From an optimization exercise on the open Yosys and OpenROAD flow, aimed at small area; shortcuts taken in it are not production practice.
Where RTL was checked, it was by simulation tests only, not by an equivalence proof against the original.
Not every run is shown, and edits may drop behaviour that the tests do not exercise.
Only the layout flow was run in runs 18 and 19; the RTL was not checked for function there.
Power figures rest on the tool's default switching activity, not on a simulated workload.

File: design/flow/config.mk
export PLATFORM = sky130hd
export DESIGN_NAME = ws_systolic_array
export DESIGN_NICKNAME = ws_systolic_array
export VERILOG_FILES = /design/flow/design.v
export SDC_FILE = /design/flow/constraint.sdc
export NUM_CORES = 4
export LEC_CHECK = 0
export CAP_MARGIN = 20
export CORE_MARGIN = 2
export CORE_UTILIZATION = 40
export GPL_TIMING_DRIVEN = 0
export SLEW_MARGIN = 20
export SYNTH_HIERARCHICAL = 1
export SYNTH_MINIMUM_KEEP_SIZE = 0
File: design/flow/constraint.sdc
create_clock -name core_clock -period 7.5 [get_ports {clk}]
set_input_delay 1.5000 -clock core_clock [delete_from_list [all_inputs] [get_ports {clk}]]
set_output_delay 1.5000 -clock core_clock [all_outputs]
set_load 0.01 [all_outputs]
File: design/flow/design.v
module fa_cell (
    input   a,
    input   b,
    input   c,
    output  s,
    output  co
);
    assign s  = a ^ b ^ c;
    assign co = (a & b) | (a & c) | (b & c);
endmodule
module pp_cell (
    input   a,
    input   b,
    output  y
);
    assign y = ~(a & b);
endmodule
module xnor_cell (
    input   a,
    input   b,
    output  y
);
    assign y = ~(a ^ b);
endmodule
module processing_element # (
    parameter DATA_WIDTH = 8
)
(
    input       [4*DATA_WIDTH-1 : 0]    i_fmap  ,    
    input       [4*DATA_WIDTH-1 : 0]    i_weight,    
    input                   [3 : 0]     i_en    ,    
    input                               i_clr   ,    
    output      [2*DATA_WIDTH-1 : 0]    o_sum
);
    wire [255:0] pp;
    wire [31:0]  fg = i_fmap & {{8{i_en[3]}}, {8{i_en[2]}}, {8{i_en[1]}}, {8{i_en[0]}}};
    genvar gr, gi, gj;
    generate for (gr = 0; gr < 4; gr = gr + 1) begin : g_r
        for (gi = 0; gi < 8; gi = gi + 1) begin : g_i
            for (gj = 0; gj < 8; gj = gj + 1) begin : g_j
                pp_cell u_pp (.a(fg[gr*8 + gi]), .b(i_weight[gr*8 + gj]), .y(pp[gr*64 + gi*8 + gj]));
            end
        end
    end endgenerate
    wire t0;
    wire t1;
    fa_cell u2 (.a(pp[0]), .b(pp[64]), .c(pp[128]), .s(t0), .co(t1));
    wire t3;
    wire t4;
    fa_cell u5 (.a(pp[1]), .b(pp[8]), .c(pp[65]), .s(t3), .co(t4));
    wire t6;
    wire t7;
    fa_cell u8 (.a(pp[72]), .b(pp[129]), .c(pp[136]), .s(t6), .co(t7));
    wire t9;
    wire t10;
    fa_cell u11 (.a(t1), .b(t3), .c(t6), .s(t9), .co(t10));
    wire t12;
    xnor_cell u13 (.a(pp[193]), .b(pp[200]), .y(t12));
    wire t14;
    assign t14 = ~(~pp[193] & ~pp[200]);
    wire t15;
    wire t16;
    fa_cell u17 (.a(pp[2]), .b(pp[9]), .c(pp[16]), .s(t15), .co(t16));
    wire t18;
    wire t19;
    fa_cell u20 (.a(pp[66]), .b(pp[73]), .c(pp[80]), .s(t18), .co(t19));
    wire t21;
    wire t22;
    fa_cell u23 (.a(pp[130]), .b(pp[137]), .c(pp[144]), .s(t21), .co(t22));
    wire t24;
    wire t25;
    fa_cell u26 (.a(t4), .b(t7), .c(t15), .s(t24), .co(t25));
    wire t27;
    wire t28;
    fa_cell u29 (.a(t18), .b(t21), .c(pp[194]), .s(t27), .co(t28));
    wire t30;
    wire t31;
    fa_cell u32 (.a(pp[201]), .b(pp[208]), .c(t10), .s(t30), .co(t31));
    wire t33;
    wire t34;
    fa_cell u35 (.a(t14), .b(t24), .c(t27), .s(t33), .co(t34));
    wire t36;
    wire t37;
    fa_cell u38 (.a(pp[3]), .b(pp[10]), .c(pp[17]), .s(t36), .co(t37));
    wire t39;
    wire t40;
    fa_cell u41 (.a(pp[24]), .b(pp[67]), .c(pp[74]), .s(t39), .co(t40));
    wire t42;
    wire t43;
    fa_cell u44 (.a(pp[81]), .b(pp[88]), .c(pp[131]), .s(t42), .co(t43));
    wire t45;
    wire t46;
    fa_cell u47 (.a(pp[138]), .b(pp[145]), .c(pp[152]), .s(t45), .co(t46));
    wire t48;
    wire t49;
    fa_cell u50 (.a(t16), .b(t19), .c(t22), .s(t48), .co(t49));
    wire t51;
    wire t52;
    fa_cell u53 (.a(t36), .b(t39), .c(t42), .s(t51), .co(t52));
    wire t54;
    wire t55;
    fa_cell u56 (.a(t45), .b(pp[195]), .c(pp[202]), .s(t54), .co(t55));
    wire t57;
    wire t58;
    fa_cell u59 (.a(pp[209]), .b(pp[216]), .c(t25), .s(t57), .co(t58));
    wire t60;
    wire t61;
    fa_cell u62 (.a(t48), .b(t28), .c(t51), .s(t60), .co(t61));
    wire t63;
    wire t64;
    fa_cell u65 (.a(t54), .b(t31), .c(t57), .s(t63), .co(t64));
    wire t66;
    xnor_cell u67 (.a(t34), .b(t60), .y(t66));
    wire t68;
    assign t68 = ~(~t34 & ~t60);
    wire t69;
    wire t70;
    fa_cell u71 (.a(pp[4]), .b(pp[11]), .c(pp[18]), .s(t69), .co(t70));
    wire t72;
    wire t73;
    fa_cell u74 (.a(pp[25]), .b(pp[32]), .c(pp[68]), .s(t72), .co(t73));
    wire t75;
    wire t76;
    fa_cell u77 (.a(pp[75]), .b(pp[82]), .c(pp[89]), .s(t75), .co(t76));
    wire t78;
    wire t79;
    fa_cell u80 (.a(pp[96]), .b(pp[132]), .c(pp[139]), .s(t78), .co(t79));
    wire t81;
    wire t82;
    fa_cell u83 (.a(pp[146]), .b(pp[153]), .c(pp[160]), .s(t81), .co(t82));
    wire t84;
    wire t85;
    fa_cell u86 (.a(t37), .b(t40), .c(t43), .s(t84), .co(t85));
    wire t87;
    wire t88;
    fa_cell u89 (.a(t46), .b(t69), .c(t72), .s(t87), .co(t88));
    wire t90;
    wire t91;
    fa_cell u92 (.a(t75), .b(t78), .c(t81), .s(t90), .co(t91));
    wire t93;
    wire t94;
    fa_cell u95 (.a(pp[196]), .b(pp[203]), .c(pp[210]), .s(t93), .co(t94));
    wire t96;
    wire t97;
    fa_cell u98 (.a(pp[217]), .b(pp[224]), .c(t49), .s(t96), .co(t97));
    wire t99;
    wire t100;
    fa_cell u101 (.a(t52), .b(t84), .c(t87), .s(t99), .co(t100));
    wire t102;
    wire t103;
    fa_cell u104 (.a(t90), .b(t55), .c(t93), .s(t102), .co(t103));
    wire t105;
    wire t106;
    fa_cell u107 (.a(t96), .b(t58), .c(t61), .s(t105), .co(t106));
    wire t108;
    wire t109;
    fa_cell u110 (.a(t99), .b(t102), .c(t64), .s(t108), .co(t109));
    wire t111;
    xnor_cell u112 (.a(t68), .b(t105), .y(t111));
    wire t113;
    assign t113 = ~(~t68 & ~t105);
    wire t114;
    wire t115;
    fa_cell u116 (.a(pp[5]), .b(pp[12]), .c(pp[19]), .s(t114), .co(t115));
    wire t117;
    wire t118;
    fa_cell u119 (.a(pp[26]), .b(pp[33]), .c(pp[40]), .s(t117), .co(t118));
    wire t120;
    wire t121;
    fa_cell u122 (.a(pp[69]), .b(pp[76]), .c(pp[83]), .s(t120), .co(t121));
    wire t123;
    wire t124;
    fa_cell u125 (.a(pp[90]), .b(pp[97]), .c(pp[104]), .s(t123), .co(t124));
    wire t126;
    wire t127;
    fa_cell u128 (.a(pp[133]), .b(pp[140]), .c(pp[147]), .s(t126), .co(t127));
    wire t129;
    wire t130;
    fa_cell u131 (.a(pp[154]), .b(pp[161]), .c(pp[168]), .s(t129), .co(t130));
    wire t132;
    wire t133;
    fa_cell u134 (.a(t70), .b(t73), .c(t76), .s(t132), .co(t133));
    wire t135;
    wire t136;
    fa_cell u137 (.a(t79), .b(t82), .c(t114), .s(t135), .co(t136));
    wire t138;
    wire t139;
    fa_cell u140 (.a(t117), .b(t120), .c(t123), .s(t138), .co(t139));
    wire t141;
    wire t142;
    fa_cell u143 (.a(t126), .b(t129), .c(pp[197]), .s(t141), .co(t142));
    wire t144;
    wire t145;
    fa_cell u146 (.a(pp[204]), .b(pp[211]), .c(pp[218]), .s(t144), .co(t145));
    wire t147;
    wire t148;
    fa_cell u149 (.a(pp[225]), .b(pp[232]), .c(t85), .s(t147), .co(t148));
    wire t150;
    wire t151;
    fa_cell u152 (.a(t88), .b(t91), .c(t132), .s(t150), .co(t151));
    wire t153;
    wire t154;
    fa_cell u155 (.a(t135), .b(t138), .c(t94), .s(t153), .co(t154));
    wire t156;
    wire t157;
    fa_cell u158 (.a(t141), .b(t144), .c(t97), .s(t156), .co(t157));
    wire t159;
    wire t160;
    fa_cell u161 (.a(t147), .b(t100), .c(t150), .s(t159), .co(t160));
    wire t162;
    wire t163;
    fa_cell u164 (.a(t153), .b(t103), .c(t156), .s(t162), .co(t163));
    wire t165;
    wire t166;
    fa_cell u167 (.a(t106), .b(t159), .c(t162), .s(t165), .co(t166));
    wire t168;
    xnor_cell u169 (.a(t109), .b(t113), .y(t168));
    wire t170;
    assign t170 = ~(~t109 & ~t113);
    wire t171;
    wire t172;
    fa_cell u173 (.a(pp[6]), .b(pp[13]), .c(pp[20]), .s(t171), .co(t172));
    wire t174;
    wire t175;
    fa_cell u176 (.a(pp[27]), .b(pp[34]), .c(pp[41]), .s(t174), .co(t175));
    wire t177;
    wire t178;
    fa_cell u179 (.a(pp[48]), .b(pp[70]), .c(pp[77]), .s(t177), .co(t178));
    wire t180;
    wire t181;
    fa_cell u182 (.a(pp[84]), .b(pp[91]), .c(pp[98]), .s(t180), .co(t181));
    wire t183;
    wire t184;
    fa_cell u185 (.a(pp[105]), .b(pp[112]), .c(pp[134]), .s(t183), .co(t184));
    wire t186;
    wire t187;
    fa_cell u188 (.a(pp[141]), .b(pp[148]), .c(pp[155]), .s(t186), .co(t187));
    wire t189;
    wire t190;
    fa_cell u191 (.a(pp[162]), .b(pp[169]), .c(pp[176]), .s(t189), .co(t190));
    wire t192;
    wire t193;
    fa_cell u194 (.a(t115), .b(t118), .c(t121), .s(t192), .co(t193));
    wire t195;
    wire t196;
    fa_cell u197 (.a(t124), .b(t127), .c(t130), .s(t195), .co(t196));
    wire t198;
    wire t199;
    fa_cell u200 (.a(t171), .b(t174), .c(t177), .s(t198), .co(t199));
    wire t201;
    wire t202;
    fa_cell u203 (.a(t180), .b(t183), .c(t186), .s(t201), .co(t202));
    wire t204;
    wire t205;
    fa_cell u206 (.a(t189), .b(pp[198]), .c(pp[205]), .s(t204), .co(t205));
    wire t207;
    wire t208;
    fa_cell u209 (.a(pp[212]), .b(pp[219]), .c(pp[226]), .s(t207), .co(t208));
    wire t210;
    wire t211;
    fa_cell u212 (.a(pp[233]), .b(pp[240]), .c(t133), .s(t210), .co(t211));
    wire t213;
    wire t214;
    fa_cell u215 (.a(t136), .b(t139), .c(t192), .s(t213), .co(t214));
    wire t216;
    wire t217;
    fa_cell u218 (.a(t195), .b(t142), .c(t198), .s(t216), .co(t217));
    wire t219;
    wire t220;
    fa_cell u221 (.a(t201), .b(t145), .c(t204), .s(t219), .co(t220));
    wire t222;
    wire t223;
    fa_cell u224 (.a(t207), .b(t148), .c(t210), .s(t222), .co(t223));
    wire t225;
    wire t226;
    fa_cell u227 (.a(t151), .b(t213), .c(t154), .s(t225), .co(t226));
    wire t228;
    wire t229;
    fa_cell u230 (.a(t216), .b(t219), .c(t157), .s(t228), .co(t229));
    wire t231;
    wire t232;
    fa_cell u233 (.a(t222), .b(t160), .c(t225), .s(t231), .co(t232));
    wire t234;
    wire t235;
    fa_cell u236 (.a(t163), .b(t228), .c(t231), .s(t234), .co(t235));
    wire t237;
    xnor_cell u238 (.a(t170), .b(t166), .y(t237));
    wire t239;
    assign t239 = ~(~t170 & ~t166);
    wire t240;
    wire t241;
    fa_cell u242 (.a(pp[7]), .b(pp[14]), .c(pp[21]), .s(t240), .co(t241));
    wire t243;
    wire t244;
    fa_cell u245 (.a(pp[28]), .b(pp[35]), .c(pp[42]), .s(t243), .co(t244));
    wire t246;
    wire t247;
    fa_cell u248 (.a(pp[49]), .b(pp[56]), .c(pp[71]), .s(t246), .co(t247));
    wire t249;
    wire t250;
    fa_cell u251 (.a(pp[78]), .b(pp[85]), .c(pp[92]), .s(t249), .co(t250));
    wire t252;
    wire t253;
    fa_cell u254 (.a(pp[99]), .b(pp[106]), .c(pp[113]), .s(t252), .co(t253));
    wire t255;
    wire t256;
    fa_cell u257 (.a(pp[120]), .b(pp[135]), .c(pp[142]), .s(t255), .co(t256));
    wire t258;
    wire t259;
    fa_cell u260 (.a(pp[149]), .b(pp[156]), .c(pp[163]), .s(t258), .co(t259));
    wire t261;
    wire t262;
    fa_cell u263 (.a(pp[170]), .b(pp[177]), .c(pp[184]), .s(t261), .co(t262));
    wire t264;
    wire t265;
    fa_cell u266 (.a(t172), .b(t175), .c(t178), .s(t264), .co(t265));
    wire t267;
    wire t268;
    fa_cell u269 (.a(t181), .b(t184), .c(t187), .s(t267), .co(t268));
    wire t270;
    wire t271;
    fa_cell u272 (.a(t190), .b(t240), .c(t243), .s(t270), .co(t271));
    wire t273;
    wire t274;
    fa_cell u275 (.a(t246), .b(t249), .c(t252), .s(t273), .co(t274));
    wire t276;
    wire t277;
    fa_cell u278 (.a(t255), .b(t258), .c(t261), .s(t276), .co(t277));
    wire t279;
    wire t280;
    fa_cell u281 (.a(pp[199]), .b(pp[206]), .c(pp[213]), .s(t279), .co(t280));
    wire t282;
    wire t283;
    fa_cell u284 (.a(pp[220]), .b(pp[227]), .c(pp[234]), .s(t282), .co(t283));
    wire t285;
    wire t286;
    fa_cell u287 (.a(pp[241]), .b(pp[248]), .c(t193), .s(t285), .co(t286));
    wire t288;
    wire t289;
    fa_cell u290 (.a(t196), .b(t199), .c(t202), .s(t288), .co(t289));
    wire t291;
    wire t292;
    fa_cell u293 (.a(t264), .b(t267), .c(t270), .s(t291), .co(t292));
    wire t294;
    wire t295;
    fa_cell u296 (.a(t273), .b(t276), .c(t205), .s(t294), .co(t295));
    wire t297;
    wire t298;
    fa_cell u299 (.a(t208), .b(t279), .c(t282), .s(t297), .co(t298));
    wire t300;
    wire t301;
    fa_cell u302 (.a(t211), .b(t285), .c(t214), .s(t300), .co(t301));
    wire t303;
    wire t304;
    fa_cell u305 (.a(t288), .b(t217), .c(t291), .s(t303), .co(t304));
    wire t306;
    wire t307;
    fa_cell u308 (.a(t220), .b(t294), .c(t297), .s(t306), .co(t307));
    wire t309;
    wire t310;
    fa_cell u311 (.a(t223), .b(t300), .c(t226), .s(t309), .co(t310));
    wire t312;
    wire t313;
    fa_cell u314 (.a(t303), .b(t229), .c(t306), .s(t312), .co(t313));
    wire t315;
    wire t316;
    fa_cell u317 (.a(t309), .b(t232), .c(t312), .s(t315), .co(t316));
    wire t318;
    xnor_cell u319 (.a(t235), .b(t239), .y(t318));
    wire t320;
    assign t320 = ~(~t235 & ~t239);
    wire t321;
    wire t322;
    fa_cell u323 (.a(pp[15]), .b(pp[22]), .c(pp[29]), .s(t321), .co(t322));
    wire t324;
    wire t325;
    fa_cell u326 (.a(pp[36]), .b(pp[43]), .c(pp[50]), .s(t324), .co(t325));
    wire t327;
    wire t328;
    fa_cell u329 (.a(pp[57]), .b(pp[79]), .c(pp[86]), .s(t327), .co(t328));
    wire t330;
    wire t331;
    fa_cell u332 (.a(pp[93]), .b(pp[100]), .c(pp[107]), .s(t330), .co(t331));
    wire t333;
    wire t334;
    fa_cell u335 (.a(pp[114]), .b(pp[121]), .c(pp[143]), .s(t333), .co(t334));
    wire t336;
    wire t337;
    fa_cell u338 (.a(pp[150]), .b(pp[157]), .c(pp[164]), .s(t336), .co(t337));
    wire t339;
    wire t340;
    fa_cell u341 (.a(pp[171]), .b(pp[178]), .c(pp[185]), .s(t339), .co(t340));
    wire t342;
    wire t343;
    fa_cell u344 (.a(t241), .b(t244), .c(t247), .s(t342), .co(t343));
    wire t345;
    wire t346;
    fa_cell u347 (.a(t250), .b(t253), .c(t256), .s(t345), .co(t346));
    wire t348;
    wire t349;
    fa_cell u350 (.a(t259), .b(t262), .c(t321), .s(t348), .co(t349));
    wire t351;
    wire t352;
    fa_cell u353 (.a(t324), .b(t327), .c(t330), .s(t351), .co(t352));
    wire t354;
    wire t355;
    fa_cell u356 (.a(t333), .b(t336), .c(t339), .s(t354), .co(t355));
    wire t357;
    wire t358;
    fa_cell u359 (.a(pp[207]), .b(pp[214]), .c(pp[221]), .s(t357), .co(t358));
    wire t360;
    wire t361;
    fa_cell u362 (.a(pp[228]), .b(pp[235]), .c(pp[242]), .s(t360), .co(t361));
    wire t363;
    wire t364;
    fa_cell u365 (.a(pp[249]), .b(t265), .c(t268), .s(t363), .co(t364));
    wire t366;
    wire t367;
    fa_cell u368 (.a(t271), .b(t274), .c(t277), .s(t366), .co(t367));
    wire t369;
    wire t370;
    fa_cell u371 (.a(t342), .b(t345), .c(t348), .s(t369), .co(t370));
    wire t372;
    wire t373;
    fa_cell u374 (.a(t351), .b(t354), .c(t280), .s(t372), .co(t373));
    wire t375;
    wire t376;
    fa_cell u377 (.a(t283), .b(t357), .c(t360), .s(t375), .co(t376));
    wire t378;
    wire t379;
    fa_cell u380 (.a(t286), .b(t363), .c(t289), .s(t378), .co(t379));
    wire t381;
    wire t382;
    fa_cell u383 (.a(t292), .b(t366), .c(t295), .s(t381), .co(t382));
    wire t384;
    wire t385;
    fa_cell u386 (.a(t369), .b(t372), .c(t298), .s(t384), .co(t385));
    wire t387;
    wire t388;
    fa_cell u389 (.a(t375), .b(t301), .c(t378), .s(t387), .co(t388));
    wire t390;
    wire t391;
    fa_cell u392 (.a(t304), .b(t381), .c(t307), .s(t390), .co(t391));
    wire t393;
    wire t394;
    fa_cell u395 (.a(t384), .b(t310), .c(t387), .s(t393), .co(t394));
    wire t396;
    wire t397;
    fa_cell u398 (.a(t313), .b(t390), .c(t393), .s(t396), .co(t397));
    wire t399;
    wire t400;
    fa_cell u401 (.a(t316), .b(t320), .c(t396), .s(t399), .co(t400));
    wire t402;
    wire t403;
    fa_cell u404 (.a(pp[23]), .b(pp[30]), .c(pp[37]), .s(t402), .co(t403));
    wire t405;
    wire t406;
    fa_cell u407 (.a(pp[44]), .b(pp[51]), .c(pp[58]), .s(t405), .co(t406));
    wire t408;
    wire t409;
    fa_cell u410 (.a(pp[87]), .b(pp[94]), .c(pp[101]), .s(t408), .co(t409));
    wire t411;
    wire t412;
    fa_cell u413 (.a(pp[108]), .b(pp[115]), .c(pp[122]), .s(t411), .co(t412));
    wire t414;
    wire t415;
    fa_cell u416 (.a(pp[151]), .b(pp[158]), .c(pp[165]), .s(t414), .co(t415));
    wire t417;
    wire t418;
    fa_cell u419 (.a(pp[172]), .b(pp[179]), .c(pp[186]), .s(t417), .co(t418));
    wire t420;
    wire t421;
    fa_cell u422 (.a(t322), .b(t325), .c(t328), .s(t420), .co(t421));
    wire t423;
    wire t424;
    fa_cell u425 (.a(t331), .b(t334), .c(t337), .s(t423), .co(t424));
    wire t426;
    wire t427;
    fa_cell u428 (.a(t340), .b(t402), .c(t405), .s(t426), .co(t427));
    wire t429;
    wire t430;
    fa_cell u431 (.a(t408), .b(t411), .c(t414), .s(t429), .co(t430));
    wire t432;
    wire t433;
    fa_cell u434 (.a(t417), .b(pp[215]), .c(pp[222]), .s(t432), .co(t433));
    wire t435;
    wire t436;
    fa_cell u437 (.a(pp[229]), .b(pp[236]), .c(pp[243]), .s(t435), .co(t436));
    wire t438;
    wire t439;
    fa_cell u440 (.a(pp[250]), .b(t343), .c(t346), .s(t438), .co(t439));
    wire t441;
    wire t442;
    fa_cell u443 (.a(t349), .b(t352), .c(t355), .s(t441), .co(t442));
    wire t444;
    wire t445;
    fa_cell u446 (.a(t420), .b(t423), .c(t426), .s(t444), .co(t445));
    wire t447;
    wire t448;
    fa_cell u449 (.a(t429), .b(t358), .c(t361), .s(t447), .co(t448));
    wire t450;
    wire t451;
    fa_cell u452 (.a(t432), .b(t435), .c(t364), .s(t450), .co(t451));
    wire t453;
    wire t454;
    fa_cell u455 (.a(t438), .b(t367), .c(t370), .s(t453), .co(t454));
    wire t456;
    wire t457;
    fa_cell u458 (.a(t441), .b(t373), .c(t444), .s(t456), .co(t457));
    wire t459;
    wire t460;
    fa_cell u461 (.a(t447), .b(t376), .c(t450), .s(t459), .co(t460));
    wire t462;
    wire t463;
    fa_cell u464 (.a(t379), .b(t453), .c(t382), .s(t462), .co(t463));
    wire t465;
    wire t466;
    fa_cell u467 (.a(t456), .b(t385), .c(t459), .s(t465), .co(t466));
    wire t468;
    wire t469;
    fa_cell u470 (.a(t388), .b(t462), .c(t391), .s(t468), .co(t469));
    wire t471;
    wire t472;
    fa_cell u473 (.a(t465), .b(t394), .c(t468), .s(t471), .co(t472));
    wire t474;
    wire t475;
    fa_cell u476 (.a(t397), .b(t471), .c(t400), .s(t474), .co(t475));
    wire t477;
    wire t478;
    fa_cell u479 (.a(pp[31]), .b(pp[38]), .c(pp[45]), .s(t477), .co(t478));
    wire t480;
    wire t481;
    fa_cell u482 (.a(pp[52]), .b(pp[59]), .c(pp[95]), .s(t480), .co(t481));
    wire t483;
    wire t484;
    fa_cell u485 (.a(pp[102]), .b(pp[109]), .c(pp[116]), .s(t483), .co(t484));
    wire t486;
    wire t487;
    fa_cell u488 (.a(pp[123]), .b(pp[159]), .c(pp[166]), .s(t486), .co(t487));
    wire t489;
    wire t490;
    fa_cell u491 (.a(pp[173]), .b(pp[180]), .c(pp[187]), .s(t489), .co(t490));
    wire t492;
    wire t493;
    fa_cell u494 (.a(t403), .b(t406), .c(t409), .s(t492), .co(t493));
    wire t495;
    wire t496;
    fa_cell u497 (.a(t412), .b(t415), .c(t418), .s(t495), .co(t496));
    wire t498;
    wire t499;
    fa_cell u500 (.a(t477), .b(t480), .c(t483), .s(t498), .co(t499));
    wire t501;
    wire t502;
    fa_cell u503 (.a(t486), .b(t489), .c(pp[223]), .s(t501), .co(t502));
    wire t504;
    wire t505;
    fa_cell u506 (.a(pp[230]), .b(pp[237]), .c(pp[244]), .s(t504), .co(t505));
    wire t507;
    wire t508;
    fa_cell u509 (.a(pp[251]), .b(t421), .c(t424), .s(t507), .co(t508));
    wire t510;
    wire t511;
    fa_cell u512 (.a(t427), .b(t430), .c(t492), .s(t510), .co(t511));
    wire t513;
    wire t514;
    fa_cell u515 (.a(t495), .b(t498), .c(t433), .s(t513), .co(t514));
    wire t516;
    wire t517;
    fa_cell u518 (.a(t436), .b(t501), .c(t504), .s(t516), .co(t517));
    wire t519;
    wire t520;
    fa_cell u521 (.a(t439), .b(t507), .c(t442), .s(t519), .co(t520));
    wire t522;
    wire t523;
    fa_cell u524 (.a(t445), .b(t510), .c(t448), .s(t522), .co(t523));
    wire t525;
    wire t526;
    fa_cell u527 (.a(t513), .b(t516), .c(t451), .s(t525), .co(t526));
    wire t528;
    wire t529;
    fa_cell u530 (.a(t454), .b(t519), .c(t457), .s(t528), .co(t529));
    wire t531;
    wire t532;
    fa_cell u533 (.a(t522), .b(t460), .c(t525), .s(t531), .co(t532));
    wire t534;
    wire t535;
    fa_cell u536 (.a(t463), .b(t528), .c(t466), .s(t534), .co(t535));
    wire t537;
    wire t538;
    fa_cell u539 (.a(t531), .b(t469), .c(t534), .s(t537), .co(t538));
    wire t540;
    wire t541;
    fa_cell u542 (.a(t472), .b(t537), .c(t475), .s(t540), .co(t541));
    wire t543;
    wire t544;
    fa_cell u545 (.a(pp[39]), .b(pp[46]), .c(pp[53]), .s(t543), .co(t544));
    wire t546;
    wire t547;
    fa_cell u548 (.a(pp[60]), .b(pp[103]), .c(pp[110]), .s(t546), .co(t547));
    wire t549;
    wire t550;
    fa_cell u551 (.a(pp[117]), .b(pp[124]), .c(pp[167]), .s(t549), .co(t550));
    wire t552;
    wire t553;
    fa_cell u554 (.a(pp[174]), .b(pp[181]), .c(pp[188]), .s(t552), .co(t553));
    wire t555;
    wire t556;
    fa_cell u557 (.a(t478), .b(t481), .c(t484), .s(t555), .co(t556));
    wire t558;
    wire t559;
    fa_cell u560 (.a(t487), .b(t490), .c(t543), .s(t558), .co(t559));
    wire t561;
    wire t562;
    fa_cell u563 (.a(t546), .b(t549), .c(t552), .s(t561), .co(t562));
    wire t564;
    wire t565;
    fa_cell u566 (.a(pp[231]), .b(pp[238]), .c(pp[245]), .s(t564), .co(t565));
    wire t567;
    wire t568;
    fa_cell u569 (.a(pp[252]), .b(t493), .c(t496), .s(t567), .co(t568));
    wire t570;
    wire t571;
    fa_cell u572 (.a(t499), .b(t555), .c(t558), .s(t570), .co(t571));
    wire t573;
    wire t574;
    fa_cell u575 (.a(t502), .b(t561), .c(t505), .s(t573), .co(t574));
    wire t576;
    wire t577;
    fa_cell u578 (.a(t564), .b(t508), .c(t567), .s(t576), .co(t577));
    wire t579;
    wire t580;
    fa_cell u581 (.a(t511), .b(t514), .c(t570), .s(t579), .co(t580));
    wire t582;
    wire t583;
    fa_cell u584 (.a(t517), .b(t573), .c(t520), .s(t582), .co(t583));
    wire t585;
    wire t586;
    fa_cell u587 (.a(t576), .b(t523), .c(t579), .s(t585), .co(t586));
    wire t588;
    wire t589;
    fa_cell u590 (.a(t526), .b(t582), .c(t529), .s(t588), .co(t589));
    wire t591;
    wire t592;
    fa_cell u593 (.a(t585), .b(t532), .c(t588), .s(t591), .co(t592));
    wire t594;
    wire t595;
    fa_cell u596 (.a(t535), .b(t591), .c(t538), .s(t594), .co(t595));
    wire t597;
    wire t598;
    fa_cell u599 (.a(pp[47]), .b(pp[54]), .c(pp[61]), .s(t597), .co(t598));
    wire t600;
    wire t601;
    fa_cell u602 (.a(pp[111]), .b(pp[118]), .c(pp[125]), .s(t600), .co(t601));
    wire t603;
    wire t604;
    fa_cell u605 (.a(pp[175]), .b(pp[182]), .c(pp[189]), .s(t603), .co(t604));
    wire t606;
    wire t607;
    fa_cell u608 (.a(t544), .b(t547), .c(t550), .s(t606), .co(t607));
    wire t609;
    wire t610;
    fa_cell u611 (.a(t553), .b(t597), .c(t600), .s(t609), .co(t610));
    wire t612;
    wire t613;
    fa_cell u614 (.a(t603), .b(pp[239]), .c(pp[246]), .s(t612), .co(t613));
    wire t615;
    wire t616;
    fa_cell u617 (.a(pp[253]), .b(t556), .c(t559), .s(t615), .co(t616));
    wire t618;
    wire t619;
    fa_cell u620 (.a(t562), .b(t606), .c(t609), .s(t618), .co(t619));
    wire t621;
    wire t622;
    fa_cell u623 (.a(t565), .b(t612), .c(t568), .s(t621), .co(t622));
    wire t624;
    wire t625;
    fa_cell u626 (.a(t571), .b(t615), .c(t574), .s(t624), .co(t625));
    wire t627;
    wire t628;
    fa_cell u629 (.a(t618), .b(t621), .c(t577), .s(t627), .co(t628));
    wire t630;
    wire t631;
    fa_cell u632 (.a(t580), .b(t624), .c(t583), .s(t630), .co(t631));
    wire t633;
    wire t634;
    fa_cell u635 (.a(t627), .b(t586), .c(t630), .s(t633), .co(t634));
    wire t636;
    wire t637;
    fa_cell u638 (.a(t589), .b(t633), .c(t592), .s(t636), .co(t637));
    wire t639;
    wire t640;
    fa_cell u641 (.a(pp[55]), .b(pp[62]), .c(pp[119]), .s(t639), .co(t640));
    wire t642;
    wire t643;
    fa_cell u644 (.a(pp[126]), .b(pp[183]), .c(pp[190]), .s(t642), .co(t643));
    wire t645;
    wire t646;
    fa_cell u647 (.a(t598), .b(t601), .c(t604), .s(t645), .co(t646));
    wire t648;
    wire t649;
    fa_cell u650 (.a(t639), .b(t642), .c(pp[247]), .s(t648), .co(t649));
    wire t651;
    wire t652;
    fa_cell u653 (.a(pp[254]), .b(t607), .c(t610), .s(t651), .co(t652));
    wire t654;
    wire t655;
    fa_cell u656 (.a(t645), .b(t613), .c(t648), .s(t654), .co(t655));
    wire t657;
    wire t658;
    fa_cell u659 (.a(t616), .b(t651), .c(t619), .s(t657), .co(t658));
    wire t660;
    wire t661;
    fa_cell u662 (.a(t654), .b(t622), .c(t625), .s(t660), .co(t661));
    wire t663;
    wire t664;
    fa_cell u665 (.a(t657), .b(t628), .c(t660), .s(t663), .co(t664));
    wire t666;
    wire t667;
    fa_cell u668 (.a(t631), .b(t663), .c(t634), .s(t666), .co(t667));
    wire t669;
    wire t670;
    fa_cell u671 (.a(pp[63]), .b(pp[127]), .c(pp[191]), .s(t669), .co(t670));
    wire t672;
    wire t673;
    fa_cell u674 (.a(t640), .b(t643), .c(t669), .s(t672), .co(t673));
    wire t675;
    wire t676;
    fa_cell u677 (.a(pp[255]), .b(t646), .c(t672), .s(t675), .co(t676));
    wire t678;
    wire t679;
    fa_cell u680 (.a(t649), .b(t652), .c(t675), .s(t678), .co(t679));
    wire t681;
    wire t682;
    fa_cell u683 (.a(t655), .b(t658), .c(t678), .s(t681), .co(t682));
    wire t684;
    wire t685;
    fa_cell u686 (.a(t661), .b(t681), .c(t664), .s(t684), .co(t685));
    wire t687;
    xnor_cell u688 (.a(t0), .b(pp[192]), .y(t687));
    wire t689;
    assign t689 = ~(~t0 & ~pp[192]);
    wire t690;
    wire t691;
    fa_cell u692 (.a(t12), .b(t689), .c(t9), .s(t690), .co(t691));
    wire t693;
    wire t694;
    fa_cell u695 (.a(t30), .b(t691), .c(t33), .s(t693), .co(t694));
    wire t696;
    wire t697;
    fa_cell u698 (.a(t63), .b(t66), .c(t694), .s(t696), .co(t697));
    wire t699;
    wire t700;
    fa_cell u701 (.a(t111), .b(t108), .c(t697), .s(t699), .co(t700));
    wire t702;
    wire t703;
    fa_cell u704 (.a(t168), .b(t165), .c(t700), .s(t702), .co(t703));
    wire t705;
    wire t706;
    fa_cell u707 (.a(t237), .b(t234), .c(t703), .s(t705), .co(t706));
    wire t708;
    wire t709;
    fa_cell u710 (.a(t315), .b(t318), .c(t706), .s(t708), .co(t709));
    wire t711;
    xnor_cell u712 (.a(t399), .b(t709), .y(t711));
    wire t713;
    assign t713 = ~(~t399 & ~t709);
    wire t714;
    xnor_cell u715 (.a(t474), .b(t713), .y(t714));
    wire t716;
    assign t716 = ~(~t474 & ~t713);
    wire t717;
    xnor_cell u718 (.a(t540), .b(t716), .y(t717));
    wire t719;
    assign t719 = ~(~t540 & ~t716);
    wire t720;
    wire t721;
    fa_cell u722 (.a(t594), .b(t541), .c(t719), .s(t720), .co(t721));
    wire t723;
    xnor_cell u724 (.a(t636), .b(t595), .y(t723));
    wire t725;
    assign t725 = ~(~t636 & ~t595);
    wire t726;
    wire t727;
    fa_cell u728 (.a(t666), .b(t637), .c(t725), .s(t726), .co(t727));
    wire t729;
    wire t730;
    fa_cell u731 (.a(t684), .b(t667), .c(t727), .s(t729), .co(t730));
    wire t732;
    assign t732 = t670 ^ t673;
    wire t733;
    assign t733 = t732 ^ t676;
    wire t734;
    assign t734 = t733 ^ t679;
    wire t735;
    assign t735 = t734 ^ t682;
    wire t736;
    assign t736 = t735 ^ t685;
    wire t737;
    assign t737 = t736 ^ t730;
    wire t738;
    xnor_cell u739 (.a(t636), .b(t595), .y(t738));
    wire t740;
    assign t740 = ~(~t636 | ~t595);
    wire t741;
    wire t742;
    fa_cell u743 (.a(t666), .b(t637), .c(t740), .s(t741), .co(t742));
    wire t744;
    wire t745;
    fa_cell u746 (.a(t684), .b(t667), .c(t742), .s(t744), .co(t745));
    wire t747;
    assign t747 = t670 ^ t673;
    wire t748;
    assign t748 = t747 ^ t676;
    wire t749;
    assign t749 = t748 ^ t679;
    wire t750;
    assign t750 = t749 ^ t682;
    wire t751;
    assign t751 = t750 ^ t685;
    wire t752;
    assign t752 = t751 ^ t745;
    wire t753;
    assign t753 = ~t721 ? t738 : ~t723;
    wire t754;
    assign t754 = ~t721 ? ~t741 : ~t726;
    wire t755;
    assign t755 = ~t721 ? ~t744 : ~t729;
    wire t756;
    assign t756 = ~t721 ? ~t752 : ~t737;
    assign o_sum[0] = ~i_clr & ~t687;
    assign o_sum[1] = ~i_clr & ~t690;
    assign o_sum[2] = ~i_clr & ~t693;
    assign o_sum[3] = ~i_clr & ~t696;
    assign o_sum[4] = ~i_clr & ~t699;
    assign o_sum[5] = ~i_clr & ~t702;
    assign o_sum[6] = ~i_clr & ~t705;
    assign o_sum[7] = ~i_clr & ~t708;
    assign o_sum[8] = ~i_clr & ~t711;
    assign o_sum[9] = ~i_clr & ~t714;
    assign o_sum[10] = ~i_clr & ~t717;
    assign o_sum[11] = ~i_clr & ~t720;
    assign o_sum[12] = ~i_clr & t753;
    assign o_sum[13] = ~i_clr & t754;
    assign o_sum[14] = ~i_clr & t755;
    assign o_sum[15] = ~i_clr & t756;
endmodule
module ws_systolic_array # (
    parameter DATA_WIDTH = 8
)
(
    input                           clk         ,
    input                           rstn        ,
    input                           i_start     ,
    input       [DATA_WIDTH-1 : 0]  i_w_col_1   ,    
    input       [DATA_WIDTH-1 : 0]  i_w_col_2   ,    
    input       [DATA_WIDTH-1 : 0]  i_w_col_3   ,    
    input       [DATA_WIDTH-1 : 0]  i_w_col_4   ,    
    input       [DATA_WIDTH-1 : 0]  i_f_row_1   ,    
    input       [DATA_WIDTH-1 : 0]  i_f_row_2   ,    
    input       [DATA_WIDTH-1 : 0]  i_f_row_3   ,    
    input       [DATA_WIDTH-1 : 0]  i_f_row_4   ,    
    output    [2*DATA_WIDTH-1 : 0]  o_p_col_1   ,    
    output    [2*DATA_WIDTH-1 : 0]  o_p_col_2   ,    
    output    [2*DATA_WIDTH-1 : 0]  o_p_col_3   ,    
    output    [2*DATA_WIDTH-1 : 0]  o_p_col_4        
);
    localparam DW = DATA_WIDTH;
    reg                 r_load;
    reg     [1 : 0]     r_cnt;
    always @ (posedge clk) begin
        if (!rstn) begin
            r_load <= 1'b0;
            r_cnt  <= 2'd0;
        end else if (r_load) begin
            r_cnt  <= r_cnt + 1'b1;
            if (r_cnt == 2'd3) r_load <= 1'b0;
        end else if (i_start) begin
            r_load <= 1'b1;
        end
    end
    wire z = r_load | ~rstn;     
    reg     [2 : 0]     r_clr;
    reg     [5 : 0]     r_shf;
    reg                 r_wok;
    wire    [2 : 0]     clr_nx = {r_clr[1:0], 1'b1} & {3{~z}};
    wire    [5 : 0]     shf_nx = !rstn ? 6'd0 : (r_load ? r_shf : {r_shf[4:0], 1'b1});
    wire                wok_nx = rstn & (r_wok | r_load);
    always @ (posedge clk) begin
        r_clr <= clr_nx;
        r_shf <= shf_nx;
        r_wok <= wok_nx;
    end
    reg     [DW-1 : 0]  r_w [1:4][1:4];      
    wire    [DW-1 : 0]  w_in [1:4];
    assign w_in[1] = i_w_col_1;
    assign w_in[2] = i_w_col_2;
    assign w_in[3] = i_w_col_3;
    assign w_in[4] = i_w_col_4;
    integer r, c;
    always @ (posedge clk) begin
        if (r_load) begin
            for (c = 1; c <= 4; c = c + 1) begin
                r_w[1][c] <= w_in[c];
                for (r = 2; r <= 4; r = r + 1)
                    r_w[r][c] <= r_w[r-1][c];
            end
        end
    end
    reg     [DW-1 : 0]  r_f1 [1:6];
    reg     [DW-1 : 0]  r_f2 [1:5];
    reg     [DW-1 : 0]  r_f3 [1:4];
    reg     [DW-1 : 0]  r_f4 [1:3];
    always @ (posedge clk) begin
        if (!r_load) begin
            r_f1[1] <= i_f_row_1;  r_f1[2] <= r_f1[1];  r_f1[3] <= r_f1[2];
            r_f2[1] <= i_f_row_2;  r_f2[2] <= r_f2[1];  r_f2[3] <= r_f2[2];
            r_f3[1] <= i_f_row_3;  r_f3[2] <= r_f3[1];  r_f3[3] <= r_f3[2];
            r_f4[1] <= i_f_row_4;  r_f4[2] <= r_f4[1];  r_f4[3] <= r_f4[2];
        end
        r_f1[4] <= r_f1[3];  r_f1[5] <= r_f1[4];  r_f1[6] <= r_f1[5];
        r_f2[4] <= r_f2[3];  r_f2[5] <= r_f2[4];
        r_f3[4] <= r_f3[3];
    end
    wire    [3 : 0]     live_nx;                 
    assign live_nx[3] = wok_nx;                  
    assign live_nx[2] = wok_nx & clr_nx[0];      
    assign live_nx[1] = wok_nx & clr_nx[1];      
    assign live_nx[0] = wok_nx & clr_nx[2];      
    wire    [DW-1 : 0]  tap [1:4][1:4];          
    wire  [2*DW-1 : 0]  sum [1:4];
    assign tap[4][1] = i_f_row_4;
    assign tap[4][2] = r_f4[1];
    assign tap[4][3] = r_f4[2];
    assign tap[4][4] = r_f4[3];
    assign tap[3][1] = r_f3[1];
    assign tap[3][2] = r_f3[2];
    assign tap[3][3] = r_f3[3];
    assign tap[3][4] = r_f3[4];
    assign tap[2][1] = r_f2[2];
    assign tap[2][2] = r_f2[3];
    assign tap[2][3] = r_f2[4];
    assign tap[2][4] = r_f2[5];
    assign tap[1][1] = r_f1[3];
    assign tap[1][2] = r_f1[4];
    assign tap[1][3] = r_f1[5];
    assign tap[1][4] = r_f1[6];
    reg     [3 : 0]     r_en [1:4];              
    always @ (posedge clk) begin
        r_en[1] <= live_nx;
        r_en[2] <= live_nx & {shf_nx[0], shf_nx[1], shf_nx[2], shf_nx[3]};
        r_en[3] <= live_nx & {shf_nx[1], shf_nx[2], shf_nx[3], shf_nx[4]};
        r_en[4] <= live_nx & {shf_nx[2], shf_nx[3], shf_nx[4], shf_nx[5]};
    end
    genvar gc;
    generate for (gc = 1; gc <= 4; gc = gc + 1) begin : g_col
        processing_element # (.DATA_WIDTH(DW)) u_mac (
            .i_fmap   ({tap[4][gc], tap[3][gc], tap[2][gc], tap[1][gc]}),
            .i_weight ({r_w[4][gc], r_w[3][gc], r_w[2][gc], r_w[1][gc]}),
            .i_en     (r_en[gc]),
            .i_clr    (z),
            .o_sum    (sum[gc])
        );
    end endgenerate
    reg   [2*DW-1 : 0]  r_p [1:4];
    always @ (posedge clk) begin
        for (c = 1; c <= 4; c = c + 1)
            r_p[c] <= sum[c];
    end
    assign o_p_col_1 = r_p[1];
    assign o_p_col_2 = r_p[2];
    assign o_p_col_3 = r_p[3];
    assign o_p_col_4 = r_p[4];
endmodule
File: design/flow/flow/run.sh
#!/bin/bash
# The standard layout (standard.sh, unchanged synthesis), with two changes:
# the port buffers use the smallest buffer cell, and the clock tree is built
# without dummy loads.  make's output goes to standard.log.
set -euo pipefail
cd "$(dirname "$0")/.."
bash standard.sh \
  "BUFFER_PORTS_ARGS=-buffer_cell sky130_fd_sc_hd__buf_1" \
  "CTS_ARGS=-sink_clustering_enable -repair_clock_nets -dont_use_dummy_load -buf_list sky130_fd_sc_hd__clkbuf_8 -sink_clustering_size 16 -sink_clustering_max_diameter 60" \
  finish > standard.log 2>&1
File: design/flow/standard.sh
#!/bin/bash
# synth_recipe.tcl (not shown) runs the flow's synth.tcl, then flattens the netlist and writes it again
# the make line also repeats each setting of config.mk as NAME=value (left out here)
make -C /OpenROAD-flow-scripts/flow DESIGN_CONFIG=/design/flow/config.mk WORK_HOME=/design/flow/orfs CLKGATE_MAP_FILE= SYNTH_SCRIPT=/design/flow/synth_recipe.tcl "${@:-finish}"
Figure 1. Zoomed window (run 1).
Window x 124 to 174, y 184 to 234 um. Cells in gray, sequential cells in the stronger gray; small squares are vias.
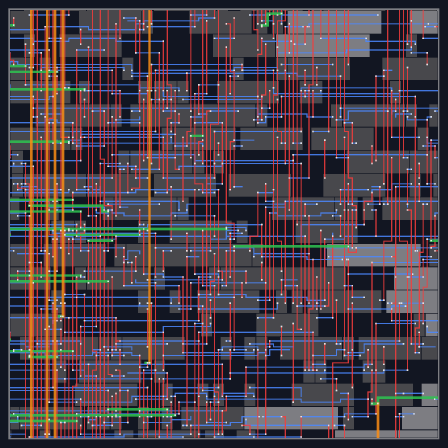
color	layer
orange	met4
green	met3
blue	met1
red	met2
sequential cells in the window	6
netlist names of flops here include	r_w (4)
cells with their middle in the window	136
most frequent	nand2_1 (81), fa_1 (48), edfxtp_1 (5)

Figure 2. Metal layers overlaid (run 1).
(1.5 px per um) Two of the layers only.
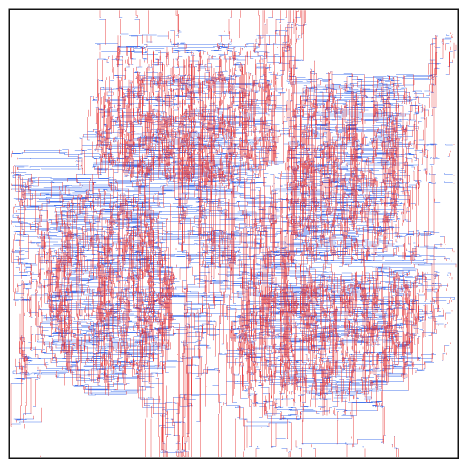
color	layer	wire length
red	met2	44.1 mm
blue	met1	36.6 mm

==> impl_summary.log, run 1 <==
INFO  metric buffer_ports.inserted = 130
INFO  metric crit_path_top_delay_cell = fa_1
INFO  metric post_dp_cell_area = 36670 sq um
INFO  metric drt-wirelength-per-cell = 22.30 um
INFO  metric power_per_cell_area = 117.9 nW/um^2
INFO  metric part_of_the_power_in_registers = 0.570
INFO  metric largestRegisters = r_w x128, r_p x64, r_f1 x48
INFO  metric cts_root_buf = clkbuf_8
INFO  metric synth.lib_cells_used.distinct = 27
INFO  metric synth_cell_count_leaders = nand2_1, fa_1, edfxtp_1
INFO  metric post_route_skew = 0.07008 ns
INFO  metric groute.layer.met2.usage = 0.3452
INFO  metric drt_pass1_iterations = 5
INFO  metric pwr.group.combinational = approximately 0.6 mW
INFO  metric status = timing/DRC/antenna clean
INFO  metric cts_htree_levels = 2
INFO  metric number_of_flip_flops_under_the_largest_register_name = around 130
INFO  metric largest_register = r_w
INFO  metric seq_area_frac = 0.2542
INFO  metric synth-compound-area-share = 0.003828
INFO  metric grt_max_degree = 52
INFO  metric ys_seq_area_frac = 0.2739
INFO  metric antenna_violating_nets_post_route = 0
INFO  metric final_max_slew_viol_count = 0
INFO  metric slew_at_the_pin_with_the_worst_max_slew_slack = 0.8128 ns
INFO  metric dp_cells = 3982
INFO  metric drt-initial-drc-count = approximately 1300
INFO  metric inverters_excl_clock = 2
INFO  metric report.final.setup_viol = 0
INFO  metric worstPathRequired = 8.04 ns
INFO  metric finalWorstPathRequiredPeriod = 7.267 ns
INFO  metric synthFlopType = edfxtp_1
INFO  metric crit_path_start = r_en[3][0]
INFO  metric clkTransAtPathRegs = about 0.10 ns
INFO  metric clock_cell_area_share = 0.01733
INFO  metric rr_startpoint = r_en[3][0]
INFO  metric io-pin-count = 131
INFO  metric cts_setup_buffers = 0
INFO  metric buffers = 146
INFO  metric met1_usage = 0.2911
INFO  metric multi_input_area = 25110 sq um
INFO  metric layout-drive-gt1-share = 0.03744
INFO  metric worst_r2r_path_depth = 18
INFO  metric p_clk = between 1 and 1.5 mW
INFO  metric seq_cells = approximately 360
INFO  metric top_usage_layer = met2
INFO  metric wl_met3 = 6.472 mm
INFO  metric route.vias.total = 21120
INFO  metric grt_antenna_before_repair = 2
INFO  metric tns = 0 ns
INFO  metric globalRouteOverflowTotal = 0
INFO  metric timing.rr.end = r_p[3][15]
INFO  metric synth_edf_count = 224
Figure 3. Finished layout with every layer on (run 1).
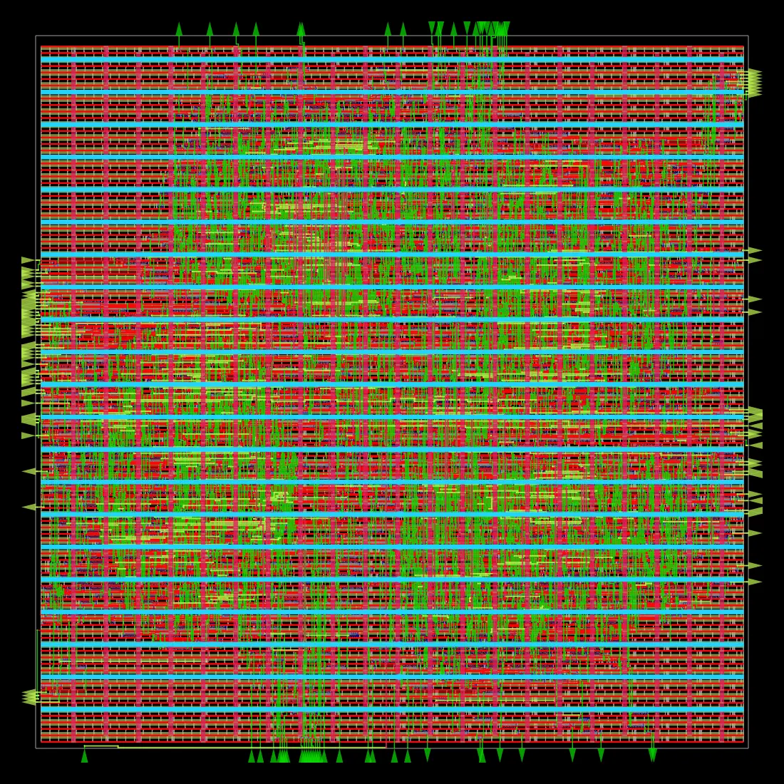
Site Rows: 107
wirelength, routed: 89.90 mm
die area: 88990 sq um
Die Ht: 298.3 um
final standard cell utilization of the core: 0.4364

Figure 4. Sizing map (run 1).
(2 px per um)
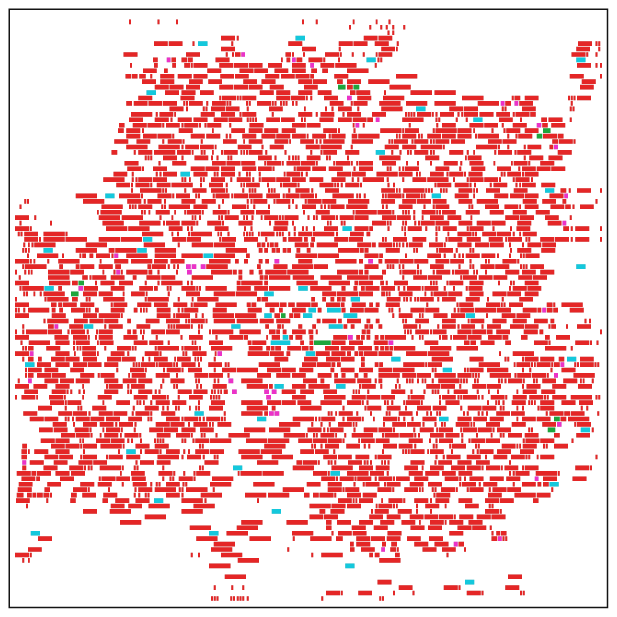
color	size	cells	share
magenta	drive 2	44	1.5%
green	drive 3 to 4	10	0.35%
red	drive 1 or less	2777	96%
cyan	drive 6 and up	54	1.9%

==> run 2: changes to the inputs <==
==> design/flow/flow/run.sh (replaced) <==
#!/bin/bash
# The standard layout (standard.sh, unchanged synthesis), with two changes:
# the port buffers use the smallest buffer cell, and the clock tree is built
# without dummy loads.  make's output goes to standard.log.
set -euo pipefail
cd "$(dirname "$0")/.."
bash standard.sh \
  "BUFFER_PORTS_ARGS=-buffer_cell sky130_fd_sc_hd__buf_1" \
  "CTS_ARGS=-sink_clustering_enable -repair_clock_nets -dont_use_dummy_load -buf_list sky130_fd_sc_hd__clkbuf_4 -sink_clustering_size 10 -sink_clustering_max_diameter 50" \
  finish > standard.log 2>&1
Figure 5. Finished layout with every layer on (run 2).
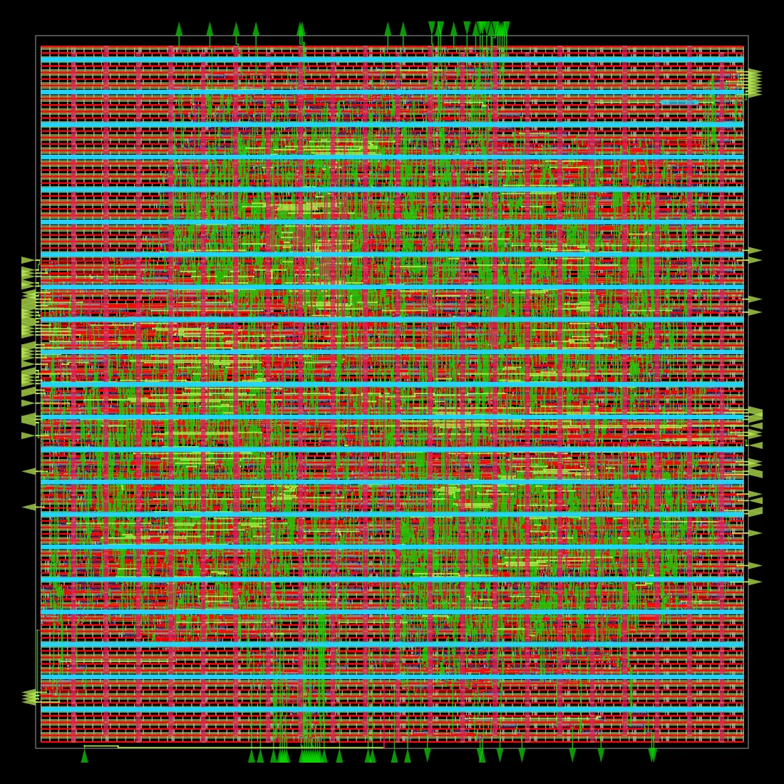
final standard cell utilization of the core: 0.4343
number of placed I/O pins: 131
design area: 37160 sq um
width of the die: 298.3 um
fin cells: 4045

==> impl_summary.log, run 2 <==
INFO  metric drt_pass1_iterations = 5
INFO  metric dp_cells = ~4000
INFO  metric met1_usage = 0.2907
INFO  metric synth_edf_count = approximately 220
INFO  metric globalRouteOverflowTotal = 0
INFO  metric tns = 0 ns
INFO  metric power_per_cell_area = approximately 110 nW/um^2
INFO  metric status = timing/DRC/antenna clean
INFO  metric largestRegisters = r_w x128, r_p x64, r_f1 x48
INFO  metric antenna_violating_nets_post_route = 0
INFO  metric largest_register = r_w
INFO  metric worstPathRequired = 8.23 ns
INFO  metric buffers = 146
INFO  metric seq_area_frac = 0.2555
INFO  metric slew_at_the_pin_with_the_worst_max_slew_slack = 0.8470 ns
INFO  metric cts_root_buf = clkbuf_4
INFO  metric worst_r2r_path_depth = 18
INFO  metric crit_path_top_delay_cell = fa_1
INFO  metric finalWorstPathRequiredPeriod = 7.235 ns
INFO  metric inverters_excl_clock = 2
INFO  metric grt_antenna_before_repair = 3
INFO  metric post_dp_cell_area = between 30000 and 40000 sq um
INFO  metric buffer_ports.inserted = between 100 and 150
INFO  metric synth-compound-area-share = 0.003828
INFO  metric part_of_the_power_in_registers = 0.598
INFO  metric ys_seq_area_frac = 0.2739
INFO  metric cts_setup_buffers = 0
INFO  metric report.final.setup_viol = 0
INFO  metric multi_input_area = 25120 sq um
INFO  metric synth_cell_count_leaders = nand2_1, fa_1, edfxtp_1
INFO  metric rr_startpoint = r_en[3][0]
INFO  metric drt-initial-drc-count = 1490
INFO  metric seq_cells = about 360
INFO  metric design.die.area = 88990 sq um
INFO  metric drt-wirelength-per-cell = ~22 um
INFO  metric placement_rows = 107
INFO  metric grt_max_degree = 52
INFO  metric wl = 89.90 mm
INFO  metric groute.layer.met2.usage = 0.3454
INFO  metric number_of_flip_flops_under_the_largest_register_name = 128
INFO  metric final_max_slew_viol_count = 0
INFO  metric layout-drive-gt1-share = 0.04415
INFO  metric timing.rr.end = r_p[3][15]
INFO  metric synthFlopType = edfxtp_1
Figure 6. Zoomed window (run 2).
Window x 124 to 174, y 184 to 234 um. Cells in gray, sequential cells in the stronger gray; small squares are vias.
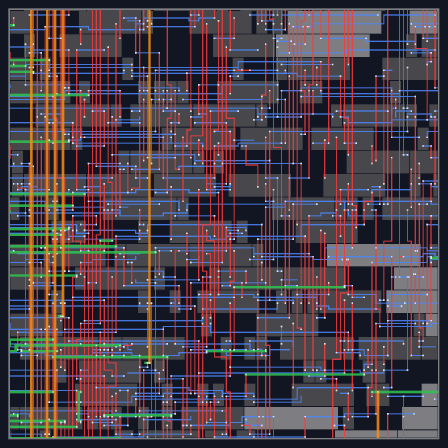
color	layer
green	met3
blue	met1
red	met2
orange	met4
sequential cells in the window	6
most frequent	nand2_1 (81), fa_1 (48), edfxtp_1 (5)
netlist names of flops here include	r_w (4)
cells with their middle in the window	137

Figure 7. Metal layers overlaid (run 2).
(1.5 px per um) Two of the layers only.
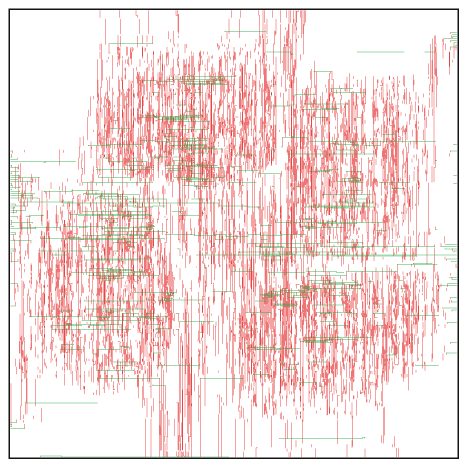

==> run 3: changes to the inputs <==
==> design/flow/flow/run.sh (replaced) <==
#!/bin/bash
# The standard layout (standard.sh, unchanged synthesis), with two changes:
# the port buffers use the smallest buffer cell, and the clock tree is built
# without dummy loads.  make's output goes to standard.log.
set -euo pipefail
cd "$(dirname "$0")/.."
bash standard.sh \
  "BUFFER_PORTS_ARGS=-buffer_cell sky130_fd_sc_hd__buf_1" \
  "CTS_ARGS=-sink_clustering_enable -repair_clock_nets -dont_use_dummy_load -sink_clustering_size 30 -sink_clustering_max_diameter 100" \
  finish > standard.log 2>&1
Figure 8. Metal layers overlaid (run 3).
(1.5 px per um) Two of the layers only.
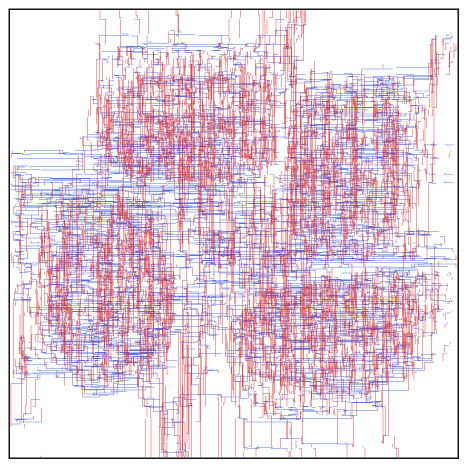
color	layer	wire length
red	met2	44.0 mm
blue	met1	37.3 mm

Figure 9. Zoomed window (run 3).
Window x 124 to 174, y 184 to 234 um. Cells in gray, sequential cells in the stronger gray; small squares are vias.
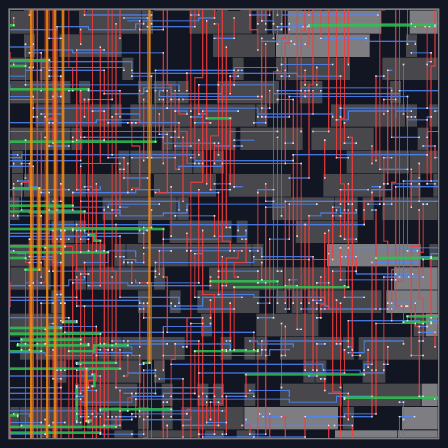
color	layer
red	met2
blue	met1
orange	met4
green	met3
cells with their middle in the window	136
netlist names of flops here include	r_w (4)
sequential cells in the window	6
most frequent	nand2_1 (81), fa_1 (48), edfxtp_1 (5)

==> impl_summary.log, run 3 <==
INFO  metric p_clk = between 1 and 1.5 mW
INFO  metric met2_length = about 44 mm
INFO  metric setup.reg_to_reg.worst_slack = 0.24 ns
INFO  metric layout.core_utilization = 0.4373
INFO  metric post_route_skew = between 0.06 and 0.07 ns
INFO  metric seq_cells = around 360
INFO  metric finalWorstPathRequiredPeriod = 7.262 ns
INFO  metric grtUsageTotal = 0.2104
INFO  metric share_of_cell_area_taken_by_multi_input_logic_gates = 0.6718
INFO  metric slew_at_the_pin_with_the_worst_max_slew_slack = ~0.84 ns
INFO  metric cts_root_buf = clkbuf_16
INFO  metric yosys-mux-area-fraction = 0.002889
INFO  metric io-pin-count = 131
INFO  metric gpl.final_weighted_congestion = approximately 0.9
INFO  metric post-dp-hpwl = between 70 and 80 mm
INFO  metric ys_seq_elements = 362
INFO  metric clock_buffer_cells = 28
INFO  metric postSynthAreaPerCell = 12.81 sq um
INFO  metric drt_pass1_iterations = 7
INFO  metric largest_register = r_w
INFO  metric whs_endpoint = r_f1[6][2]
INFO  metric placement_rows = between 100 and 150
INFO  metric buffers = 146
INFO  metric seq_area_frac = 0.2538
INFO  metric power.share.combinational = 0.136
INFO  metric timing.critical_path.max_delay_family = adder cells
INFO  metric multi_input_cells = 2328
INFO  metric n_antenna_cell = 0
INFO  metric inverters_excl_clock = 2
INFO  metric worstSkewPairLatency = 0.63 ns
INFO  metric maximum_root_to_sink_buffer_count = 3
INFO  metric status = timing/DRC/antenna clean
INFO  metric slew_headroom = 0.4403
INFO  metric hold_viol = 0
INFO  metric multi_input_area = ~25000 sq um
INFO  metric wl = 89.89 mm
INFO  metric mostFrequentLayoutCell = nand2_1
INFO  metric rr_startpoint = r_en[3][0]
INFO  metric yosysWarningCount = 21
INFO  metric number_of_flip_flops_under_the_largest_register_name = 128
INFO  metric cts_tree = built
INFO  metric start_kind = register
INFO  metric worst_r2r_path_depth = 18
INFO  metric synth_edf_count = 224
INFO  metric tns = 0 ns
INFO  metric report.final.setup_viol = 0
INFO  metric drt-initial-drc-count = about 1500
INFO  metric grt_antenna_before_repair = 1
INFO  metric route.vias.total = 20977
INFO  metric synth.lib_cells_used.distinct = 27
INFO  metric timing.fmax = 137.7 MHz
INFO  metric dp_worst_setup_slack = -0.2574 ns
INFO  metric largestRegisters = r_w x128, r_p x64, r_f1 x48
INFO  metric postLayoutSetupSlackWorst = 0.2377 ns
INFO  metric part_of_the_power_in_registers = 0.558
INFO  metric yosys.area_share.adder = 0.5435
INFO  metric arrival = 7.74 ns
INFO  metric buffer_ports.inserted = 130
INFO  metric clock_cell_area_share = 0.01873
INFO  metric wl_met3 = 5.633 mm
INFO  metric vdd.ir_drop.worst = 0.1493 mV
INFO  metric crit_path_start = r_en[3][0]
INFO  metric ys_seq_area_frac = 0.2739
INFO  metric area_growth_syn_to_layout = 7.959%
INFO  metric synth_top_family_by_area = adder cells
INFO  metric cts_setup_buffers = 0
INFO  metric synth-compound-area-share = 0.003828
INFO  metric maxPowerGroup = sequential cells
INFO  metric p_sw_frac = 0.2854
INFO  metric synthesis.area = 34650 sq um
INFO  metric synth_cell_count_leaders = nand2_1, fa_1, edfxtp_1
INFO  metric internal_power = 3.213 mW
INFO  metric final_max_slew_viol_count = 0
INFO  metric post_dp_cell_area = 36670 sq um
INFO  metric power_per_cell_area = around 120 nW/um^2
INFO  metric grt_max_degree = 52
INFO  metric post-layout-total-power = 4.496 mW
INFO  metric layout-drive-gt1-share = 0.03594
INFO  metric design.die.area = 88990 sq um
INFO  metric worstPathRequired = roughly 8 ns
INFO  metric antenna_violating_nets_post_route = 0
INFO  metric power.sequential.total = 2.51 mW
INFO  metric route.top_layer_used = met4
INFO  metric synthFlopType = edfxtp_1
INFO  metric floorplan.die.width = between 200 and 300 um
INFO  metric clkTransAtPathRegs = ~0.11 ns
INFO  metric number_of_buffers_created_by_cts = 28
INFO  metric initial_util = 0.4050
INFO  metric worst_hold_path.num_cells = 0
INFO  metric synth.top_cells.by_area = fa_1, edfxtp_1, nand2_1
INFO  metric timing.rr.end = r_p[3][15]
INFO  metric final_design_area_no_fill = 37410 sq um
INFO  metric die-height = 298.3 um
INFO  metric top_usage_layer = met2
INFO  metric dp_cells = 3982
INFO  metric via_per_inst = around 5.2
INFO  metric globalRouteOverflowTotal = 0
INFO  metric met1_usage = 0.2933
INFO  metric layout.cells.non_filler = 4010
INFO  metric cts_htree_levels = 1
INFO  metric groute.layer.met2.usage = 0.3446
INFO  metric pwr.group.combinational = slightly above 0.6 mW
INFO  metric crit_path_top_delay_cell = fa_1
INFO  metric grt.met3_usage = 0.03041
INFO  metric leakage = 6.839 nW
INFO  metric synthCells = 2704
INFO  metric drt-wirelength-per-cell = around 22 um
Figure 10. Sizing map (run 3).
(2 px per um)
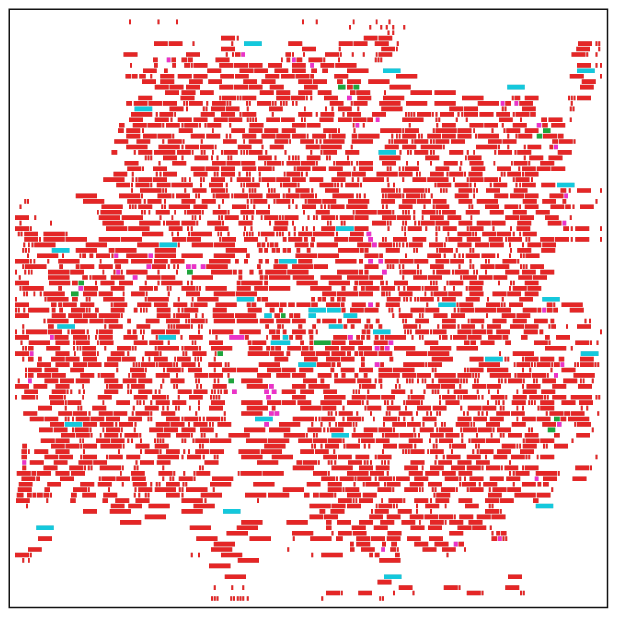

==> run 4: changes to the inputs <==
--- a/design/flow/design.v
+++ b/design/flow/design.v
@@ -29,11 +29,13 @@
     input       [4*DATA_WIDTH-1 : 0]    i_fmap  ,    
     input       [4*DATA_WIDTH-1 : 0]    i_weight,    
     input                   [3 : 0]     i_en    ,    
+    input                   [3 : 0]     i_sh    ,    
     input                               i_clr   ,    
     output      [2*DATA_WIDTH-1 : 0]    o_sum
 );
     wire [255:0] pp;
-    wire [31:0]  fg = i_fmap & {{8{i_en[3]}}, {8{i_en[2]}}, {8{i_en[1]}}, {8{i_en[0]}}};
+    wire [3:0]   en = i_en & i_sh;
+    wire [31:0]  fg = i_fmap & {{8{en[3]}}, {8{en[2]}}, {8{en[1]}}, {8{en[0]}}};
     genvar gr, gi, gj;
     generate for (gr = 0; gr < 4; gr = gr + 1) begin : g_r
         for (gi = 0; gi < 8; gi = gi + 1) begin : g_i
@@ -944,19 +946,21 @@
     assign tap[1][2] = r_f1[4];
     assign tap[1][3] = r_f1[5];
     assign tap[1][4] = r_f1[6];
-    reg     [3 : 0]     r_en [1:4];              
-    always @ (posedge clk) begin
-        r_en[1] <= live_nx;
-        r_en[2] <= live_nx & {shf_nx[0], shf_nx[1], shf_nx[2], shf_nx[3]};
-        r_en[3] <= live_nx & {shf_nx[1], shf_nx[2], shf_nx[3], shf_nx[4]};
-        r_en[4] <= live_nx & {shf_nx[2], shf_nx[3], shf_nx[4], shf_nx[5]};
-    end
+    reg     [3 : 0]     r_live;                  
+    always @ (posedge clk)
+        r_live <= live_nx;
+    wire    [3 : 0]     sh [1:4];                
+    assign sh[1] = 4'b1111;
+    assign sh[2] = {r_shf[0], r_shf[1], r_shf[2], r_shf[3]};
+    assign sh[3] = {r_shf[1], r_shf[2], r_shf[3], r_shf[4]};
+    assign sh[4] = {r_shf[2], r_shf[3], r_shf[4], r_shf[5]};
     genvar gc;
     generate for (gc = 1; gc <= 4; gc = gc + 1) begin : g_col
         processing_element # (.DATA_WIDTH(DW)) u_mac (
             .i_fmap   ({tap[4][gc], tap[3][gc], tap[2][gc], tap[1][gc]}),
             .i_weight ({r_w[4][gc], r_w[3][gc], r_w[2][gc], r_w[1][gc]}),
-            .i_en     (r_en[gc]),
+            .i_en     (r_live),
+            .i_sh     (sh[gc]),
             .i_clr    (z),
             .o_sum    (sum[gc])
         );
Figure 11. Sizing map (run 4).
(2 px per um)
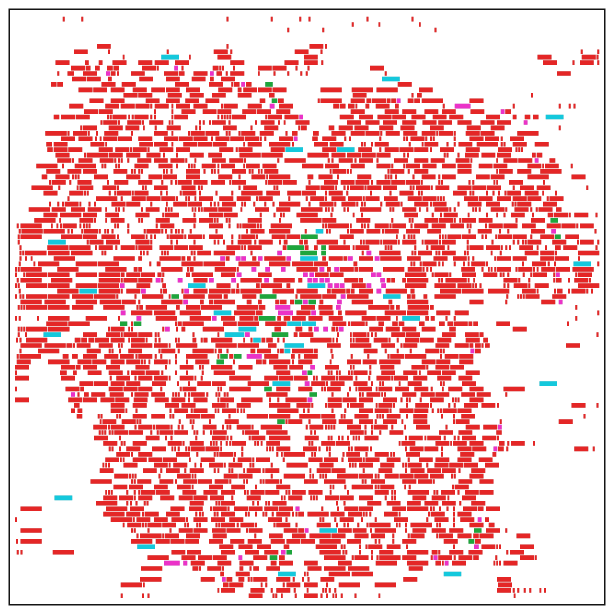
color	size	cells	share
magenta	drive 2	89	3.1%
cyan	drive 6 and up	30	1.0%
red	drive 1 or less	2725	95%
green	drive 3 to 4	28	0.97%

==> impl_summary.log, run 4 <==
INFO  metric inverters_excl_clock = 2
INFO  metric groute.layer.met2.usage = 0.3584
INFO  metric buffers = 148
INFO  metric crit_path_start = r_shf[3]
INFO  metric cts_root_buf = clkbuf_16
INFO  metric postLayoutSetupSlackWorst = 0.2651 ns
INFO  metric synth_edf_count = 224
INFO  metric synth.lib_cells_used.distinct = 24
INFO  metric status = timing/DRC/antenna clean
INFO  metric dp_cells = approximately 4000
INFO  metric crit_path_top_delay_cell = fa_1
INFO  metric postSynthAreaPerCell = 12.81 sq um
INFO  metric final_max_slew_viol_count = 0
INFO  metric grtUsageTotal = 0.2141
INFO  metric maximum_root_to_sink_buffer_count = 3
INFO  metric worst_hold_path.num_cells = 0
INFO  metric hold_viol = 0
INFO  metric worstPathRequired = 7.96 ns
INFO  metric ys_seq_elements = 351
INFO  metric worst_r2r_path_depth = 18
INFO  metric n_antenna_cell = 1
INFO  metric synth-compound-area-share = 0.003353
INFO  metric timing.rr.end = r_p[2][15]
INFO  metric leakage = 6.935 nW
INFO  metric initial_util = 0.4032
INFO  metric power.sequential.total = 2.38 mW
INFO  metric grt_max_degree = between 70 and 80
INFO  metric clock_buffer_cells = 23
INFO  metric route.top_layer_used = met4
INFO  metric largest_register = r_w
INFO  metric pwr.group.combinational = 0.343 mW
INFO  metric clock_cell_area_share = 0.01546
INFO  metric layout.core_utilization = 0.4373
INFO  metric via_per_inst = 5.273
INFO  metric route.vias.total = 21180
INFO  metric synth.top_cells.by_area = fa_1, edfxtp_1, nand2_1
INFO  metric mostFrequentLayoutCell = nand2_1
INFO  metric number_of_buffers_created_by_cts = 23
INFO  metric internal_power = roughly 2.9 mW
INFO  metric report.final.setup_viol = 0
INFO  metric synthCells = 2680
INFO  metric cts_tree = built
INFO  metric part_of_the_power_in_registers = 0.604
INFO  metric clkTransAtPathRegs = between 0.1 and 0.15 ns
INFO  metric io-pin-count = about 130
INFO  metric number_of_flip_flops_under_the_largest_register_name = 128
INFO  metric globalRouteOverflowTotal = 0
INFO  metric post-dp-hpwl = about 75 mm
INFO  metric rr_startpoint = r_shf[3]
INFO  metric ys_seq_area_frac = 0.2700
INFO  metric timing.fmax = 138.2 MHz
INFO  metric slew_at_the_pin_with_the_worst_max_slew_slack = between 0.7 and 0.8 ns
INFO  metric top_usage_layer = met2
INFO  metric whs_endpoint = r_f1[5][6]
INFO  metric start_kind = register
INFO  metric share_of_cell_area_taken_by_multi_input_logic_gates = 0.6783
INFO  metric layout.cells.non_filler = 4017
INFO  metric p_sw_frac = 0.2712
INFO  metric yosys-mux-area-fraction = 0.002916
INFO  metric synth_cell_count_leaders = nand2_1, fa_1, edfxtp_1
INFO  metric dp_worst_setup_slack = -0.5560 ns
INFO  metric p_clk = roughly 1.2 mW
INFO  metric power_per_cell_area = around 110 nW/um^2
INFO  metric post-layout-total-power = between 3 and 4 mW
INFO  metric maxPowerGroup = sequential cells
INFO  metric slew_headroom = 0.5071
INFO  metric post_dp_cell_area = 36470 sq um
INFO  metric met1_usage = 0.2844
INFO  metric synthesis.area = 34330 sq um
INFO  metric synth_top_family_by_area = adder cells
INFO  metric gpl.final_weighted_congestion = 0.9154
INFO  metric wl_met3 = 6.302 mm
INFO  metric met2_length = 45.07 mm
INFO  metric buffer_ports.inserted = 130
INFO  metric placement_rows = roughly 110
INFO  metric drt_pass1_iterations = 5
INFO  metric wl = 91.61 mm
INFO  metric drt-initial-drc-count = 1474
INFO  metric area_growth_syn_to_layout = 8.459%
INFO  metric power.share.combinational = 0.087
INFO  metric finalWorstPathRequiredPeriod = 7.235 ns
INFO  metric seq_cells = 351
INFO  metric tns = 0 ns
INFO  metric grt_antenna_before_repair = 4
INFO  metric die-height = 297.0 um
INFO  metric antenna_violating_nets_post_route = 0
INFO  metric vdd.ir_drop.worst = approximately 0.16 mV
Figure 12. Zoomed window (run 4).
Window x 123 to 173, y 183 to 233 um. Cells in gray, sequential cells in the stronger gray; small squares are vias.
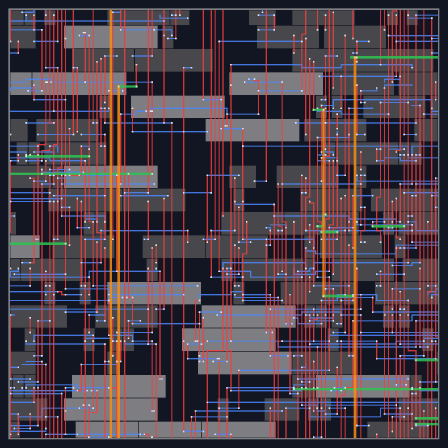
color	layer
blue	met1
green	met3
red	met2
orange	met4
sequential cells in the window	16
cells with their middle in the window	113
most frequent	nand2_1 (54), fa_1 (36), edfxtp_1 (13)
netlist names of flops here include	r_w (13), r_clr (2)

Figure 13. Finished layout with every layer on (run 4).
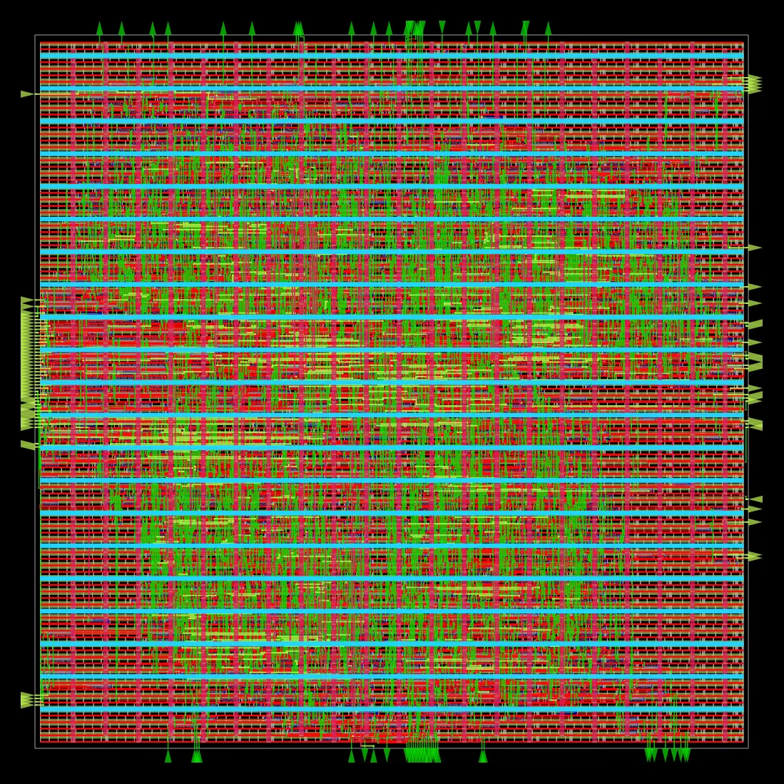

==> run 5: changes to the inputs <==
--- a/design/flow/flow/run.sh
+++ b/design/flow/flow/run.sh
@@ -6,5 +6,5 @@
 cd "$(dirname "$0")/.."
 bash standard.sh \
   "BUFFER_PORTS_ARGS=-buffer_cell sky130_fd_sc_hd__buf_1" \
-  "CTS_ARGS=-sink_clustering_enable -repair_clock_nets -dont_use_dummy_load -sink_clustering_size 30 -sink_clustering_max_diameter 100" \
+  "CTS_ARGS=-sink_clustering_enable -repair_clock_nets -dont_use_dummy_load -buf_list sky130_fd_sc_hd__clkbuf_8 -sink_clustering_size 16 -sink_clustering_max_diameter 60" \
   finish > standard.log 2>&1
Figure 14. Finished layout with every layer on (run 5).
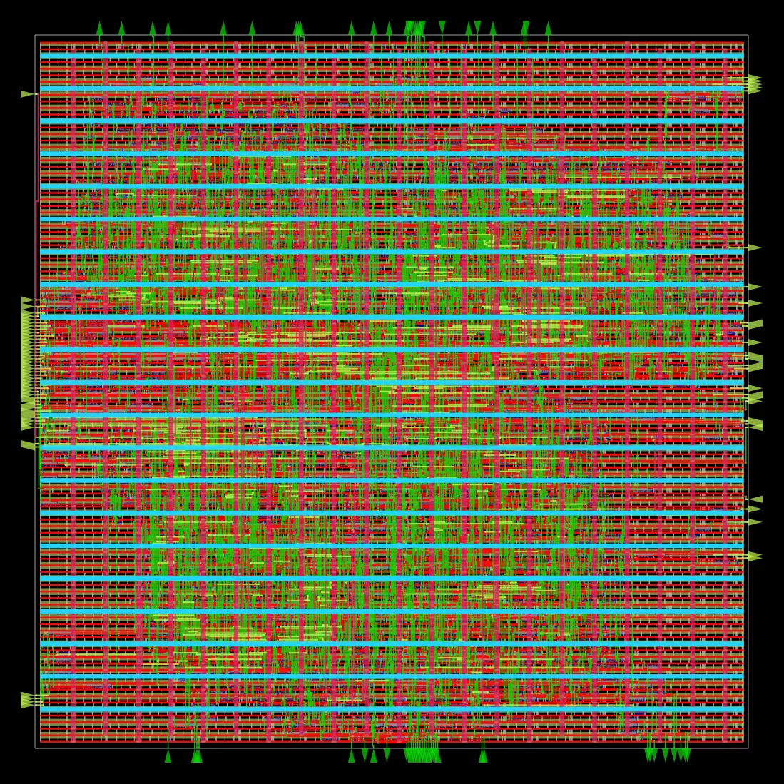
wirelength, routed: 92.29 mm
Die Ht: 297.0 um
die area: 88180 sq um
final standard cell utilization of the core: 0.4386
width of the die: 297.0 um

==> impl_summary.log, run 5 <==
INFO  metric inverters_excl_clock = 2
INFO  metric dp_worst_setup_slack = -0.5560 ns
INFO  metric status = timing/DRC/antenna clean
INFO  metric worstPathRequired = 8.02 ns
INFO  metric number_of_flip_flops_under_the_largest_register_name = approximately 130
INFO  metric synth_cell_count_leaders = nand2_1, fa_1, edfxtp_1
INFO  metric top_usage_layer = met2
INFO  metric cts_setup_buffers = 0
INFO  metric area_growth_syn_to_layout = 8.787%
INFO  metric io-pin-count = between 100 and 150
INFO  metric timing.rr.end = r_p[1][15]
INFO  metric slew_at_the_pin_with_the_worst_max_slew_slack = 0.7483 ns
INFO  metric report.final.setup_viol = 0
INFO  metric synthesis.area = 34330 sq um
INFO  metric pwr.group.combinational = 0.345 mW
INFO  metric hold_viol = 0
INFO  metric maximum_root_to_sink_buffer_count = 3
INFO  metric initial_util = 0.4032
INFO  metric internal_power = 2.853 mW
INFO  metric p_clk = 1.22 mW
INFO  metric yosys.area_share.adder = 0.5485
INFO  metric buffer_ports.inserted = 130
INFO  metric multi_input_area = 25300 sq um
INFO  metric synth_top_family_by_area = adder cells
INFO  metric synthCells = 2680
INFO  metric synth-compound-area-share = 0.003353
INFO  metric postLayoutSetupSlackWorst = between 0.2 and 0.25 ns
INFO  metric synth.lib_cells_used.distinct = 24
INFO  metric ys_seq_elements = about 350
INFO  metric layout-drive-gt1-share = 0.06008
INFO  metric maxPowerGroup = sequential cells
INFO  metric final_design_area_no_fill = roughly 37000 sq um
INFO  metric timing.critical_path.max_delay_family = adder cells
INFO  metric synth.top_cells.by_area = fa_1, edfxtp_1, nand2_1
INFO  metric post_route_skew = 0.1319 ns
INFO  metric ys_seq_area_frac = 0.2700
INFO  metric whs_endpoint = r_f2[5][0]
INFO  metric crit_path_top_delay_cell = fa_1
INFO  metric multi_input_cells = 2348
INFO  metric yosys-mux-area-fraction = 0.002916
INFO  metric seq_area_frac = 0.2489
INFO  metric placement_rows = approximately 110
INFO  metric grt_max_degree = 79
INFO  metric arrival = 7.77 ns
Figure 15. Sizing map (run 5).
(2 px per um)
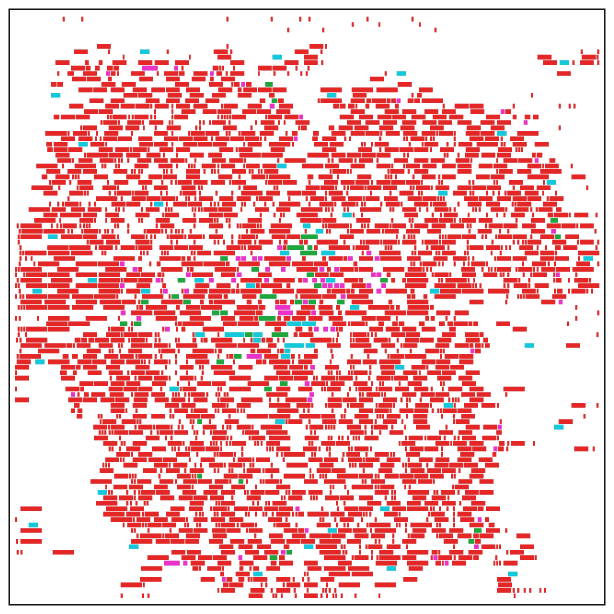
color	size	cells	share
red	drive 1 or less	2722	94%
cyan	drive 6 and up	53	1.8%
green	drive 3 to 4	39	1.3%
magenta	drive 2	82	2.8%

Figure 16. Metal layers overlaid (run 5).
(1.5 px per um) Two of the layers only.
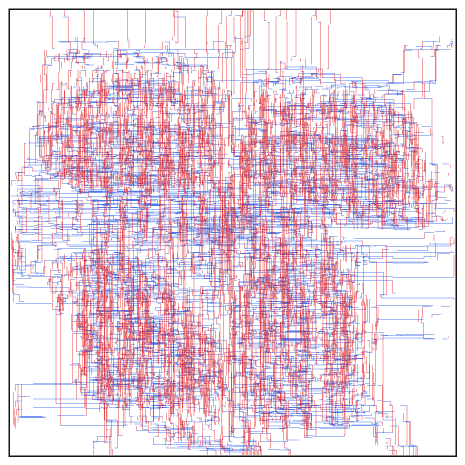

==> run 6: changes to the inputs <==
==> design/flow/flow/run.sh (replaced) <==
#!/bin/bash
# The standard layout (standard.sh, unchanged synthesis), with two changes:
# the port buffers use the smallest buffer cell, and the clock tree is built
# without dummy loads.  make's output goes to standard.log.
set -euo pipefail
cd "$(dirname "$0")/.."
bash standard.sh \
  "BUFFER_PORTS_ARGS=-buffer_cell sky130_fd_sc_hd__buf_1" \
  "CTS_ARGS=-sink_clustering_enable -repair_clock_nets -dont_use_dummy_load -buf_list sky130_fd_sc_hd__clkbuf_4 -sink_clustering_size 9 -sink_clustering_max_diameter 45" \
  finish > standard.log 2>&1
Figure 17. Metal layers overlaid (run 6).
(1.5 px per um) Two of the layers only.
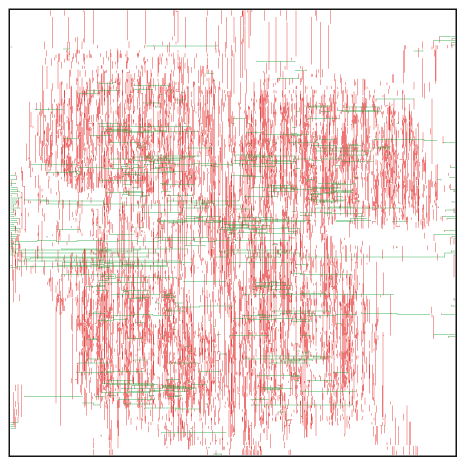
color	layer	wire length
red	met2	44.5 mm
green	met3	6780 um

Figure 18. Finished layout with every layer on (run 6).
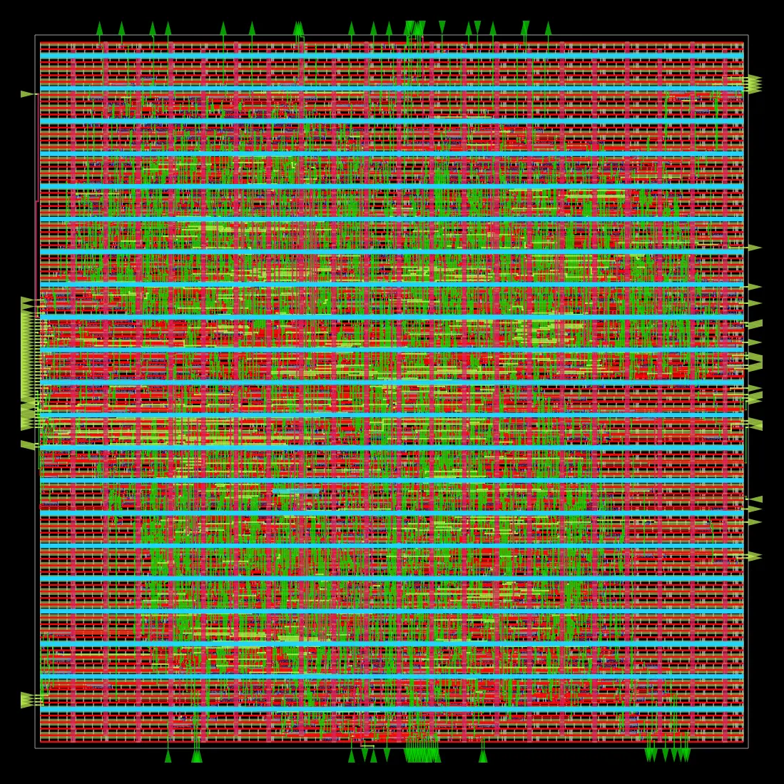
final standard cell utilization of the core: 0.4368
wirelength, routed: 92.34 mm

==> impl_summary.log, run 6 <==
INFO  metric globalRouteOverflowTotal = 0
INFO  metric finalWorstPathRequiredPeriod = about 7.2 ns
INFO  metric timing.critical_path.max_delay_family = adder cells
INFO  metric worstSkewPairLatency = 0.89 ns
INFO  metric groute.layer.met2.usage = 0.3570
INFO  metric final_max_slew_viol_count = 0
INFO  metric clkTransAtPathRegs = 0.11 ns
INFO  metric power.sequential.total = between 2 and 2.5 mW
INFO  metric internal_power = ~2.7 mW
INFO  metric cts_tree = built
INFO  metric yosys.area_share.adder = 0.5485
INFO  metric synth.top_cells.by_area = fa_1, edfxtp_1, nand2_1
INFO  metric pwr.group.combinational = between 0.3 and 0.4 mW
INFO  metric drt_pass1_iterations = 5
INFO  metric wl_met3 = a little under 7 mm
INFO  metric worst_r2r_path_depth = 19
INFO  metric largestRegisters = r_w x128, r_p x64, r_f1 x48
INFO  metric part_of_the_power_in_registers = 0.618
INFO  metric synth.lib_cells_used.distinct = 24
INFO  metric ys_seq_area_frac = 0.2700
INFO  metric maximum_root_to_sink_buffer_count = 3
INFO  metric seq_cells = 351
INFO  metric top_usage_layer = met2
INFO  metric postSynthAreaPerCell = 12.81 sq um
INFO  metric setup.reg_to_reg.worst_slack = approximately 0.27 ns
INFO  metric cts_root_buf = clkbuf_4
INFO  metric status = timing/DRC/antenna clean
INFO  metric synth-compound-area-share = 0.003353
INFO  metric placement_rows = 107
INFO  metric die-height = 297.0 um
INFO  metric number_of_flip_flops_under_the_largest_register_name = between 100 and 150
INFO  metric number_of_buffers_created_by_cts = between 60 and 70
INFO  metric post-layout-total-power = between 3 and 4 mW
INFO  metric largest_register = r_w
INFO  metric floorplan.die.width = 297.0 um
INFO  metric hold_viol = 0
INFO  metric area_growth_syn_to_layout = 8.343%
INFO  metric timing.fmax = 138.4 MHz
INFO  metric post_dp_cell_area = 36470 sq um
INFO  metric start_kind = register
INFO  metric ys_seq_elements = 351
INFO  metric grt_max_degree = 79
INFO  metric io-pin-count = 131
INFO  metric buffers = 149
INFO  metric inverters_excl_clock = 2
INFO  metric post_route_skew = ~0.17 ns
INFO  metric design.die.area = 88180 sq um
INFO  metric layout.cells.non_filler = 4070
INFO  metric report.final.setup_viol = 0
INFO  metric met2_length = 44.47 mm
INFO  metric multi_input_cells = 2348
INFO  metric power.share.combinational = 0.089
INFO  metric n_antenna_cell = 8
INFO  metric via_per_inst = 5.274
INFO  metric route.top_layer_used = met5
INFO  metric synth_cell_count_leaders = nand2_1, fa_1, edfxtp_1
INFO  metric drt-wirelength-per-cell = 22.69 um
INFO  metric drt-initial-drc-count = roughly 1500
Figure 19. Zoomed window (run 6).
Window x 123 to 173, y 183 to 233 um. Cells in gray, sequential cells in the stronger gray; small squares are vias.
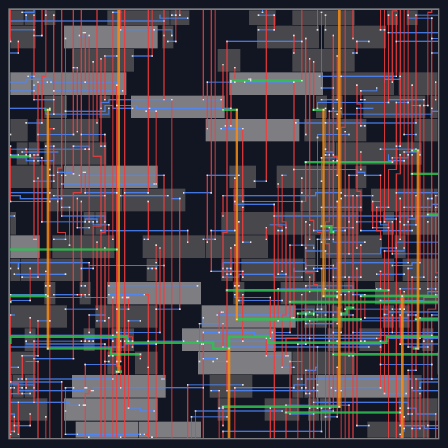

==> run 7: changes to the inputs <==
--- a/design/flow/config.mk
+++ b/design/flow/config.mk
@@ -7,7 +7,7 @@
 export LEC_CHECK = 0
 export CAP_MARGIN = 20
 export CORE_MARGIN = 2
-export CORE_UTILIZATION = 40
+export CORE_UTILIZATION = 55
 export GPL_TIMING_DRIVEN = 0
 export SLEW_MARGIN = 20
 export SYNTH_HIERARCHICAL = 1
Figure 20. Zoomed window (run 7).
Window x 102 to 152, y 153 to 203 um. Cells in gray, sequential cells in the stronger gray; small squares are vias.
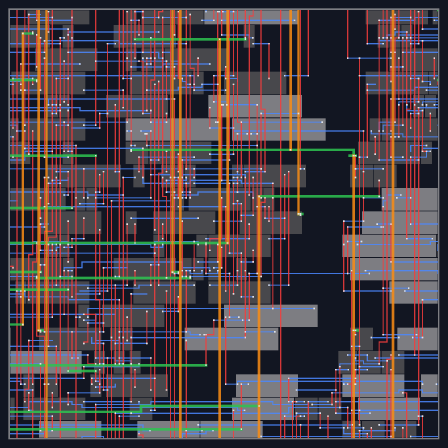
color	layer
red	met2
green	met3
orange	met4
blue	met1
netlist names of flops here include	r_w (12), r_f2 (6)
cells with their middle in the window	119
sequential cells in the window	19
most frequent	nand2_1 (53), fa_1 (34), edfxtp_1 (12)

==> impl_summary.log, run 7 <==
INFO  metric final_design_area_no_fill = 36740 sq um
INFO  metric seq_area_frac = 0.2530
INFO  metric postSynthAreaPerCell = 12.81 sq um
INFO  metric ys_seq_elements = 351
INFO  metric slew_headroom = 0.4846
INFO  metric worst_hold_path.num_cells = 0
INFO  metric layout.core_utilization = 0.5953
INFO  metric crit_path_top_delay_cell = dfxtp_4
INFO  metric internal_power = 2.689 mW
INFO  metric cts_tree = built
INFO  metric worstSkewPairLatency = 0.86 ns
INFO  metric synth.top_cells.by_area = fa_1, edfxtp_1, nand2_1
INFO  metric clock_buffer_cells = 59
INFO  metric layout-drive-gt1-share = 0.06366
INFO  metric p_sw_frac = 0.2803
INFO  metric synthCells = 2680
INFO  metric power_per_cell_area = 101.7 nW/um^2
INFO  metric grtUsageTotal = 0.2977
INFO  metric globalRouteOverflowTotal = 0
INFO  metric synthesis.area = 34330 sq um
INFO  metric die-height = approximately 250 um
INFO  metric layout.cells.non_filler = 3746
INFO  metric buffer_ports.inserted = 130
INFO  metric share_of_cell_area_taken_by_multi_input_logic_gates = 0.6882
INFO  metric post_dp_cell_area = roughly 36000 sq um
INFO  metric finalWorstPathRequiredPeriod = 7.395 ns
INFO  metric synth_edf_count = 224
INFO  metric largest_register = r_w
INFO  metric status = timing/DRC/antenna clean
INFO  metric seq_cells = 351
INFO  metric multi_input_area = 25280 sq um
INFO  metric groute.layer.met2.usage = 0.4835
INFO  metric worstPathRequired = 8.16 ns
INFO  metric ys_seq_area_frac = 0.2700
INFO  metric setup.reg_to_reg.worst_slack = 0.11 ns
INFO  metric post-layout-total-power = 3.737 mW
INFO  metric drt-wirelength-per-cell = 24.12 um
INFO  metric cts_htree_levels = 2
INFO  metric grt_max_degree = 66
INFO  metric final_max_slew_viol_count = 0
INFO  metric leakage = 6.901 nW
INFO  metric largestRegisters = r_w x128, r_p x64, r_f1 x48
INFO  metric slew_at_the_pin_with_the_worst_max_slew_slack = 0.7723 ns
INFO  metric synth_cell_count_leaders = nand2_1, fa_1, edfxtp_1
INFO  metric cts_setup_buffers = 0
INFO  metric via_per_inst = 5.723
INFO  metric timing.critical_path.max_delay_family = adder cells
INFO  metric yosys.area_share.adder = 0.5485
INFO  metric n_antenna_cell = 3
INFO  metric timing.fmax = 135.2 MHz
INFO  metric clock_cell_area_share = 0.01206
INFO  metric synth.lib_cells_used.distinct = 24
INFO  metric antenna_violating_nets_post_route = 0
INFO  metric maxPowerGroup = sequential cells
INFO  metric whs_endpoint = r_f2[4][4]
INFO  metric cts_root_buf = clkbuf_4
INFO  metric gpl.final_weighted_congestion = 0.9337
INFO  metric number_of_buffers_created_by_cts = just under 60
INFO  metric yosys-mux-area-fraction = 0.002916
INFO  metric worst_r2r_path_depth = 18
INFO  metric synthFlopType = edfxtp_1
INFO  metric start_kind = register
INFO  metric grt.met3_usage = 0.05234
INFO  metric top_usage_layer = met2
INFO  metric design.die.area = about 64000 sq um
INFO  metric arrival = approximately 8.1 ns
INFO  metric power.sequential.total = 2.38 mW
INFO  metric synth_top_family_by_area = adder cells
INFO  metric route.top_layer_used = met4
INFO  metric maximum_root_to_sink_buffer_count = 3
INFO  metric drt-initial-drc-count = about 1500
INFO  metric wl_met3 = ~6.5 mm
INFO  metric pwr.group.combinational = approximately 0.33 mW
INFO  metric buffers = approximately 150
Figure 21. Gate families picked out (run 7).
(1.5 px per um)
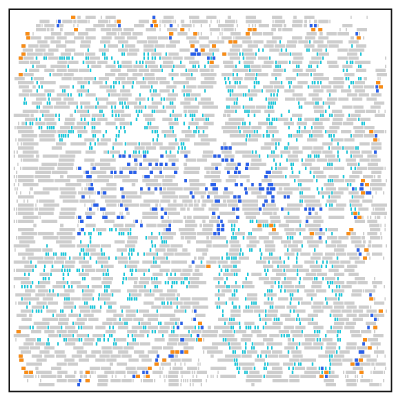
color	family	cells	most used
blue	AND and OR gates	181	and3_1
cyan	NAND gates	1025	nand2_1
orange	XOR/XNOR gates	73	xnor2_1

Figure 22. Finished layout with every layer on (run 7).
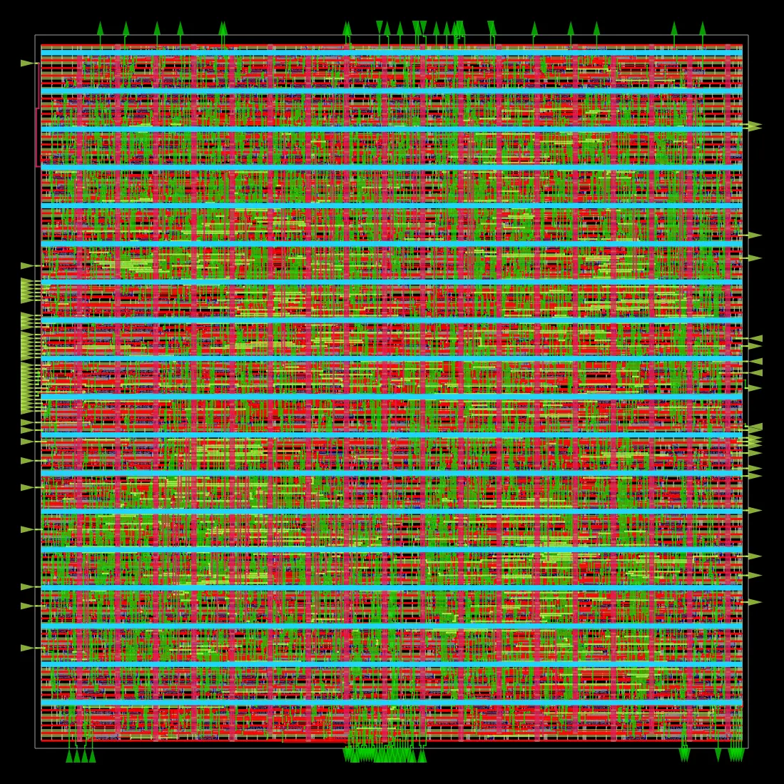

==> run 8: changes to the inputs <==
--- a/design/flow/config.mk
+++ b/design/flow/config.mk
@@ -5,10 +5,10 @@
 export SDC_FILE = /design/flow/constraint.sdc
 export NUM_CORES = 4
 export LEC_CHECK = 0
-export CAP_MARGIN = 20
+export CAP_MARGIN = 0
 export CORE_MARGIN = 2
 export CORE_UTILIZATION = 55
 export GPL_TIMING_DRIVEN = 0
-export SLEW_MARGIN = 20
+export SLEW_MARGIN = 0
 export SYNTH_HIERARCHICAL = 1
 export SYNTH_MINIMUM_KEEP_SIZE = 0
Figure 23. Finished layout with every layer on (run 8).
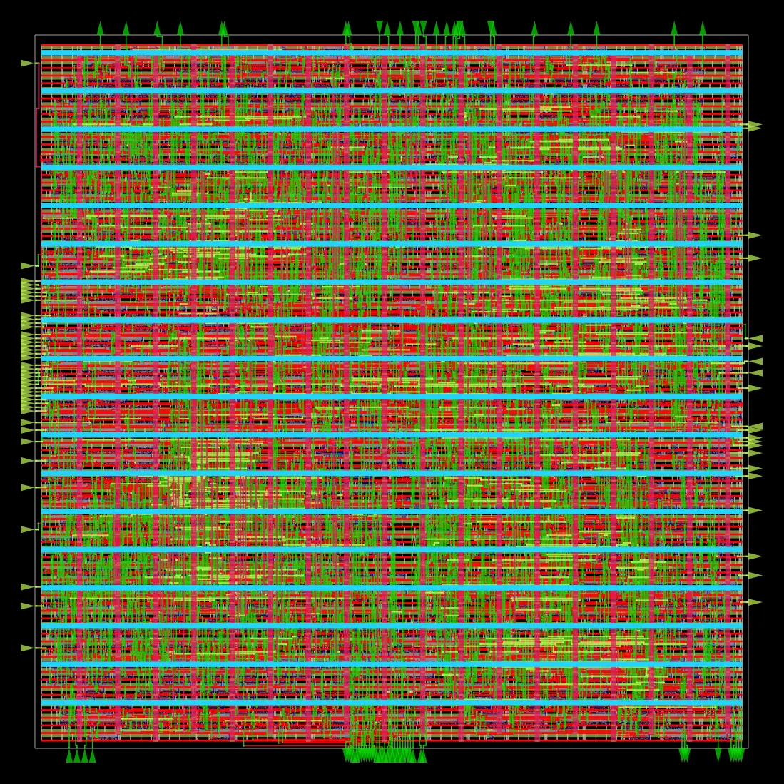
Site Rows: 91
die area: 64430 sq um
fin cells: 3757
width of the die: 253.8 um
design area: 36860 sq um

==> impl_summary.log, run 8 <==
INFO  metric grt_antenna_before_repair = 2
INFO  metric wl = 90.67 mm
INFO  metric worst_hold_path.num_cells = 0
INFO  metric synthesis.area = 34330 sq um
INFO  metric timing.rr.end = r_p[4][15]
INFO  metric cts_root_buf = clkbuf_4
INFO  metric layout-drive-gt1-share = 0.06854
INFO  metric inverters_excl_clock = 2
INFO  metric maxPowerGroup = sequential cells
INFO  metric timing.critical_path.max_delay_family = adder cells
INFO  metric slew_headroom = 0.4783
INFO  metric postLayoutSetupSlackWorst = 0.1987 ns
INFO  metric grtUsageTotal = 0.2997
INFO  metric area_growth_syn_to_layout = 7.359%
INFO  metric rr_startpoint = r_live[2]
INFO  metric synth.lib_cells_used.distinct = 24
INFO  metric post_dp_cell_area = ~36000 sq um
INFO  metric part_of_the_power_in_registers = 0.626
INFO  metric crit_path_top_delay_cell = fa_1
INFO  metric vdd.ir_drop.worst = 0.1175 mV
INFO  metric yosys.area_share.adder = 0.5485
INFO  metric clock_buffer_cells = 66
INFO  metric multi_input_cells = around 2300
INFO  metric layout.core_utilization = 0.5972
INFO  metric yosysWarningCount = 19
INFO  metric n_antenna_cell = 2
INFO  metric hold_viol = 0
INFO  metric cts_htree_levels = 3
INFO  metric yosys-mux-area-fraction = 0.002916
INFO  metric synth_edf_count = between 200 and 250
INFO  metric largest_register = r_w
INFO  metric crit_path_start = r_live[2]
INFO  metric final_max_slew_viol_count = 0
INFO  metric whs_endpoint = r_f2[4][4]
INFO  metric post-layout-total-power = 3.807 mW
INFO  metric synth.top_cells.by_area = fa_1, edfxtp_1, nand2_1
INFO  metric report.final.setup_viol = 0
INFO  metric p_clk = 1.09 mW
INFO  metric antenna_violating_nets_post_route = 0
INFO  metric mostFrequentLayoutCell = nand2_1
INFO  metric status = timing/DRC/antenna clean
INFO  metric worstSkewPairLatency = about 0.83 ns
INFO  metric drt_pass1_iterations = 7
INFO  metric synth_top_family_by_area = adder cells
INFO  metric groute.layer.met2.usage = 0.4795
INFO  metric maximum_root_to_sink_buffer_count = 3
INFO  metric buffers = about 150
INFO  metric number_of_buffers_created_by_cts = 66
Figure 24. Metal layers overlaid (run 8).
(2 px per um) Two of the layers only.
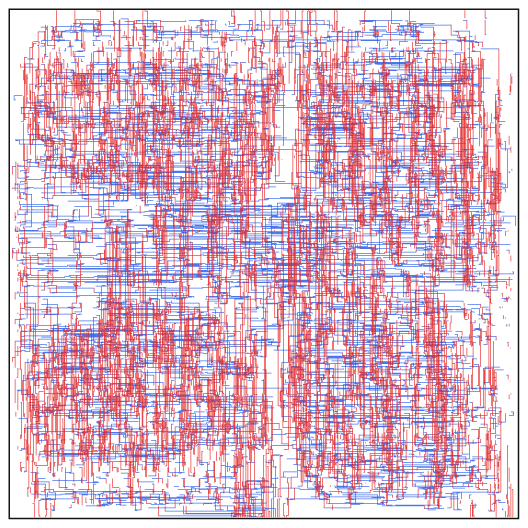
color	layer	wire length
red	met2	43.6 mm
blue	met1	36.2 mm

Figure 25. Zoomed window (run 8).
Window x 102 to 152, y 153 to 203 um. Cells in gray, sequential cells in the stronger gray; small squares are vias.
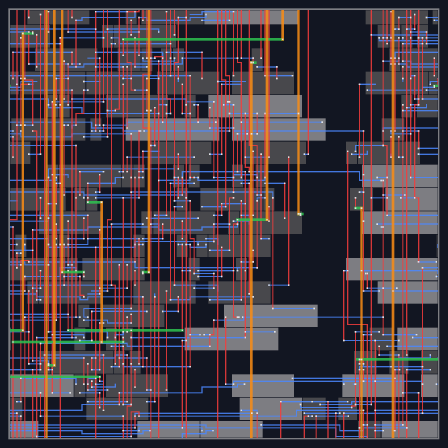

==> run 9: changes to the inputs <==
--- a/design/flow/config.mk
+++ b/design/flow/config.mk
@@ -7,7 +7,7 @@
 export LEC_CHECK = 0
 export CAP_MARGIN = 0
 export CORE_MARGIN = 2
-export CORE_UTILIZATION = 55
+export CORE_UTILIZATION = 40
 export GPL_TIMING_DRIVEN = 0
 export SLEW_MARGIN = 0
 export SYNTH_HIERARCHICAL = 1
Figure 26. Zoomed window (run 9).
Window x 123 to 173, y 183 to 233 um. Cells in gray, sequential cells in the stronger gray; small squares are vias.
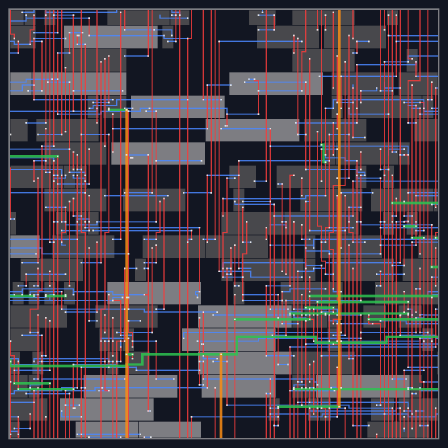
color	layer
blue	met1
green	met3
red	met2
orange	met4
most frequent	nand2_1 (54), fa_1 (36), edfxtp_1 (13)
cells with their middle in the window	114
sequential cells in the window	16
netlist names of flops here include	r_w (13), r_clr (2)

Figure 27. Metal layers overlaid (run 9).
(1.5 px per um) Two of the layers only.
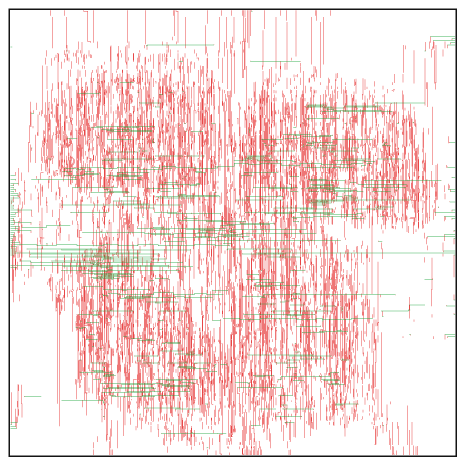
color	layer	wire length
green	met3	7160 um
red	met2	45.0 mm

==> impl_summary.log, run 9 <==
INFO  metric multi_input_area = 25260 sq um
INFO  metric mostFrequentLayoutCell = nand2_1
INFO  metric tns = 0 ns
INFO  metric vdd.ir_drop.worst = 0.1363 mV
INFO  metric wl = 92.16 mm
INFO  metric gpl.final_weighted_congestion = 0.9154
INFO  metric internal_power = 2.752 mW
INFO  metric crit_path_start = r_shf[3]
INFO  metric drt-wirelength-per-cell = 22.67 um
INFO  metric post-layout-total-power = 3.865 mW
INFO  metric inverters_excl_clock = 2
INFO  metric cts_tree = built
INFO  metric buffers = 143
INFO  metric worstSkewPairLatency = about 0.91 ns
INFO  metric globalRouteOverflowTotal = 0
INFO  metric yosys.area_share.adder = 0.5485
INFO  metric p_clk = about 1.1 mW
INFO  metric largestRegisters = r_w x128, r_p x64, r_f1 x48
INFO  metric grt_antenna_before_repair = 7
INFO  metric dp_cells = 3988
INFO  metric crit_path_top_delay_cell = fa_1
INFO  metric grt_max_degree = 78
INFO  metric final_max_slew_viol_count = 0
INFO  metric whs_endpoint = r_f1[5][6]
INFO  metric design.die.area = 88180 sq um
INFO  metric seq_area_frac = 0.2503
INFO  metric maxPowerGroup = sequential cells
INFO  metric rr_startpoint = r_shf[3]
INFO  metric drt_pass1_iterations = 5
INFO  metric status = timing/DRC/antenna clean
INFO  metric hold_viol = 0
INFO  metric floorplan.die.width = between 200 and 300 um
INFO  metric ys_seq_elements = 351
INFO  metric met1_usage = 0.2823
INFO  metric arrival = around 8.0 ns
INFO  metric yosys-mux-area-fraction = 0.002916
INFO  metric postSynthAreaPerCell = 12.81 sq um
INFO  metric clock_cell_area_share = 0.01394
INFO  metric pwr.group.combinational = 0.339 mW
INFO  metric largest_register = r_w
INFO  metric clock_buffer_cells = between 60 and 70
INFO  metric timing.fmax = ~140 MHz
INFO  metric route.vias.total = 21484
INFO  metric n_antenna_cell = 9
INFO  metric p_sw_frac = 0.2880
INFO  metric layout.cells.non_filler = between 4000 and 5000
INFO  metric route.top_layer_used = met5
INFO  metric via_per_inst = roughly 5.3
INFO  metric clkTransAtPathRegs = about 0.10 ns
INFO  metric synth_top_family_by_area = adder cells
INFO  metric synthesis.area = 34330 sq um
INFO  metric part_of_the_power_in_registers = 0.617
INFO  metric worst_hold_path.num_cells = 0
INFO  metric grtUsageTotal = 0.2183
INFO  metric met2_length = between 40 and 50 mm
INFO  metric synth.lib_cells_used.distinct = 24
INFO  metric power_per_cell_area = between 100 and 150 nW/um^2
INFO  metric timing.rr.end = r_p[4][15]
INFO  metric grt.met3_usage = 0.05054
INFO  metric share_of_cell_area_taken_by_multi_input_logic_gates = 0.6798
INFO  metric synth.top_cells.by_area = fa_1, edfxtp_1, nand2_1
INFO  metric die-height = just under 300 um
INFO  metric number_of_buffers_created_by_cts = 69
INFO  metric groute.layer.met2.usage = 0.3591
INFO  metric layout-drive-gt1-share = 0.06419
INFO  metric top_usage_layer = met2
INFO  metric synth_cell_count_leaders = nand2_1, fa_1, edfxtp_1
INFO  metric power.sequential.total = 2.39 mW
INFO  metric cts_htree_levels = 3
INFO  metric cts_root_buf = clkbuf_4
INFO  metric seq_cells = 351
INFO  metric placement_rows = 107
INFO  metric synth_edf_count = between 200 and 250
INFO  metric area_growth_syn_to_layout = 8.219%
INFO  metric synthFlopType = edfxtp_1
INFO  metric ys_seq_area_frac = 0.2700
Figure 28. Sizing map (run 9).
(2 px per um)
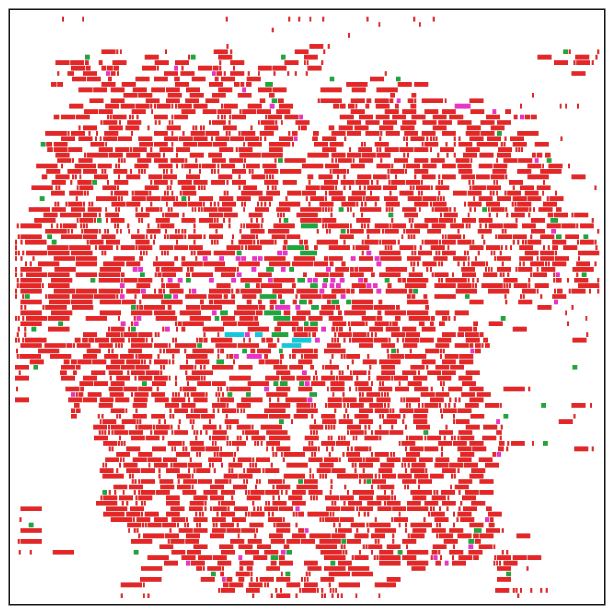

==> run 10: changes to the inputs <==
--- a/design/flow/config.mk
+++ b/design/flow/config.mk
@@ -7,7 +7,7 @@
 export LEC_CHECK = 0
 export CAP_MARGIN = 0
 export CORE_MARGIN = 2
-export CORE_UTILIZATION = 40
+export CORE_UTILIZATION = 50
 export GPL_TIMING_DRIVEN = 0
 export SLEW_MARGIN = 0
 export SYNTH_HIERARCHICAL = 1
Figure 29. Sizing map (run 10).
(2 px per um)
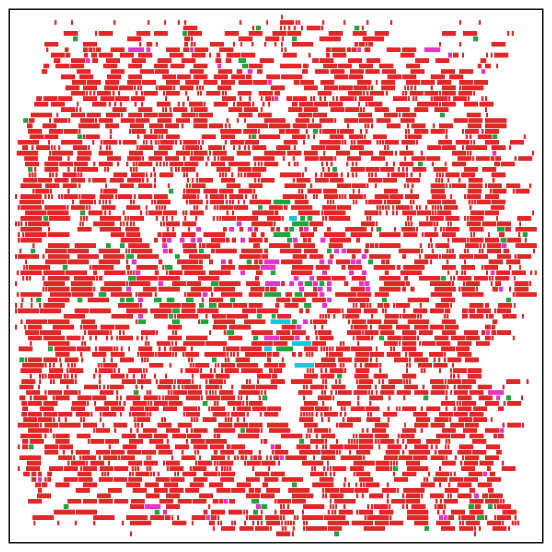
color	size	cells	share
cyan	drive 6 and up	5	0.17%
magenta	drive 2	87	3.0%
red	drive 1 or less	2721	93%
green	drive 3 to 4	101	3.5%

Figure 30. Gate families picked out (run 10).
(1.5 px per um)
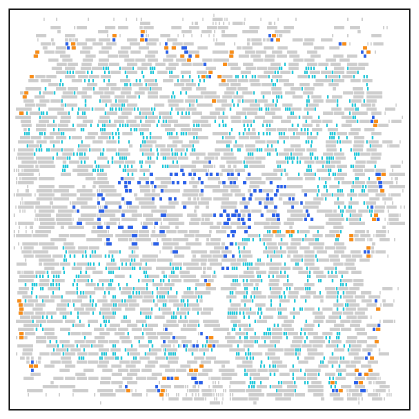
color	family	cells	most used
cyan	NAND gates	1025	nand2_1
blue	AND and OR gates	181	and3_1
orange	XOR/XNOR gates	73	xnor2_1

==> impl_summary.log, run 10 <==
INFO  metric whs_endpoint = r_f2[4][1]
INFO  metric worstSkewPairLatency = slightly below 0.9 ns
INFO  metric io-pin-count = 131
INFO  metric arrival = 7.96 ns
INFO  metric drt_pass1_iterations = 5
INFO  metric tns = 0 ns
INFO  metric slew_at_the_pin_with_the_worst_max_slew_slack = 0.7235 ns
INFO  metric final_max_slew_viol_count = 0
INFO  metric multi_input_cells = 2348
INFO  metric synth.lib_cells_used.distinct = 24
INFO  metric crit_path_top_delay_cell = fa_1
INFO  metric postSynthAreaPerCell = roughly 13 sq um
INFO  metric number_of_buffers_created_by_cts = between 60 and 70
INFO  metric grt_antenna_before_repair = 3
INFO  metric multi_input_area = roughly 25000 sq um
INFO  metric post_route_skew = 0.1171 ns
INFO  metric crit_path_start = r_live[2]
INFO  metric grt.met3_usage = 0.04760
INFO  metric vdd.ir_drop.worst = around 0.15 mV
INFO  metric wl_met3 = 6.298 mm
INFO  metric globalRouteOverflowTotal = 0
INFO  metric report.final.setup_viol = 0
INFO  metric power_per_cell_area = 104.2 nW/um^2
INFO  metric cts_setup_buffers = 0
INFO  metric slew_headroom = 0.5177
INFO  metric post-dp-hpwl = around 74 mm
INFO  metric largestRegisters = r_w x128, r_p x64, r_f1 x48
INFO  metric clock_buffer_cells = 67
INFO  metric largest_register = r_w
INFO  metric share_of_cell_area_taken_by_multi_input_logic_gates = 0.6864
INFO  metric synth_cell_count_leaders = nand2_1, fa_1, edfxtp_1
INFO  metric maximum_root_to_sink_buffer_count = 3
INFO  metric worst_r2r_path_depth = 19
INFO  metric dp_cells = 3726
INFO  metric die-height = 266.0 um
INFO  metric mostFrequentLayoutCell = nand2_1
INFO  metric start_kind = register
INFO  metric setup.reg_to_reg.worst_slack = 0.23 ns
INFO  metric top_usage_layer = met2
INFO  metric status = timing/DRC/antenna clean
INFO  metric met1_usage = 0.3570
INFO  metric via_per_inst = 5.741
INFO  metric route.top_layer_used = met4
INFO  metric yosys.area_share.adder = 0.5485
INFO  metric synthCells = 2680
INFO  metric postLayoutSetupSlackWorst = around 0.23 ns
INFO  metric wl = 91.89 mm
INFO  metric synth-compound-area-share = 0.003353
INFO  metric clock_cell_area_share = 0.01365
INFO  metric cts_root_buf = clkbuf_4
INFO  metric clkTransAtPathRegs = 0.09 ns
INFO  metric pwr.group.combinational = 0.336 mW
INFO  metric route.vias.total = 21806
INFO  metric p_sw_frac = 0.2859
INFO  metric drt-wirelength-per-cell = 24.19 um
INFO  metric grtUsageTotal = 0.2730
INFO  metric power.share.combinational = 0.088
INFO  metric part_of_the_power_in_registers = 0.621
INFO  metric seq_cells = 351
INFO  metric timing.critical_path.max_delay_family = adder cells
INFO  metric groute.layer.met2.usage = 0.4548
INFO  metric maxPowerGroup = sequential cells
INFO  metric p_clk = 1.12 mW
INFO  metric seq_area_frac = 0.2522
INFO  metric drt-initial-drc-count = between 1500 and 2000
INFO  metric cts_tree = built
INFO  metric post-layout-total-power = 3.839 mW
INFO  metric internal_power = 2.742 mW
Figure 31. Metal layers overlaid (run 10).
(2 px per um) Two of the layers only.
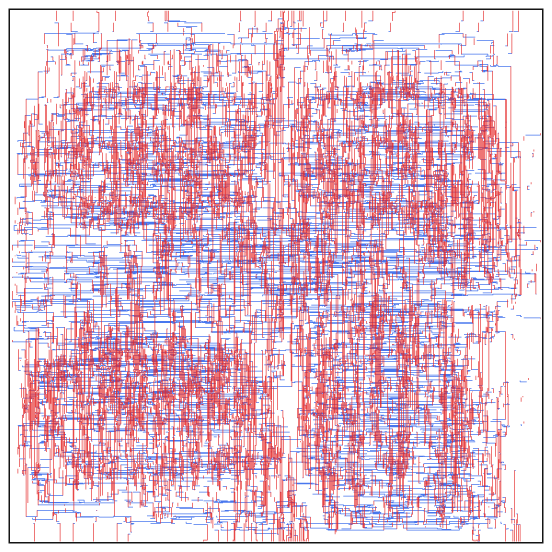

==> run 11: changes to the inputs <==
--- a/design/flow/design.v
+++ b/design/flow/design.v
@@ -23,7 +23,8 @@
     assign y = ~(a ^ b);
 endmodule
 module processing_element # (
-    parameter DATA_WIDTH = 8
+    parameter DATA_WIDTH = 8,
+    parameter USE_SH     = 1         
 )
 (
     input       [4*DATA_WIDTH-1 : 0]    i_fmap  ,    
@@ -34,7 +35,7 @@
     output      [2*DATA_WIDTH-1 : 0]    o_sum
 );
     wire [255:0] pp;
-    wire [3:0]   en = i_en & i_sh;
+    wire [3:0]   en = USE_SH ? (i_en & i_sh) : i_en;
     wire [31:0]  fg = i_fmap & {{8{en[3]}}, {8{en[2]}}, {8{en[1]}}, {8{en[0]}}};
     genvar gr, gi, gj;
     generate for (gr = 0; gr < 4; gr = gr + 1) begin : g_r
@@ -950,13 +951,13 @@
     always @ (posedge clk)
         r_live <= live_nx;
     wire    [3 : 0]     sh [1:4];                
-    assign sh[1] = 4'b1111;
+    assign sh[1] = 4'b1111;                  
     assign sh[2] = {r_shf[0], r_shf[1], r_shf[2], r_shf[3]};
     assign sh[3] = {r_shf[1], r_shf[2], r_shf[3], r_shf[4]};
     assign sh[4] = {r_shf[2], r_shf[3], r_shf[4], r_shf[5]};
     genvar gc;
     generate for (gc = 1; gc <= 4; gc = gc + 1) begin : g_col
-        processing_element # (.DATA_WIDTH(DW)) u_mac (
+        processing_element # (.DATA_WIDTH(DW), .USE_SH(gc > 1)) u_mac (
             .i_fmap   ({tap[4][gc], tap[3][gc], tap[2][gc], tap[1][gc]}),
             .i_weight ({r_w[4][gc], r_w[3][gc], r_w[2][gc], r_w[1][gc]}),
             .i_en     (r_live),
--- a/design/flow/config.mk
+++ b/design/flow/config.mk
@@ -7,8 +7,9 @@
 export LEC_CHECK = 0
 export CAP_MARGIN = 0
 export CORE_MARGIN = 2
-export CORE_UTILIZATION = 50
+export CORE_UTILIZATION = 55
 export GPL_TIMING_DRIVEN = 0
+export SETUP_SLACK_MARGIN = -0.25
 export SLEW_MARGIN = 0
 export SYNTH_HIERARCHICAL = 1
 export SYNTH_MINIMUM_KEEP_SIZE = 0
Figure 32. Metal layers overlaid (run 11).
(2 px per um) Two of the layers only.
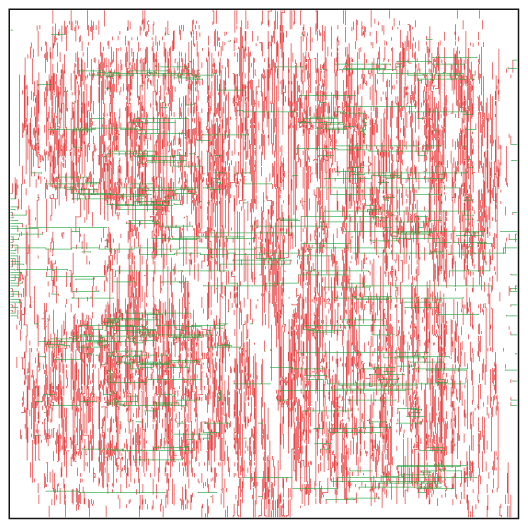
color	layer	wire length
green	met3	6280 um
red	met2	43.3 mm

Figure 33. Zoomed window (run 11).
Window x 102 to 152, y 153 to 203 um. Cells in gray, sequential cells in the stronger gray; small squares are vias.
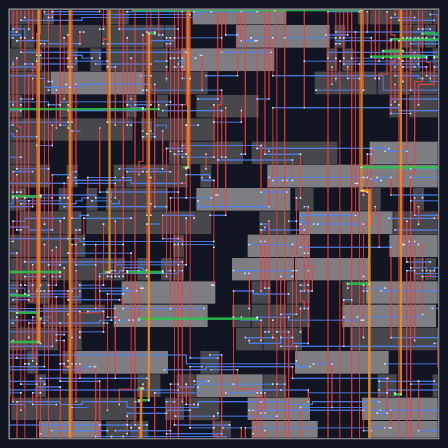
color	layer
green	met3
red	met2
orange	met4
blue	met1
cells with their middle in the window	125
sequential cells in the window	25
most frequent	nand2_1 (47), fa_1 (29), edfxtp_1 (18)
netlist names of flops here include	r_w (14), r_f4 (4), r_shf (3)

==> impl_summary.log, run 11 <==
INFO  metric status = complete, but fails checks
INFO  metric failed_layout_checks = setup timing
INFO  metric worstSetupPathType = register to register
INFO  metric post-layout-total-power = approximately 4.0 mW
INFO  metric yosysWarningCount = 19
INFO  metric p_clk = 1.04 mW
INFO  metric clock_buffer_cells = 60
INFO  metric drt_pass1_iterations = 7
INFO  metric slew_at_the_pin_with_the_worst_max_slew_slack = 1.145 ns
INFO  metric part_of_the_power_in_registers = 0.614
INFO  metric crit_path_start = r_shf[2]
INFO  metric drt-initial-drc-count = 1651
INFO  metric worst-path-buf-inv = 0
INFO  metric synthCells = 2680
INFO  metric report.final.setup_viol = 1
INFO  metric post_route_skew = between 0.1 and 0.15 ns
INFO  metric post-dp-hpwl = 72.31 mm
INFO  metric route.top_layer_used = met5
INFO  metric via_per_inst = 5.815
INFO  metric seq_area_frac = 0.2548
INFO  metric cts_root_buf = clkbuf_4
INFO  metric placement_rows = 91
INFO  metric multi_input_area = 25030 sq um
INFO  metric multi_input_cells = 2317
INFO  metric inverters_excl_clock = 2
INFO  metric antenna_violating_nets_post_route = 0
INFO  metric layout.core_utilization = 0.5907
INFO  metric layout-drive-gt1-share = 0.04420
INFO  metric final_design_area_no_fill = ~36000 sq um
INFO  metric design.die.area = around 64000 sq um
INFO  metric maxPowerGroup = sequential cells
INFO  metric start_kind = register
INFO  metric hold_viol = 0
INFO  metric die-height = 253.9 um
INFO  metric floorplan.die.width = 253.9 um
INFO  metric postSynthAreaPerCell = 12.81 sq um
INFO  metric largest_register = r_w
INFO  metric clkTransAtPathRegs = 0.09 ns
INFO  metric met1_usage = 0.4040
INFO  metric tns = -0.03454 ns
INFO  metric seq_cells = 351
INFO  metric top_usage_layer = met2
INFO  metric cts_setup_buffers = 0
INFO  metric worstSkewPairLatency = 0.89 ns
INFO  metric area_growth_syn_to_layout = 6.162%
INFO  metric cts_htree_levels = 2
INFO  metric vdd.ir_drop.worst = 0.1481 mV
INFO  metric pwr.group.combinational = 0.490 mW
INFO  metric maximum_root_to_sink_buffer_count = 3
INFO  metric arrival = between 8 and 9 ns
INFO  metric io-pin-count = around 130
INFO  metric power.sequential.total = around 2.4 mW
INFO  metric gpl.final_weighted_congestion = 0.9236
INFO  metric final_max_slew_viol_count = 0
INFO  metric mostFrequentLayoutCell = nand2_1
INFO  metric grtUsageTotal = 0.2959
INFO  metric setup.reg_to_reg.worst_slack = -0.03 ns
INFO  metric wl = 89.07 mm
INFO  metric p_sw_frac = 0.2947
INFO  metric worst_hold_path.num_cells = 0
INFO  metric timing.critical_path.max_delay_family = adder cells
INFO  metric grt_antenna_before_repair = 3
INFO  metric rr_startpoint = r_shf[2]
INFO  metric share_of_cell_area_taken_by_multi_input_logic_gates = 0.6867
INFO  metric slew_headroom = 0.2357
INFO  metric timing.fmax = between 100 and 150 MHz
INFO  metric cp.depth = 18
INFO  metric timing.rr.end = r_p[3][15]
INFO  metric buffers = 143
INFO  metric grt.met3_usage = 0.04660
INFO  metric dp_worst_setup_slack = -0.5119 ns
INFO  metric met2_length = 43.32 mm
INFO  metric whs_endpoint = r_f1[6][1]
INFO  metric crit_path_top_delay_cell = dfxtp_2
INFO  metric wl_met3 = 6.283 mm
INFO  metric groute.layer.met2.usage = 0.4778
INFO  metric worstPathRequired = 8.27 ns
INFO  metric n_antenna_cell = 3
INFO  metric largestRegisters = r_w x128, r_p x64, r_f1 x48
INFO  metric number_of_buffers_created_by_cts = 60
INFO  metric buffer_ports.inserted = 130
INFO  metric globalRouteOverflowTotal = 0
INFO  metric worst_r2r_path_depth = 18
INFO  metric initial_util = 0.5564
INFO  metric power_per_cell_area = 109.0 nW/um^2
INFO  metric postLayoutSetupSlackWorst = -0.03454 ns
INFO  metric internal_power = 2.804 mW
INFO  metric cts_tree = built
INFO  metric route.vias.total = 21592
Figure 34. Sizing map (run 11).
(2 px per um)
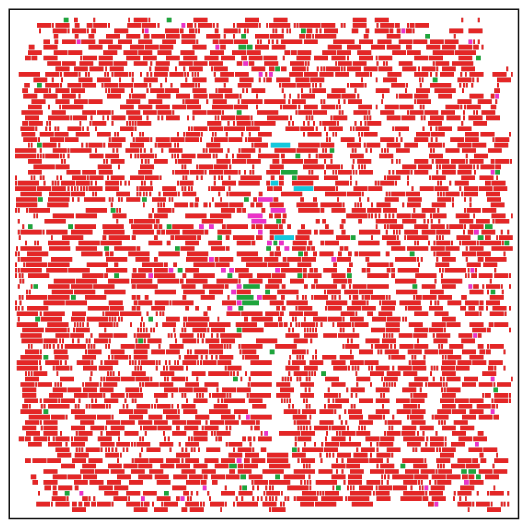

==> run 12: changes to the inputs <==
--- a/design/flow/config.mk
+++ b/design/flow/config.mk
@@ -9,7 +9,6 @@
 export CORE_MARGIN = 2
 export CORE_UTILIZATION = 55
 export GPL_TIMING_DRIVEN = 0
-export SETUP_SLACK_MARGIN = -0.25
 export SLEW_MARGIN = 0
 export SYNTH_HIERARCHICAL = 1
 export SYNTH_MINIMUM_KEEP_SIZE = 0
Figure 35. Sizing map (run 12).
(2 px per um)
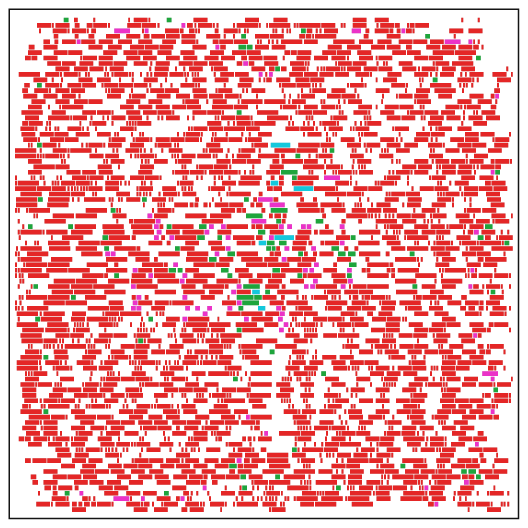
color	size	cells	share
cyan	drive 6 and up	7	0.24%
red	drive 1 or less	2681	93%
green	drive 3 to 4	92	3.2%
magenta	drive 2	96	3.3%

==> impl_summary.log, run 12 <==
INFO  metric post_route_skew = 0.09609 ns
INFO  metric leakage = 6.805 nW
INFO  metric slew_headroom = 0.4893
INFO  metric worstPathRequired = roughly 8.3 ns
INFO  metric cp.depth = 19
INFO  metric post-dp-hpwl = approximately 72 mm
INFO  metric clock_buffer_cells = 60
INFO  metric status = timing/DRC/antenna clean
INFO  metric synthCells = 2680
INFO  metric io-pin-count = roughly 130
INFO  metric share_of_cell_area_taken_by_multi_input_logic_gates = 0.6873
INFO  metric dp_worst_setup_slack = -0.5119 ns
INFO  metric finalWorstPathRequiredPeriod = between 7 and 8 ns
INFO  metric yosysWarningCount = 19
INFO  metric multi_input_area = 25180 sq um
INFO  metric setup.reg_to_reg.worst_slack = 0.24 ns
INFO  metric rr_startpoint = r_live[1]
INFO  metric multi_input_cells = 2317
INFO  metric drt-initial-drc-count = 1690
INFO  metric initial_util = 0.5564
INFO  metric clock_cell_area_share = 0.01229
INFO  metric area_growth_syn_to_layout = 6.716%
INFO  metric postSynthAreaPerCell = approximately 13 sq um
INFO  metric n_antenna_cell = 3
INFO  metric cts_tree = built
INFO  metric globalRouteOverflowTotal = 0
INFO  metric timing.fmax = 137.8 MHz
INFO  metric arrival = 8.02 ns
INFO  metric vdd.ir_drop.worst = between 0.1 and 0.15 mV
INFO  metric drt-wirelength-per-cell = approximately 24 um
INFO  metric start_kind = register
INFO  metric maxPowerGroup = sequential cells
INFO  metric whs_endpoint = r_f1[6][1]
INFO  metric design.die.area = between 60000 and 70000 sq um
INFO  metric post_dp_cell_area = 35960 sq um
INFO  metric met1_usage = 0.4044
INFO  metric postLayoutSetupSlackWorst = 0.2448 ns
INFO  metric drt_pass1_iterations = 6
INFO  metric gpl.final_weighted_congestion = 0.9236
INFO  metric worstSetupPathType = register to register
Figure 36. Finished layout with every layer on (run 12).
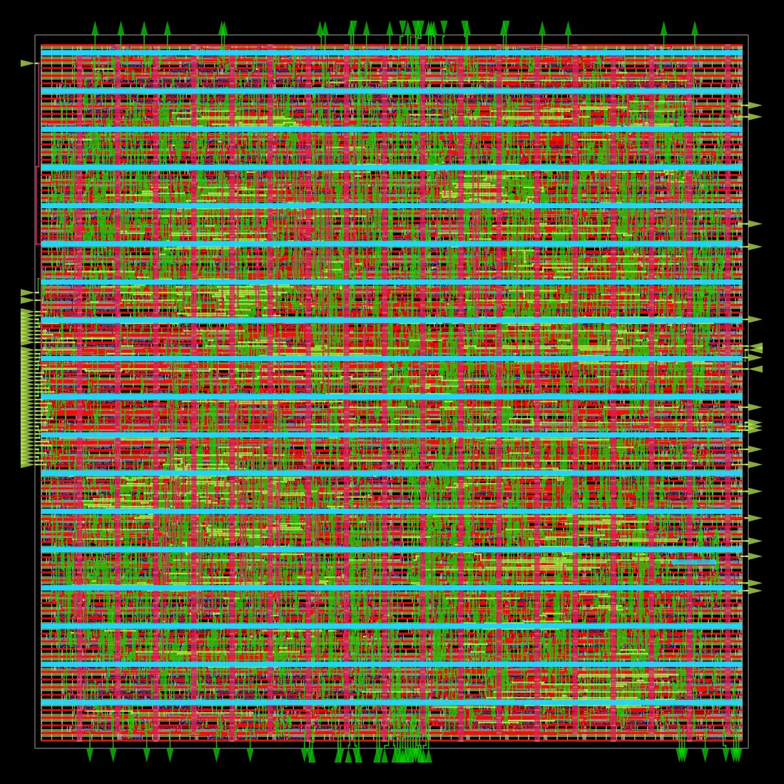
fin cells: 3716
final standard cell utilization of the core: 0.5938
width of the die: 253.9 um
Die Ht: 253.9 um

Figure 37. Zoomed window (run 12).
Window x 102 to 152, y 153 to 203 um. Cells in gray, sequential cells in the stronger gray; small squares are vias.
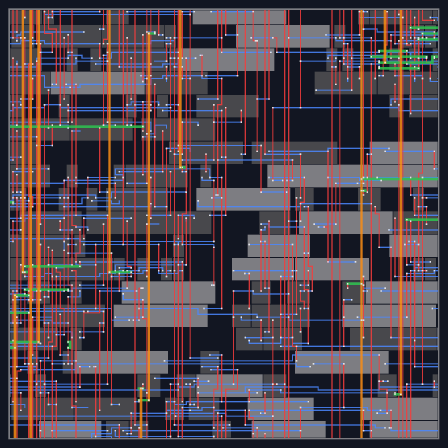

==> run 13: changes to the inputs <==
--- a/design/flow/config.mk
+++ b/design/flow/config.mk
@@ -9,6 +9,7 @@
 export CORE_MARGIN = 2
 export CORE_UTILIZATION = 55
 export GPL_TIMING_DRIVEN = 0
+export SETUP_SLACK_MARGIN = -0.1
 export SLEW_MARGIN = 0
 export SYNTH_HIERARCHICAL = 1
 export SYNTH_MINIMUM_KEEP_SIZE = 0
Figure 38. Zoomed window (run 13).
Window x 102 to 152, y 153 to 203 um. Cells in gray, sequential cells in the stronger gray; small squares are vias.
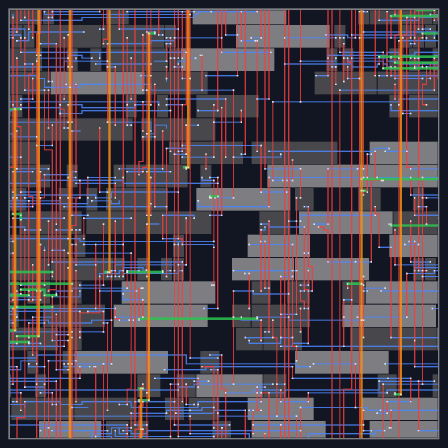
color	layer
orange	met4
green	met3
blue	met1
red	met2
sequential cells in the window	25
cells with their middle in the window	125
most frequent	nand2_1 (47), fa_1 (29), edfxtp_1 (18)
netlist names of flops here include	r_w (14), r_f4 (4), r_shf (3)

Figure 39. Gate families picked out (run 13).
(1.5 px per um)
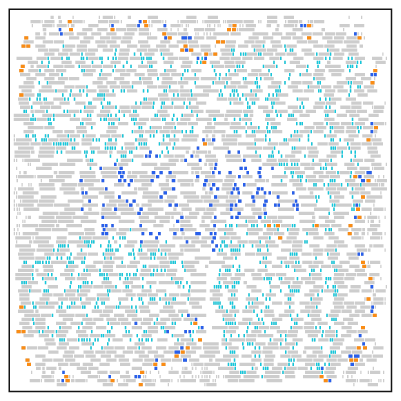
color	family	cells	most used
orange	XOR/XNOR gates	73	xnor2_1
blue	AND and OR gates	182	and3_1
cyan	NAND gates	1025	nand2_1

==> impl_summary.log, run 13 <==
INFO  metric dp_cells = 3650
INFO  metric grt_max_degree = 78
INFO  metric groute.layer.met2.usage = 0.4777
INFO  metric pwr.group.combinational = 0.490 mW
INFO  metric whs_endpoint = r_f1[6][1]
INFO  metric share_of_cell_area_taken_by_multi_input_logic_gates = 0.6871
INFO  metric multi_input_area = 25080 sq um
INFO  metric internal_power = 2.804 mW
INFO  metric synthCells = 2680
INFO  metric timing.rr.end = r_p[3][15]
INFO  metric n_antenna_cell = 2
INFO  metric status = timing/DRC/antenna clean
INFO  metric number_of_buffers_created_by_cts = 60
INFO  metric timing.fmax = 136.7 MHz
INFO  metric grt_antenna_before_repair = 3
INFO  metric cts_root_buf = clkbuf_4
INFO  metric number_of_flip_flops_under_the_largest_register_name = ~130
INFO  metric largestRegisters = r_w x128, r_p x64, r_f1 x48
INFO  metric tns = 0 ns
INFO  metric final_max_slew_viol_count = 0
INFO  metric layout.cells.non_filler = 3712
INFO  metric largest_register = r_w
INFO  metric clock_cell_area_share = 0.01234
INFO  metric die-height = 253.9 um
INFO  metric route.top_layer_used = met5
INFO  metric slew_headroom = 0.4595
INFO  metric placement_rows = 91
INFO  metric grtUsageTotal = 0.2959
INFO  metric leakage = around 6.8 nW
INFO  metric inverters_excl_clock = 2
INFO  metric power.sequential.total = 2.44 mW
INFO  metric synthesis.area = between 30000 and 40000 sq um
INFO  metric hold_viol = 0
INFO  metric timing.critical_path.max_delay_family = adder cells
INFO  metric part_of_the_power_in_registers = 0.614
INFO  metric area_growth_syn_to_layout = 6.308%
INFO  metric report.final.setup_viol = 0
INFO  metric grt.met3_usage = 0.04660
INFO  metric post_route_skew = 0.1034 ns
Figure 40. Finished layout with every layer on (run 13).
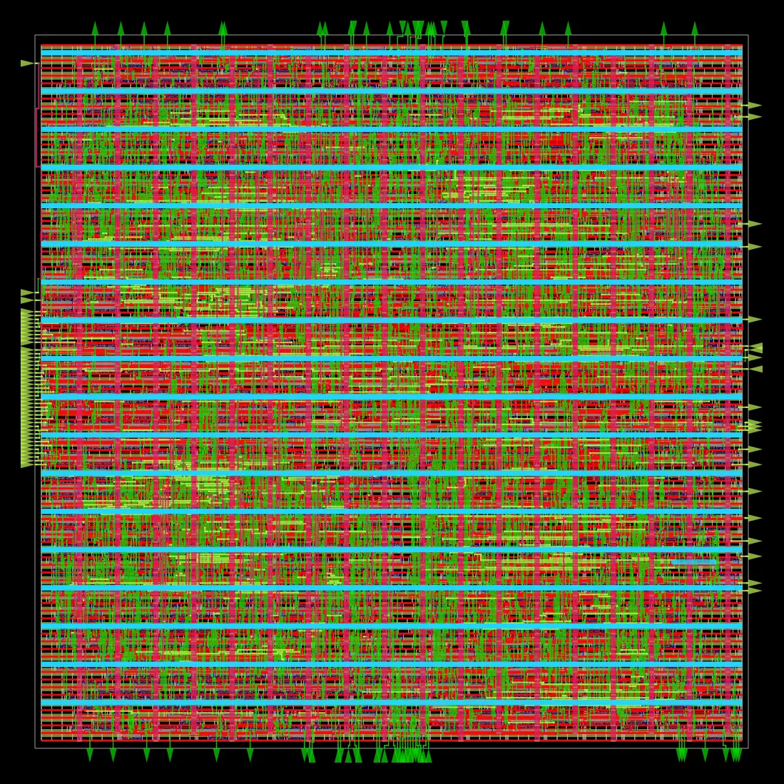

==> run 14: changes to the inputs <==
--- a/design/flow/config.mk
+++ b/design/flow/config.mk
@@ -7,8 +7,9 @@
 export LEC_CHECK = 0
 export CAP_MARGIN = 0
 export CORE_MARGIN = 2
-export CORE_UTILIZATION = 55
+export CORE_UTILIZATION = 60
 export GPL_TIMING_DRIVEN = 0
+export PLACE_DENSITY = 0.7
 export SETUP_SLACK_MARGIN = -0.1
 export SLEW_MARGIN = 0
 export SYNTH_HIERARCHICAL = 1
Figure 41. Finished layout with every layer on (run 14).
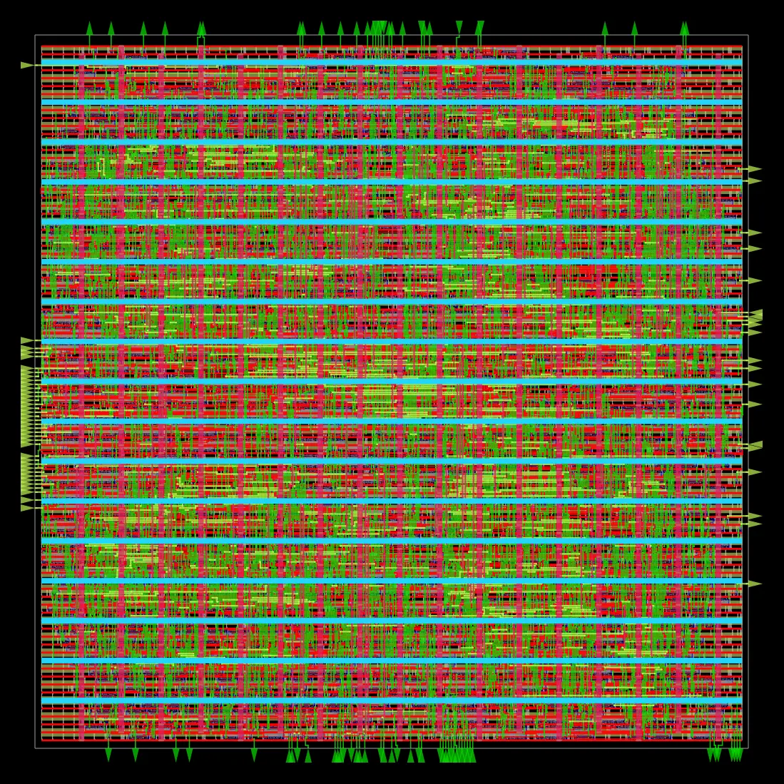
design area: 36430 sq um
wirelength, routed: 87.78 mm
final standard cell utilization of the core: 0.6448

Figure 42. Metal layers overlaid (run 14).
(2 px per um) Two of the layers only.
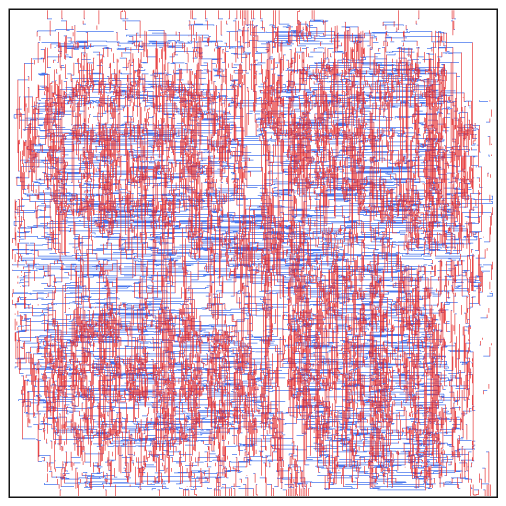
color	layer	wire length
red	met2	43.5 mm
blue	met1	32.5 mm

==> impl_summary.log, run 14 <==
INFO  metric synthCells = 2680
INFO  metric gpl.final_weighted_congestion = 0.9643
INFO  metric grt_max_degree = 72
INFO  metric p_sw_frac = 0.2931
INFO  metric report.final.setup_viol = 0
INFO  metric start_kind = register
INFO  metric design.die.area = 59160 sq um
INFO  metric met2_length = 43.49 mm
INFO  metric cts_tree = built
INFO  metric grt.met3_usage = 0.05661
INFO  metric power.share.combinational = 0.124
INFO  metric power.sequential.total = 2.44 mW
INFO  metric post_route_skew = 0.09186 ns
INFO  metric share_of_cell_area_taken_by_multi_input_logic_gates = 0.6889
INFO  metric area_growth_syn_to_layout = 6.082%
INFO  metric part_of_the_power_in_registers = 0.615
INFO  metric vdd.ir_drop.worst = 0.1422 mV
INFO  metric rr_startpoint = r_live[2]
INFO  metric post-dp-hpwl = approximately 70 mm
INFO  metric grt_antenna_before_repair = 2
INFO  metric clock_buffer_cells = a little over 60
INFO  metric die-height = between 200 and 250 um
INFO  metric finalWorstPathRequiredPeriod = 7.382 ns
INFO  metric setup.reg_to_reg.worst_slack = ~0.12 ns
INFO  metric power_per_cell_area = 109.1 nW/um^2
INFO  metric slew_headroom = 0.4681
INFO  metric floorplan.die.width = 243.2 um
INFO  metric top_usage_layer = met2
INFO  metric clock_cell_area_share = 0.01257
INFO  metric antenna_violating_nets_post_route = 0
INFO  metric drt_pass1_iterations = 5
INFO  metric worstPathRequired = 8.18 ns
INFO  metric crit_path_top_delay_cell = fa_1
INFO  metric layout-drive-gt1-share = 0.05637
INFO  metric buffer_ports.inserted = 130
INFO  metric postSynthAreaPerCell = ~13 sq um
INFO  metric route.vias.total = approximately 22000
INFO  metric yosysWarningCount = 19
INFO  metric grtUsageTotal = 0.3124
INFO  metric crit_path_start = r_live[2]
INFO  metric postLayoutSetupSlackWorst = 0.1178 ns
INFO  metric timing.rr.end = r_p[4][15]
INFO  metric dp_cells = 3569
INFO  metric maxPowerGroup = sequential cells
INFO  metric via_per_inst = 6.061
INFO  metric seq_area_frac = 0.2552
INFO  metric final_max_slew_viol_count = 0
INFO  metric power.switching = 1.165 mW
INFO  metric hold_viol = 0
INFO  metric timing.fmax = about 140 MHz
INFO  metric multi_input_area = 25090 sq um
INFO  metric seq_cells = 351
INFO  metric placement_rows = 87
INFO  metric buffers = 143
INFO  metric tns = 0 ns
INFO  metric clkTransAtPathRegs = 0.10 ns
INFO  metric maximum_root_to_sink_buffer_count = 3
INFO  metric inverters_excl_clock = 2
INFO  metric drt-initial-drc-count = 1694
INFO  metric largest_register = r_w
INFO  metric post_dp_cell_area = approximately 36000 sq um
INFO  metric worst_hold_path.num_cells = 0
INFO  metric wl_met3 = 7.086 mm
INFO  metric whs_endpoint = r_f1[4][7]
INFO  metric route.top_layer_used = met4
INFO  metric worstSetupPathType = register to register
INFO  metric dp_worst_setup_slack = -0.4181 ns
INFO  metric worst_r2r_path_depth = 18
INFO  metric leakage = 6.797 nW
INFO  metric cts_setup_buffers = 0
INFO  metric n_antenna_cell = 3
INFO  metric timing.critical_path.max_delay_family = adder cells
INFO  metric number_of_buffers_created_by_cts = roughly 60
INFO  metric layout.cells.non_filler = 3633
INFO  metric arrival = 8.07 ns
INFO  metric critPathMaxStageDelay = 0.57 ns
INFO  metric io-pin-count = 131
INFO  metric number_of_flip_flops_under_the_largest_register_name = 128
INFO  metric p_clk = 1.04 mW
INFO  metric synthesis.area = 34340 sq um
INFO  metric globalRouteOverflowTotal = 0
INFO  metric pwr.group.combinational = 0.492 mW
INFO  metric largestRegisters = r_w x128, r_p x64, r_f1 x48
INFO  metric mostFrequentLayoutCell = nand2_1
INFO  metric cp.depth = 18
INFO  metric worst-path-buf-inv = 0
INFO  metric met1_usage = 0.4117
INFO  metric cts_htree_levels = 2
INFO  metric worstSkewPairLatency = 0.88 ns
INFO  metric status = timing/DRC/antenna clean
INFO  metric slew_at_the_pin_with_the_worst_max_slew_slack = about 0.80 ns
Figure 43. Zoomed window (run 14).
Window x 97 to 147, y 145 to 195 um. Cells in gray, sequential cells in the stronger gray; small squares are vias.
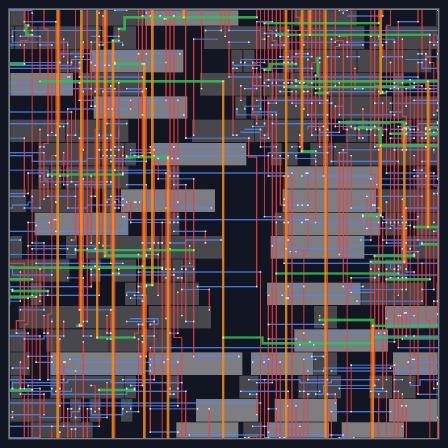

==> run 15: changes to the inputs <==
==> design/flow/flow/run.sh (replaced) <==
#!/bin/bash
# The standard layout (standard.sh, unchanged synthesis), with two changes:
# the port buffers use the smallest buffer cell, and the clock tree is built
# without dummy loads.  make's output goes to standard.log.
set -euo pipefail
cd "$(dirname "$0")/.."
bash standard.sh \
  "BUFFER_PORTS_ARGS=-buffer_cell sky130_fd_sc_hd__buf_1" \
  "CTS_ARGS=-sink_clustering_enable -repair_clock_nets -dont_use_dummy_load -buf_list sky130_fd_sc_hd__clkbuf_4 -sink_clustering_size 11 -sink_clustering_max_diameter 45" \
  finish > standard.log 2>&1
--- a/design/flow/config.mk
+++ b/design/flow/config.mk
@@ -7,9 +7,8 @@
 export LEC_CHECK = 0
 export CAP_MARGIN = 0
 export CORE_MARGIN = 2
-export CORE_UTILIZATION = 60
+export CORE_UTILIZATION = 55
 export GPL_TIMING_DRIVEN = 0
-export PLACE_DENSITY = 0.7
 export SETUP_SLACK_MARGIN = -0.1
 export SLEW_MARGIN = 0
 export SYNTH_HIERARCHICAL = 1
Figure 44. Zoomed window (run 15).
Window x 102 to 152, y 153 to 203 um. Cells in gray, sequential cells in the stronger gray; small squares are vias.
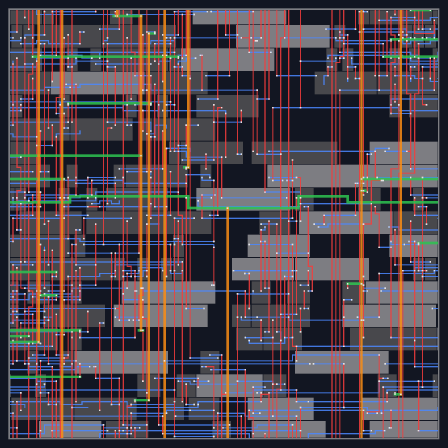
color	layer
blue	met1
orange	met4
green	met3
red	met2
cells with their middle in the window	125
sequential cells in the window	25
netlist names of flops here include	r_w (14), r_f4 (4), r_shf (3)
most frequent	nand2_1 (47), fa_1 (29), edfxtp_1 (18)

==> impl_summary.log, run 15 <==
INFO  metric crit_path_end = r_p[3][15]
INFO  metric multi_input_cells = 2317
INFO  metric yosysWarningCount = 19
INFO  metric worst-path-buf-inv = 0
INFO  metric slew_headroom = 0.4782
INFO  metric globalRouteOverflowTotal = 0
INFO  metric share_of_cell_area_taken_by_multi_input_logic_gates = 0.6877
INFO  metric largest_register = r_w
INFO  metric layout-drive-gt1-share = 0.05681
INFO  metric hold-worst-slack = ~0.3 ns
INFO  metric status = timing/DRC/antenna clean
INFO  metric dp_cells = approximately 3700
INFO  metric report.final.setup_viol = 0
INFO  metric top_usage_layer = met2
INFO  metric grt_antenna_before_repair = 5
INFO  metric layout.nonclk_buf_frac = 0.01687
INFO  metric part_of_the_power_in_registers = 0.618
INFO  metric number_of_flip_flops_under_the_largest_register_name = 128
INFO  metric number_of_buffers_created_by_cts = 56
INFO  metric cts_htree_levels = 2
INFO  metric vdd.ir_drop.worst = 0.1211 mV
INFO  metric grtUsageTotal = 0.2962
INFO  metric slew_at_the_pin_with_the_worst_max_slew_slack = 0.7818 ns
INFO  metric crit_path_top_delay_cell = fa_1
INFO  metric initial_util = 0.5564
INFO  metric seq_cells = 351
INFO  metric placement_rows = 91
INFO  metric route.top_layer_used = met5
INFO  metric design.die.area = about 64000 sq um
INFO  metric die-height = 253.9 um
INFO  metric power_per_cell_area = 108.2 nW/um^2
INFO  metric crit_path_start = r_shf[4]
INFO  metric inverters_excl_clock = 2
INFO  metric p_clk = about 1.0 mW
INFO  metric worst_hold_path.num_cells = 0
INFO  metric timing.rr.end = r_p[3][15]
INFO  metric via_per_inst = 5.814
INFO  metric floorplan.die.width = 253.9 um
INFO  metric buffer_ports.inserted = 130
INFO  metric timing.critical_path.max_delay_family = adder cells
INFO  metric gpl.final_weighted_congestion = 0.9236
INFO  metric wl = 88.99 mm
INFO  metric maxPowerGroup = sequential cells
INFO  metric post_route_skew = 0.1285 ns
INFO  metric tns = 0 ns
INFO  metric worst_r2r_path_depth = 18
INFO  metric power.share.combinational = 0.124
INFO  metric buffers = 143
INFO  metric cp.depth = 18
INFO  metric layout.core_utilization = 0.5913
INFO  metric final_design_area_no_fill = ~36000 sq um
INFO  metric clock_buffer_cells = 56
INFO  metric finalWorstPathRequiredPeriod = 7.381 ns
INFO  metric cts_tree = built
INFO  metric grt_max_degree = between 70 and 80
INFO  metric area_growth_syn_to_layout = 6.275%
INFO  metric synthCells = 2680
INFO  metric route.vias.total = 21569
INFO  metric mostFrequentLayoutCell = nand2_1
INFO  metric n_antenna_cell = 4
INFO  metric worstPathRequired = 8.25 ns
INFO  metric groute.layer.met2.usage = 0.4779
INFO  metric antenna_violating_nets_post_route = 0
INFO  metric cts_setup_buffers = 0
INFO  metric whs_endpoint = r_f2[4][2]
INFO  metric layout.cells.non_filler = 3710
INFO  metric maximum_root_to_sink_buffer_count = 3
INFO  metric crit_top_cell = fa_1
INFO  metric timing.fmax = 135.5 MHz
INFO  metric met1_usage = 0.4031
INFO  metric critPathMaxStageDelay = 0.54 ns
INFO  metric met2_length = about 43 mm
INFO  metric dp_worst_setup_slack = -0.5119 ns
INFO  metric postSynthAreaPerCell = 12.81 sq um
INFO  metric io-pin-count = 131
INFO  metric grt.met3_usage = 0.05152
INFO  metric category_of_the_worst_setup_path_capture_point = register
INFO  metric hold_viol = 0
INFO  metric synthesis.area = 34340 sq um
INFO  metric clock_cell_area_share = 0.01152
INFO  metric setup.reg_to_reg.worst_slack = 0.12 ns
INFO  metric leakage = 6.784 nW
INFO  metric post-dp-hpwl = 72.31 mm
INFO  metric final_max_slew_viol_count = 0
INFO  metric post-layout-total-power = 3.949 mW
INFO  metric largestRegisters = r_w x128, r_p x64, r_f1 x48
INFO  metric p_sw_frac = 0.2962
INFO  metric wl_met3 = 6.665 mm
INFO  metric cts_root_buf = clkbuf_4
INFO  metric drt-wirelength-per-cell = 23.99 um
INFO  metric start_kind = register
INFO  metric post_dp_cell_area = 35960 sq um
INFO  metric rr_startpoint = r_shf[4]
INFO  metric clkTransAtPathRegs = between 0.1 and 0.15 ns
INFO  metric pwr.group.combinational = 0.490 mW
INFO  metric multi_input_area = 25090 sq um
INFO  metric power.switching = 1.170 mW
INFO  metric postLayoutSetupSlackWorst = around 0.12 ns
INFO  metric worstSetupPathType = register to register
INFO  metric worstSkewPairLatency = 0.92 ns
INFO  metric arrival = 8.13 ns
INFO  metric seq_area_frac = 0.2547
INFO  metric drt-initial-drc-count = ~1700
INFO  metric drt_pass1_iterations = 8
INFO  metric internal_power = 2.780 mW
INFO  metric power.sequential.total = 2.44 mW
Figure 45. Gate families picked out (run 15).
(1.5 px per um)
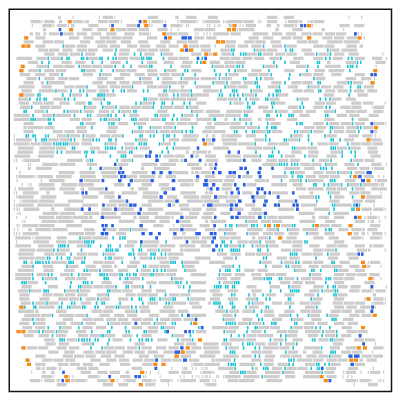
color	family	cells	most used
cyan	NAND gates	1025	nand2_1
blue	AND and OR gates	182	and3_1
orange	XOR/XNOR gates	73	xnor2_1

Figure 46. Finished layout with every layer on (run 15).
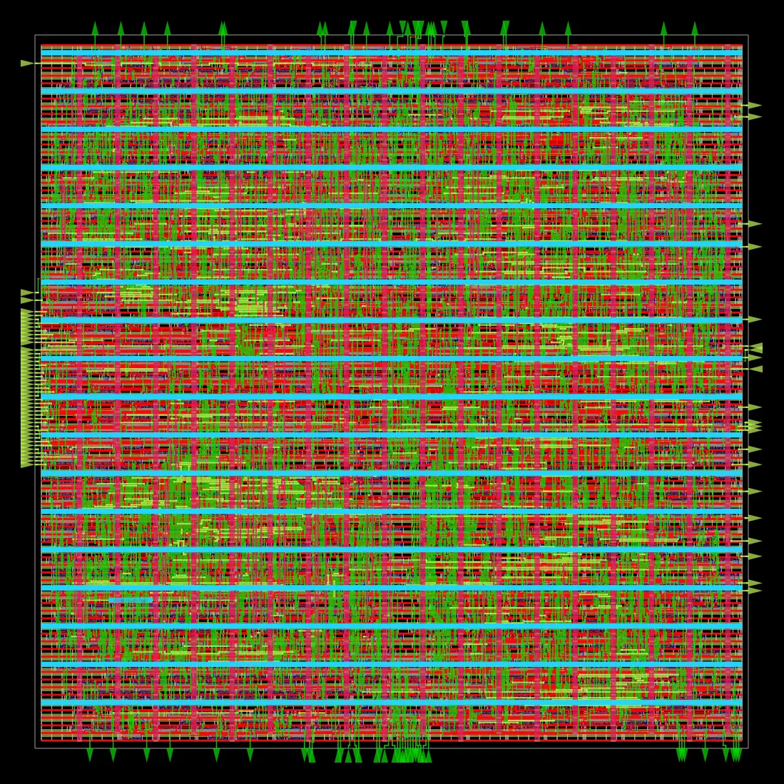

==> run 16: changes to the inputs <==
==> design/flow/flow/run.sh (replaced) <==
#!/bin/bash
# The standard layout (standard.sh, unchanged synthesis), with two changes:
# the port buffers use the smallest buffer cell, and the clock tree is built
# without dummy loads.  make's output goes to standard.log.
set -euo pipefail
cd "$(dirname "$0")/.."
bash standard.sh \
  "BUFFER_PORTS_ARGS=-buffer_cell sky130_fd_sc_hd__buf_1" \
  "CTS_ARGS=-sink_clustering_enable -repair_clock_nets -dont_use_dummy_load -buf_list {sky130_fd_sc_hd__clkbuf_2 sky130_fd_sc_hd__clkbuf_4} -sink_clustering_size 6 -sink_clustering_max_diameter 30" \
  finish > standard.log 2>&1
--- a/design/flow/config.mk
+++ b/design/flow/config.mk
@@ -9,7 +9,6 @@
 export CORE_MARGIN = 2
 export CORE_UTILIZATION = 55
 export GPL_TIMING_DRIVEN = 0
-export SETUP_SLACK_MARGIN = -0.1
 export SLEW_MARGIN = 0
 export SYNTH_HIERARCHICAL = 1
 export SYNTH_MINIMUM_KEEP_SIZE = 0
Figure 47. Finished layout with every layer on (run 16).
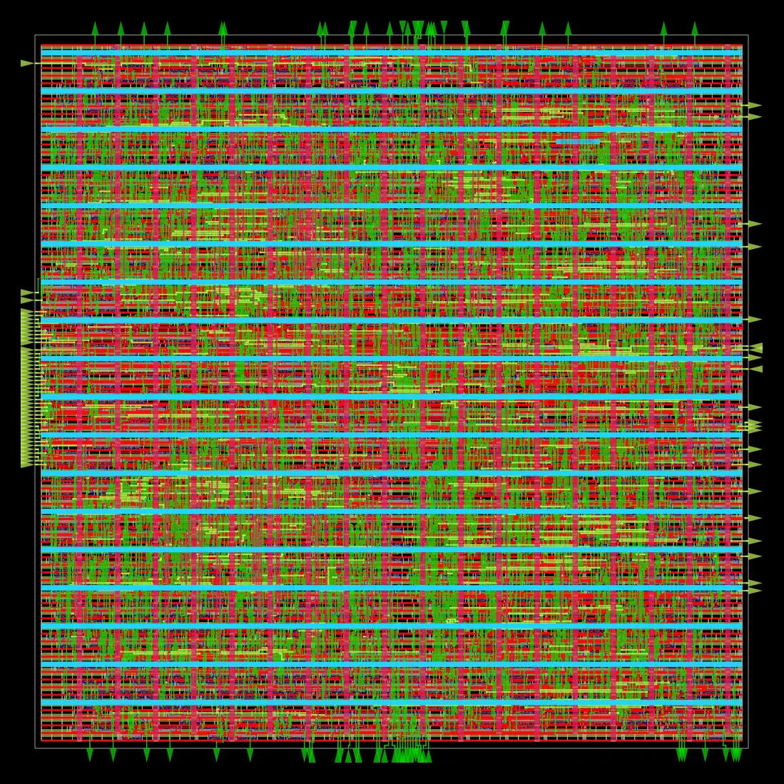
design area: 36770 sq um
final standard cell utilization of the core: 0.5958
die area: 64450 sq um
fin cells: 3744
wirelength, routed: 89.43 mm

==> impl_summary.log, run 16 <==
INFO  metric status = timing/DRC/antenna clean
INFO  metric clkPwrFrac = 0.306
INFO  metric worstSetupPathType = register to register
INFO  metric multi_input_area = 25100 sq um
INFO  metric maximum_root_to_sink_buffer_count = 3
INFO  metric crit_chain = and3_2 > nand2_1 > fa_1 > fa_1 > fa_1 > fa_1 > fa_1 > fa_1 > fa_1 > fa_1 > fa_1 > fa_1 > or2_2 > fa_1 > mux2i_1 > xnor2_1 > xnor2_1 > nor2_1
INFO  metric timing.critical_path.max_delay_family = adder cells
INFO  metric worst_r2r_path_depth = 18
INFO  metric placement_rows = roughly 90
INFO  metric route.top_layer_used = met5
INFO  metric pwr.group.combinational = a little under 0.5 mW
INFO  metric postLayoutSetupSlackWorst = 0.2027 ns
INFO  metric cp.depth = 18
INFO  metric crit_path_top_delay_cell = dfxtp_4
INFO  metric power.share.combinational = 0.116
INFO  metric layout.nonclk_buf_frac = 0.01674
INFO  metric synthCells = 2680
INFO  metric power_per_cell_area = around 120 nW/um^2
INFO  metric post-layout-total-power = 4.229 mW
INFO  metric critPathMaxStageDelay = around 0.55 ns
INFO  metric largest_register = r_w
INFO  metric part_of_the_power_in_registers = 0.578
INFO  metric drt-initial-drc-count = around 1700
INFO  metric post-dp-hpwl = 72.31 mm
INFO  metric slew_at_the_pin_with_the_worst_max_slew_slack = 0.7779 ns
INFO  metric multi_input_cells = 2317
INFO  metric final_max_slew_viol_count = 0
INFO  metric antenna_violating_nets_post_route = 0
INFO  metric worstPathRequired = 8.20 ns
INFO  metric share_of_cell_area_taken_by_multi_input_logic_gates = 0.6827
INFO  metric vdd.ir_drop.worst = 0.1163 mV
INFO  metric layout-drive-gt1-share = 0.06986
INFO  metric tns = 0 ns
INFO  metric report.final.setup_viol = 0
INFO  metric final-seq-area = 9295 sq um
INFO  metric cts_setup_buffers = 0
INFO  metric drt-wirelength-per-cell = 23.89 um
INFO  metric clock_cell_area_share = 0.01899
INFO  metric groute.layer.met2.usage = 0.4806
INFO  metric p_sw_frac = 0.2902
INFO  metric whs_endpoint = r_f2[5][4]
INFO  metric crit_path_end = r_p[3][15]
INFO  metric slew_headroom = 0.4808
INFO  metric post_route_skew = 0.09755 ns
INFO  metric met1_usage = 0.4003
INFO  metric finalWorstPathRequiredPeriod = between 7 and 8 ns
INFO  metric worst-path-buf-inv = 0
INFO  metric internal_power = between 3 and 4 mW
INFO  metric globalRouteOverflowTotal = 0
INFO  metric seq_cells = between 300 and 400
INFO  metric crit_top_cell = fa_1
INFO  metric wl_met3 = 6.534 mm
INFO  metric top_usage_layer = met2
INFO  metric mostFrequentLayoutCell = nand2_1
INFO  metric crit_path_max_fanout = 32
INFO  metric inverters_excl_clock = 2
INFO  metric floorplan.die.width = 253.9 um
INFO  metric grt_antenna_before_repair = 3
INFO  metric drt_pass1_iterations = 6
INFO  metric leakage = 6.941 nW
INFO  metric io-pin-count = 131
INFO  metric met2_length = 43.72 mm
INFO  metric power.sequential.total = 2.45 mW
INFO  metric setup.reg_to_reg.worst_slack = 0.20 ns
INFO  metric initial_util = 0.5564
INFO  metric area_growth_syn_to_layout = 7.084%
INFO  metric n_antenna_cell = 1
INFO  metric number_of_buffers_created_by_cts = 93
INFO  metric worstSkewPairLatency = just under 0.9 ns
INFO  metric route.vias.total = 21770
INFO  metric p_clk = 1.29 mW
INFO  metric hold_viol = 0
INFO  metric post_dp_cell_area = 35960 sq um
INFO  metric grtUsageTotal = 0.2974
INFO  metric timing.rr.end = r_p[3][15]
INFO  metric dp_worst_setup_slack = -0.5119 ns
INFO  metric postSynthAreaPerCell = 12.81 sq um
INFO  metric cts_tree = built
INFO  metric crit_path_start = r_live[1]
INFO  metric number_of_flip_flops_under_the_largest_register_name = 128
INFO  metric power.switching = 1.228 mW
INFO  metric rr_startpoint = r_live[1]
INFO  metric seq_area_frac = 0.2528
INFO  metric worst_hold_path.num_cells = 0
INFO  metric gpl.final_weighted_congestion = a little over 0.9
INFO  metric cts_htree_levels = 3
INFO  metric buffers = around 140
INFO  metric grt_max_degree = 78
INFO  metric hold-worst-slack = 0.3074 ns
INFO  metric clkTransAtPathRegs = 0.07 ns
INFO  metric cts_root_buf = clkbuf_4
INFO  metric buffer_ports.inserted = 130
INFO  metric dp_cells = approximately 3700
INFO  metric largestRegisters = r_w x128, r_p x64, r_f1 x48
INFO  metric grt.met3_usage = 0.05203
Figure 48. Sizing map (run 16).
(2 px per um)
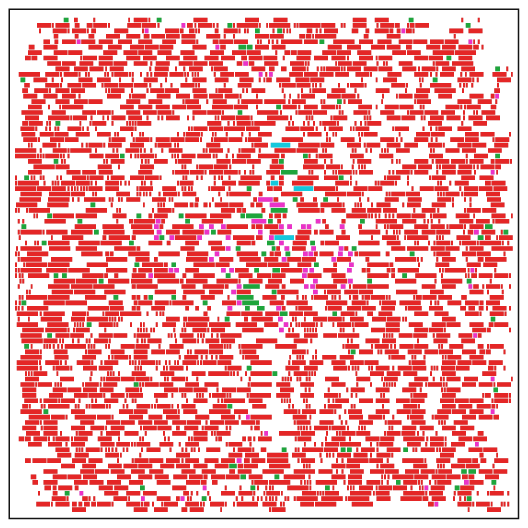
color	size	cells	share
cyan	drive 6 and up	4	0.14%
red	drive 1 or less	2703	93%
magenta	drive 2	87	3.0%
green	drive 3 to 4	112	3.9%

Figure 49. Metal layers overlaid (run 16).
(2 px per um) Two of the layers only.
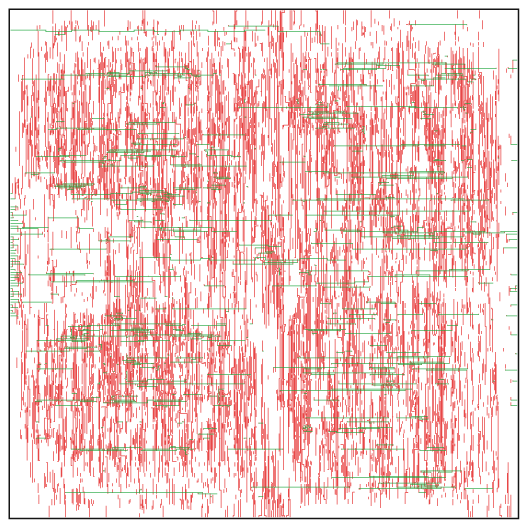

==> run 17: changes to the inputs <==
--- a/design/flow/design.v
+++ b/design/flow/design.v
@@ -882,17 +882,10 @@
         end
     end
     wire z = r_load | ~rstn;     
-    reg     [2 : 0]     r_clr;
     reg     [5 : 0]     r_shf;
-    reg                 r_wok;
-    wire    [2 : 0]     clr_nx = {r_clr[1:0], 1'b1} & {3{~z}};
     wire    [5 : 0]     shf_nx = !rstn ? 6'd0 : (r_load ? r_shf : {r_shf[4:0], 1'b1});
-    wire                wok_nx = rstn & (r_wok | r_load);
-    always @ (posedge clk) begin
-        r_clr <= clr_nx;
+    always @ (posedge clk)
         r_shf <= shf_nx;
-        r_wok <= wok_nx;
-    end
     reg     [DW-1 : 0]  r_w [1:4][1:4];      
     wire    [DW-1 : 0]  w_in [1:4];
     assign w_in[1] = i_w_col_1;
@@ -924,11 +917,14 @@
         r_f2[4] <= r_f2[3];  r_f2[5] <= r_f2[4];
         r_f3[4] <= r_f3[3];
     end
-    wire    [3 : 0]     live_nx;                 
-    assign live_nx[3] = wok_nx;                  
-    assign live_nx[2] = wok_nx & clr_nx[0];      
-    assign live_nx[1] = wok_nx & clr_nx[1];      
-    assign live_nx[0] = wok_nx & clr_nx[2];      
+    reg     [3 : 0]     r_live;                  
+    wire    [3 : 0]     live_nx;
+    assign live_nx[3] = rstn & (r_live[3] | r_load);     
+    assign live_nx[2] = ~z & r_live[3];                  
+    assign live_nx[1] = ~z & r_live[2];                  
+    assign live_nx[0] = ~z & r_live[1];                  
+    always @ (posedge clk)
+        r_live <= live_nx;
     wire    [DW-1 : 0]  tap [1:4][1:4];          
     wire  [2*DW-1 : 0]  sum [1:4];
     assign tap[4][1] = i_f_row_4;
@@ -947,9 +943,6 @@
     assign tap[1][2] = r_f1[4];
     assign tap[1][3] = r_f1[5];
     assign tap[1][4] = r_f1[6];
-    reg     [3 : 0]     r_live;                  
-    always @ (posedge clk)
-        r_live <= live_nx;
     wire    [3 : 0]     sh [1:4];                
     assign sh[1] = 4'b1111;                  
     assign sh[2] = {r_shf[0], r_shf[1], r_shf[2], r_shf[3]};
==> design/flow/flow/run.sh (replaced) <==
#!/bin/bash
# The standard layout (standard.sh, unchanged synthesis), with two changes:
# the port buffers use the smallest buffer cell (buf_1), and the clock tree
# is built from clkbuf_4 with small sink clusters and without dummy loads.
# make's output goes to standard.log.
set -euo pipefail
cd "$(dirname "$0")/.."
bash standard.sh \
  "BUFFER_PORTS_ARGS=-buffer_cell sky130_fd_sc_hd__buf_1" \
  "CTS_ARGS=-sink_clustering_enable -repair_clock_nets -dont_use_dummy_load -buf_list sky130_fd_sc_hd__clkbuf_4 -sink_clustering_size 9 -sink_clustering_max_diameter 45" \
  finish > standard.log 2>&1
--- a/design/flow/config.mk
+++ b/design/flow/config.mk
@@ -9,6 +9,7 @@
 export CORE_MARGIN = 2
 export CORE_UTILIZATION = 55
 export GPL_TIMING_DRIVEN = 0
+export SETUP_SLACK_MARGIN = -0.1
 export SLEW_MARGIN = 0
 export SYNTH_HIERARCHICAL = 1
 export SYNTH_MINIMUM_KEEP_SIZE = 0
Figure 50. Metal layers overlaid (run 17).
(2 px per um) Two of the layers only.
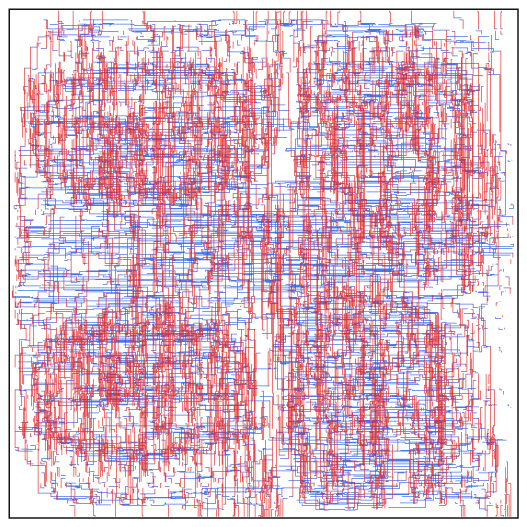
color	layer	wire length
blue	met1	35.1 mm
red	met2	43.0 mm

==> impl_summary.log, run 17 <==
INFO  metric status = timing/DRC/antenna clean
INFO  metric cts_root_buf = clkbuf_4
INFO  metric pwr.group.combinational = 0.487 mW
INFO  metric leakage = roughly 6.8 nW
INFO  metric post-dp-hpwl = 71.68 mm
INFO  metric clock_buffer_cells = 61
INFO  metric finalWorstPathRequiredPeriod = 7.354 ns
INFO  metric timing.fmax = 136.0 MHz
INFO  metric met1_usage = 0.4009
INFO  metric multi_input_area = 25090 sq um
INFO  metric buffer_ports.inserted = 130
INFO  metric cts_setup_buffers = 0
INFO  metric largest_register = r_w
INFO  metric maxPowerGroup = sequential cells
INFO  metric synthesis.area = 34290 sq um
INFO  metric via_per_inst = slightly below 6
INFO  metric setup.reg_to_reg.worst_slack = 0.15 ns
INFO  metric p_sw_frac = 0.2956
INFO  metric floorplan.die.width = 253.7 um
INFO  metric design.die.area = 64360 sq um
INFO  metric grt_antenna_before_repair = 4
INFO  metric hold-worst-slack = 0.3415 ns
INFO  metric vdd.ir_drop.worst = 0.1297 mV
INFO  metric layout.core_utilization = 0.5912
INFO  metric worstPathRequired = 8.27 ns
INFO  metric number_of_buffers_created_by_cts = 61
INFO  metric arrival = 8.12 ns
INFO  metric wl = between 80 and 90 mm
INFO  metric top_usage_layer = met2
INFO  metric area_growth_syn_to_layout = 6.404%
INFO  metric power_per_cell_area = 108.9 nW/um^2
INFO  metric final_design_area_no_fill = 36490 sq um
INFO  metric critPathMaxStageDelay = 0.60 ns
INFO  metric final-seq-area = 9253 sq um
INFO  metric start_kind = register
INFO  metric power.share.combinational = 0.123
INFO  metric crit_path_start = r_shf[3]
INFO  metric report.final.setup_viol = 0
INFO  metric whs_endpoint = r_f1[6][7]
INFO  metric drt_pass1_iterations = 7
INFO  metric layout.nonclk_buf_frac = 0.01687
INFO  metric final_max_slew_viol_count = 0
INFO  metric dp_worst_setup_slack = -0.4363 ns
INFO  metric largestRegisters = r_w x128, r_p x64, r_f1 x48
INFO  metric placement_rows = 91
INFO  metric power.sequential.total = ~2.4 mW
INFO  metric worst_hold_path.num_cells = 0
INFO  metric hold_viol = 0
INFO  metric clock_cell_area_share = 0.01255
INFO  metric post-layout-total-power = just under 4 mW
INFO  metric die-height = around 250 um
INFO  metric slew_headroom = 0.5145
INFO  metric crit_path_end = r_p[2][15]
INFO  metric layout-drive-gt1-share = 0.05712
INFO  metric crit_path_max_fanout = 26
INFO  metric worstSetupPathType = register to register
INFO  metric seq_cells = 349
INFO  metric yosysWarningCount = 19
INFO  metric initial_util = 0.5556
INFO  metric layout.cells.non_filler = 3713
INFO  metric crit_chain = and3_1 > nand2_1 > fa_1 > fa_1 > fa_1 > fa_1 > fa_1 > fa_1 > fa_1 > fa_1 > fa_1 > fa_1 > or2_2 > fa_1 > mux2i_1 > xnor2_1 > xnor2_1 > nor2_1
INFO  metric internal_power = 2.798 mW
INFO  metric postLayoutSetupSlackWorst = 0.1460 ns
INFO  metric cts_htree_levels = 2
INFO  metric clkPwrFrac = 0.265
INFO  metric number_of_flip_flops_under_the_largest_register_name = 128
INFO  metric groute.layer.met2.usage = 0.4795
INFO  metric category_of_the_worst_setup_path_capture_point = register
INFO  metric antenna_violating_nets_post_route = 0
INFO  metric timing.rr.end = r_p[2][15]
INFO  metric post_dp_cell_area = 35910 sq um
INFO  metric grtUsageTotal = 0.2915
INFO  metric cp.depth = 18
INFO  metric post_route_skew = 0.07163 ns
INFO  metric route.vias.total = 21476
INFO  metric timing.critical_path.max_delay_family = adder cells
INFO  metric inverters_excl_clock = 2
INFO  metric p_clk = 1.05 mW
Figure 51. Gate families picked out (run 17).
(1.5 px per um)
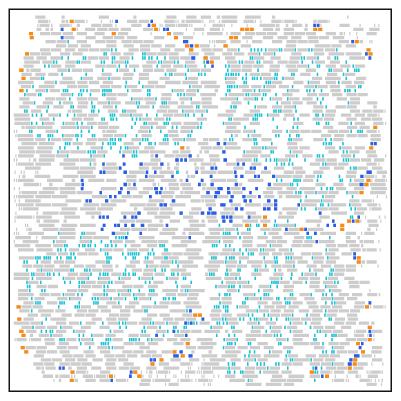
color	family	cells	most used
orange	XOR/XNOR gates	73	xnor2_1
cyan	NAND gates	1025	nand2_1
blue	AND and OR gates	182	and3_1

Figure 52. Sizing map (run 17).
(2 px per um)
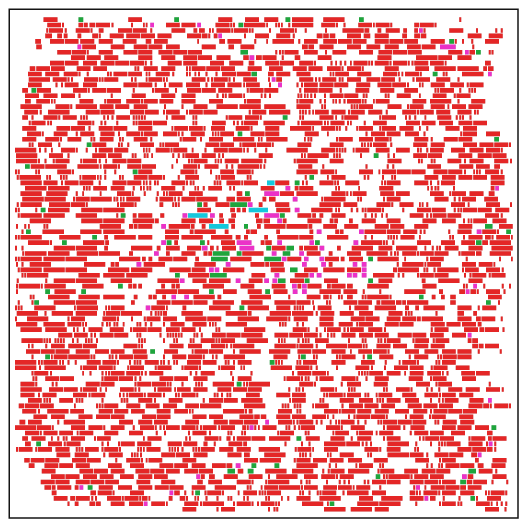

==> run 18: changes to the inputs <==
--- a/design/flow/design.v
+++ b/design/flow/design.v
@@ -23,20 +23,17 @@
     assign y = ~(a ^ b);
 endmodule
 module processing_element # (
-    parameter DATA_WIDTH = 8,
-    parameter USE_SH     = 1         
+    parameter DATA_WIDTH = 8
 )
 (
-    input       [4*DATA_WIDTH-1 : 0]    i_fmap  ,    
+    input       [4*DATA_WIDTH-1 : 0]    i_fmap_n,    
     input       [4*DATA_WIDTH-1 : 0]    i_weight,    
-    input                   [3 : 0]     i_en    ,    
-    input                   [3 : 0]     i_sh    ,    
+    input                   [3 : 0]     i_en_n  ,    
     input                               i_clr   ,    
     output      [2*DATA_WIDTH-1 : 0]    o_sum
 );
     wire [255:0] pp;
-    wire [3:0]   en = USE_SH ? (i_en & i_sh) : i_en;
-    wire [31:0]  fg = i_fmap & {{8{en[3]}}, {8{en[2]}}, {8{en[1]}}, {8{en[0]}}};
+    wire [31:0]  fg = ~(i_fmap_n | {{8{i_en_n[3]}}, {8{i_en_n[2]}}, {8{i_en_n[1]}}, {8{i_en_n[0]}}});
     genvar gr, gi, gj;
     generate for (gr = 0; gr < 4; gr = gr + 1) begin : g_r
         for (gi = 0; gi < 8; gi = gi + 1) begin : g_i
@@ -882,10 +879,17 @@
         end
     end
     wire z = r_load | ~rstn;     
+    reg     [2 : 0]     r_clr;
     reg     [5 : 0]     r_shf;
+    reg                 r_wok;
+    wire    [2 : 0]     clr_nx = {r_clr[1:0], 1'b1} & {3{~z}};
     wire    [5 : 0]     shf_nx = !rstn ? 6'd0 : (r_load ? r_shf : {r_shf[4:0], 1'b1});
-    always @ (posedge clk)
+    wire                wok_nx = rstn & (r_wok | r_load);
+    always @ (posedge clk) begin
+        r_clr <= clr_nx;
         r_shf <= shf_nx;
+        r_wok <= wok_nx;
+    end
     reg     [DW-1 : 0]  r_w [1:4][1:4];      
     wire    [DW-1 : 0]  w_in [1:4];
     assign w_in[1] = i_w_col_1;
@@ -908,26 +912,23 @@
     reg     [DW-1 : 0]  r_f4 [1:3];
     always @ (posedge clk) begin
         if (!r_load) begin
-            r_f1[1] <= i_f_row_1;  r_f1[2] <= r_f1[1];  r_f1[3] <= r_f1[2];
-            r_f2[1] <= i_f_row_2;  r_f2[2] <= r_f2[1];  r_f2[3] <= r_f2[2];
-            r_f3[1] <= i_f_row_3;  r_f3[2] <= r_f3[1];  r_f3[3] <= r_f3[2];
-            r_f4[1] <= i_f_row_4;  r_f4[2] <= r_f4[1];  r_f4[3] <= r_f4[2];
+            r_f1[1] <= ~i_f_row_1;  r_f1[2] <= r_f1[1];  r_f1[3] <= r_f1[2];
+            r_f2[1] <= ~i_f_row_2;  r_f2[2] <= r_f2[1];  r_f2[3] <= r_f2[2];
+            r_f3[1] <= ~i_f_row_3;  r_f3[2] <= r_f3[1];  r_f3[3] <= r_f3[2];
+            r_f4[1] <= ~i_f_row_4;  r_f4[2] <= r_f4[1];  r_f4[3] <= r_f4[2];
         end
         r_f1[4] <= r_f1[3];  r_f1[5] <= r_f1[4];  r_f1[6] <= r_f1[5];
         r_f2[4] <= r_f2[3];  r_f2[5] <= r_f2[4];
         r_f3[4] <= r_f3[3];
     end
-    reg     [3 : 0]     r_live;                  
-    wire    [3 : 0]     live_nx;
-    assign live_nx[3] = rstn & (r_live[3] | r_load);     
-    assign live_nx[2] = ~z & r_live[3];                  
-    assign live_nx[1] = ~z & r_live[2];                  
-    assign live_nx[0] = ~z & r_live[1];                  
-    always @ (posedge clk)
-        r_live <= live_nx;
+    wire    [3 : 0]     live_nx;                 
+    assign live_nx[3] = wok_nx;                  
+    assign live_nx[2] = wok_nx & clr_nx[0];      
+    assign live_nx[1] = wok_nx & clr_nx[1];      
+    assign live_nx[0] = wok_nx & clr_nx[2];      
     wire    [DW-1 : 0]  tap [1:4][1:4];          
     wire  [2*DW-1 : 0]  sum [1:4];
-    assign tap[4][1] = i_f_row_4;
+    assign tap[4][1] = ~i_f_row_4;
     assign tap[4][2] = r_f4[1];
     assign tap[4][3] = r_f4[2];
     assign tap[4][4] = r_f4[3];
@@ -943,18 +944,19 @@
     assign tap[1][2] = r_f1[4];
     assign tap[1][3] = r_f1[5];
     assign tap[1][4] = r_f1[6];
-    wire    [3 : 0]     sh [1:4];                
-    assign sh[1] = 4'b1111;                  
-    assign sh[2] = {r_shf[0], r_shf[1], r_shf[2], r_shf[3]};
-    assign sh[3] = {r_shf[1], r_shf[2], r_shf[3], r_shf[4]};
-    assign sh[4] = {r_shf[2], r_shf[3], r_shf[4], r_shf[5]};
+    reg     [3 : 0]     r_en_n [1:4];            
+    always @ (posedge clk) begin
+        r_en_n[1] <= ~live_nx;
+        r_en_n[2] <= ~(live_nx & {shf_nx[0], shf_nx[1], shf_nx[2], shf_nx[3]});
+        r_en_n[3] <= ~(live_nx & {shf_nx[1], shf_nx[2], shf_nx[3], shf_nx[4]});
+        r_en_n[4] <= ~(live_nx & {shf_nx[2], shf_nx[3], shf_nx[4], shf_nx[5]});
+    end
     genvar gc;
     generate for (gc = 1; gc <= 4; gc = gc + 1) begin : g_col
-        processing_element # (.DATA_WIDTH(DW), .USE_SH(gc > 1)) u_mac (
-            .i_fmap   ({tap[4][gc], tap[3][gc], tap[2][gc], tap[1][gc]}),
+        processing_element # (.DATA_WIDTH(DW)) u_mac (
+            .i_fmap_n ({tap[4][gc], tap[3][gc], tap[2][gc], tap[1][gc]}),
             .i_weight ({r_w[4][gc], r_w[3][gc], r_w[2][gc], r_w[1][gc]}),
-            .i_en     (r_live),
-            .i_sh     (sh[gc]),
+            .i_en_n   (r_en_n[gc]),
             .i_clr    (z),
             .o_sum    (sum[gc])
         );
==> design/flow/flow/run.sh (replaced) <==
#!/bin/bash
# The standard layout (standard.sh, unchanged synthesis), with two changes:
# the port buffers use the smallest buffer cell, and the clock tree is built
# without dummy loads.  make's output goes to standard.log.
set -euo pipefail
cd "$(dirname "$0")/.."
bash standard.sh \
  "BUFFER_PORTS_ARGS=-buffer_cell sky130_fd_sc_hd__buf_1" \
  "CTS_ARGS=-sink_clustering_enable -repair_clock_nets -dont_use_dummy_load" \
  finish > standard.log 2>&1
==> design/flow/config.mk (replaced) <==
export PLATFORM = sky130hd
export DESIGN_NAME = ws_systolic_array
export DESIGN_NICKNAME = ws_systolic_array
export VERILOG_FILES = /design/flow/design.v
export SDC_FILE = /design/flow/constraint.sdc
export NUM_CORES = 4
export LEC_CHECK = 0
export CAP_MARGIN = 20
export CORE_MARGIN = 2
export CORE_UTILIZATION = 40
export GPL_TIMING_DRIVEN = 0
export SLEW_MARGIN = 20
export SYNTH_HIERARCHICAL = 1
export SYNTH_MINIMUM_KEEP_SIZE = 0
Figure 53. Sizing map (run 18).
(2 px per um)
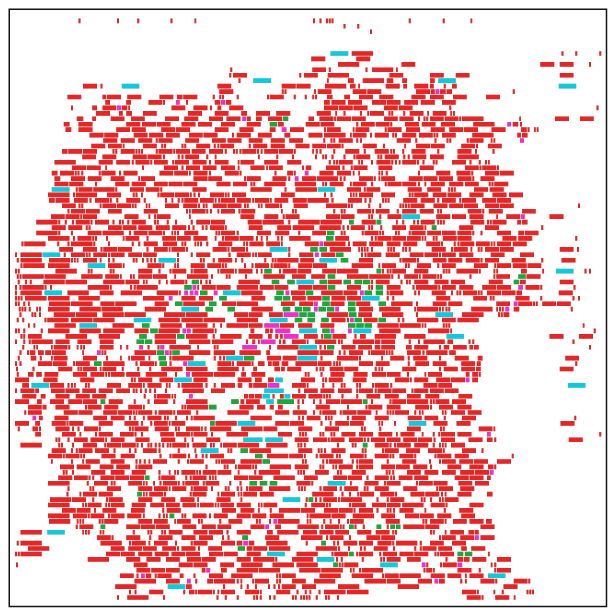
color	size	cells	share
magenta	drive 2	60	2.0%
cyan	drive 6 and up	51	1.7%
red	drive 1 or less	2726	93%
green	drive 3 to 4	103	3.5%

==> impl_summary.log, run 18 <==
INFO  metric globalRouteOverflowTotal = 0
INFO  metric gpl.final_weighted_congestion = 0.8988
INFO  metric seq_area_frac = 0.2481
INFO  metric post_dp_cell_area = about 37000 sq um
INFO  metric post-dp-hpwl = 73.84 mm
INFO  metric groute.layer.met2.usage = 0.3492
INFO  metric crit_chain = buf_1 > inv_1 > nor2_1 > nand2_1 > fa_1 > fa_1 > fa_1 > fa_1 > fa_1 > fa_1 > fa_1 > fa_1 > or2_2 > fa_1 > mux2i_1 > xnor2_1 > xnor2_1 > nor2_1
INFO  metric power.share.combinational = 0.125
INFO  metric leakage = 7.081 nW
INFO  metric hold-worst-slack = 0.3720 ns
INFO  metric slew_headroom = 0.3038
INFO  metric synth_cell_count_leaders = nand2_1, fa_1, edfxtp_1
INFO  metric category_of_the_worst_setup_path_capture_point = register
INFO  metric buffer_ports.inserted = 130
INFO  metric synth_edf_count = between 200 and 250
INFO  metric critPathMaxStageDelay = 0.59 ns
INFO  metric crit_path_start = i_f_row_4[3]
INFO  metric worstSetupPathType = input port to register
INFO  metric n_antenna_cell = 1
INFO  metric synth-compound-area-share = 0.003986
INFO  metric drt_pass1_iterations = 6
INFO  metric top_usage_layer = met2
INFO  metric number_of_flip_flops_under_the_largest_register_name = 128
INFO  metric multi_input_cells = 2328
INFO  metric met1_usage = 0.2915
INFO  metric power.sequential.total = around 2.6 mW
INFO  metric drt-initial-drc-count = 1473
INFO  metric synthFlopType = edfxtp_1
INFO  metric seq_cells = 363
INFO  metric power_per_cell_area = 130.3 nW/um^2
INFO  metric maximum_root_to_sink_buffer_count = 3
INFO  metric cp.depth = 18
INFO  metric yosys.area_share.adder = 0.5453
INFO  metric ys_seq_elements = ~360
INFO  metric slew_at_the_pin_with_the_worst_max_slew_slack = 1.041 ns
INFO  metric cts_tree = built
INFO  metric layout.nonclk_buf_frac = 0.02094
INFO  metric largestRegisters = r_w x128, r_p x64, r_f1 x48
INFO  metric worstPathRequired = 7.98 ns
INFO  metric number_of_buffers_created_by_cts = between 40 and 50
INFO  metric clock_buffer_cells = 44
INFO  metric area_growth_syn_to_layout = 11.11%
INFO  metric cts_setup_buffers = 0
INFO  metric post-layout-total-power = 5.001 mW
INFO  metric grt_antenna_before_repair = 1
INFO  metric route.vias.total = 21286
INFO  metric synth_top_family_by_area = adder cells
INFO  metric timing.critical_path.max_delay_family = adder cells
INFO  metric drt-wirelength-per-cell = about 22 um
INFO  metric start_kind = input port
INFO  metric clkTransAtPathRegs = 0.06 ns
INFO  metric postSynthAreaPerCell = 12.53 sq um
INFO  metric multi_input_area = around 25000 sq um
INFO  metric p_clk = approximately 1.8 mW
INFO  metric setup.reg_to_reg.worst_slack = 0.28 ns
INFO  metric post_route_skew = 0.09008 ns
INFO  metric mostFrequentLayoutCell = nand2_1
INFO  metric vdd.ir_drop.worst = ~0.16 mV
INFO  metric largest_register = r_w
INFO  metric io-pin-count = around 130
INFO  metric rr_startpoint = r_en_n[1][0]
INFO  metric status = timing/DRC/antenna clean
INFO  metric route.top_layer_used = met4
INFO  metric layout.cells.non_filler = 4085
INFO  metric crit_path_top_delay_cell = fa_1
INFO  metric layout-drive-gt1-share = 0.07279
INFO  metric pwr.group.combinational = around 0.63 mW
INFO  metric crit_path_max_fanout = 8
INFO  metric inverters_excl_clock = 36
INFO  metric crit_top_cell = fa_1
INFO  metric design.die.area = between 80000 and 90000 sq um
INFO  metric synthesis.area = between 30000 and 40000 sq um
INFO  metric grt_max_degree = 67
INFO  metric yosysWarningCount = 21
INFO  metric postLayoutSetupSlackWorst = 0.2706 ns
INFO  metric worst-path-buf-inv = 2
INFO  metric synth.lib_cells_used.distinct = 29
INFO  metric tns = 0 ns
INFO  metric final_max_slew_viol_count = 0
INFO  metric cts_htree_levels = 2
INFO  metric internal_power = 3.592 mW
INFO  metric part_of_the_power_in_registers = 0.510
INFO  metric clkPwrFrac = 0.365
INFO  metric share_of_cell_area_taken_by_multi_input_logic_gates = 0.6612
INFO  metric yosys-mux-area-fraction = 0.003044
INFO  metric met2_length = 43.75 mm
INFO  metric finalWorstPathRequiredPeriod = about 7.2 ns
INFO  metric clock_cell_area_share = 0.02870
Figure 54. Finished layout with every layer on (run 18).
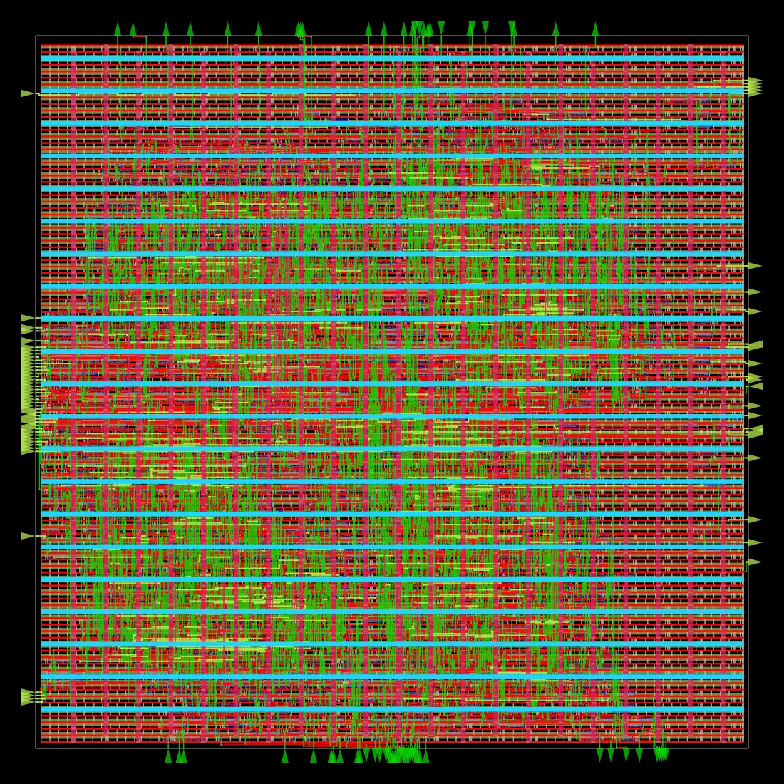
Site Rows: 107
Die Ht: 297.8 um
width of the die: 297.8 um
design area: 38370 sq um

Figure 55. Metal layers overlaid (run 18).
(1.5 px per um) Two of the layers only.
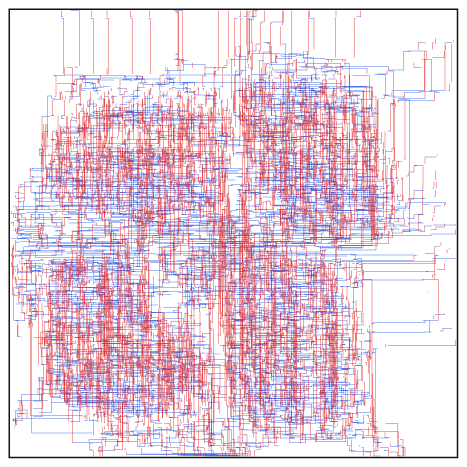

==> run 19: changes to the inputs <==
--- a/design/flow/flow/run.sh
+++ b/design/flow/flow/run.sh
@@ -6,5 +6,5 @@
 cd "$(dirname "$0")/.."
 bash standard.sh \
   "BUFFER_PORTS_ARGS=-buffer_cell sky130_fd_sc_hd__buf_1" \
-  "CTS_ARGS=-sink_clustering_enable -repair_clock_nets -dont_use_dummy_load" \
+  "CTS_ARGS=-sink_clustering_enable -repair_clock_nets -dont_use_dummy_load -sink_clustering_size 30 -sink_clustering_max_diameter 100" \
   finish > standard.log 2>&1
Figure 56. Metal layers overlaid (run 19).
(1.5 px per um) Two of the layers only.
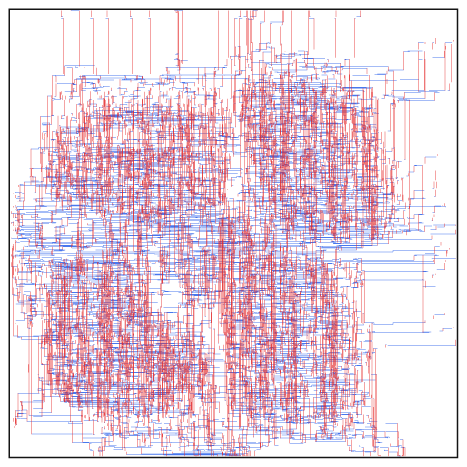
color	layer	wire length
blue	met1	37.7 mm
red	met2	43.8 mm

Figure 57. Finished layout with every layer on (run 19).
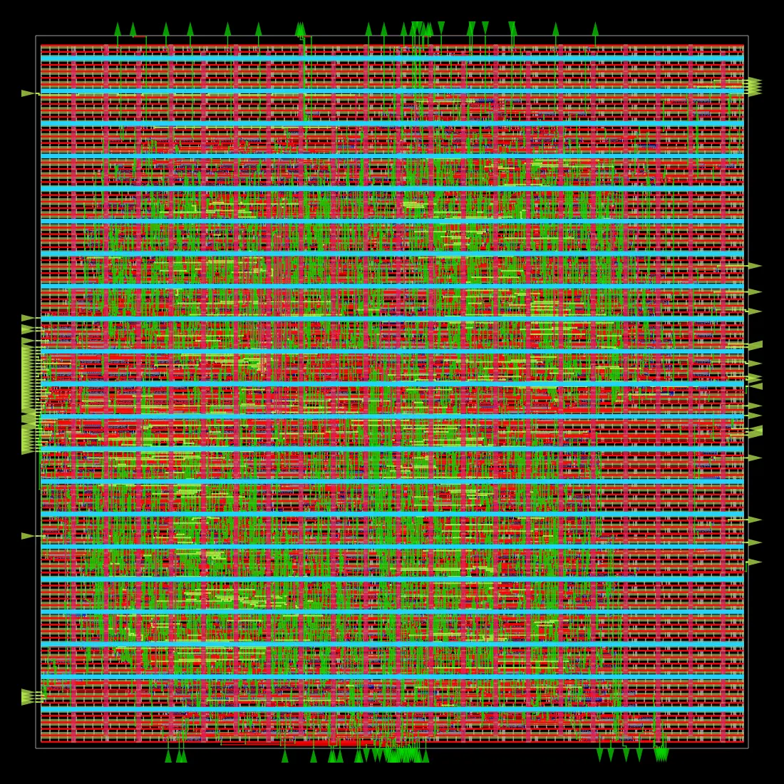
final standard cell utilization of the core: 0.4439
wirelength, routed: 89.23 mm

==> impl_summary.log, run 19 <==
INFO  metric yosys.area_share.adder = 0.5453
INFO  metric rr_startpoint = r_en_n[3][2]
INFO  metric maximum_root_to_sink_buffer_count = 3
INFO  metric antenna_violating_nets_post_route = 0
INFO  metric internal_power = 3.110 mW
INFO  metric synthesis.area = 34530 sq um
INFO  metric critPathMaxStageDelay = approximately 0.57 ns
INFO  metric top_usage_layer = met2
INFO  metric post_dp_cell_area = 36540 sq um
INFO  metric slew_at_the_pin_with_the_worst_max_slew_slack = 1.038 ns
INFO  metric multi_input_cells = 2328
INFO  metric final-seq-area = 9523 sq um
INFO  metric number_of_flip_flops_under_the_largest_register_name = 128
INFO  metric final_design_area_no_fill = 37910 sq um
INFO  metric buffers = 173
INFO  metric synth_cell_count_leaders = nand2_1, fa_1, edfxtp_1
INFO  metric seq_area_frac = 0.2512
INFO  metric category_of_the_worst_setup_path_capture_point = register
INFO  metric groute.layer.met2.usage = 0.3498
INFO  metric wl_met3 = around 5.3 mm
INFO  metric drt-initial-drc-count = 1634
INFO  metric met2_length = around 44 mm
INFO  metric status = timing/DRC/antenna clean
INFO  metric yosysWarningCount = 21
INFO  metric largest_register = r_w
INFO  metric worst_hold_path.num_cells = 0
INFO  metric placement_rows = 107
INFO  metric leakage = between 6 and 7 nW
INFO  metric layout.cells.non_filler = 4067
INFO  metric tns = 0 ns
INFO  metric report.final.setup_viol = 0
INFO  metric whs_endpoint = r_f1[3][4]
INFO  metric grt.met3_usage = 0.02458
INFO  metric initial_util = 0.4043
INFO  metric post_route_skew = 0.07436 ns
INFO  metric synth-compound-area-share = 0.003986
INFO  metric vdd.ir_drop.worst = 0.1776 mV
INFO  metric number_of_buffers_created_by_cts = 23
INFO  metric crit_path_start = r_en_n[3][2]
INFO  metric clock_cell_area_share = 0.01518
INFO  metric post-layout-total-power = 4.397 mW
INFO  metric power_per_cell_area = 116.0 nW/um^2
INFO  metric synth_top_family_by_area = adder cells
INFO  metric clock_buffer_cells = 23
INFO  metric worst-path-buf-inv = 0
INFO  metric hold-worst-slack = 0.3427 ns
INFO  metric worstSkewPairLatency = 0.62 ns
INFO  metric p_clk = 1.22 mW
INFO  metric crit_top_cell = fa_1
INFO  metric final_max_slew_viol_count = 0
INFO  metric postLayoutSetupSlackWorst = 0.2913 ns
INFO  metric start_kind = register
INFO  metric cts_setup_buffers = 0
INFO  metric postSynthAreaPerCell = 12.53 sq um
INFO  metric buffer_ports.inserted = 130
INFO  metric largestRegisters = r_w x128, r_p x64, r_f1 x48
INFO  metric yosys-mux-area-fraction = 0.003044
INFO  metric worstSetupPathType = register to register
INFO  metric drt-wirelength-per-cell = about 22 um
INFO  metric share_of_cell_area_taken_by_multi_input_logic_gates = 0.6699
INFO  metric grt_max_degree = 67
INFO  metric seq_cells = 363
INFO  metric timing.fmax = approximately 140 MHz
INFO  metric part_of_the_power_in_registers = 0.580
INFO  metric crit_path_top_delay_cell = fa_1
INFO  metric n_antenna_cell = 0
INFO  metric crit_path_max_fanout = 8
INFO  metric hold_viol = 0
INFO  metric post-synth-top-area-cell = fa_1
INFO  metric io-pin-count = 131
INFO  metric power.switching = around 1.3 mW
INFO  metric cts_htree_levels = 1
INFO  metric clkTransAtPathRegs = 0.11 ns
INFO  metric multi_input_area = ~25000 sq um
INFO  metric worst_r2r_path_depth = 18
INFO  metric layout-drive-gt1-share = 0.06876
INFO  metric inverters_excl_clock = 36
INFO  metric synthFlopType = edfxtp_1
INFO  metric cts_root_buf = clkbuf_16
INFO  metric cts_tree = built
INFO  metric ys_seq_area_frac = 0.2754
INFO  metric clkPwrFrac = 0.278
INFO  metric synth.lib_cells_used.distinct = 29
INFO  metric arrival = 7.62 ns
INFO  metric cp.depth = 18
INFO  metric grtUsageTotal = 0.2081
INFO  metric finalWorstPathRequiredPeriod = 7.209 ns
INFO  metric maxPowerGroup = sequential cells
INFO  metric crit_path_end = r_p[3][15]
INFO  metric met1_usage = 0.2894
INFO  metric design.die.area = 88700 sq um
INFO  metric synth.top_cells.by_area = fa_1, edfxtp_1, nand2_1
INFO  metric synth_edf_count = approximately 220
INFO  metric route.vias.total = approximately 21000
INFO  metric area_growth_syn_to_layout = 9.787%
INFO  metric dp_cells = 4032
INFO  metric timing.critical_path.max_delay_family = adder cells
INFO  metric drt_pass1_iterations = 5
INFO  metric post-dp-hpwl = between 70 and 80 mm
INFO  metric p_sw_frac = 0.2927
INFO  metric synthCells = 2755
INFO  metric die-height = 297.8 um
INFO  metric worstPathRequired = just under 8 ns
Figure 58. Sizing map (run 19).
(2 px per um)
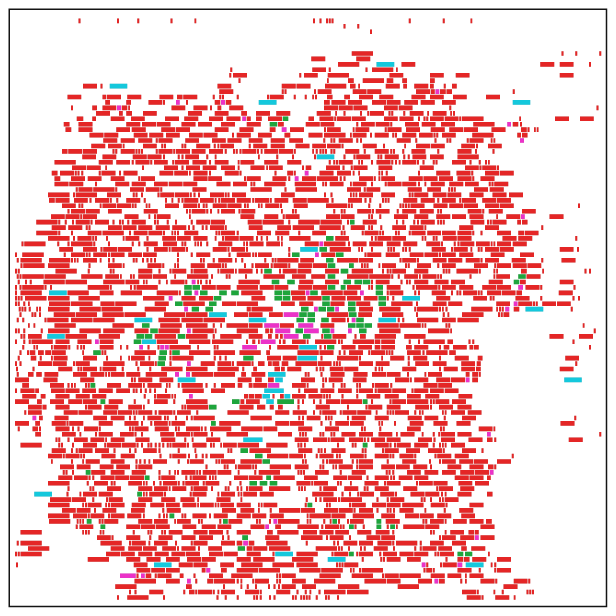

==> run 20: a larger rewrite; changed files in full <==
removed: design/flow/flow/run.sh
removed: design/flow/standard.sh
==> design/flow/design.v <==
module fa_cell (
    input   a,
    input   b,
    input   c,
    output  s,
    output  co
);
    assign s  = a ^ b ^ c;
    assign co = (a & b) | (a & c) | (b & c);
endmodule
module processing_element # (
    parameter DATA_WIDTH = 8
)
(
    input       [4*DATA_WIDTH-1 : 0]    i_fmap  ,    
    input       [4*DATA_WIDTH-1 : 0]    i_weight,    
    input                   [3 : 0]     i_en    ,    
    input                               i_clr   ,    
    output      [2*DATA_WIDTH-1 : 0]    o_sum
);
    wire [255:0] pp;
    wire [31:0]  fg = i_fmap & {{8{i_en[3]}}, {8{i_en[2]}}, {8{i_en[1]}}, {8{i_en[0]}}};
    genvar gr, gi, gj;
    generate for (gr = 0; gr < 4; gr = gr + 1) begin : g_r
        for (gi = 0; gi < 8; gi = gi + 1) begin : g_i
            for (gj = 0; gj < 8; gj = gj + 1) begin : g_j
                assign pp[gr*64 + gi*8 + gj] = ~(fg[gr*8 + gi] & i_weight[gr*8 + gj]);
            end
        end
    end endgenerate
    wire t0;
    wire t1;
    fa_cell u2 (.a(pp[0]), .b(pp[64]), .c(pp[128]), .s(t0), .co(t1));
    wire t3;
    wire t4;
    fa_cell u5 (.a(pp[1]), .b(pp[8]), .c(pp[65]), .s(t3), .co(t4));
    wire t6;
    wire t7;
    fa_cell u8 (.a(pp[72]), .b(pp[129]), .c(pp[136]), .s(t6), .co(t7));
    wire t9;
    wire t10;
    fa_cell u11 (.a(t1), .b(t3), .c(t6), .s(t9), .co(t10));
    wire t12;
    assign t12 = ~(~pp[193] ^ ~pp[200]);
    wire t13;
    assign t13 = ~(~pp[193] & ~pp[200]);
    wire t14;
    wire t15;
    fa_cell u16 (.a(pp[2]), .b(pp[9]), .c(pp[16]), .s(t14), .co(t15));
    wire t17;
    wire t18;
    fa_cell u19 (.a(pp[66]), .b(pp[73]), .c(pp[80]), .s(t17), .co(t18));
    wire t20;
    wire t21;
    fa_cell u22 (.a(pp[130]), .b(pp[137]), .c(pp[144]), .s(t20), .co(t21));
    wire t23;
    wire t24;
    fa_cell u25 (.a(t4), .b(t7), .c(t14), .s(t23), .co(t24));
    wire t26;
    wire t27;
    fa_cell u28 (.a(t17), .b(t20), .c(pp[194]), .s(t26), .co(t27));
    wire t29;
    wire t30;
    fa_cell u31 (.a(pp[201]), .b(pp[208]), .c(t10), .s(t29), .co(t30));
    wire t32;
    wire t33;
    fa_cell u34 (.a(t13), .b(t23), .c(t26), .s(t32), .co(t33));
    wire t35;
    wire t36;
    fa_cell u37 (.a(pp[3]), .b(pp[10]), .c(pp[17]), .s(t35), .co(t36));
    wire t38;
    wire t39;
    fa_cell u40 (.a(pp[24]), .b(pp[67]), .c(pp[74]), .s(t38), .co(t39));
    wire t41;
    wire t42;
    fa_cell u43 (.a(pp[81]), .b(pp[88]), .c(pp[131]), .s(t41), .co(t42));
    wire t44;
    wire t45;
    fa_cell u46 (.a(pp[138]), .b(pp[145]), .c(pp[152]), .s(t44), .co(t45));
    wire t47;
    wire t48;
    fa_cell u49 (.a(t15), .b(t18), .c(t21), .s(t47), .co(t48));
    wire t50;
    wire t51;
    fa_cell u52 (.a(t35), .b(t38), .c(t41), .s(t50), .co(t51));
    wire t53;
    wire t54;
    fa_cell u55 (.a(t44), .b(pp[195]), .c(pp[202]), .s(t53), .co(t54));
    wire t56;
    wire t57;
    fa_cell u58 (.a(pp[209]), .b(pp[216]), .c(t24), .s(t56), .co(t57));
    wire t59;
    wire t60;
    fa_cell u61 (.a(t47), .b(t27), .c(t50), .s(t59), .co(t60));
    wire t62;
    wire t63;
    fa_cell u64 (.a(t53), .b(t30), .c(t56), .s(t62), .co(t63));
    wire t65;
    assign t65 = ~(~t33 ^ ~t59);
    wire t66;
    assign t66 = ~(~t33 & ~t59);
    wire t67;
    wire t68;
    fa_cell u69 (.a(pp[4]), .b(pp[11]), .c(pp[18]), .s(t67), .co(t68));
    wire t70;
    wire t71;
    fa_cell u72 (.a(pp[25]), .b(pp[32]), .c(pp[68]), .s(t70), .co(t71));
    wire t73;
    wire t74;
    fa_cell u75 (.a(pp[75]), .b(pp[82]), .c(pp[89]), .s(t73), .co(t74));
    wire t76;
    wire t77;
    fa_cell u78 (.a(pp[96]), .b(pp[132]), .c(pp[139]), .s(t76), .co(t77));
    wire t79;
    wire t80;
    fa_cell u81 (.a(pp[146]), .b(pp[153]), .c(pp[160]), .s(t79), .co(t80));
    wire t82;
    wire t83;
    fa_cell u84 (.a(t36), .b(t39), .c(t42), .s(t82), .co(t83));
    wire t85;
    wire t86;
    fa_cell u87 (.a(t45), .b(t67), .c(t70), .s(t85), .co(t86));
    wire t88;
    wire t89;
    fa_cell u90 (.a(t73), .b(t76), .c(t79), .s(t88), .co(t89));
    wire t91;
    wire t92;
    fa_cell u93 (.a(pp[196]), .b(pp[203]), .c(pp[210]), .s(t91), .co(t92));
    wire t94;
    wire t95;
    fa_cell u96 (.a(pp[217]), .b(pp[224]), .c(t48), .s(t94), .co(t95));
    wire t97;
    wire t98;
    fa_cell u99 (.a(t51), .b(t82), .c(t85), .s(t97), .co(t98));
    wire t100;
    wire t101;
    fa_cell u102 (.a(t88), .b(t54), .c(t91), .s(t100), .co(t101));
    wire t103;
    wire t104;
    fa_cell u105 (.a(t94), .b(t57), .c(t60), .s(t103), .co(t104));
    wire t106;
    wire t107;
    fa_cell u108 (.a(t97), .b(t100), .c(t63), .s(t106), .co(t107));
    wire t109;
    assign t109 = ~(~t66 ^ ~t103);
    wire t110;
    assign t110 = ~(~t66 & ~t103);
    wire t111;
    wire t112;
    fa_cell u113 (.a(pp[5]), .b(pp[12]), .c(pp[19]), .s(t111), .co(t112));
    wire t114;
    wire t115;
    fa_cell u116 (.a(pp[26]), .b(pp[33]), .c(pp[40]), .s(t114), .co(t115));
    wire t117;
    wire t118;
    fa_cell u119 (.a(pp[69]), .b(pp[76]), .c(pp[83]), .s(t117), .co(t118));
    wire t120;
    wire t121;
    fa_cell u122 (.a(pp[90]), .b(pp[97]), .c(pp[104]), .s(t120), .co(t121));
    wire t123;
    wire t124;
    fa_cell u125 (.a(pp[133]), .b(pp[140]), .c(pp[147]), .s(t123), .co(t124));
    wire t126;
    wire t127;
    fa_cell u128 (.a(pp[154]), .b(pp[161]), .c(pp[168]), .s(t126), .co(t127));
    wire t129;
    wire t130;
    fa_cell u131 (.a(t68), .b(t71), .c(t74), .s(t129), .co(t130));
    wire t132;
    wire t133;
    fa_cell u134 (.a(t77), .b(t80), .c(t111), .s(t132), .co(t133));
    wire t135;
    wire t136;
    fa_cell u137 (.a(t114), .b(t117), .c(t120), .s(t135), .co(t136));
    wire t138;
    wire t139;
    fa_cell u140 (.a(t123), .b(t126), .c(pp[197]), .s(t138), .co(t139));
    wire t141;
    wire t142;
    fa_cell u143 (.a(pp[204]), .b(pp[211]), .c(pp[218]), .s(t141), .co(t142));
    wire t144;
    wire t145;
    fa_cell u146 (.a(pp[225]), .b(pp[232]), .c(t83), .s(t144), .co(t145));
    wire t147;
    wire t148;
    fa_cell u149 (.a(t86), .b(t89), .c(t129), .s(t147), .co(t148));
    wire t150;
    wire t151;
    fa_cell u152 (.a(t132), .b(t135), .c(t92), .s(t150), .co(t151));
    wire t153;
    wire t154;
    fa_cell u155 (.a(t138), .b(t141), .c(t95), .s(t153), .co(t154));
    wire t156;
    wire t157;
    fa_cell u158 (.a(t144), .b(t98), .c(t147), .s(t156), .co(t157));
    wire t159;
    wire t160;
    fa_cell u161 (.a(t150), .b(t101), .c(t153), .s(t159), .co(t160));
    wire t162;
    wire t163;
    fa_cell u164 (.a(t104), .b(t156), .c(t159), .s(t162), .co(t163));
    wire t165;
    assign t165 = ~(~t107 ^ ~t110);
    wire t166;
    assign t166 = ~(~t107 & ~t110);
    wire t167;
    wire t168;
    fa_cell u169 (.a(pp[6]), .b(pp[13]), .c(pp[20]), .s(t167), .co(t168));
    wire t170;
    wire t171;
    fa_cell u172 (.a(pp[27]), .b(pp[34]), .c(pp[41]), .s(t170), .co(t171));
    wire t173;
    wire t174;
    fa_cell u175 (.a(pp[48]), .b(pp[70]), .c(pp[77]), .s(t173), .co(t174));
    wire t176;
    wire t177;
    fa_cell u178 (.a(pp[84]), .b(pp[91]), .c(pp[98]), .s(t176), .co(t177));
    wire t179;
    wire t180;
    fa_cell u181 (.a(pp[105]), .b(pp[112]), .c(pp[134]), .s(t179), .co(t180));
    wire t182;
    wire t183;
    fa_cell u184 (.a(pp[141]), .b(pp[148]), .c(pp[155]), .s(t182), .co(t183));
    wire t185;
    wire t186;
    fa_cell u187 (.a(pp[162]), .b(pp[169]), .c(pp[176]), .s(t185), .co(t186));
    wire t188;
    wire t189;
    fa_cell u190 (.a(t112), .b(t115), .c(t118), .s(t188), .co(t189));
    wire t191;
    wire t192;
    fa_cell u193 (.a(t121), .b(t124), .c(t127), .s(t191), .co(t192));
    wire t194;
    wire t195;
    fa_cell u196 (.a(t167), .b(t170), .c(t173), .s(t194), .co(t195));
    wire t197;
    wire t198;
    fa_cell u199 (.a(t176), .b(t179), .c(t182), .s(t197), .co(t198));
    wire t200;
    wire t201;
    fa_cell u202 (.a(t185), .b(pp[198]), .c(pp[205]), .s(t200), .co(t201));
    wire t203;
    wire t204;
    fa_cell u205 (.a(pp[212]), .b(pp[219]), .c(pp[226]), .s(t203), .co(t204));
    wire t206;
    wire t207;
    fa_cell u208 (.a(pp[233]), .b(pp[240]), .c(t130), .s(t206), .co(t207));
    wire t209;
    wire t210;
    fa_cell u211 (.a(t133), .b(t136), .c(t188), .s(t209), .co(t210));
    wire t212;
    wire t213;
    fa_cell u214 (.a(t191), .b(t139), .c(t194), .s(t212), .co(t213));
    wire t215;
    wire t216;
    fa_cell u217 (.a(t197), .b(t142), .c(t200), .s(t215), .co(t216));
    wire t218;
    wire t219;
    fa_cell u220 (.a(t203), .b(t145), .c(t206), .s(t218), .co(t219));
    wire t221;
    wire t222;
    fa_cell u223 (.a(t148), .b(t209), .c(t151), .s(t221), .co(t222));
    wire t224;
    wire t225;
    fa_cell u226 (.a(t212), .b(t215), .c(t154), .s(t224), .co(t225));
    wire t227;
    wire t228;
    fa_cell u229 (.a(t218), .b(t157), .c(t221), .s(t227), .co(t228));
    wire t230;
    wire t231;
    fa_cell u232 (.a(t160), .b(t224), .c(t227), .s(t230), .co(t231));
    wire t233;
    assign t233 = ~(~t166 ^ ~t163);
    wire t234;
    assign t234 = ~(~t166 & ~t163);
    wire t235;
    wire t236;
    fa_cell u237 (.a(pp[7]), .b(pp[14]), .c(pp[21]), .s(t235), .co(t236));
    wire t238;
    wire t239;
    fa_cell u240 (.a(pp[28]), .b(pp[35]), .c(pp[42]), .s(t238), .co(t239));
    wire t241;
    wire t242;
    fa_cell u243 (.a(pp[49]), .b(pp[56]), .c(pp[71]), .s(t241), .co(t242));
    wire t244;
    wire t245;
    fa_cell u246 (.a(pp[78]), .b(pp[85]), .c(pp[92]), .s(t244), .co(t245));
    wire t247;
    wire t248;
    fa_cell u249 (.a(pp[99]), .b(pp[106]), .c(pp[113]), .s(t247), .co(t248));
    wire t250;
    wire t251;
    fa_cell u252 (.a(pp[120]), .b(pp[135]), .c(pp[142]), .s(t250), .co(t251));
    wire t253;
    wire t254;
    fa_cell u255 (.a(pp[149]), .b(pp[156]), .c(pp[163]), .s(t253), .co(t254));
    wire t256;
    wire t257;
    fa_cell u258 (.a(pp[170]), .b(pp[177]), .c(pp[184]), .s(t256), .co(t257));
    wire t259;
    wire t260;
    fa_cell u261 (.a(t168), .b(t171), .c(t174), .s(t259), .co(t260));
    wire t262;
    wire t263;
    fa_cell u264 (.a(t177), .b(t180), .c(t183), .s(t262), .co(t263));
    wire t265;
    wire t266;
    fa_cell u267 (.a(t186), .b(t235), .c(t238), .s(t265), .co(t266));
    wire t268;
    wire t269;
    fa_cell u270 (.a(t241), .b(t244), .c(t247), .s(t268), .co(t269));
    wire t271;
    wire t272;
    fa_cell u273 (.a(t250), .b(t253), .c(t256), .s(t271), .co(t272));
    wire t274;
    wire t275;
    fa_cell u276 (.a(pp[199]), .b(pp[206]), .c(pp[213]), .s(t274), .co(t275));
    wire t277;
    wire t278;
    fa_cell u279 (.a(pp[220]), .b(pp[227]), .c(pp[234]), .s(t277), .co(t278));
    wire t280;
    wire t281;
    fa_cell u282 (.a(pp[241]), .b(pp[248]), .c(t189), .s(t280), .co(t281));
    wire t283;
    wire t284;
    fa_cell u285 (.a(t192), .b(t195), .c(t198), .s(t283), .co(t284));
    wire t286;
    wire t287;
    fa_cell u288 (.a(t259), .b(t262), .c(t265), .s(t286), .co(t287));
    wire t289;
    wire t290;
    fa_cell u291 (.a(t268), .b(t271), .c(t201), .s(t289), .co(t290));
    wire t292;
    wire t293;
    fa_cell u294 (.a(t204), .b(t274), .c(t277), .s(t292), .co(t293));
    wire t295;
    wire t296;
    fa_cell u297 (.a(t207), .b(t280), .c(t210), .s(t295), .co(t296));
    wire t298;
    wire t299;
    fa_cell u300 (.a(t283), .b(t213), .c(t286), .s(t298), .co(t299));
    wire t301;
    wire t302;
    fa_cell u303 (.a(t216), .b(t289), .c(t292), .s(t301), .co(t302));
    wire t304;
    wire t305;
    fa_cell u306 (.a(t219), .b(t295), .c(t222), .s(t304), .co(t305));
    wire t307;
    wire t308;
    fa_cell u309 (.a(t298), .b(t225), .c(t301), .s(t307), .co(t308));
    wire t310;
    wire t311;
    fa_cell u312 (.a(t304), .b(t228), .c(t307), .s(t310), .co(t311));
    wire t313;
    assign t313 = ~(~t231 ^ ~t234);
    wire t314;
    assign t314 = ~(~t231 & ~t234);
    wire t315;
    wire t316;
    fa_cell u317 (.a(pp[15]), .b(pp[22]), .c(pp[29]), .s(t315), .co(t316));
    wire t318;
    wire t319;
    fa_cell u320 (.a(pp[36]), .b(pp[43]), .c(pp[50]), .s(t318), .co(t319));
    wire t321;
    wire t322;
    fa_cell u323 (.a(pp[57]), .b(pp[79]), .c(pp[86]), .s(t321), .co(t322));
    wire t324;
    wire t325;
    fa_cell u326 (.a(pp[93]), .b(pp[100]), .c(pp[107]), .s(t324), .co(t325));
    wire t327;
    wire t328;
    fa_cell u329 (.a(pp[114]), .b(pp[121]), .c(pp[143]), .s(t327), .co(t328));
    wire t330;
    wire t331;
    fa_cell u332 (.a(pp[150]), .b(pp[157]), .c(pp[164]), .s(t330), .co(t331));
    wire t333;
    wire t334;
    fa_cell u335 (.a(pp[171]), .b(pp[178]), .c(pp[185]), .s(t333), .co(t334));
    wire t336;
    wire t337;
    fa_cell u338 (.a(t236), .b(t239), .c(t242), .s(t336), .co(t337));
    wire t339;
    wire t340;
    fa_cell u341 (.a(t245), .b(t248), .c(t251), .s(t339), .co(t340));
    wire t342;
    wire t343;
    fa_cell u344 (.a(t254), .b(t257), .c(t315), .s(t342), .co(t343));
    wire t345;
    wire t346;
    fa_cell u347 (.a(t318), .b(t321), .c(t324), .s(t345), .co(t346));
    wire t348;
    wire t349;
    fa_cell u350 (.a(t327), .b(t330), .c(t333), .s(t348), .co(t349));
    wire t351;
    wire t352;
    fa_cell u353 (.a(pp[207]), .b(pp[214]), .c(pp[221]), .s(t351), .co(t352));
    wire t354;
    wire t355;
    fa_cell u356 (.a(pp[228]), .b(pp[235]), .c(pp[242]), .s(t354), .co(t355));
    wire t357;
    wire t358;
    fa_cell u359 (.a(pp[249]), .b(t260), .c(t263), .s(t357), .co(t358));
    wire t360;
    wire t361;
    fa_cell u362 (.a(t266), .b(t269), .c(t272), .s(t360), .co(t361));
    wire t363;
    wire t364;
    fa_cell u365 (.a(t336), .b(t339), .c(t342), .s(t363), .co(t364));
    wire t366;
    wire t367;
    fa_cell u368 (.a(t345), .b(t348), .c(t275), .s(t366), .co(t367));
    wire t369;
    wire t370;
    fa_cell u371 (.a(t278), .b(t351), .c(t354), .s(t369), .co(t370));
    wire t372;
    wire t373;
    fa_cell u374 (.a(t281), .b(t357), .c(t284), .s(t372), .co(t373));
    wire t375;
    wire t376;
    fa_cell u377 (.a(t287), .b(t360), .c(t290), .s(t375), .co(t376));
    wire t378;
    wire t379;
    fa_cell u380 (.a(t363), .b(t366), .c(t293), .s(t378), .co(t379));
    wire t381;
    wire t382;
    fa_cell u383 (.a(t369), .b(t296), .c(t372), .s(t381), .co(t382));
    wire t384;
    wire t385;
    fa_cell u386 (.a(t299), .b(t375), .c(t302), .s(t384), .co(t385));
    wire t387;
    wire t388;
    fa_cell u389 (.a(t378), .b(t305), .c(t381), .s(t387), .co(t388));
    wire t390;
    wire t391;
    fa_cell u392 (.a(t308), .b(t384), .c(t387), .s(t390), .co(t391));
    wire t393;
    wire t394;
    fa_cell u395 (.a(t311), .b(t314), .c(t390), .s(t393), .co(t394));
    wire t396;
    wire t397;
    fa_cell u398 (.a(pp[23]), .b(pp[30]), .c(pp[37]), .s(t396), .co(t397));
    wire t399;
    wire t400;
    fa_cell u401 (.a(pp[44]), .b(pp[51]), .c(pp[58]), .s(t399), .co(t400));
    wire t402;
    wire t403;
    fa_cell u404 (.a(pp[87]), .b(pp[94]), .c(pp[101]), .s(t402), .co(t403));
    wire t405;
    wire t406;
    fa_cell u407 (.a(pp[108]), .b(pp[115]), .c(pp[122]), .s(t405), .co(t406));
    wire t408;
    wire t409;
    fa_cell u410 (.a(pp[151]), .b(pp[158]), .c(pp[165]), .s(t408), .co(t409));
    wire t411;
    wire t412;
    fa_cell u413 (.a(pp[172]), .b(pp[179]), .c(pp[186]), .s(t411), .co(t412));
    wire t414;
    wire t415;
    fa_cell u416 (.a(t316), .b(t319), .c(t322), .s(t414), .co(t415));
    wire t417;
    wire t418;
    fa_cell u419 (.a(t325), .b(t328), .c(t331), .s(t417), .co(t418));
    wire t420;
    wire t421;
    fa_cell u422 (.a(t334), .b(t396), .c(t399), .s(t420), .co(t421));
    wire t423;
    wire t424;
    fa_cell u425 (.a(t402), .b(t405), .c(t408), .s(t423), .co(t424));
    wire t426;
    wire t427;
    fa_cell u428 (.a(t411), .b(pp[215]), .c(pp[222]), .s(t426), .co(t427));
    wire t429;
    wire t430;
    fa_cell u431 (.a(pp[229]), .b(pp[236]), .c(pp[243]), .s(t429), .co(t430));
    wire t432;
    wire t433;
    fa_cell u434 (.a(pp[250]), .b(t337), .c(t340), .s(t432), .co(t433));
    wire t435;
    wire t436;
    fa_cell u437 (.a(t343), .b(t346), .c(t349), .s(t435), .co(t436));
    wire t438;
    wire t439;
    fa_cell u440 (.a(t414), .b(t417), .c(t420), .s(t438), .co(t439));
    wire t441;
    wire t442;
    fa_cell u443 (.a(t423), .b(t352), .c(t355), .s(t441), .co(t442));
    wire t444;
    wire t445;
    fa_cell u446 (.a(t426), .b(t429), .c(t358), .s(t444), .co(t445));
    wire t447;
    wire t448;
    fa_cell u449 (.a(t432), .b(t361), .c(t364), .s(t447), .co(t448));
    wire t450;
    wire t451;
    fa_cell u452 (.a(t435), .b(t367), .c(t438), .s(t450), .co(t451));
    wire t453;
    wire t454;
    fa_cell u455 (.a(t441), .b(t370), .c(t444), .s(t453), .co(t454));
    wire t456;
    wire t457;
    fa_cell u458 (.a(t373), .b(t447), .c(t376), .s(t456), .co(t457));
    wire t459;
    wire t460;
    fa_cell u461 (.a(t450), .b(t379), .c(t453), .s(t459), .co(t460));
    wire t462;
    wire t463;
    fa_cell u464 (.a(t382), .b(t456), .c(t385), .s(t462), .co(t463));
    wire t465;
    wire t466;
    fa_cell u467 (.a(t459), .b(t388), .c(t462), .s(t465), .co(t466));
    wire t468;
    wire t469;
    fa_cell u470 (.a(t391), .b(t465), .c(t394), .s(t468), .co(t469));
    wire t471;
    wire t472;
    fa_cell u473 (.a(pp[31]), .b(pp[38]), .c(pp[45]), .s(t471), .co(t472));
    wire t474;
    wire t475;
    fa_cell u476 (.a(pp[52]), .b(pp[59]), .c(pp[95]), .s(t474), .co(t475));
    wire t477;
    wire t478;
    fa_cell u479 (.a(pp[102]), .b(pp[109]), .c(pp[116]), .s(t477), .co(t478));
    wire t480;
    wire t481;
    fa_cell u482 (.a(pp[123]), .b(pp[159]), .c(pp[166]), .s(t480), .co(t481));
    wire t483;
    wire t484;
    fa_cell u485 (.a(pp[173]), .b(pp[180]), .c(pp[187]), .s(t483), .co(t484));
    wire t486;
    wire t487;
    fa_cell u488 (.a(t397), .b(t400), .c(t403), .s(t486), .co(t487));
    wire t489;
    wire t490;
    fa_cell u491 (.a(t406), .b(t409), .c(t412), .s(t489), .co(t490));
    wire t492;
    wire t493;
    fa_cell u494 (.a(t471), .b(t474), .c(t477), .s(t492), .co(t493));
    wire t495;
    wire t496;
    fa_cell u497 (.a(t480), .b(t483), .c(pp[223]), .s(t495), .co(t496));
    wire t498;
    wire t499;
    fa_cell u500 (.a(pp[230]), .b(pp[237]), .c(pp[244]), .s(t498), .co(t499));
    wire t501;
    wire t502;
    fa_cell u503 (.a(pp[251]), .b(t415), .c(t418), .s(t501), .co(t502));
    wire t504;
    wire t505;
    fa_cell u506 (.a(t421), .b(t424), .c(t486), .s(t504), .co(t505));
    wire t507;
    wire t508;
    fa_cell u509 (.a(t489), .b(t492), .c(t427), .s(t507), .co(t508));
    wire t510;
    wire t511;
    fa_cell u512 (.a(t430), .b(t495), .c(t498), .s(t510), .co(t511));
    wire t513;
    wire t514;
    fa_cell u515 (.a(t433), .b(t501), .c(t436), .s(t513), .co(t514));
    wire t516;
    wire t517;
    fa_cell u518 (.a(t439), .b(t504), .c(t442), .s(t516), .co(t517));
    wire t519;
    wire t520;
    fa_cell u521 (.a(t507), .b(t510), .c(t445), .s(t519), .co(t520));
    wire t522;
    wire t523;
    fa_cell u524 (.a(t448), .b(t513), .c(t451), .s(t522), .co(t523));
    wire t525;
    wire t526;
    fa_cell u527 (.a(t516), .b(t454), .c(t519), .s(t525), .co(t526));
    wire t528;
    wire t529;
    fa_cell u530 (.a(t457), .b(t522), .c(t460), .s(t528), .co(t529));
    wire t531;
    wire t532;
    fa_cell u533 (.a(t525), .b(t463), .c(t528), .s(t531), .co(t532));
    wire t534;
    wire t535;
    fa_cell u536 (.a(t466), .b(t531), .c(t469), .s(t534), .co(t535));
    wire t537;
    wire t538;
    fa_cell u539 (.a(pp[39]), .b(pp[46]), .c(pp[53]), .s(t537), .co(t538));
    wire t540;
    wire t541;
    fa_cell u542 (.a(pp[60]), .b(pp[103]), .c(pp[110]), .s(t540), .co(t541));
    wire t543;
    wire t544;
    fa_cell u545 (.a(pp[117]), .b(pp[124]), .c(pp[167]), .s(t543), .co(t544));
    wire t546;
    wire t547;
    fa_cell u548 (.a(pp[174]), .b(pp[181]), .c(pp[188]), .s(t546), .co(t547));
    wire t549;
    wire t550;
    fa_cell u551 (.a(t472), .b(t475), .c(t478), .s(t549), .co(t550));
    wire t552;
    wire t553;
    fa_cell u554 (.a(t481), .b(t484), .c(t537), .s(t552), .co(t553));
    wire t555;
    wire t556;
    fa_cell u557 (.a(t540), .b(t543), .c(t546), .s(t555), .co(t556));
    wire t558;
    wire t559;
    fa_cell u560 (.a(pp[231]), .b(pp[238]), .c(pp[245]), .s(t558), .co(t559));
    wire t561;
    wire t562;
    fa_cell u563 (.a(pp[252]), .b(t487), .c(t490), .s(t561), .co(t562));
    wire t564;
    wire t565;
    fa_cell u566 (.a(t493), .b(t549), .c(t552), .s(t564), .co(t565));
    wire t567;
    wire t568;
    fa_cell u569 (.a(t496), .b(t555), .c(t499), .s(t567), .co(t568));
    wire t570;
    wire t571;
    fa_cell u572 (.a(t558), .b(t502), .c(t561), .s(t570), .co(t571));
    wire t573;
    wire t574;
    fa_cell u575 (.a(t505), .b(t508), .c(t564), .s(t573), .co(t574));
    wire t576;
    wire t577;
    fa_cell u578 (.a(t511), .b(t567), .c(t514), .s(t576), .co(t577));
    wire t579;
    wire t580;
    fa_cell u581 (.a(t570), .b(t517), .c(t573), .s(t579), .co(t580));
    wire t582;
    wire t583;
    fa_cell u584 (.a(t520), .b(t576), .c(t523), .s(t582), .co(t583));
    wire t585;
    wire t586;
    fa_cell u587 (.a(t579), .b(t526), .c(t582), .s(t585), .co(t586));
    wire t588;
    wire t589;
    fa_cell u590 (.a(t529), .b(t585), .c(t532), .s(t588), .co(t589));
    wire t591;
    wire t592;
    fa_cell u593 (.a(pp[47]), .b(pp[54]), .c(pp[61]), .s(t591), .co(t592));
    wire t594;
    wire t595;
    fa_cell u596 (.a(pp[111]), .b(pp[118]), .c(pp[125]), .s(t594), .co(t595));
    wire t597;
    wire t598;
    fa_cell u599 (.a(pp[175]), .b(pp[182]), .c(pp[189]), .s(t597), .co(t598));
    wire t600;
    wire t601;
    fa_cell u602 (.a(t538), .b(t541), .c(t544), .s(t600), .co(t601));
    wire t603;
    wire t604;
    fa_cell u605 (.a(t547), .b(t591), .c(t594), .s(t603), .co(t604));
    wire t606;
    wire t607;
    fa_cell u608 (.a(t597), .b(pp[239]), .c(pp[246]), .s(t606), .co(t607));
    wire t609;
    wire t610;
    fa_cell u611 (.a(pp[253]), .b(t550), .c(t553), .s(t609), .co(t610));
    wire t612;
    wire t613;
    fa_cell u614 (.a(t556), .b(t600), .c(t603), .s(t612), .co(t613));
    wire t615;
    wire t616;
    fa_cell u617 (.a(t559), .b(t606), .c(t562), .s(t615), .co(t616));
    wire t618;
    wire t619;
    fa_cell u620 (.a(t565), .b(t609), .c(t568), .s(t618), .co(t619));
    wire t621;
    wire t622;
    fa_cell u623 (.a(t612), .b(t615), .c(t571), .s(t621), .co(t622));
    wire t624;
    wire t625;
    fa_cell u626 (.a(t574), .b(t618), .c(t577), .s(t624), .co(t625));
    wire t627;
    wire t628;
    fa_cell u629 (.a(t621), .b(t580), .c(t624), .s(t627), .co(t628));
    wire t630;
    wire t631;
    fa_cell u632 (.a(t583), .b(t627), .c(t586), .s(t630), .co(t631));
    wire t633;
    wire t634;
    fa_cell u635 (.a(pp[55]), .b(pp[62]), .c(pp[119]), .s(t633), .co(t634));
    wire t636;
    wire t637;
    fa_cell u638 (.a(pp[126]), .b(pp[183]), .c(pp[190]), .s(t636), .co(t637));
    wire t639;
    wire t640;
    fa_cell u641 (.a(t592), .b(t595), .c(t598), .s(t639), .co(t640));
    wire t642;
    wire t643;
    fa_cell u644 (.a(t633), .b(t636), .c(pp[247]), .s(t642), .co(t643));
    wire t645;
    wire t646;
    fa_cell u647 (.a(pp[254]), .b(t601), .c(t604), .s(t645), .co(t646));
    wire t648;
    wire t649;
    fa_cell u650 (.a(t639), .b(t607), .c(t642), .s(t648), .co(t649));
    wire t651;
    wire t652;
    fa_cell u653 (.a(t610), .b(t645), .c(t613), .s(t651), .co(t652));
    wire t654;
    wire t655;
    fa_cell u656 (.a(t648), .b(t616), .c(t619), .s(t654), .co(t655));
    wire t657;
    wire t658;
    fa_cell u659 (.a(t651), .b(t622), .c(t654), .s(t657), .co(t658));
    wire t660;
    wire t661;
    fa_cell u662 (.a(t625), .b(t657), .c(t628), .s(t660), .co(t661));
    wire t663;
    wire t664;
    fa_cell u665 (.a(pp[63]), .b(pp[127]), .c(pp[191]), .s(t663), .co(t664));
    wire t666;
    wire t667;
    fa_cell u668 (.a(t634), .b(t637), .c(t663), .s(t666), .co(t667));
    wire t669;
    wire t670;
    fa_cell u671 (.a(pp[255]), .b(t640), .c(t666), .s(t669), .co(t670));
    wire t672;
    wire t673;
    fa_cell u674 (.a(t643), .b(t646), .c(t669), .s(t672), .co(t673));
    wire t675;
    wire t676;
    fa_cell u677 (.a(t649), .b(t652), .c(t672), .s(t675), .co(t676));
    wire t678;
    wire t679;
    fa_cell u680 (.a(t655), .b(t675), .c(t658), .s(t678), .co(t679));
    wire t681;
    assign t681 = ~(~t0 ^ ~pp[192]);
    wire t682;
    assign t682 = ~(~t0 & ~pp[192]);
    wire t683;
    wire t684;
    fa_cell u685 (.a(t12), .b(t682), .c(t9), .s(t683), .co(t684));
    wire t686;
    wire t687;
    fa_cell u688 (.a(t29), .b(t684), .c(t32), .s(t686), .co(t687));
    wire t689;
    wire t690;
    fa_cell u691 (.a(t62), .b(t65), .c(t687), .s(t689), .co(t690));
    wire t692;
    wire t693;
    fa_cell u694 (.a(t109), .b(t106), .c(t690), .s(t692), .co(t693));
    wire t695;
    wire t696;
    fa_cell u697 (.a(t165), .b(t162), .c(t693), .s(t695), .co(t696));
    wire t698;
    wire t699;
    fa_cell u700 (.a(t233), .b(t230), .c(t696), .s(t698), .co(t699));
    wire t701;
    wire t702;
    fa_cell u703 (.a(t310), .b(t313), .c(t699), .s(t701), .co(t702));
    wire t704;
    assign t704 = ~(~t393 ^ ~t702);
    wire t705;
    assign t705 = ~(~t393 & ~t702);
    wire t706;
    assign t706 = ~(~t468 ^ ~t705);
    wire t707;
    assign t707 = ~(~t468 & ~t705);
    wire t708;
    assign t708 = ~(~t534 ^ ~t707);
    wire t709;
    assign t709 = ~(~t534 & ~t707);
    wire t710;
    wire t711;
    fa_cell u712 (.a(t588), .b(t535), .c(t709), .s(t710), .co(t711));
    wire t713;
    assign t713 = ~(~t630 ^ ~t589);
    wire t714;
    assign t714 = ~(~t630 & ~t589);
    wire t715;
    wire t716;
    fa_cell u717 (.a(t660), .b(t631), .c(t714), .s(t715), .co(t716));
    wire t718;
    wire t719;
    fa_cell u720 (.a(t678), .b(t661), .c(t716), .s(t718), .co(t719));
    wire t721;
    assign t721 = t664 ^ t667;
    wire t722;
    assign t722 = t721 ^ t670;
    wire t723;
    assign t723 = t722 ^ t673;
    wire t724;
    assign t724 = t723 ^ t676;
    wire t725;
    assign t725 = t724 ^ t679;
    wire t726;
    assign t726 = t725 ^ t719;
    wire t727;
    assign t727 = (~t630 ^ ~t589);
    wire t728;
    assign t728 = ~(~t630 | ~t589);
    wire t729;
    wire t730;
    fa_cell u731 (.a(t660), .b(t631), .c(t728), .s(t729), .co(t730));
    wire t732;
    wire t733;
    fa_cell u734 (.a(t678), .b(t661), .c(t730), .s(t732), .co(t733));
    wire t735;
    assign t735 = t664 ^ t667;
    wire t736;
    assign t736 = t735 ^ t670;
    wire t737;
    assign t737 = t736 ^ t673;
    wire t738;
    assign t738 = t737 ^ t676;
    wire t739;
    assign t739 = t738 ^ t679;
    wire t740;
    assign t740 = t739 ^ t733;
    wire t741;
    assign t741 = ~t711 ? ~t727 : ~t713;
    wire t742;
    assign t742 = ~t711 ? ~t729 : ~t715;
    wire t743;
    assign t743 = ~t711 ? ~t732 : ~t718;
    wire t744;
    assign t744 = ~t711 ? ~t740 : ~t726;
    assign o_sum[0] = ~i_clr & ~t681;
    assign o_sum[1] = ~i_clr & ~t683;
    assign o_sum[2] = ~i_clr & ~t686;
    assign o_sum[3] = ~i_clr & ~t689;
    assign o_sum[4] = ~i_clr & ~t692;
    assign o_sum[5] = ~i_clr & ~t695;
    assign o_sum[6] = ~i_clr & ~t698;
    assign o_sum[7] = ~i_clr & ~t701;
    assign o_sum[8] = ~i_clr & ~t704;
    assign o_sum[9] = ~i_clr & ~t706;
    assign o_sum[10] = ~i_clr & ~t708;
    assign o_sum[11] = ~i_clr & ~t710;
    assign o_sum[12] = ~i_clr & t741;
    assign o_sum[13] = ~i_clr & t742;
    assign o_sum[14] = ~i_clr & t743;
    assign o_sum[15] = ~i_clr & t744;
endmodule
module ws_systolic_array # (
    parameter DATA_WIDTH = 8
)
(
    input                           clk         ,
    input                           rstn        ,
    input                           i_start     ,
    input       [DATA_WIDTH-1 : 0]  i_w_col_1   ,    
    input       [DATA_WIDTH-1 : 0]  i_w_col_2   ,    
    input       [DATA_WIDTH-1 : 0]  i_w_col_3   ,    
    input       [DATA_WIDTH-1 : 0]  i_w_col_4   ,    
    input       [DATA_WIDTH-1 : 0]  i_f_row_1   ,    
    input       [DATA_WIDTH-1 : 0]  i_f_row_2   ,    
    input       [DATA_WIDTH-1 : 0]  i_f_row_3   ,    
    input       [DATA_WIDTH-1 : 0]  i_f_row_4   ,    
    output    [2*DATA_WIDTH-1 : 0]  o_p_col_1   ,    
    output    [2*DATA_WIDTH-1 : 0]  o_p_col_2   ,    
    output    [2*DATA_WIDTH-1 : 0]  o_p_col_3   ,    
    output    [2*DATA_WIDTH-1 : 0]  o_p_col_4        
);
    localparam DW = DATA_WIDTH;
    reg                 r_load;
    reg     [1 : 0]     r_cnt;
    always @ (posedge clk) begin
        if (!rstn) begin
            r_load <= 1'b0;
            r_cnt  <= 2'd0;
        end else if (r_load) begin
            r_cnt  <= r_cnt + 1'b1;
            if (r_cnt == 2'd3) r_load <= 1'b0;
        end else if (i_start) begin
            r_load <= 1'b1;
        end
    end
    wire z = r_load | ~rstn;     
    reg     [2 : 0]     r_clr;
    reg     [5 : 0]     r_shf;
    reg                 r_wok;
    wire    [2 : 0]     clr_nx = {r_clr[1:0], 1'b1} & {3{~z}};
    wire    [5 : 0]     shf_nx = !rstn ? 6'd0 : (r_load ? r_shf : {r_shf[4:0], 1'b1});
    wire                wok_nx = rstn & (r_wok | r_load);
    always @ (posedge clk) begin
        r_clr <= clr_nx;
        r_shf <= shf_nx;
        r_wok <= wok_nx;
    end
    reg     [DW-1 : 0]  r_w [1:4][1:4];      
    wire    [DW-1 : 0]  w_in [1:4];
    assign w_in[1] = i_w_col_1;
    assign w_in[2] = i_w_col_2;
    assign w_in[3] = i_w_col_3;
    assign w_in[4] = i_w_col_4;
    integer r, c;
    always @ (posedge clk) begin
        if (r_load) begin
            for (c = 1; c <= 4; c = c + 1) begin
                r_w[1][c] <= w_in[c];
                for (r = 2; r <= 4; r = r + 1)
                    r_w[r][c] <= r_w[r-1][c];
            end
        end
    end
    reg     [DW-1 : 0]  r_f1 [1:6];
    reg     [DW-1 : 0]  r_f2 [1:5];
    reg     [DW-1 : 0]  r_f3 [1:4];
    reg     [DW-1 : 0]  r_f4 [1:3];
    always @ (posedge clk) begin
        if (!r_load) begin
            r_f1[1] <= i_f_row_1;  r_f1[2] <= r_f1[1];  r_f1[3] <= r_f1[2];
            r_f2[1] <= i_f_row_2;  r_f2[2] <= r_f2[1];  r_f2[3] <= r_f2[2];
            r_f3[1] <= i_f_row_3;  r_f3[2] <= r_f3[1];  r_f3[3] <= r_f3[2];
            r_f4[1] <= i_f_row_4;  r_f4[2] <= r_f4[1];  r_f4[3] <= r_f4[2];
        end
        r_f1[4] <= r_f1[3];  r_f1[5] <= r_f1[4];  r_f1[6] <= r_f1[5];
        r_f2[4] <= r_f2[3];  r_f2[5] <= r_f2[4];
        r_f3[4] <= r_f3[3];
    end
    wire    [3 : 0]     live_nx;                 
    assign live_nx[3] = wok_nx;                  
    assign live_nx[2] = wok_nx & clr_nx[0];      
    assign live_nx[1] = wok_nx & clr_nx[1];      
    assign live_nx[0] = wok_nx & clr_nx[2];      
    wire    [DW-1 : 0]  tap [1:4][1:4];          
    wire  [2*DW-1 : 0]  sum [1:4];
    assign tap[4][1] = i_f_row_4;
    assign tap[4][2] = r_f4[1];
    assign tap[4][3] = r_f4[2];
    assign tap[4][4] = r_f4[3];
    assign tap[3][1] = r_f3[1];
    assign tap[3][2] = r_f3[2];
    assign tap[3][3] = r_f3[3];
    assign tap[3][4] = r_f3[4];
    assign tap[2][1] = r_f2[2];
    assign tap[2][2] = r_f2[3];
    assign tap[2][3] = r_f2[4];
    assign tap[2][4] = r_f2[5];
    assign tap[1][1] = r_f1[3];
    assign tap[1][2] = r_f1[4];
    assign tap[1][3] = r_f1[5];
    assign tap[1][4] = r_f1[6];
    reg     [3 : 0]     r_en [1:4];              
    always @ (posedge clk) begin
        r_en[1] <= live_nx;
        r_en[2] <= live_nx & {shf_nx[0], shf_nx[1], shf_nx[2], shf_nx[3]};
        r_en[3] <= live_nx & {shf_nx[1], shf_nx[2], shf_nx[3], shf_nx[4]};
        r_en[4] <= live_nx & {shf_nx[2], shf_nx[3], shf_nx[4], shf_nx[5]};
    end
    genvar gc;
    generate for (gc = 1; gc <= 4; gc = gc + 1) begin : g_col
        processing_element # (.DATA_WIDTH(DW)) u_mac (
            .i_fmap   ({tap[4][gc], tap[3][gc], tap[2][gc], tap[1][gc]}),
            .i_weight ({r_w[4][gc], r_w[3][gc], r_w[2][gc], r_w[1][gc]}),
            .i_en     (r_en[gc]),
            .i_clr    (z),
            .o_sum    (sum[gc])
        );
    end endgenerate
    reg   [2*DW-1 : 0]  r_p [1:4];
    always @ (posedge clk) begin
        for (c = 1; c <= 4; c = c + 1)
            r_p[c] <= sum[c];
    end
    assign o_p_col_1 = r_p[1];
    assign o_p_col_2 = r_p[2];
    assign o_p_col_3 = r_p[3];
    assign o_p_col_4 = r_p[4];
endmodule
==> design/flow/run.sh <==
#!/bin/bash
# synth_recipe.tcl (not shown) runs the flow's synth.tcl, then flattens the netlist and writes it again
# the make line also repeats each setting of config.mk as NAME=value (left out here)
make -C /OpenROAD-flow-scripts/flow DESIGN_CONFIG=/design/flow/config.mk WORK_HOME=/design/flow/orfs CLKGATE_MAP_FILE= SYNTH_SCRIPT=/design/flow/synth_recipe.tcl finish
==> design/flow/config.mk <==
export PLATFORM = sky130hd
export DESIGN_NAME = ws_systolic_array
export DESIGN_NICKNAME = ws_systolic_array
export VERILOG_FILES = /design/flow/design.v
export SDC_FILE = /design/flow/constraint.sdc
export NUM_CORES = 4
export LEC_CHECK = 0
export CAP_MARGIN = 20
export CORE_MARGIN = 2
export CORE_UTILIZATION = 40
export CTS_BUF_LIST = sky130_fd_sc_hd__clkbuf_8
export CTS_CLUSTER_DIAMETER = 40
export CTS_CLUSTER_SIZE = 20
export GPL_TIMING_DRIVEN = 0
export SLEW_MARGIN = 20
export SYNTH_HIERARCHICAL = 1
export SYNTH_MINIMUM_KEEP_SIZE = 0
Figure 59. Sizing map (run 20).
(2 px per um)
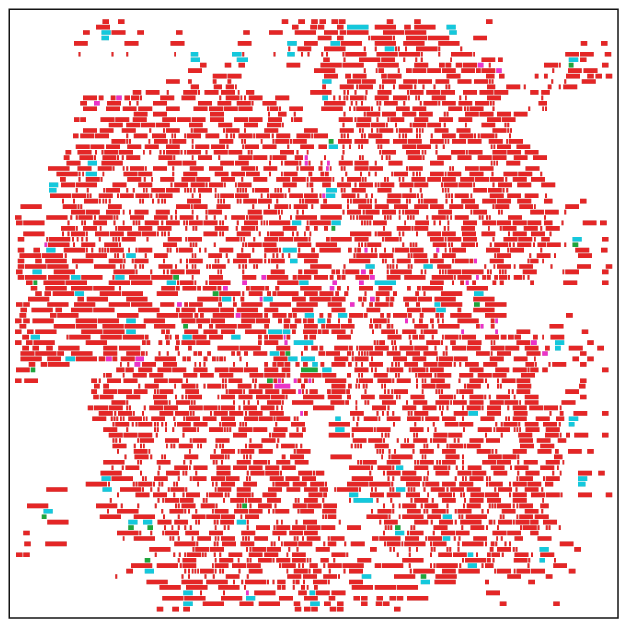
color	size	cells	share
green	drive 3 to 4	20	0.63%
magenta	drive 2	47	1.5%
red	drive 1 or less	3036	95%
cyan	drive 6 and up	95	3.0%

==> impl_summary.log, run 20 <==
INFO  metric dp_worst_setup_slack = -0.8493 ns
INFO  metric buffer_ports.inserted = 130
INFO  metric start_kind = input port
INFO  metric layout-drive-gt1-share = 0.05066
INFO  metric power_per_cell_area = 128.7 nW/um^2
INFO  metric mostFrequentLayoutCell = nand2_1
INFO  metric clock_buffer_cells = 65
INFO  metric crit_path_end = r_p[1][15]
INFO  metric synth.top_cells.by_area = fa_1, edfxtp_1, nand2_1
INFO  metric design.die.area = 92220 sq um
INFO  metric multi_input_area = approximately 25000 sq um
INFO  metric inverters_excl_clock = 98
INFO  metric clkTransAtPathRegs = 0.08 ns
INFO  metric synthCells = 3004
INFO  metric final-seq-area = between 9000 and 10000 sq um
INFO  metric arrival = 7.90 ns
INFO  metric tns = 0 ns
INFO  metric multi_input_cells = 2280
INFO  metric clock_cell_area_share = 0.03408
INFO  metric crit_path_top_delay_cell = clkdlybuf4s50_1
INFO  metric clkPwrFrac = 0.380
INFO  metric slew_at_the_pin_with_the_worst_max_slew_slack = about 0.85 ns
INFO  metric finalWorstPathRequiredPeriod = approximately 7.3 ns
INFO  metric area_growth_syn_to_layout = 11.30%
INFO  metric cts_tree = built
INFO  metric synthFlopType = edfxtp_1
INFO  metric synth_top_family_by_area = adder cells
INFO  metric yosysWarningCount = 21
INFO  metric worst-path-buf-inv = 3
INFO  metric number_of_buffers_created_by_cts = 61
INFO  metric floorplan.die.width = 303.7 um
INFO  metric grtUsageTotal = 0.2071
INFO  metric leakage = between 8 and 9 nW
INFO  metric postLayoutSetupSlackWorst = 0.1743 ns
INFO  metric pwr.group.combinational = 0.785 mW
INFO  metric io-pin-count = 131
INFO  metric yosys.area_share.adder = 0.5409
INFO  metric final_design_area_no_fill = 39980 sq um
INFO  metric maximum_root_to_sink_buffer_count = 3
INFO  metric dp_cells = approximately 4300
INFO  metric grt_max_degree = between 60 and 70
INFO  metric die-height = 303.7 um
INFO  metric hold_viol = 0
INFO  metric crit_path_max_fanout = 8
INFO  metric internal_power = 3.564 mW
INFO  metric synth_edf_count = 224
INFO  metric cp.depth = 19
INFO  metric rr_startpoint = r_f2[2][0]
INFO  metric critPathMaxStageDelay = around 0.7 ns
INFO  metric ys_seq_area_frac = 0.2642
INFO  metric worstSkewPairLatency = 0.74 ns
INFO  metric slew_headroom = 0.4362
INFO  metric status = timing/DRC/antenna clean
INFO  metric gpl.final_weighted_congestion = slightly above 0.9
INFO  metric met2_length = roughly 44 mm
INFO  metric post_route_skew = 0.04609 ns
INFO  metric setup.reg_to_reg.worst_slack = around 0.22 ns
Figure 60. Zoomed window (run 20).
Window x 127 to 177, y 188 to 238 um. Cells in gray, sequential cells in the stronger gray; small squares are vias.
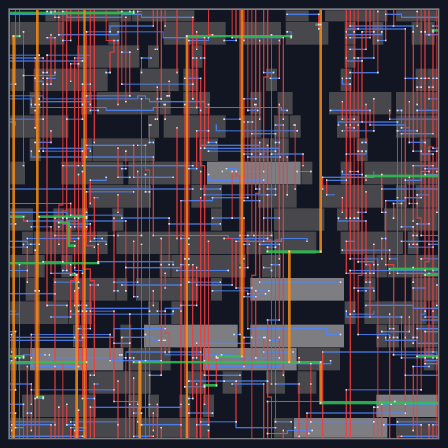
color	layer
red	met2
blue	met1
orange	met4
green	met3
most frequent	nand2_1 (53), fa_1 (34), edfxtp_1 (8)
cells with their middle in the window	139
sequential cells in the window	8
netlist names of flops here include	r_w (6), r_f4 (2)

Figure 61. Finished layout with every layer on (run 20).
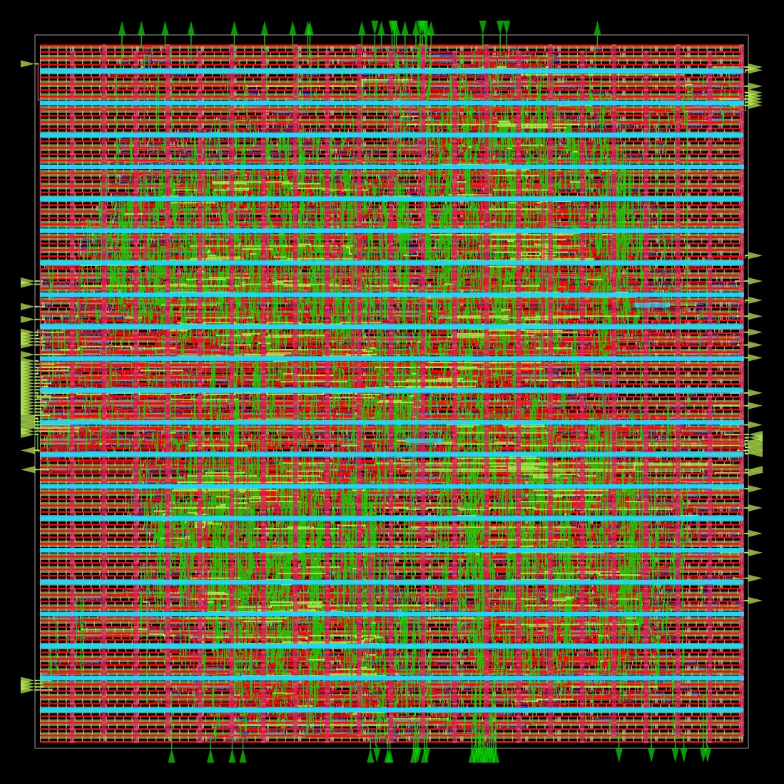

==> run 21: changes to the inputs <==
--- a/design/flow/config.mk
+++ b/design/flow/config.mk
@@ -8,9 +8,6 @@
 export CAP_MARGIN = 20
 export CORE_MARGIN = 2
 export CORE_UTILIZATION = 40
-export CTS_BUF_LIST = sky130_fd_sc_hd__clkbuf_8
-export CTS_CLUSTER_DIAMETER = 40
-export CTS_CLUSTER_SIZE = 20
 export GPL_TIMING_DRIVEN = 0
 export SLEW_MARGIN = 20
 export SYNTH_HIERARCHICAL = 1
Figure 62. Finished layout with every layer on (run 21).
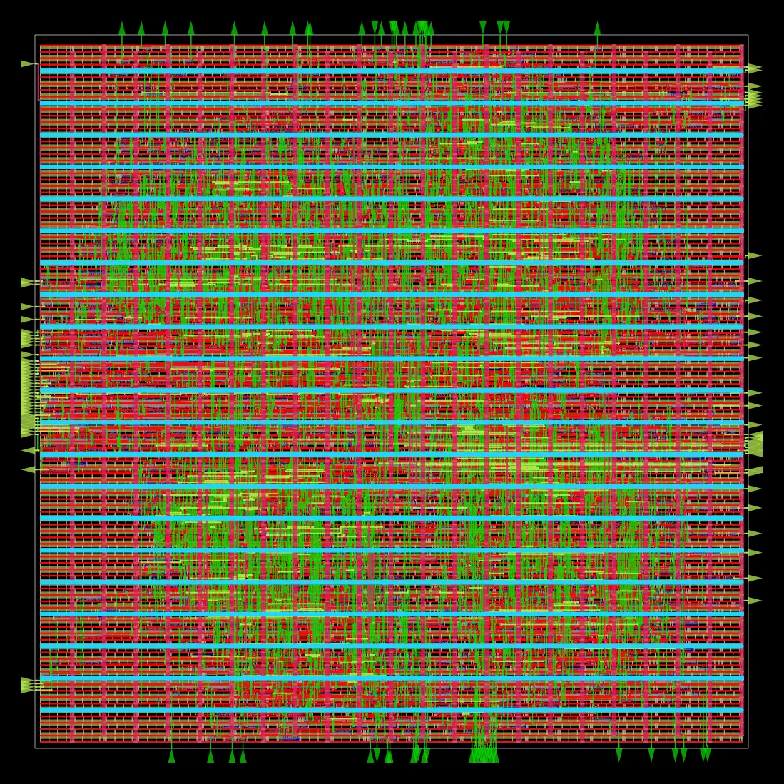
final standard cell utilization of the core: 0.4513
design area: 40000 sq um
wirelength, routed: 91.69 mm

Figure 63. Sizing map (run 21).
(2 px per um)
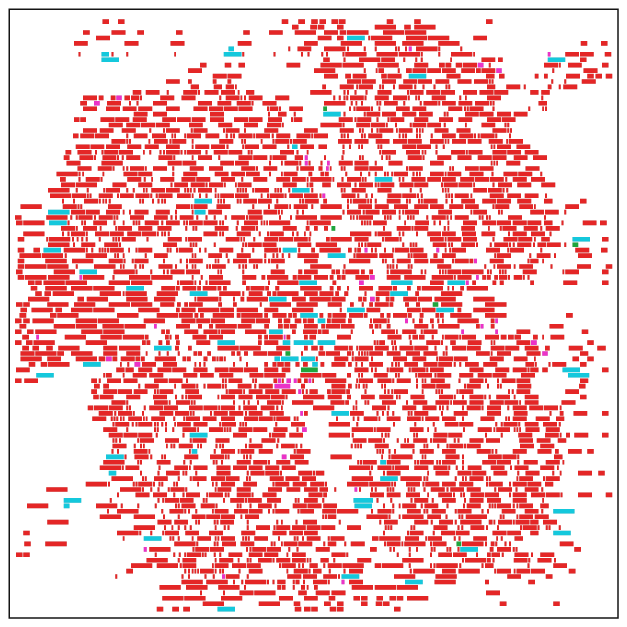
color	size	cells	share
cyan	drive 6 and up	63	2.0%
green	drive 3 to 4	7	0.22%
magenta	drive 2	45	1.4%
red	drive 1 or less	3049	96%

==> impl_summary.log, run 21 <==
INFO  metric top_usage_layer = met2
INFO  metric power_per_cell_area = 132.4 nW/um^2
INFO  metric buffers = 346
INFO  metric worstPathRequired = about 8 ns
INFO  metric internal_power = 3.807 mW
INFO  metric pwr.group.combinational = around 0.78 mW
INFO  metric n_antenna_cell = 1
INFO  metric timing.critical_path.max_delay_family = adder cells
INFO  metric crit_path_max_fanout = 8
INFO  metric yosys.area_share.adder = 0.5409
INFO  metric io-pin-count = 131
INFO  metric p_sw_frac = 0.2813
INFO  metric ys_seq_elements = 362
INFO  metric floorplan.die.width = 303.7 um
INFO  metric cts_tree = built
INFO  metric grt_max_degree = 66
INFO  metric seq_cells = roughly 360
INFO  metric status = timing/DRC/antenna clean
INFO  metric area_growth_syn_to_layout = 11.37%
INFO  metric drt-initial-drc-count = approximately 1500
INFO  metric maxPowerGroup = sequential cells
INFO  metric synth_cell_count_leaders = nand2_1, fa_1, edfxtp_1
INFO  metric grtUsageTotal = 0.2068
INFO  metric worst_hold_path.num_cells = 0
INFO  metric setup.reg_to_reg.worst_slack = 0.18 ns
INFO  metric finalWorstPathRequiredPeriod = between 7 and 8 ns
INFO  metric final_max_slew_viol_count = 0
INFO  metric start_kind = input port
INFO  metric crit_top_cell = fa_1
INFO  metric critPathMaxStageDelay = 0.75 ns
INFO  metric route.vias.total = 21710
INFO  metric grt.met3_usage = 0.03993
INFO  metric initial_util = 0.4052
INFO  metric maximum_root_to_sink_buffer_count = 3
INFO  metric power.share.combinational = 0.148
INFO  metric ys_seq_area_frac = 0.2642
INFO  metric crit_path_end = r_p[1][13]
INFO  metric inverters_excl_clock = 98
INFO  metric die-height = 303.7 um
INFO  metric slew_headroom = 0.4315
INFO  metric hold_viol = 0
INFO  metric tns = 0 ns
INFO  metric met1_usage = 0.2786
INFO  metric mostFrequentLayoutCell = nand2_1
INFO  metric globalRouteOverflowTotal = 0
INFO  metric multi_input_area = between 20000 and 30000 sq um

[static timing again, ports no longer ideal]
The flow's constraints put no driver on any port. The routed layouts listed below were extracted and timed again, unchanged, in two steps.
Step 1: set_driving_cell puts a clkbuf_16 on clk and a buf_2 on each other input, an assumption about the parent block.
Step 2 moves the port delays by t, midway between the first and last clock arrival at a register: inputs arrive t later, outputs are due t later. That takes back most of the time a late clock gives input paths.
Slacks: no drivers / after step 1 / after step 2; pairs: no drivers / after step 1.
run	t (ns)	setup WS [ns]	worst setup path after step 2	latest minus earliest clock arrival (ns)	worst slew at a driven data input, ns
run 1	0.715	0.233 / 0.233 / -0.260	input to register	0.086 / 0.086	0.14
run 2	0.900	0.265 / 0.265 / -0.217	input to register	0.107 / 0.107	0.15
run 3	0.662	0.238 / 0.238 / -0.267	input to register	0.091 / 0.091	0.14
run 4	0.653	0.265 / 0.265 / -0.274	input to register	0.103 / 0.103	0.17
run 5	0.703	0.246 / 0.246 / -0.248	input to register	0.136 / 0.137	0.15
run 6	0.870	0.272 / 0.272 / -0.164	input to register	0.168 / 0.168	0.14
run 7	0.875	0.105 / 0.105 / -0.428	input to register	0.084 / 0.083	0.05
run 8	0.849	0.199 / 0.199 / -0.410	input to register	0.089 / 0.089	0.04
run 9	0.908	0.214 / 0.214 / -0.300	input to register	0.148 / 0.148	0.14
run 10	0.882	0.229 / 0.229 / -0.278	input to register	0.141 / 0.140	0.04
run 11	0.901	-0.035 / -0.035 / -0.194	input to register	0.115 / 0.115	0.04
run 12	0.901	0.245 / 0.245 / -0.080	input to register	0.107 / 0.106	0.04
run 13	0.898	0.183 / 0.183 / -0.193	input to register	0.115 / 0.114	0.04
run 14	0.892	0.118 / 0.118 / -0.241	input to register	0.103 / 0.103	0.04
run 15	0.910	0.119 / 0.119 / -0.201	input to register	0.135 / 0.135	0.04
run 16	0.883	0.203 / 0.203 / -0.102	input to register	0.102 / 0.102	0.04
run 17	0.928	0.146 / 0.146 / -0.093	input to register	0.075 / 0.075	0.04
run 18	0.647	0.271 / 0.282 / -0.341	input to register	0.092 / 0.092	0.14
run 19	0.645	0.291 / 0.291 / -0.270	input to register	0.077 / 0.077	0.13
run 20	0.786	0.174 / 0.206 / -0.581	input to register	0.049 / 0.049	0.15
run 21	0.662	0.078 / 0.114 / -0.548	input to register	0.040 / 0.040	0.18
Met with ideal ports but missed after step 2: setup timing in 20 of these runs. The setup slack of run 20, which loses most, moves by +0.032 ns with the drivers and by -0.755 ns with both steps.
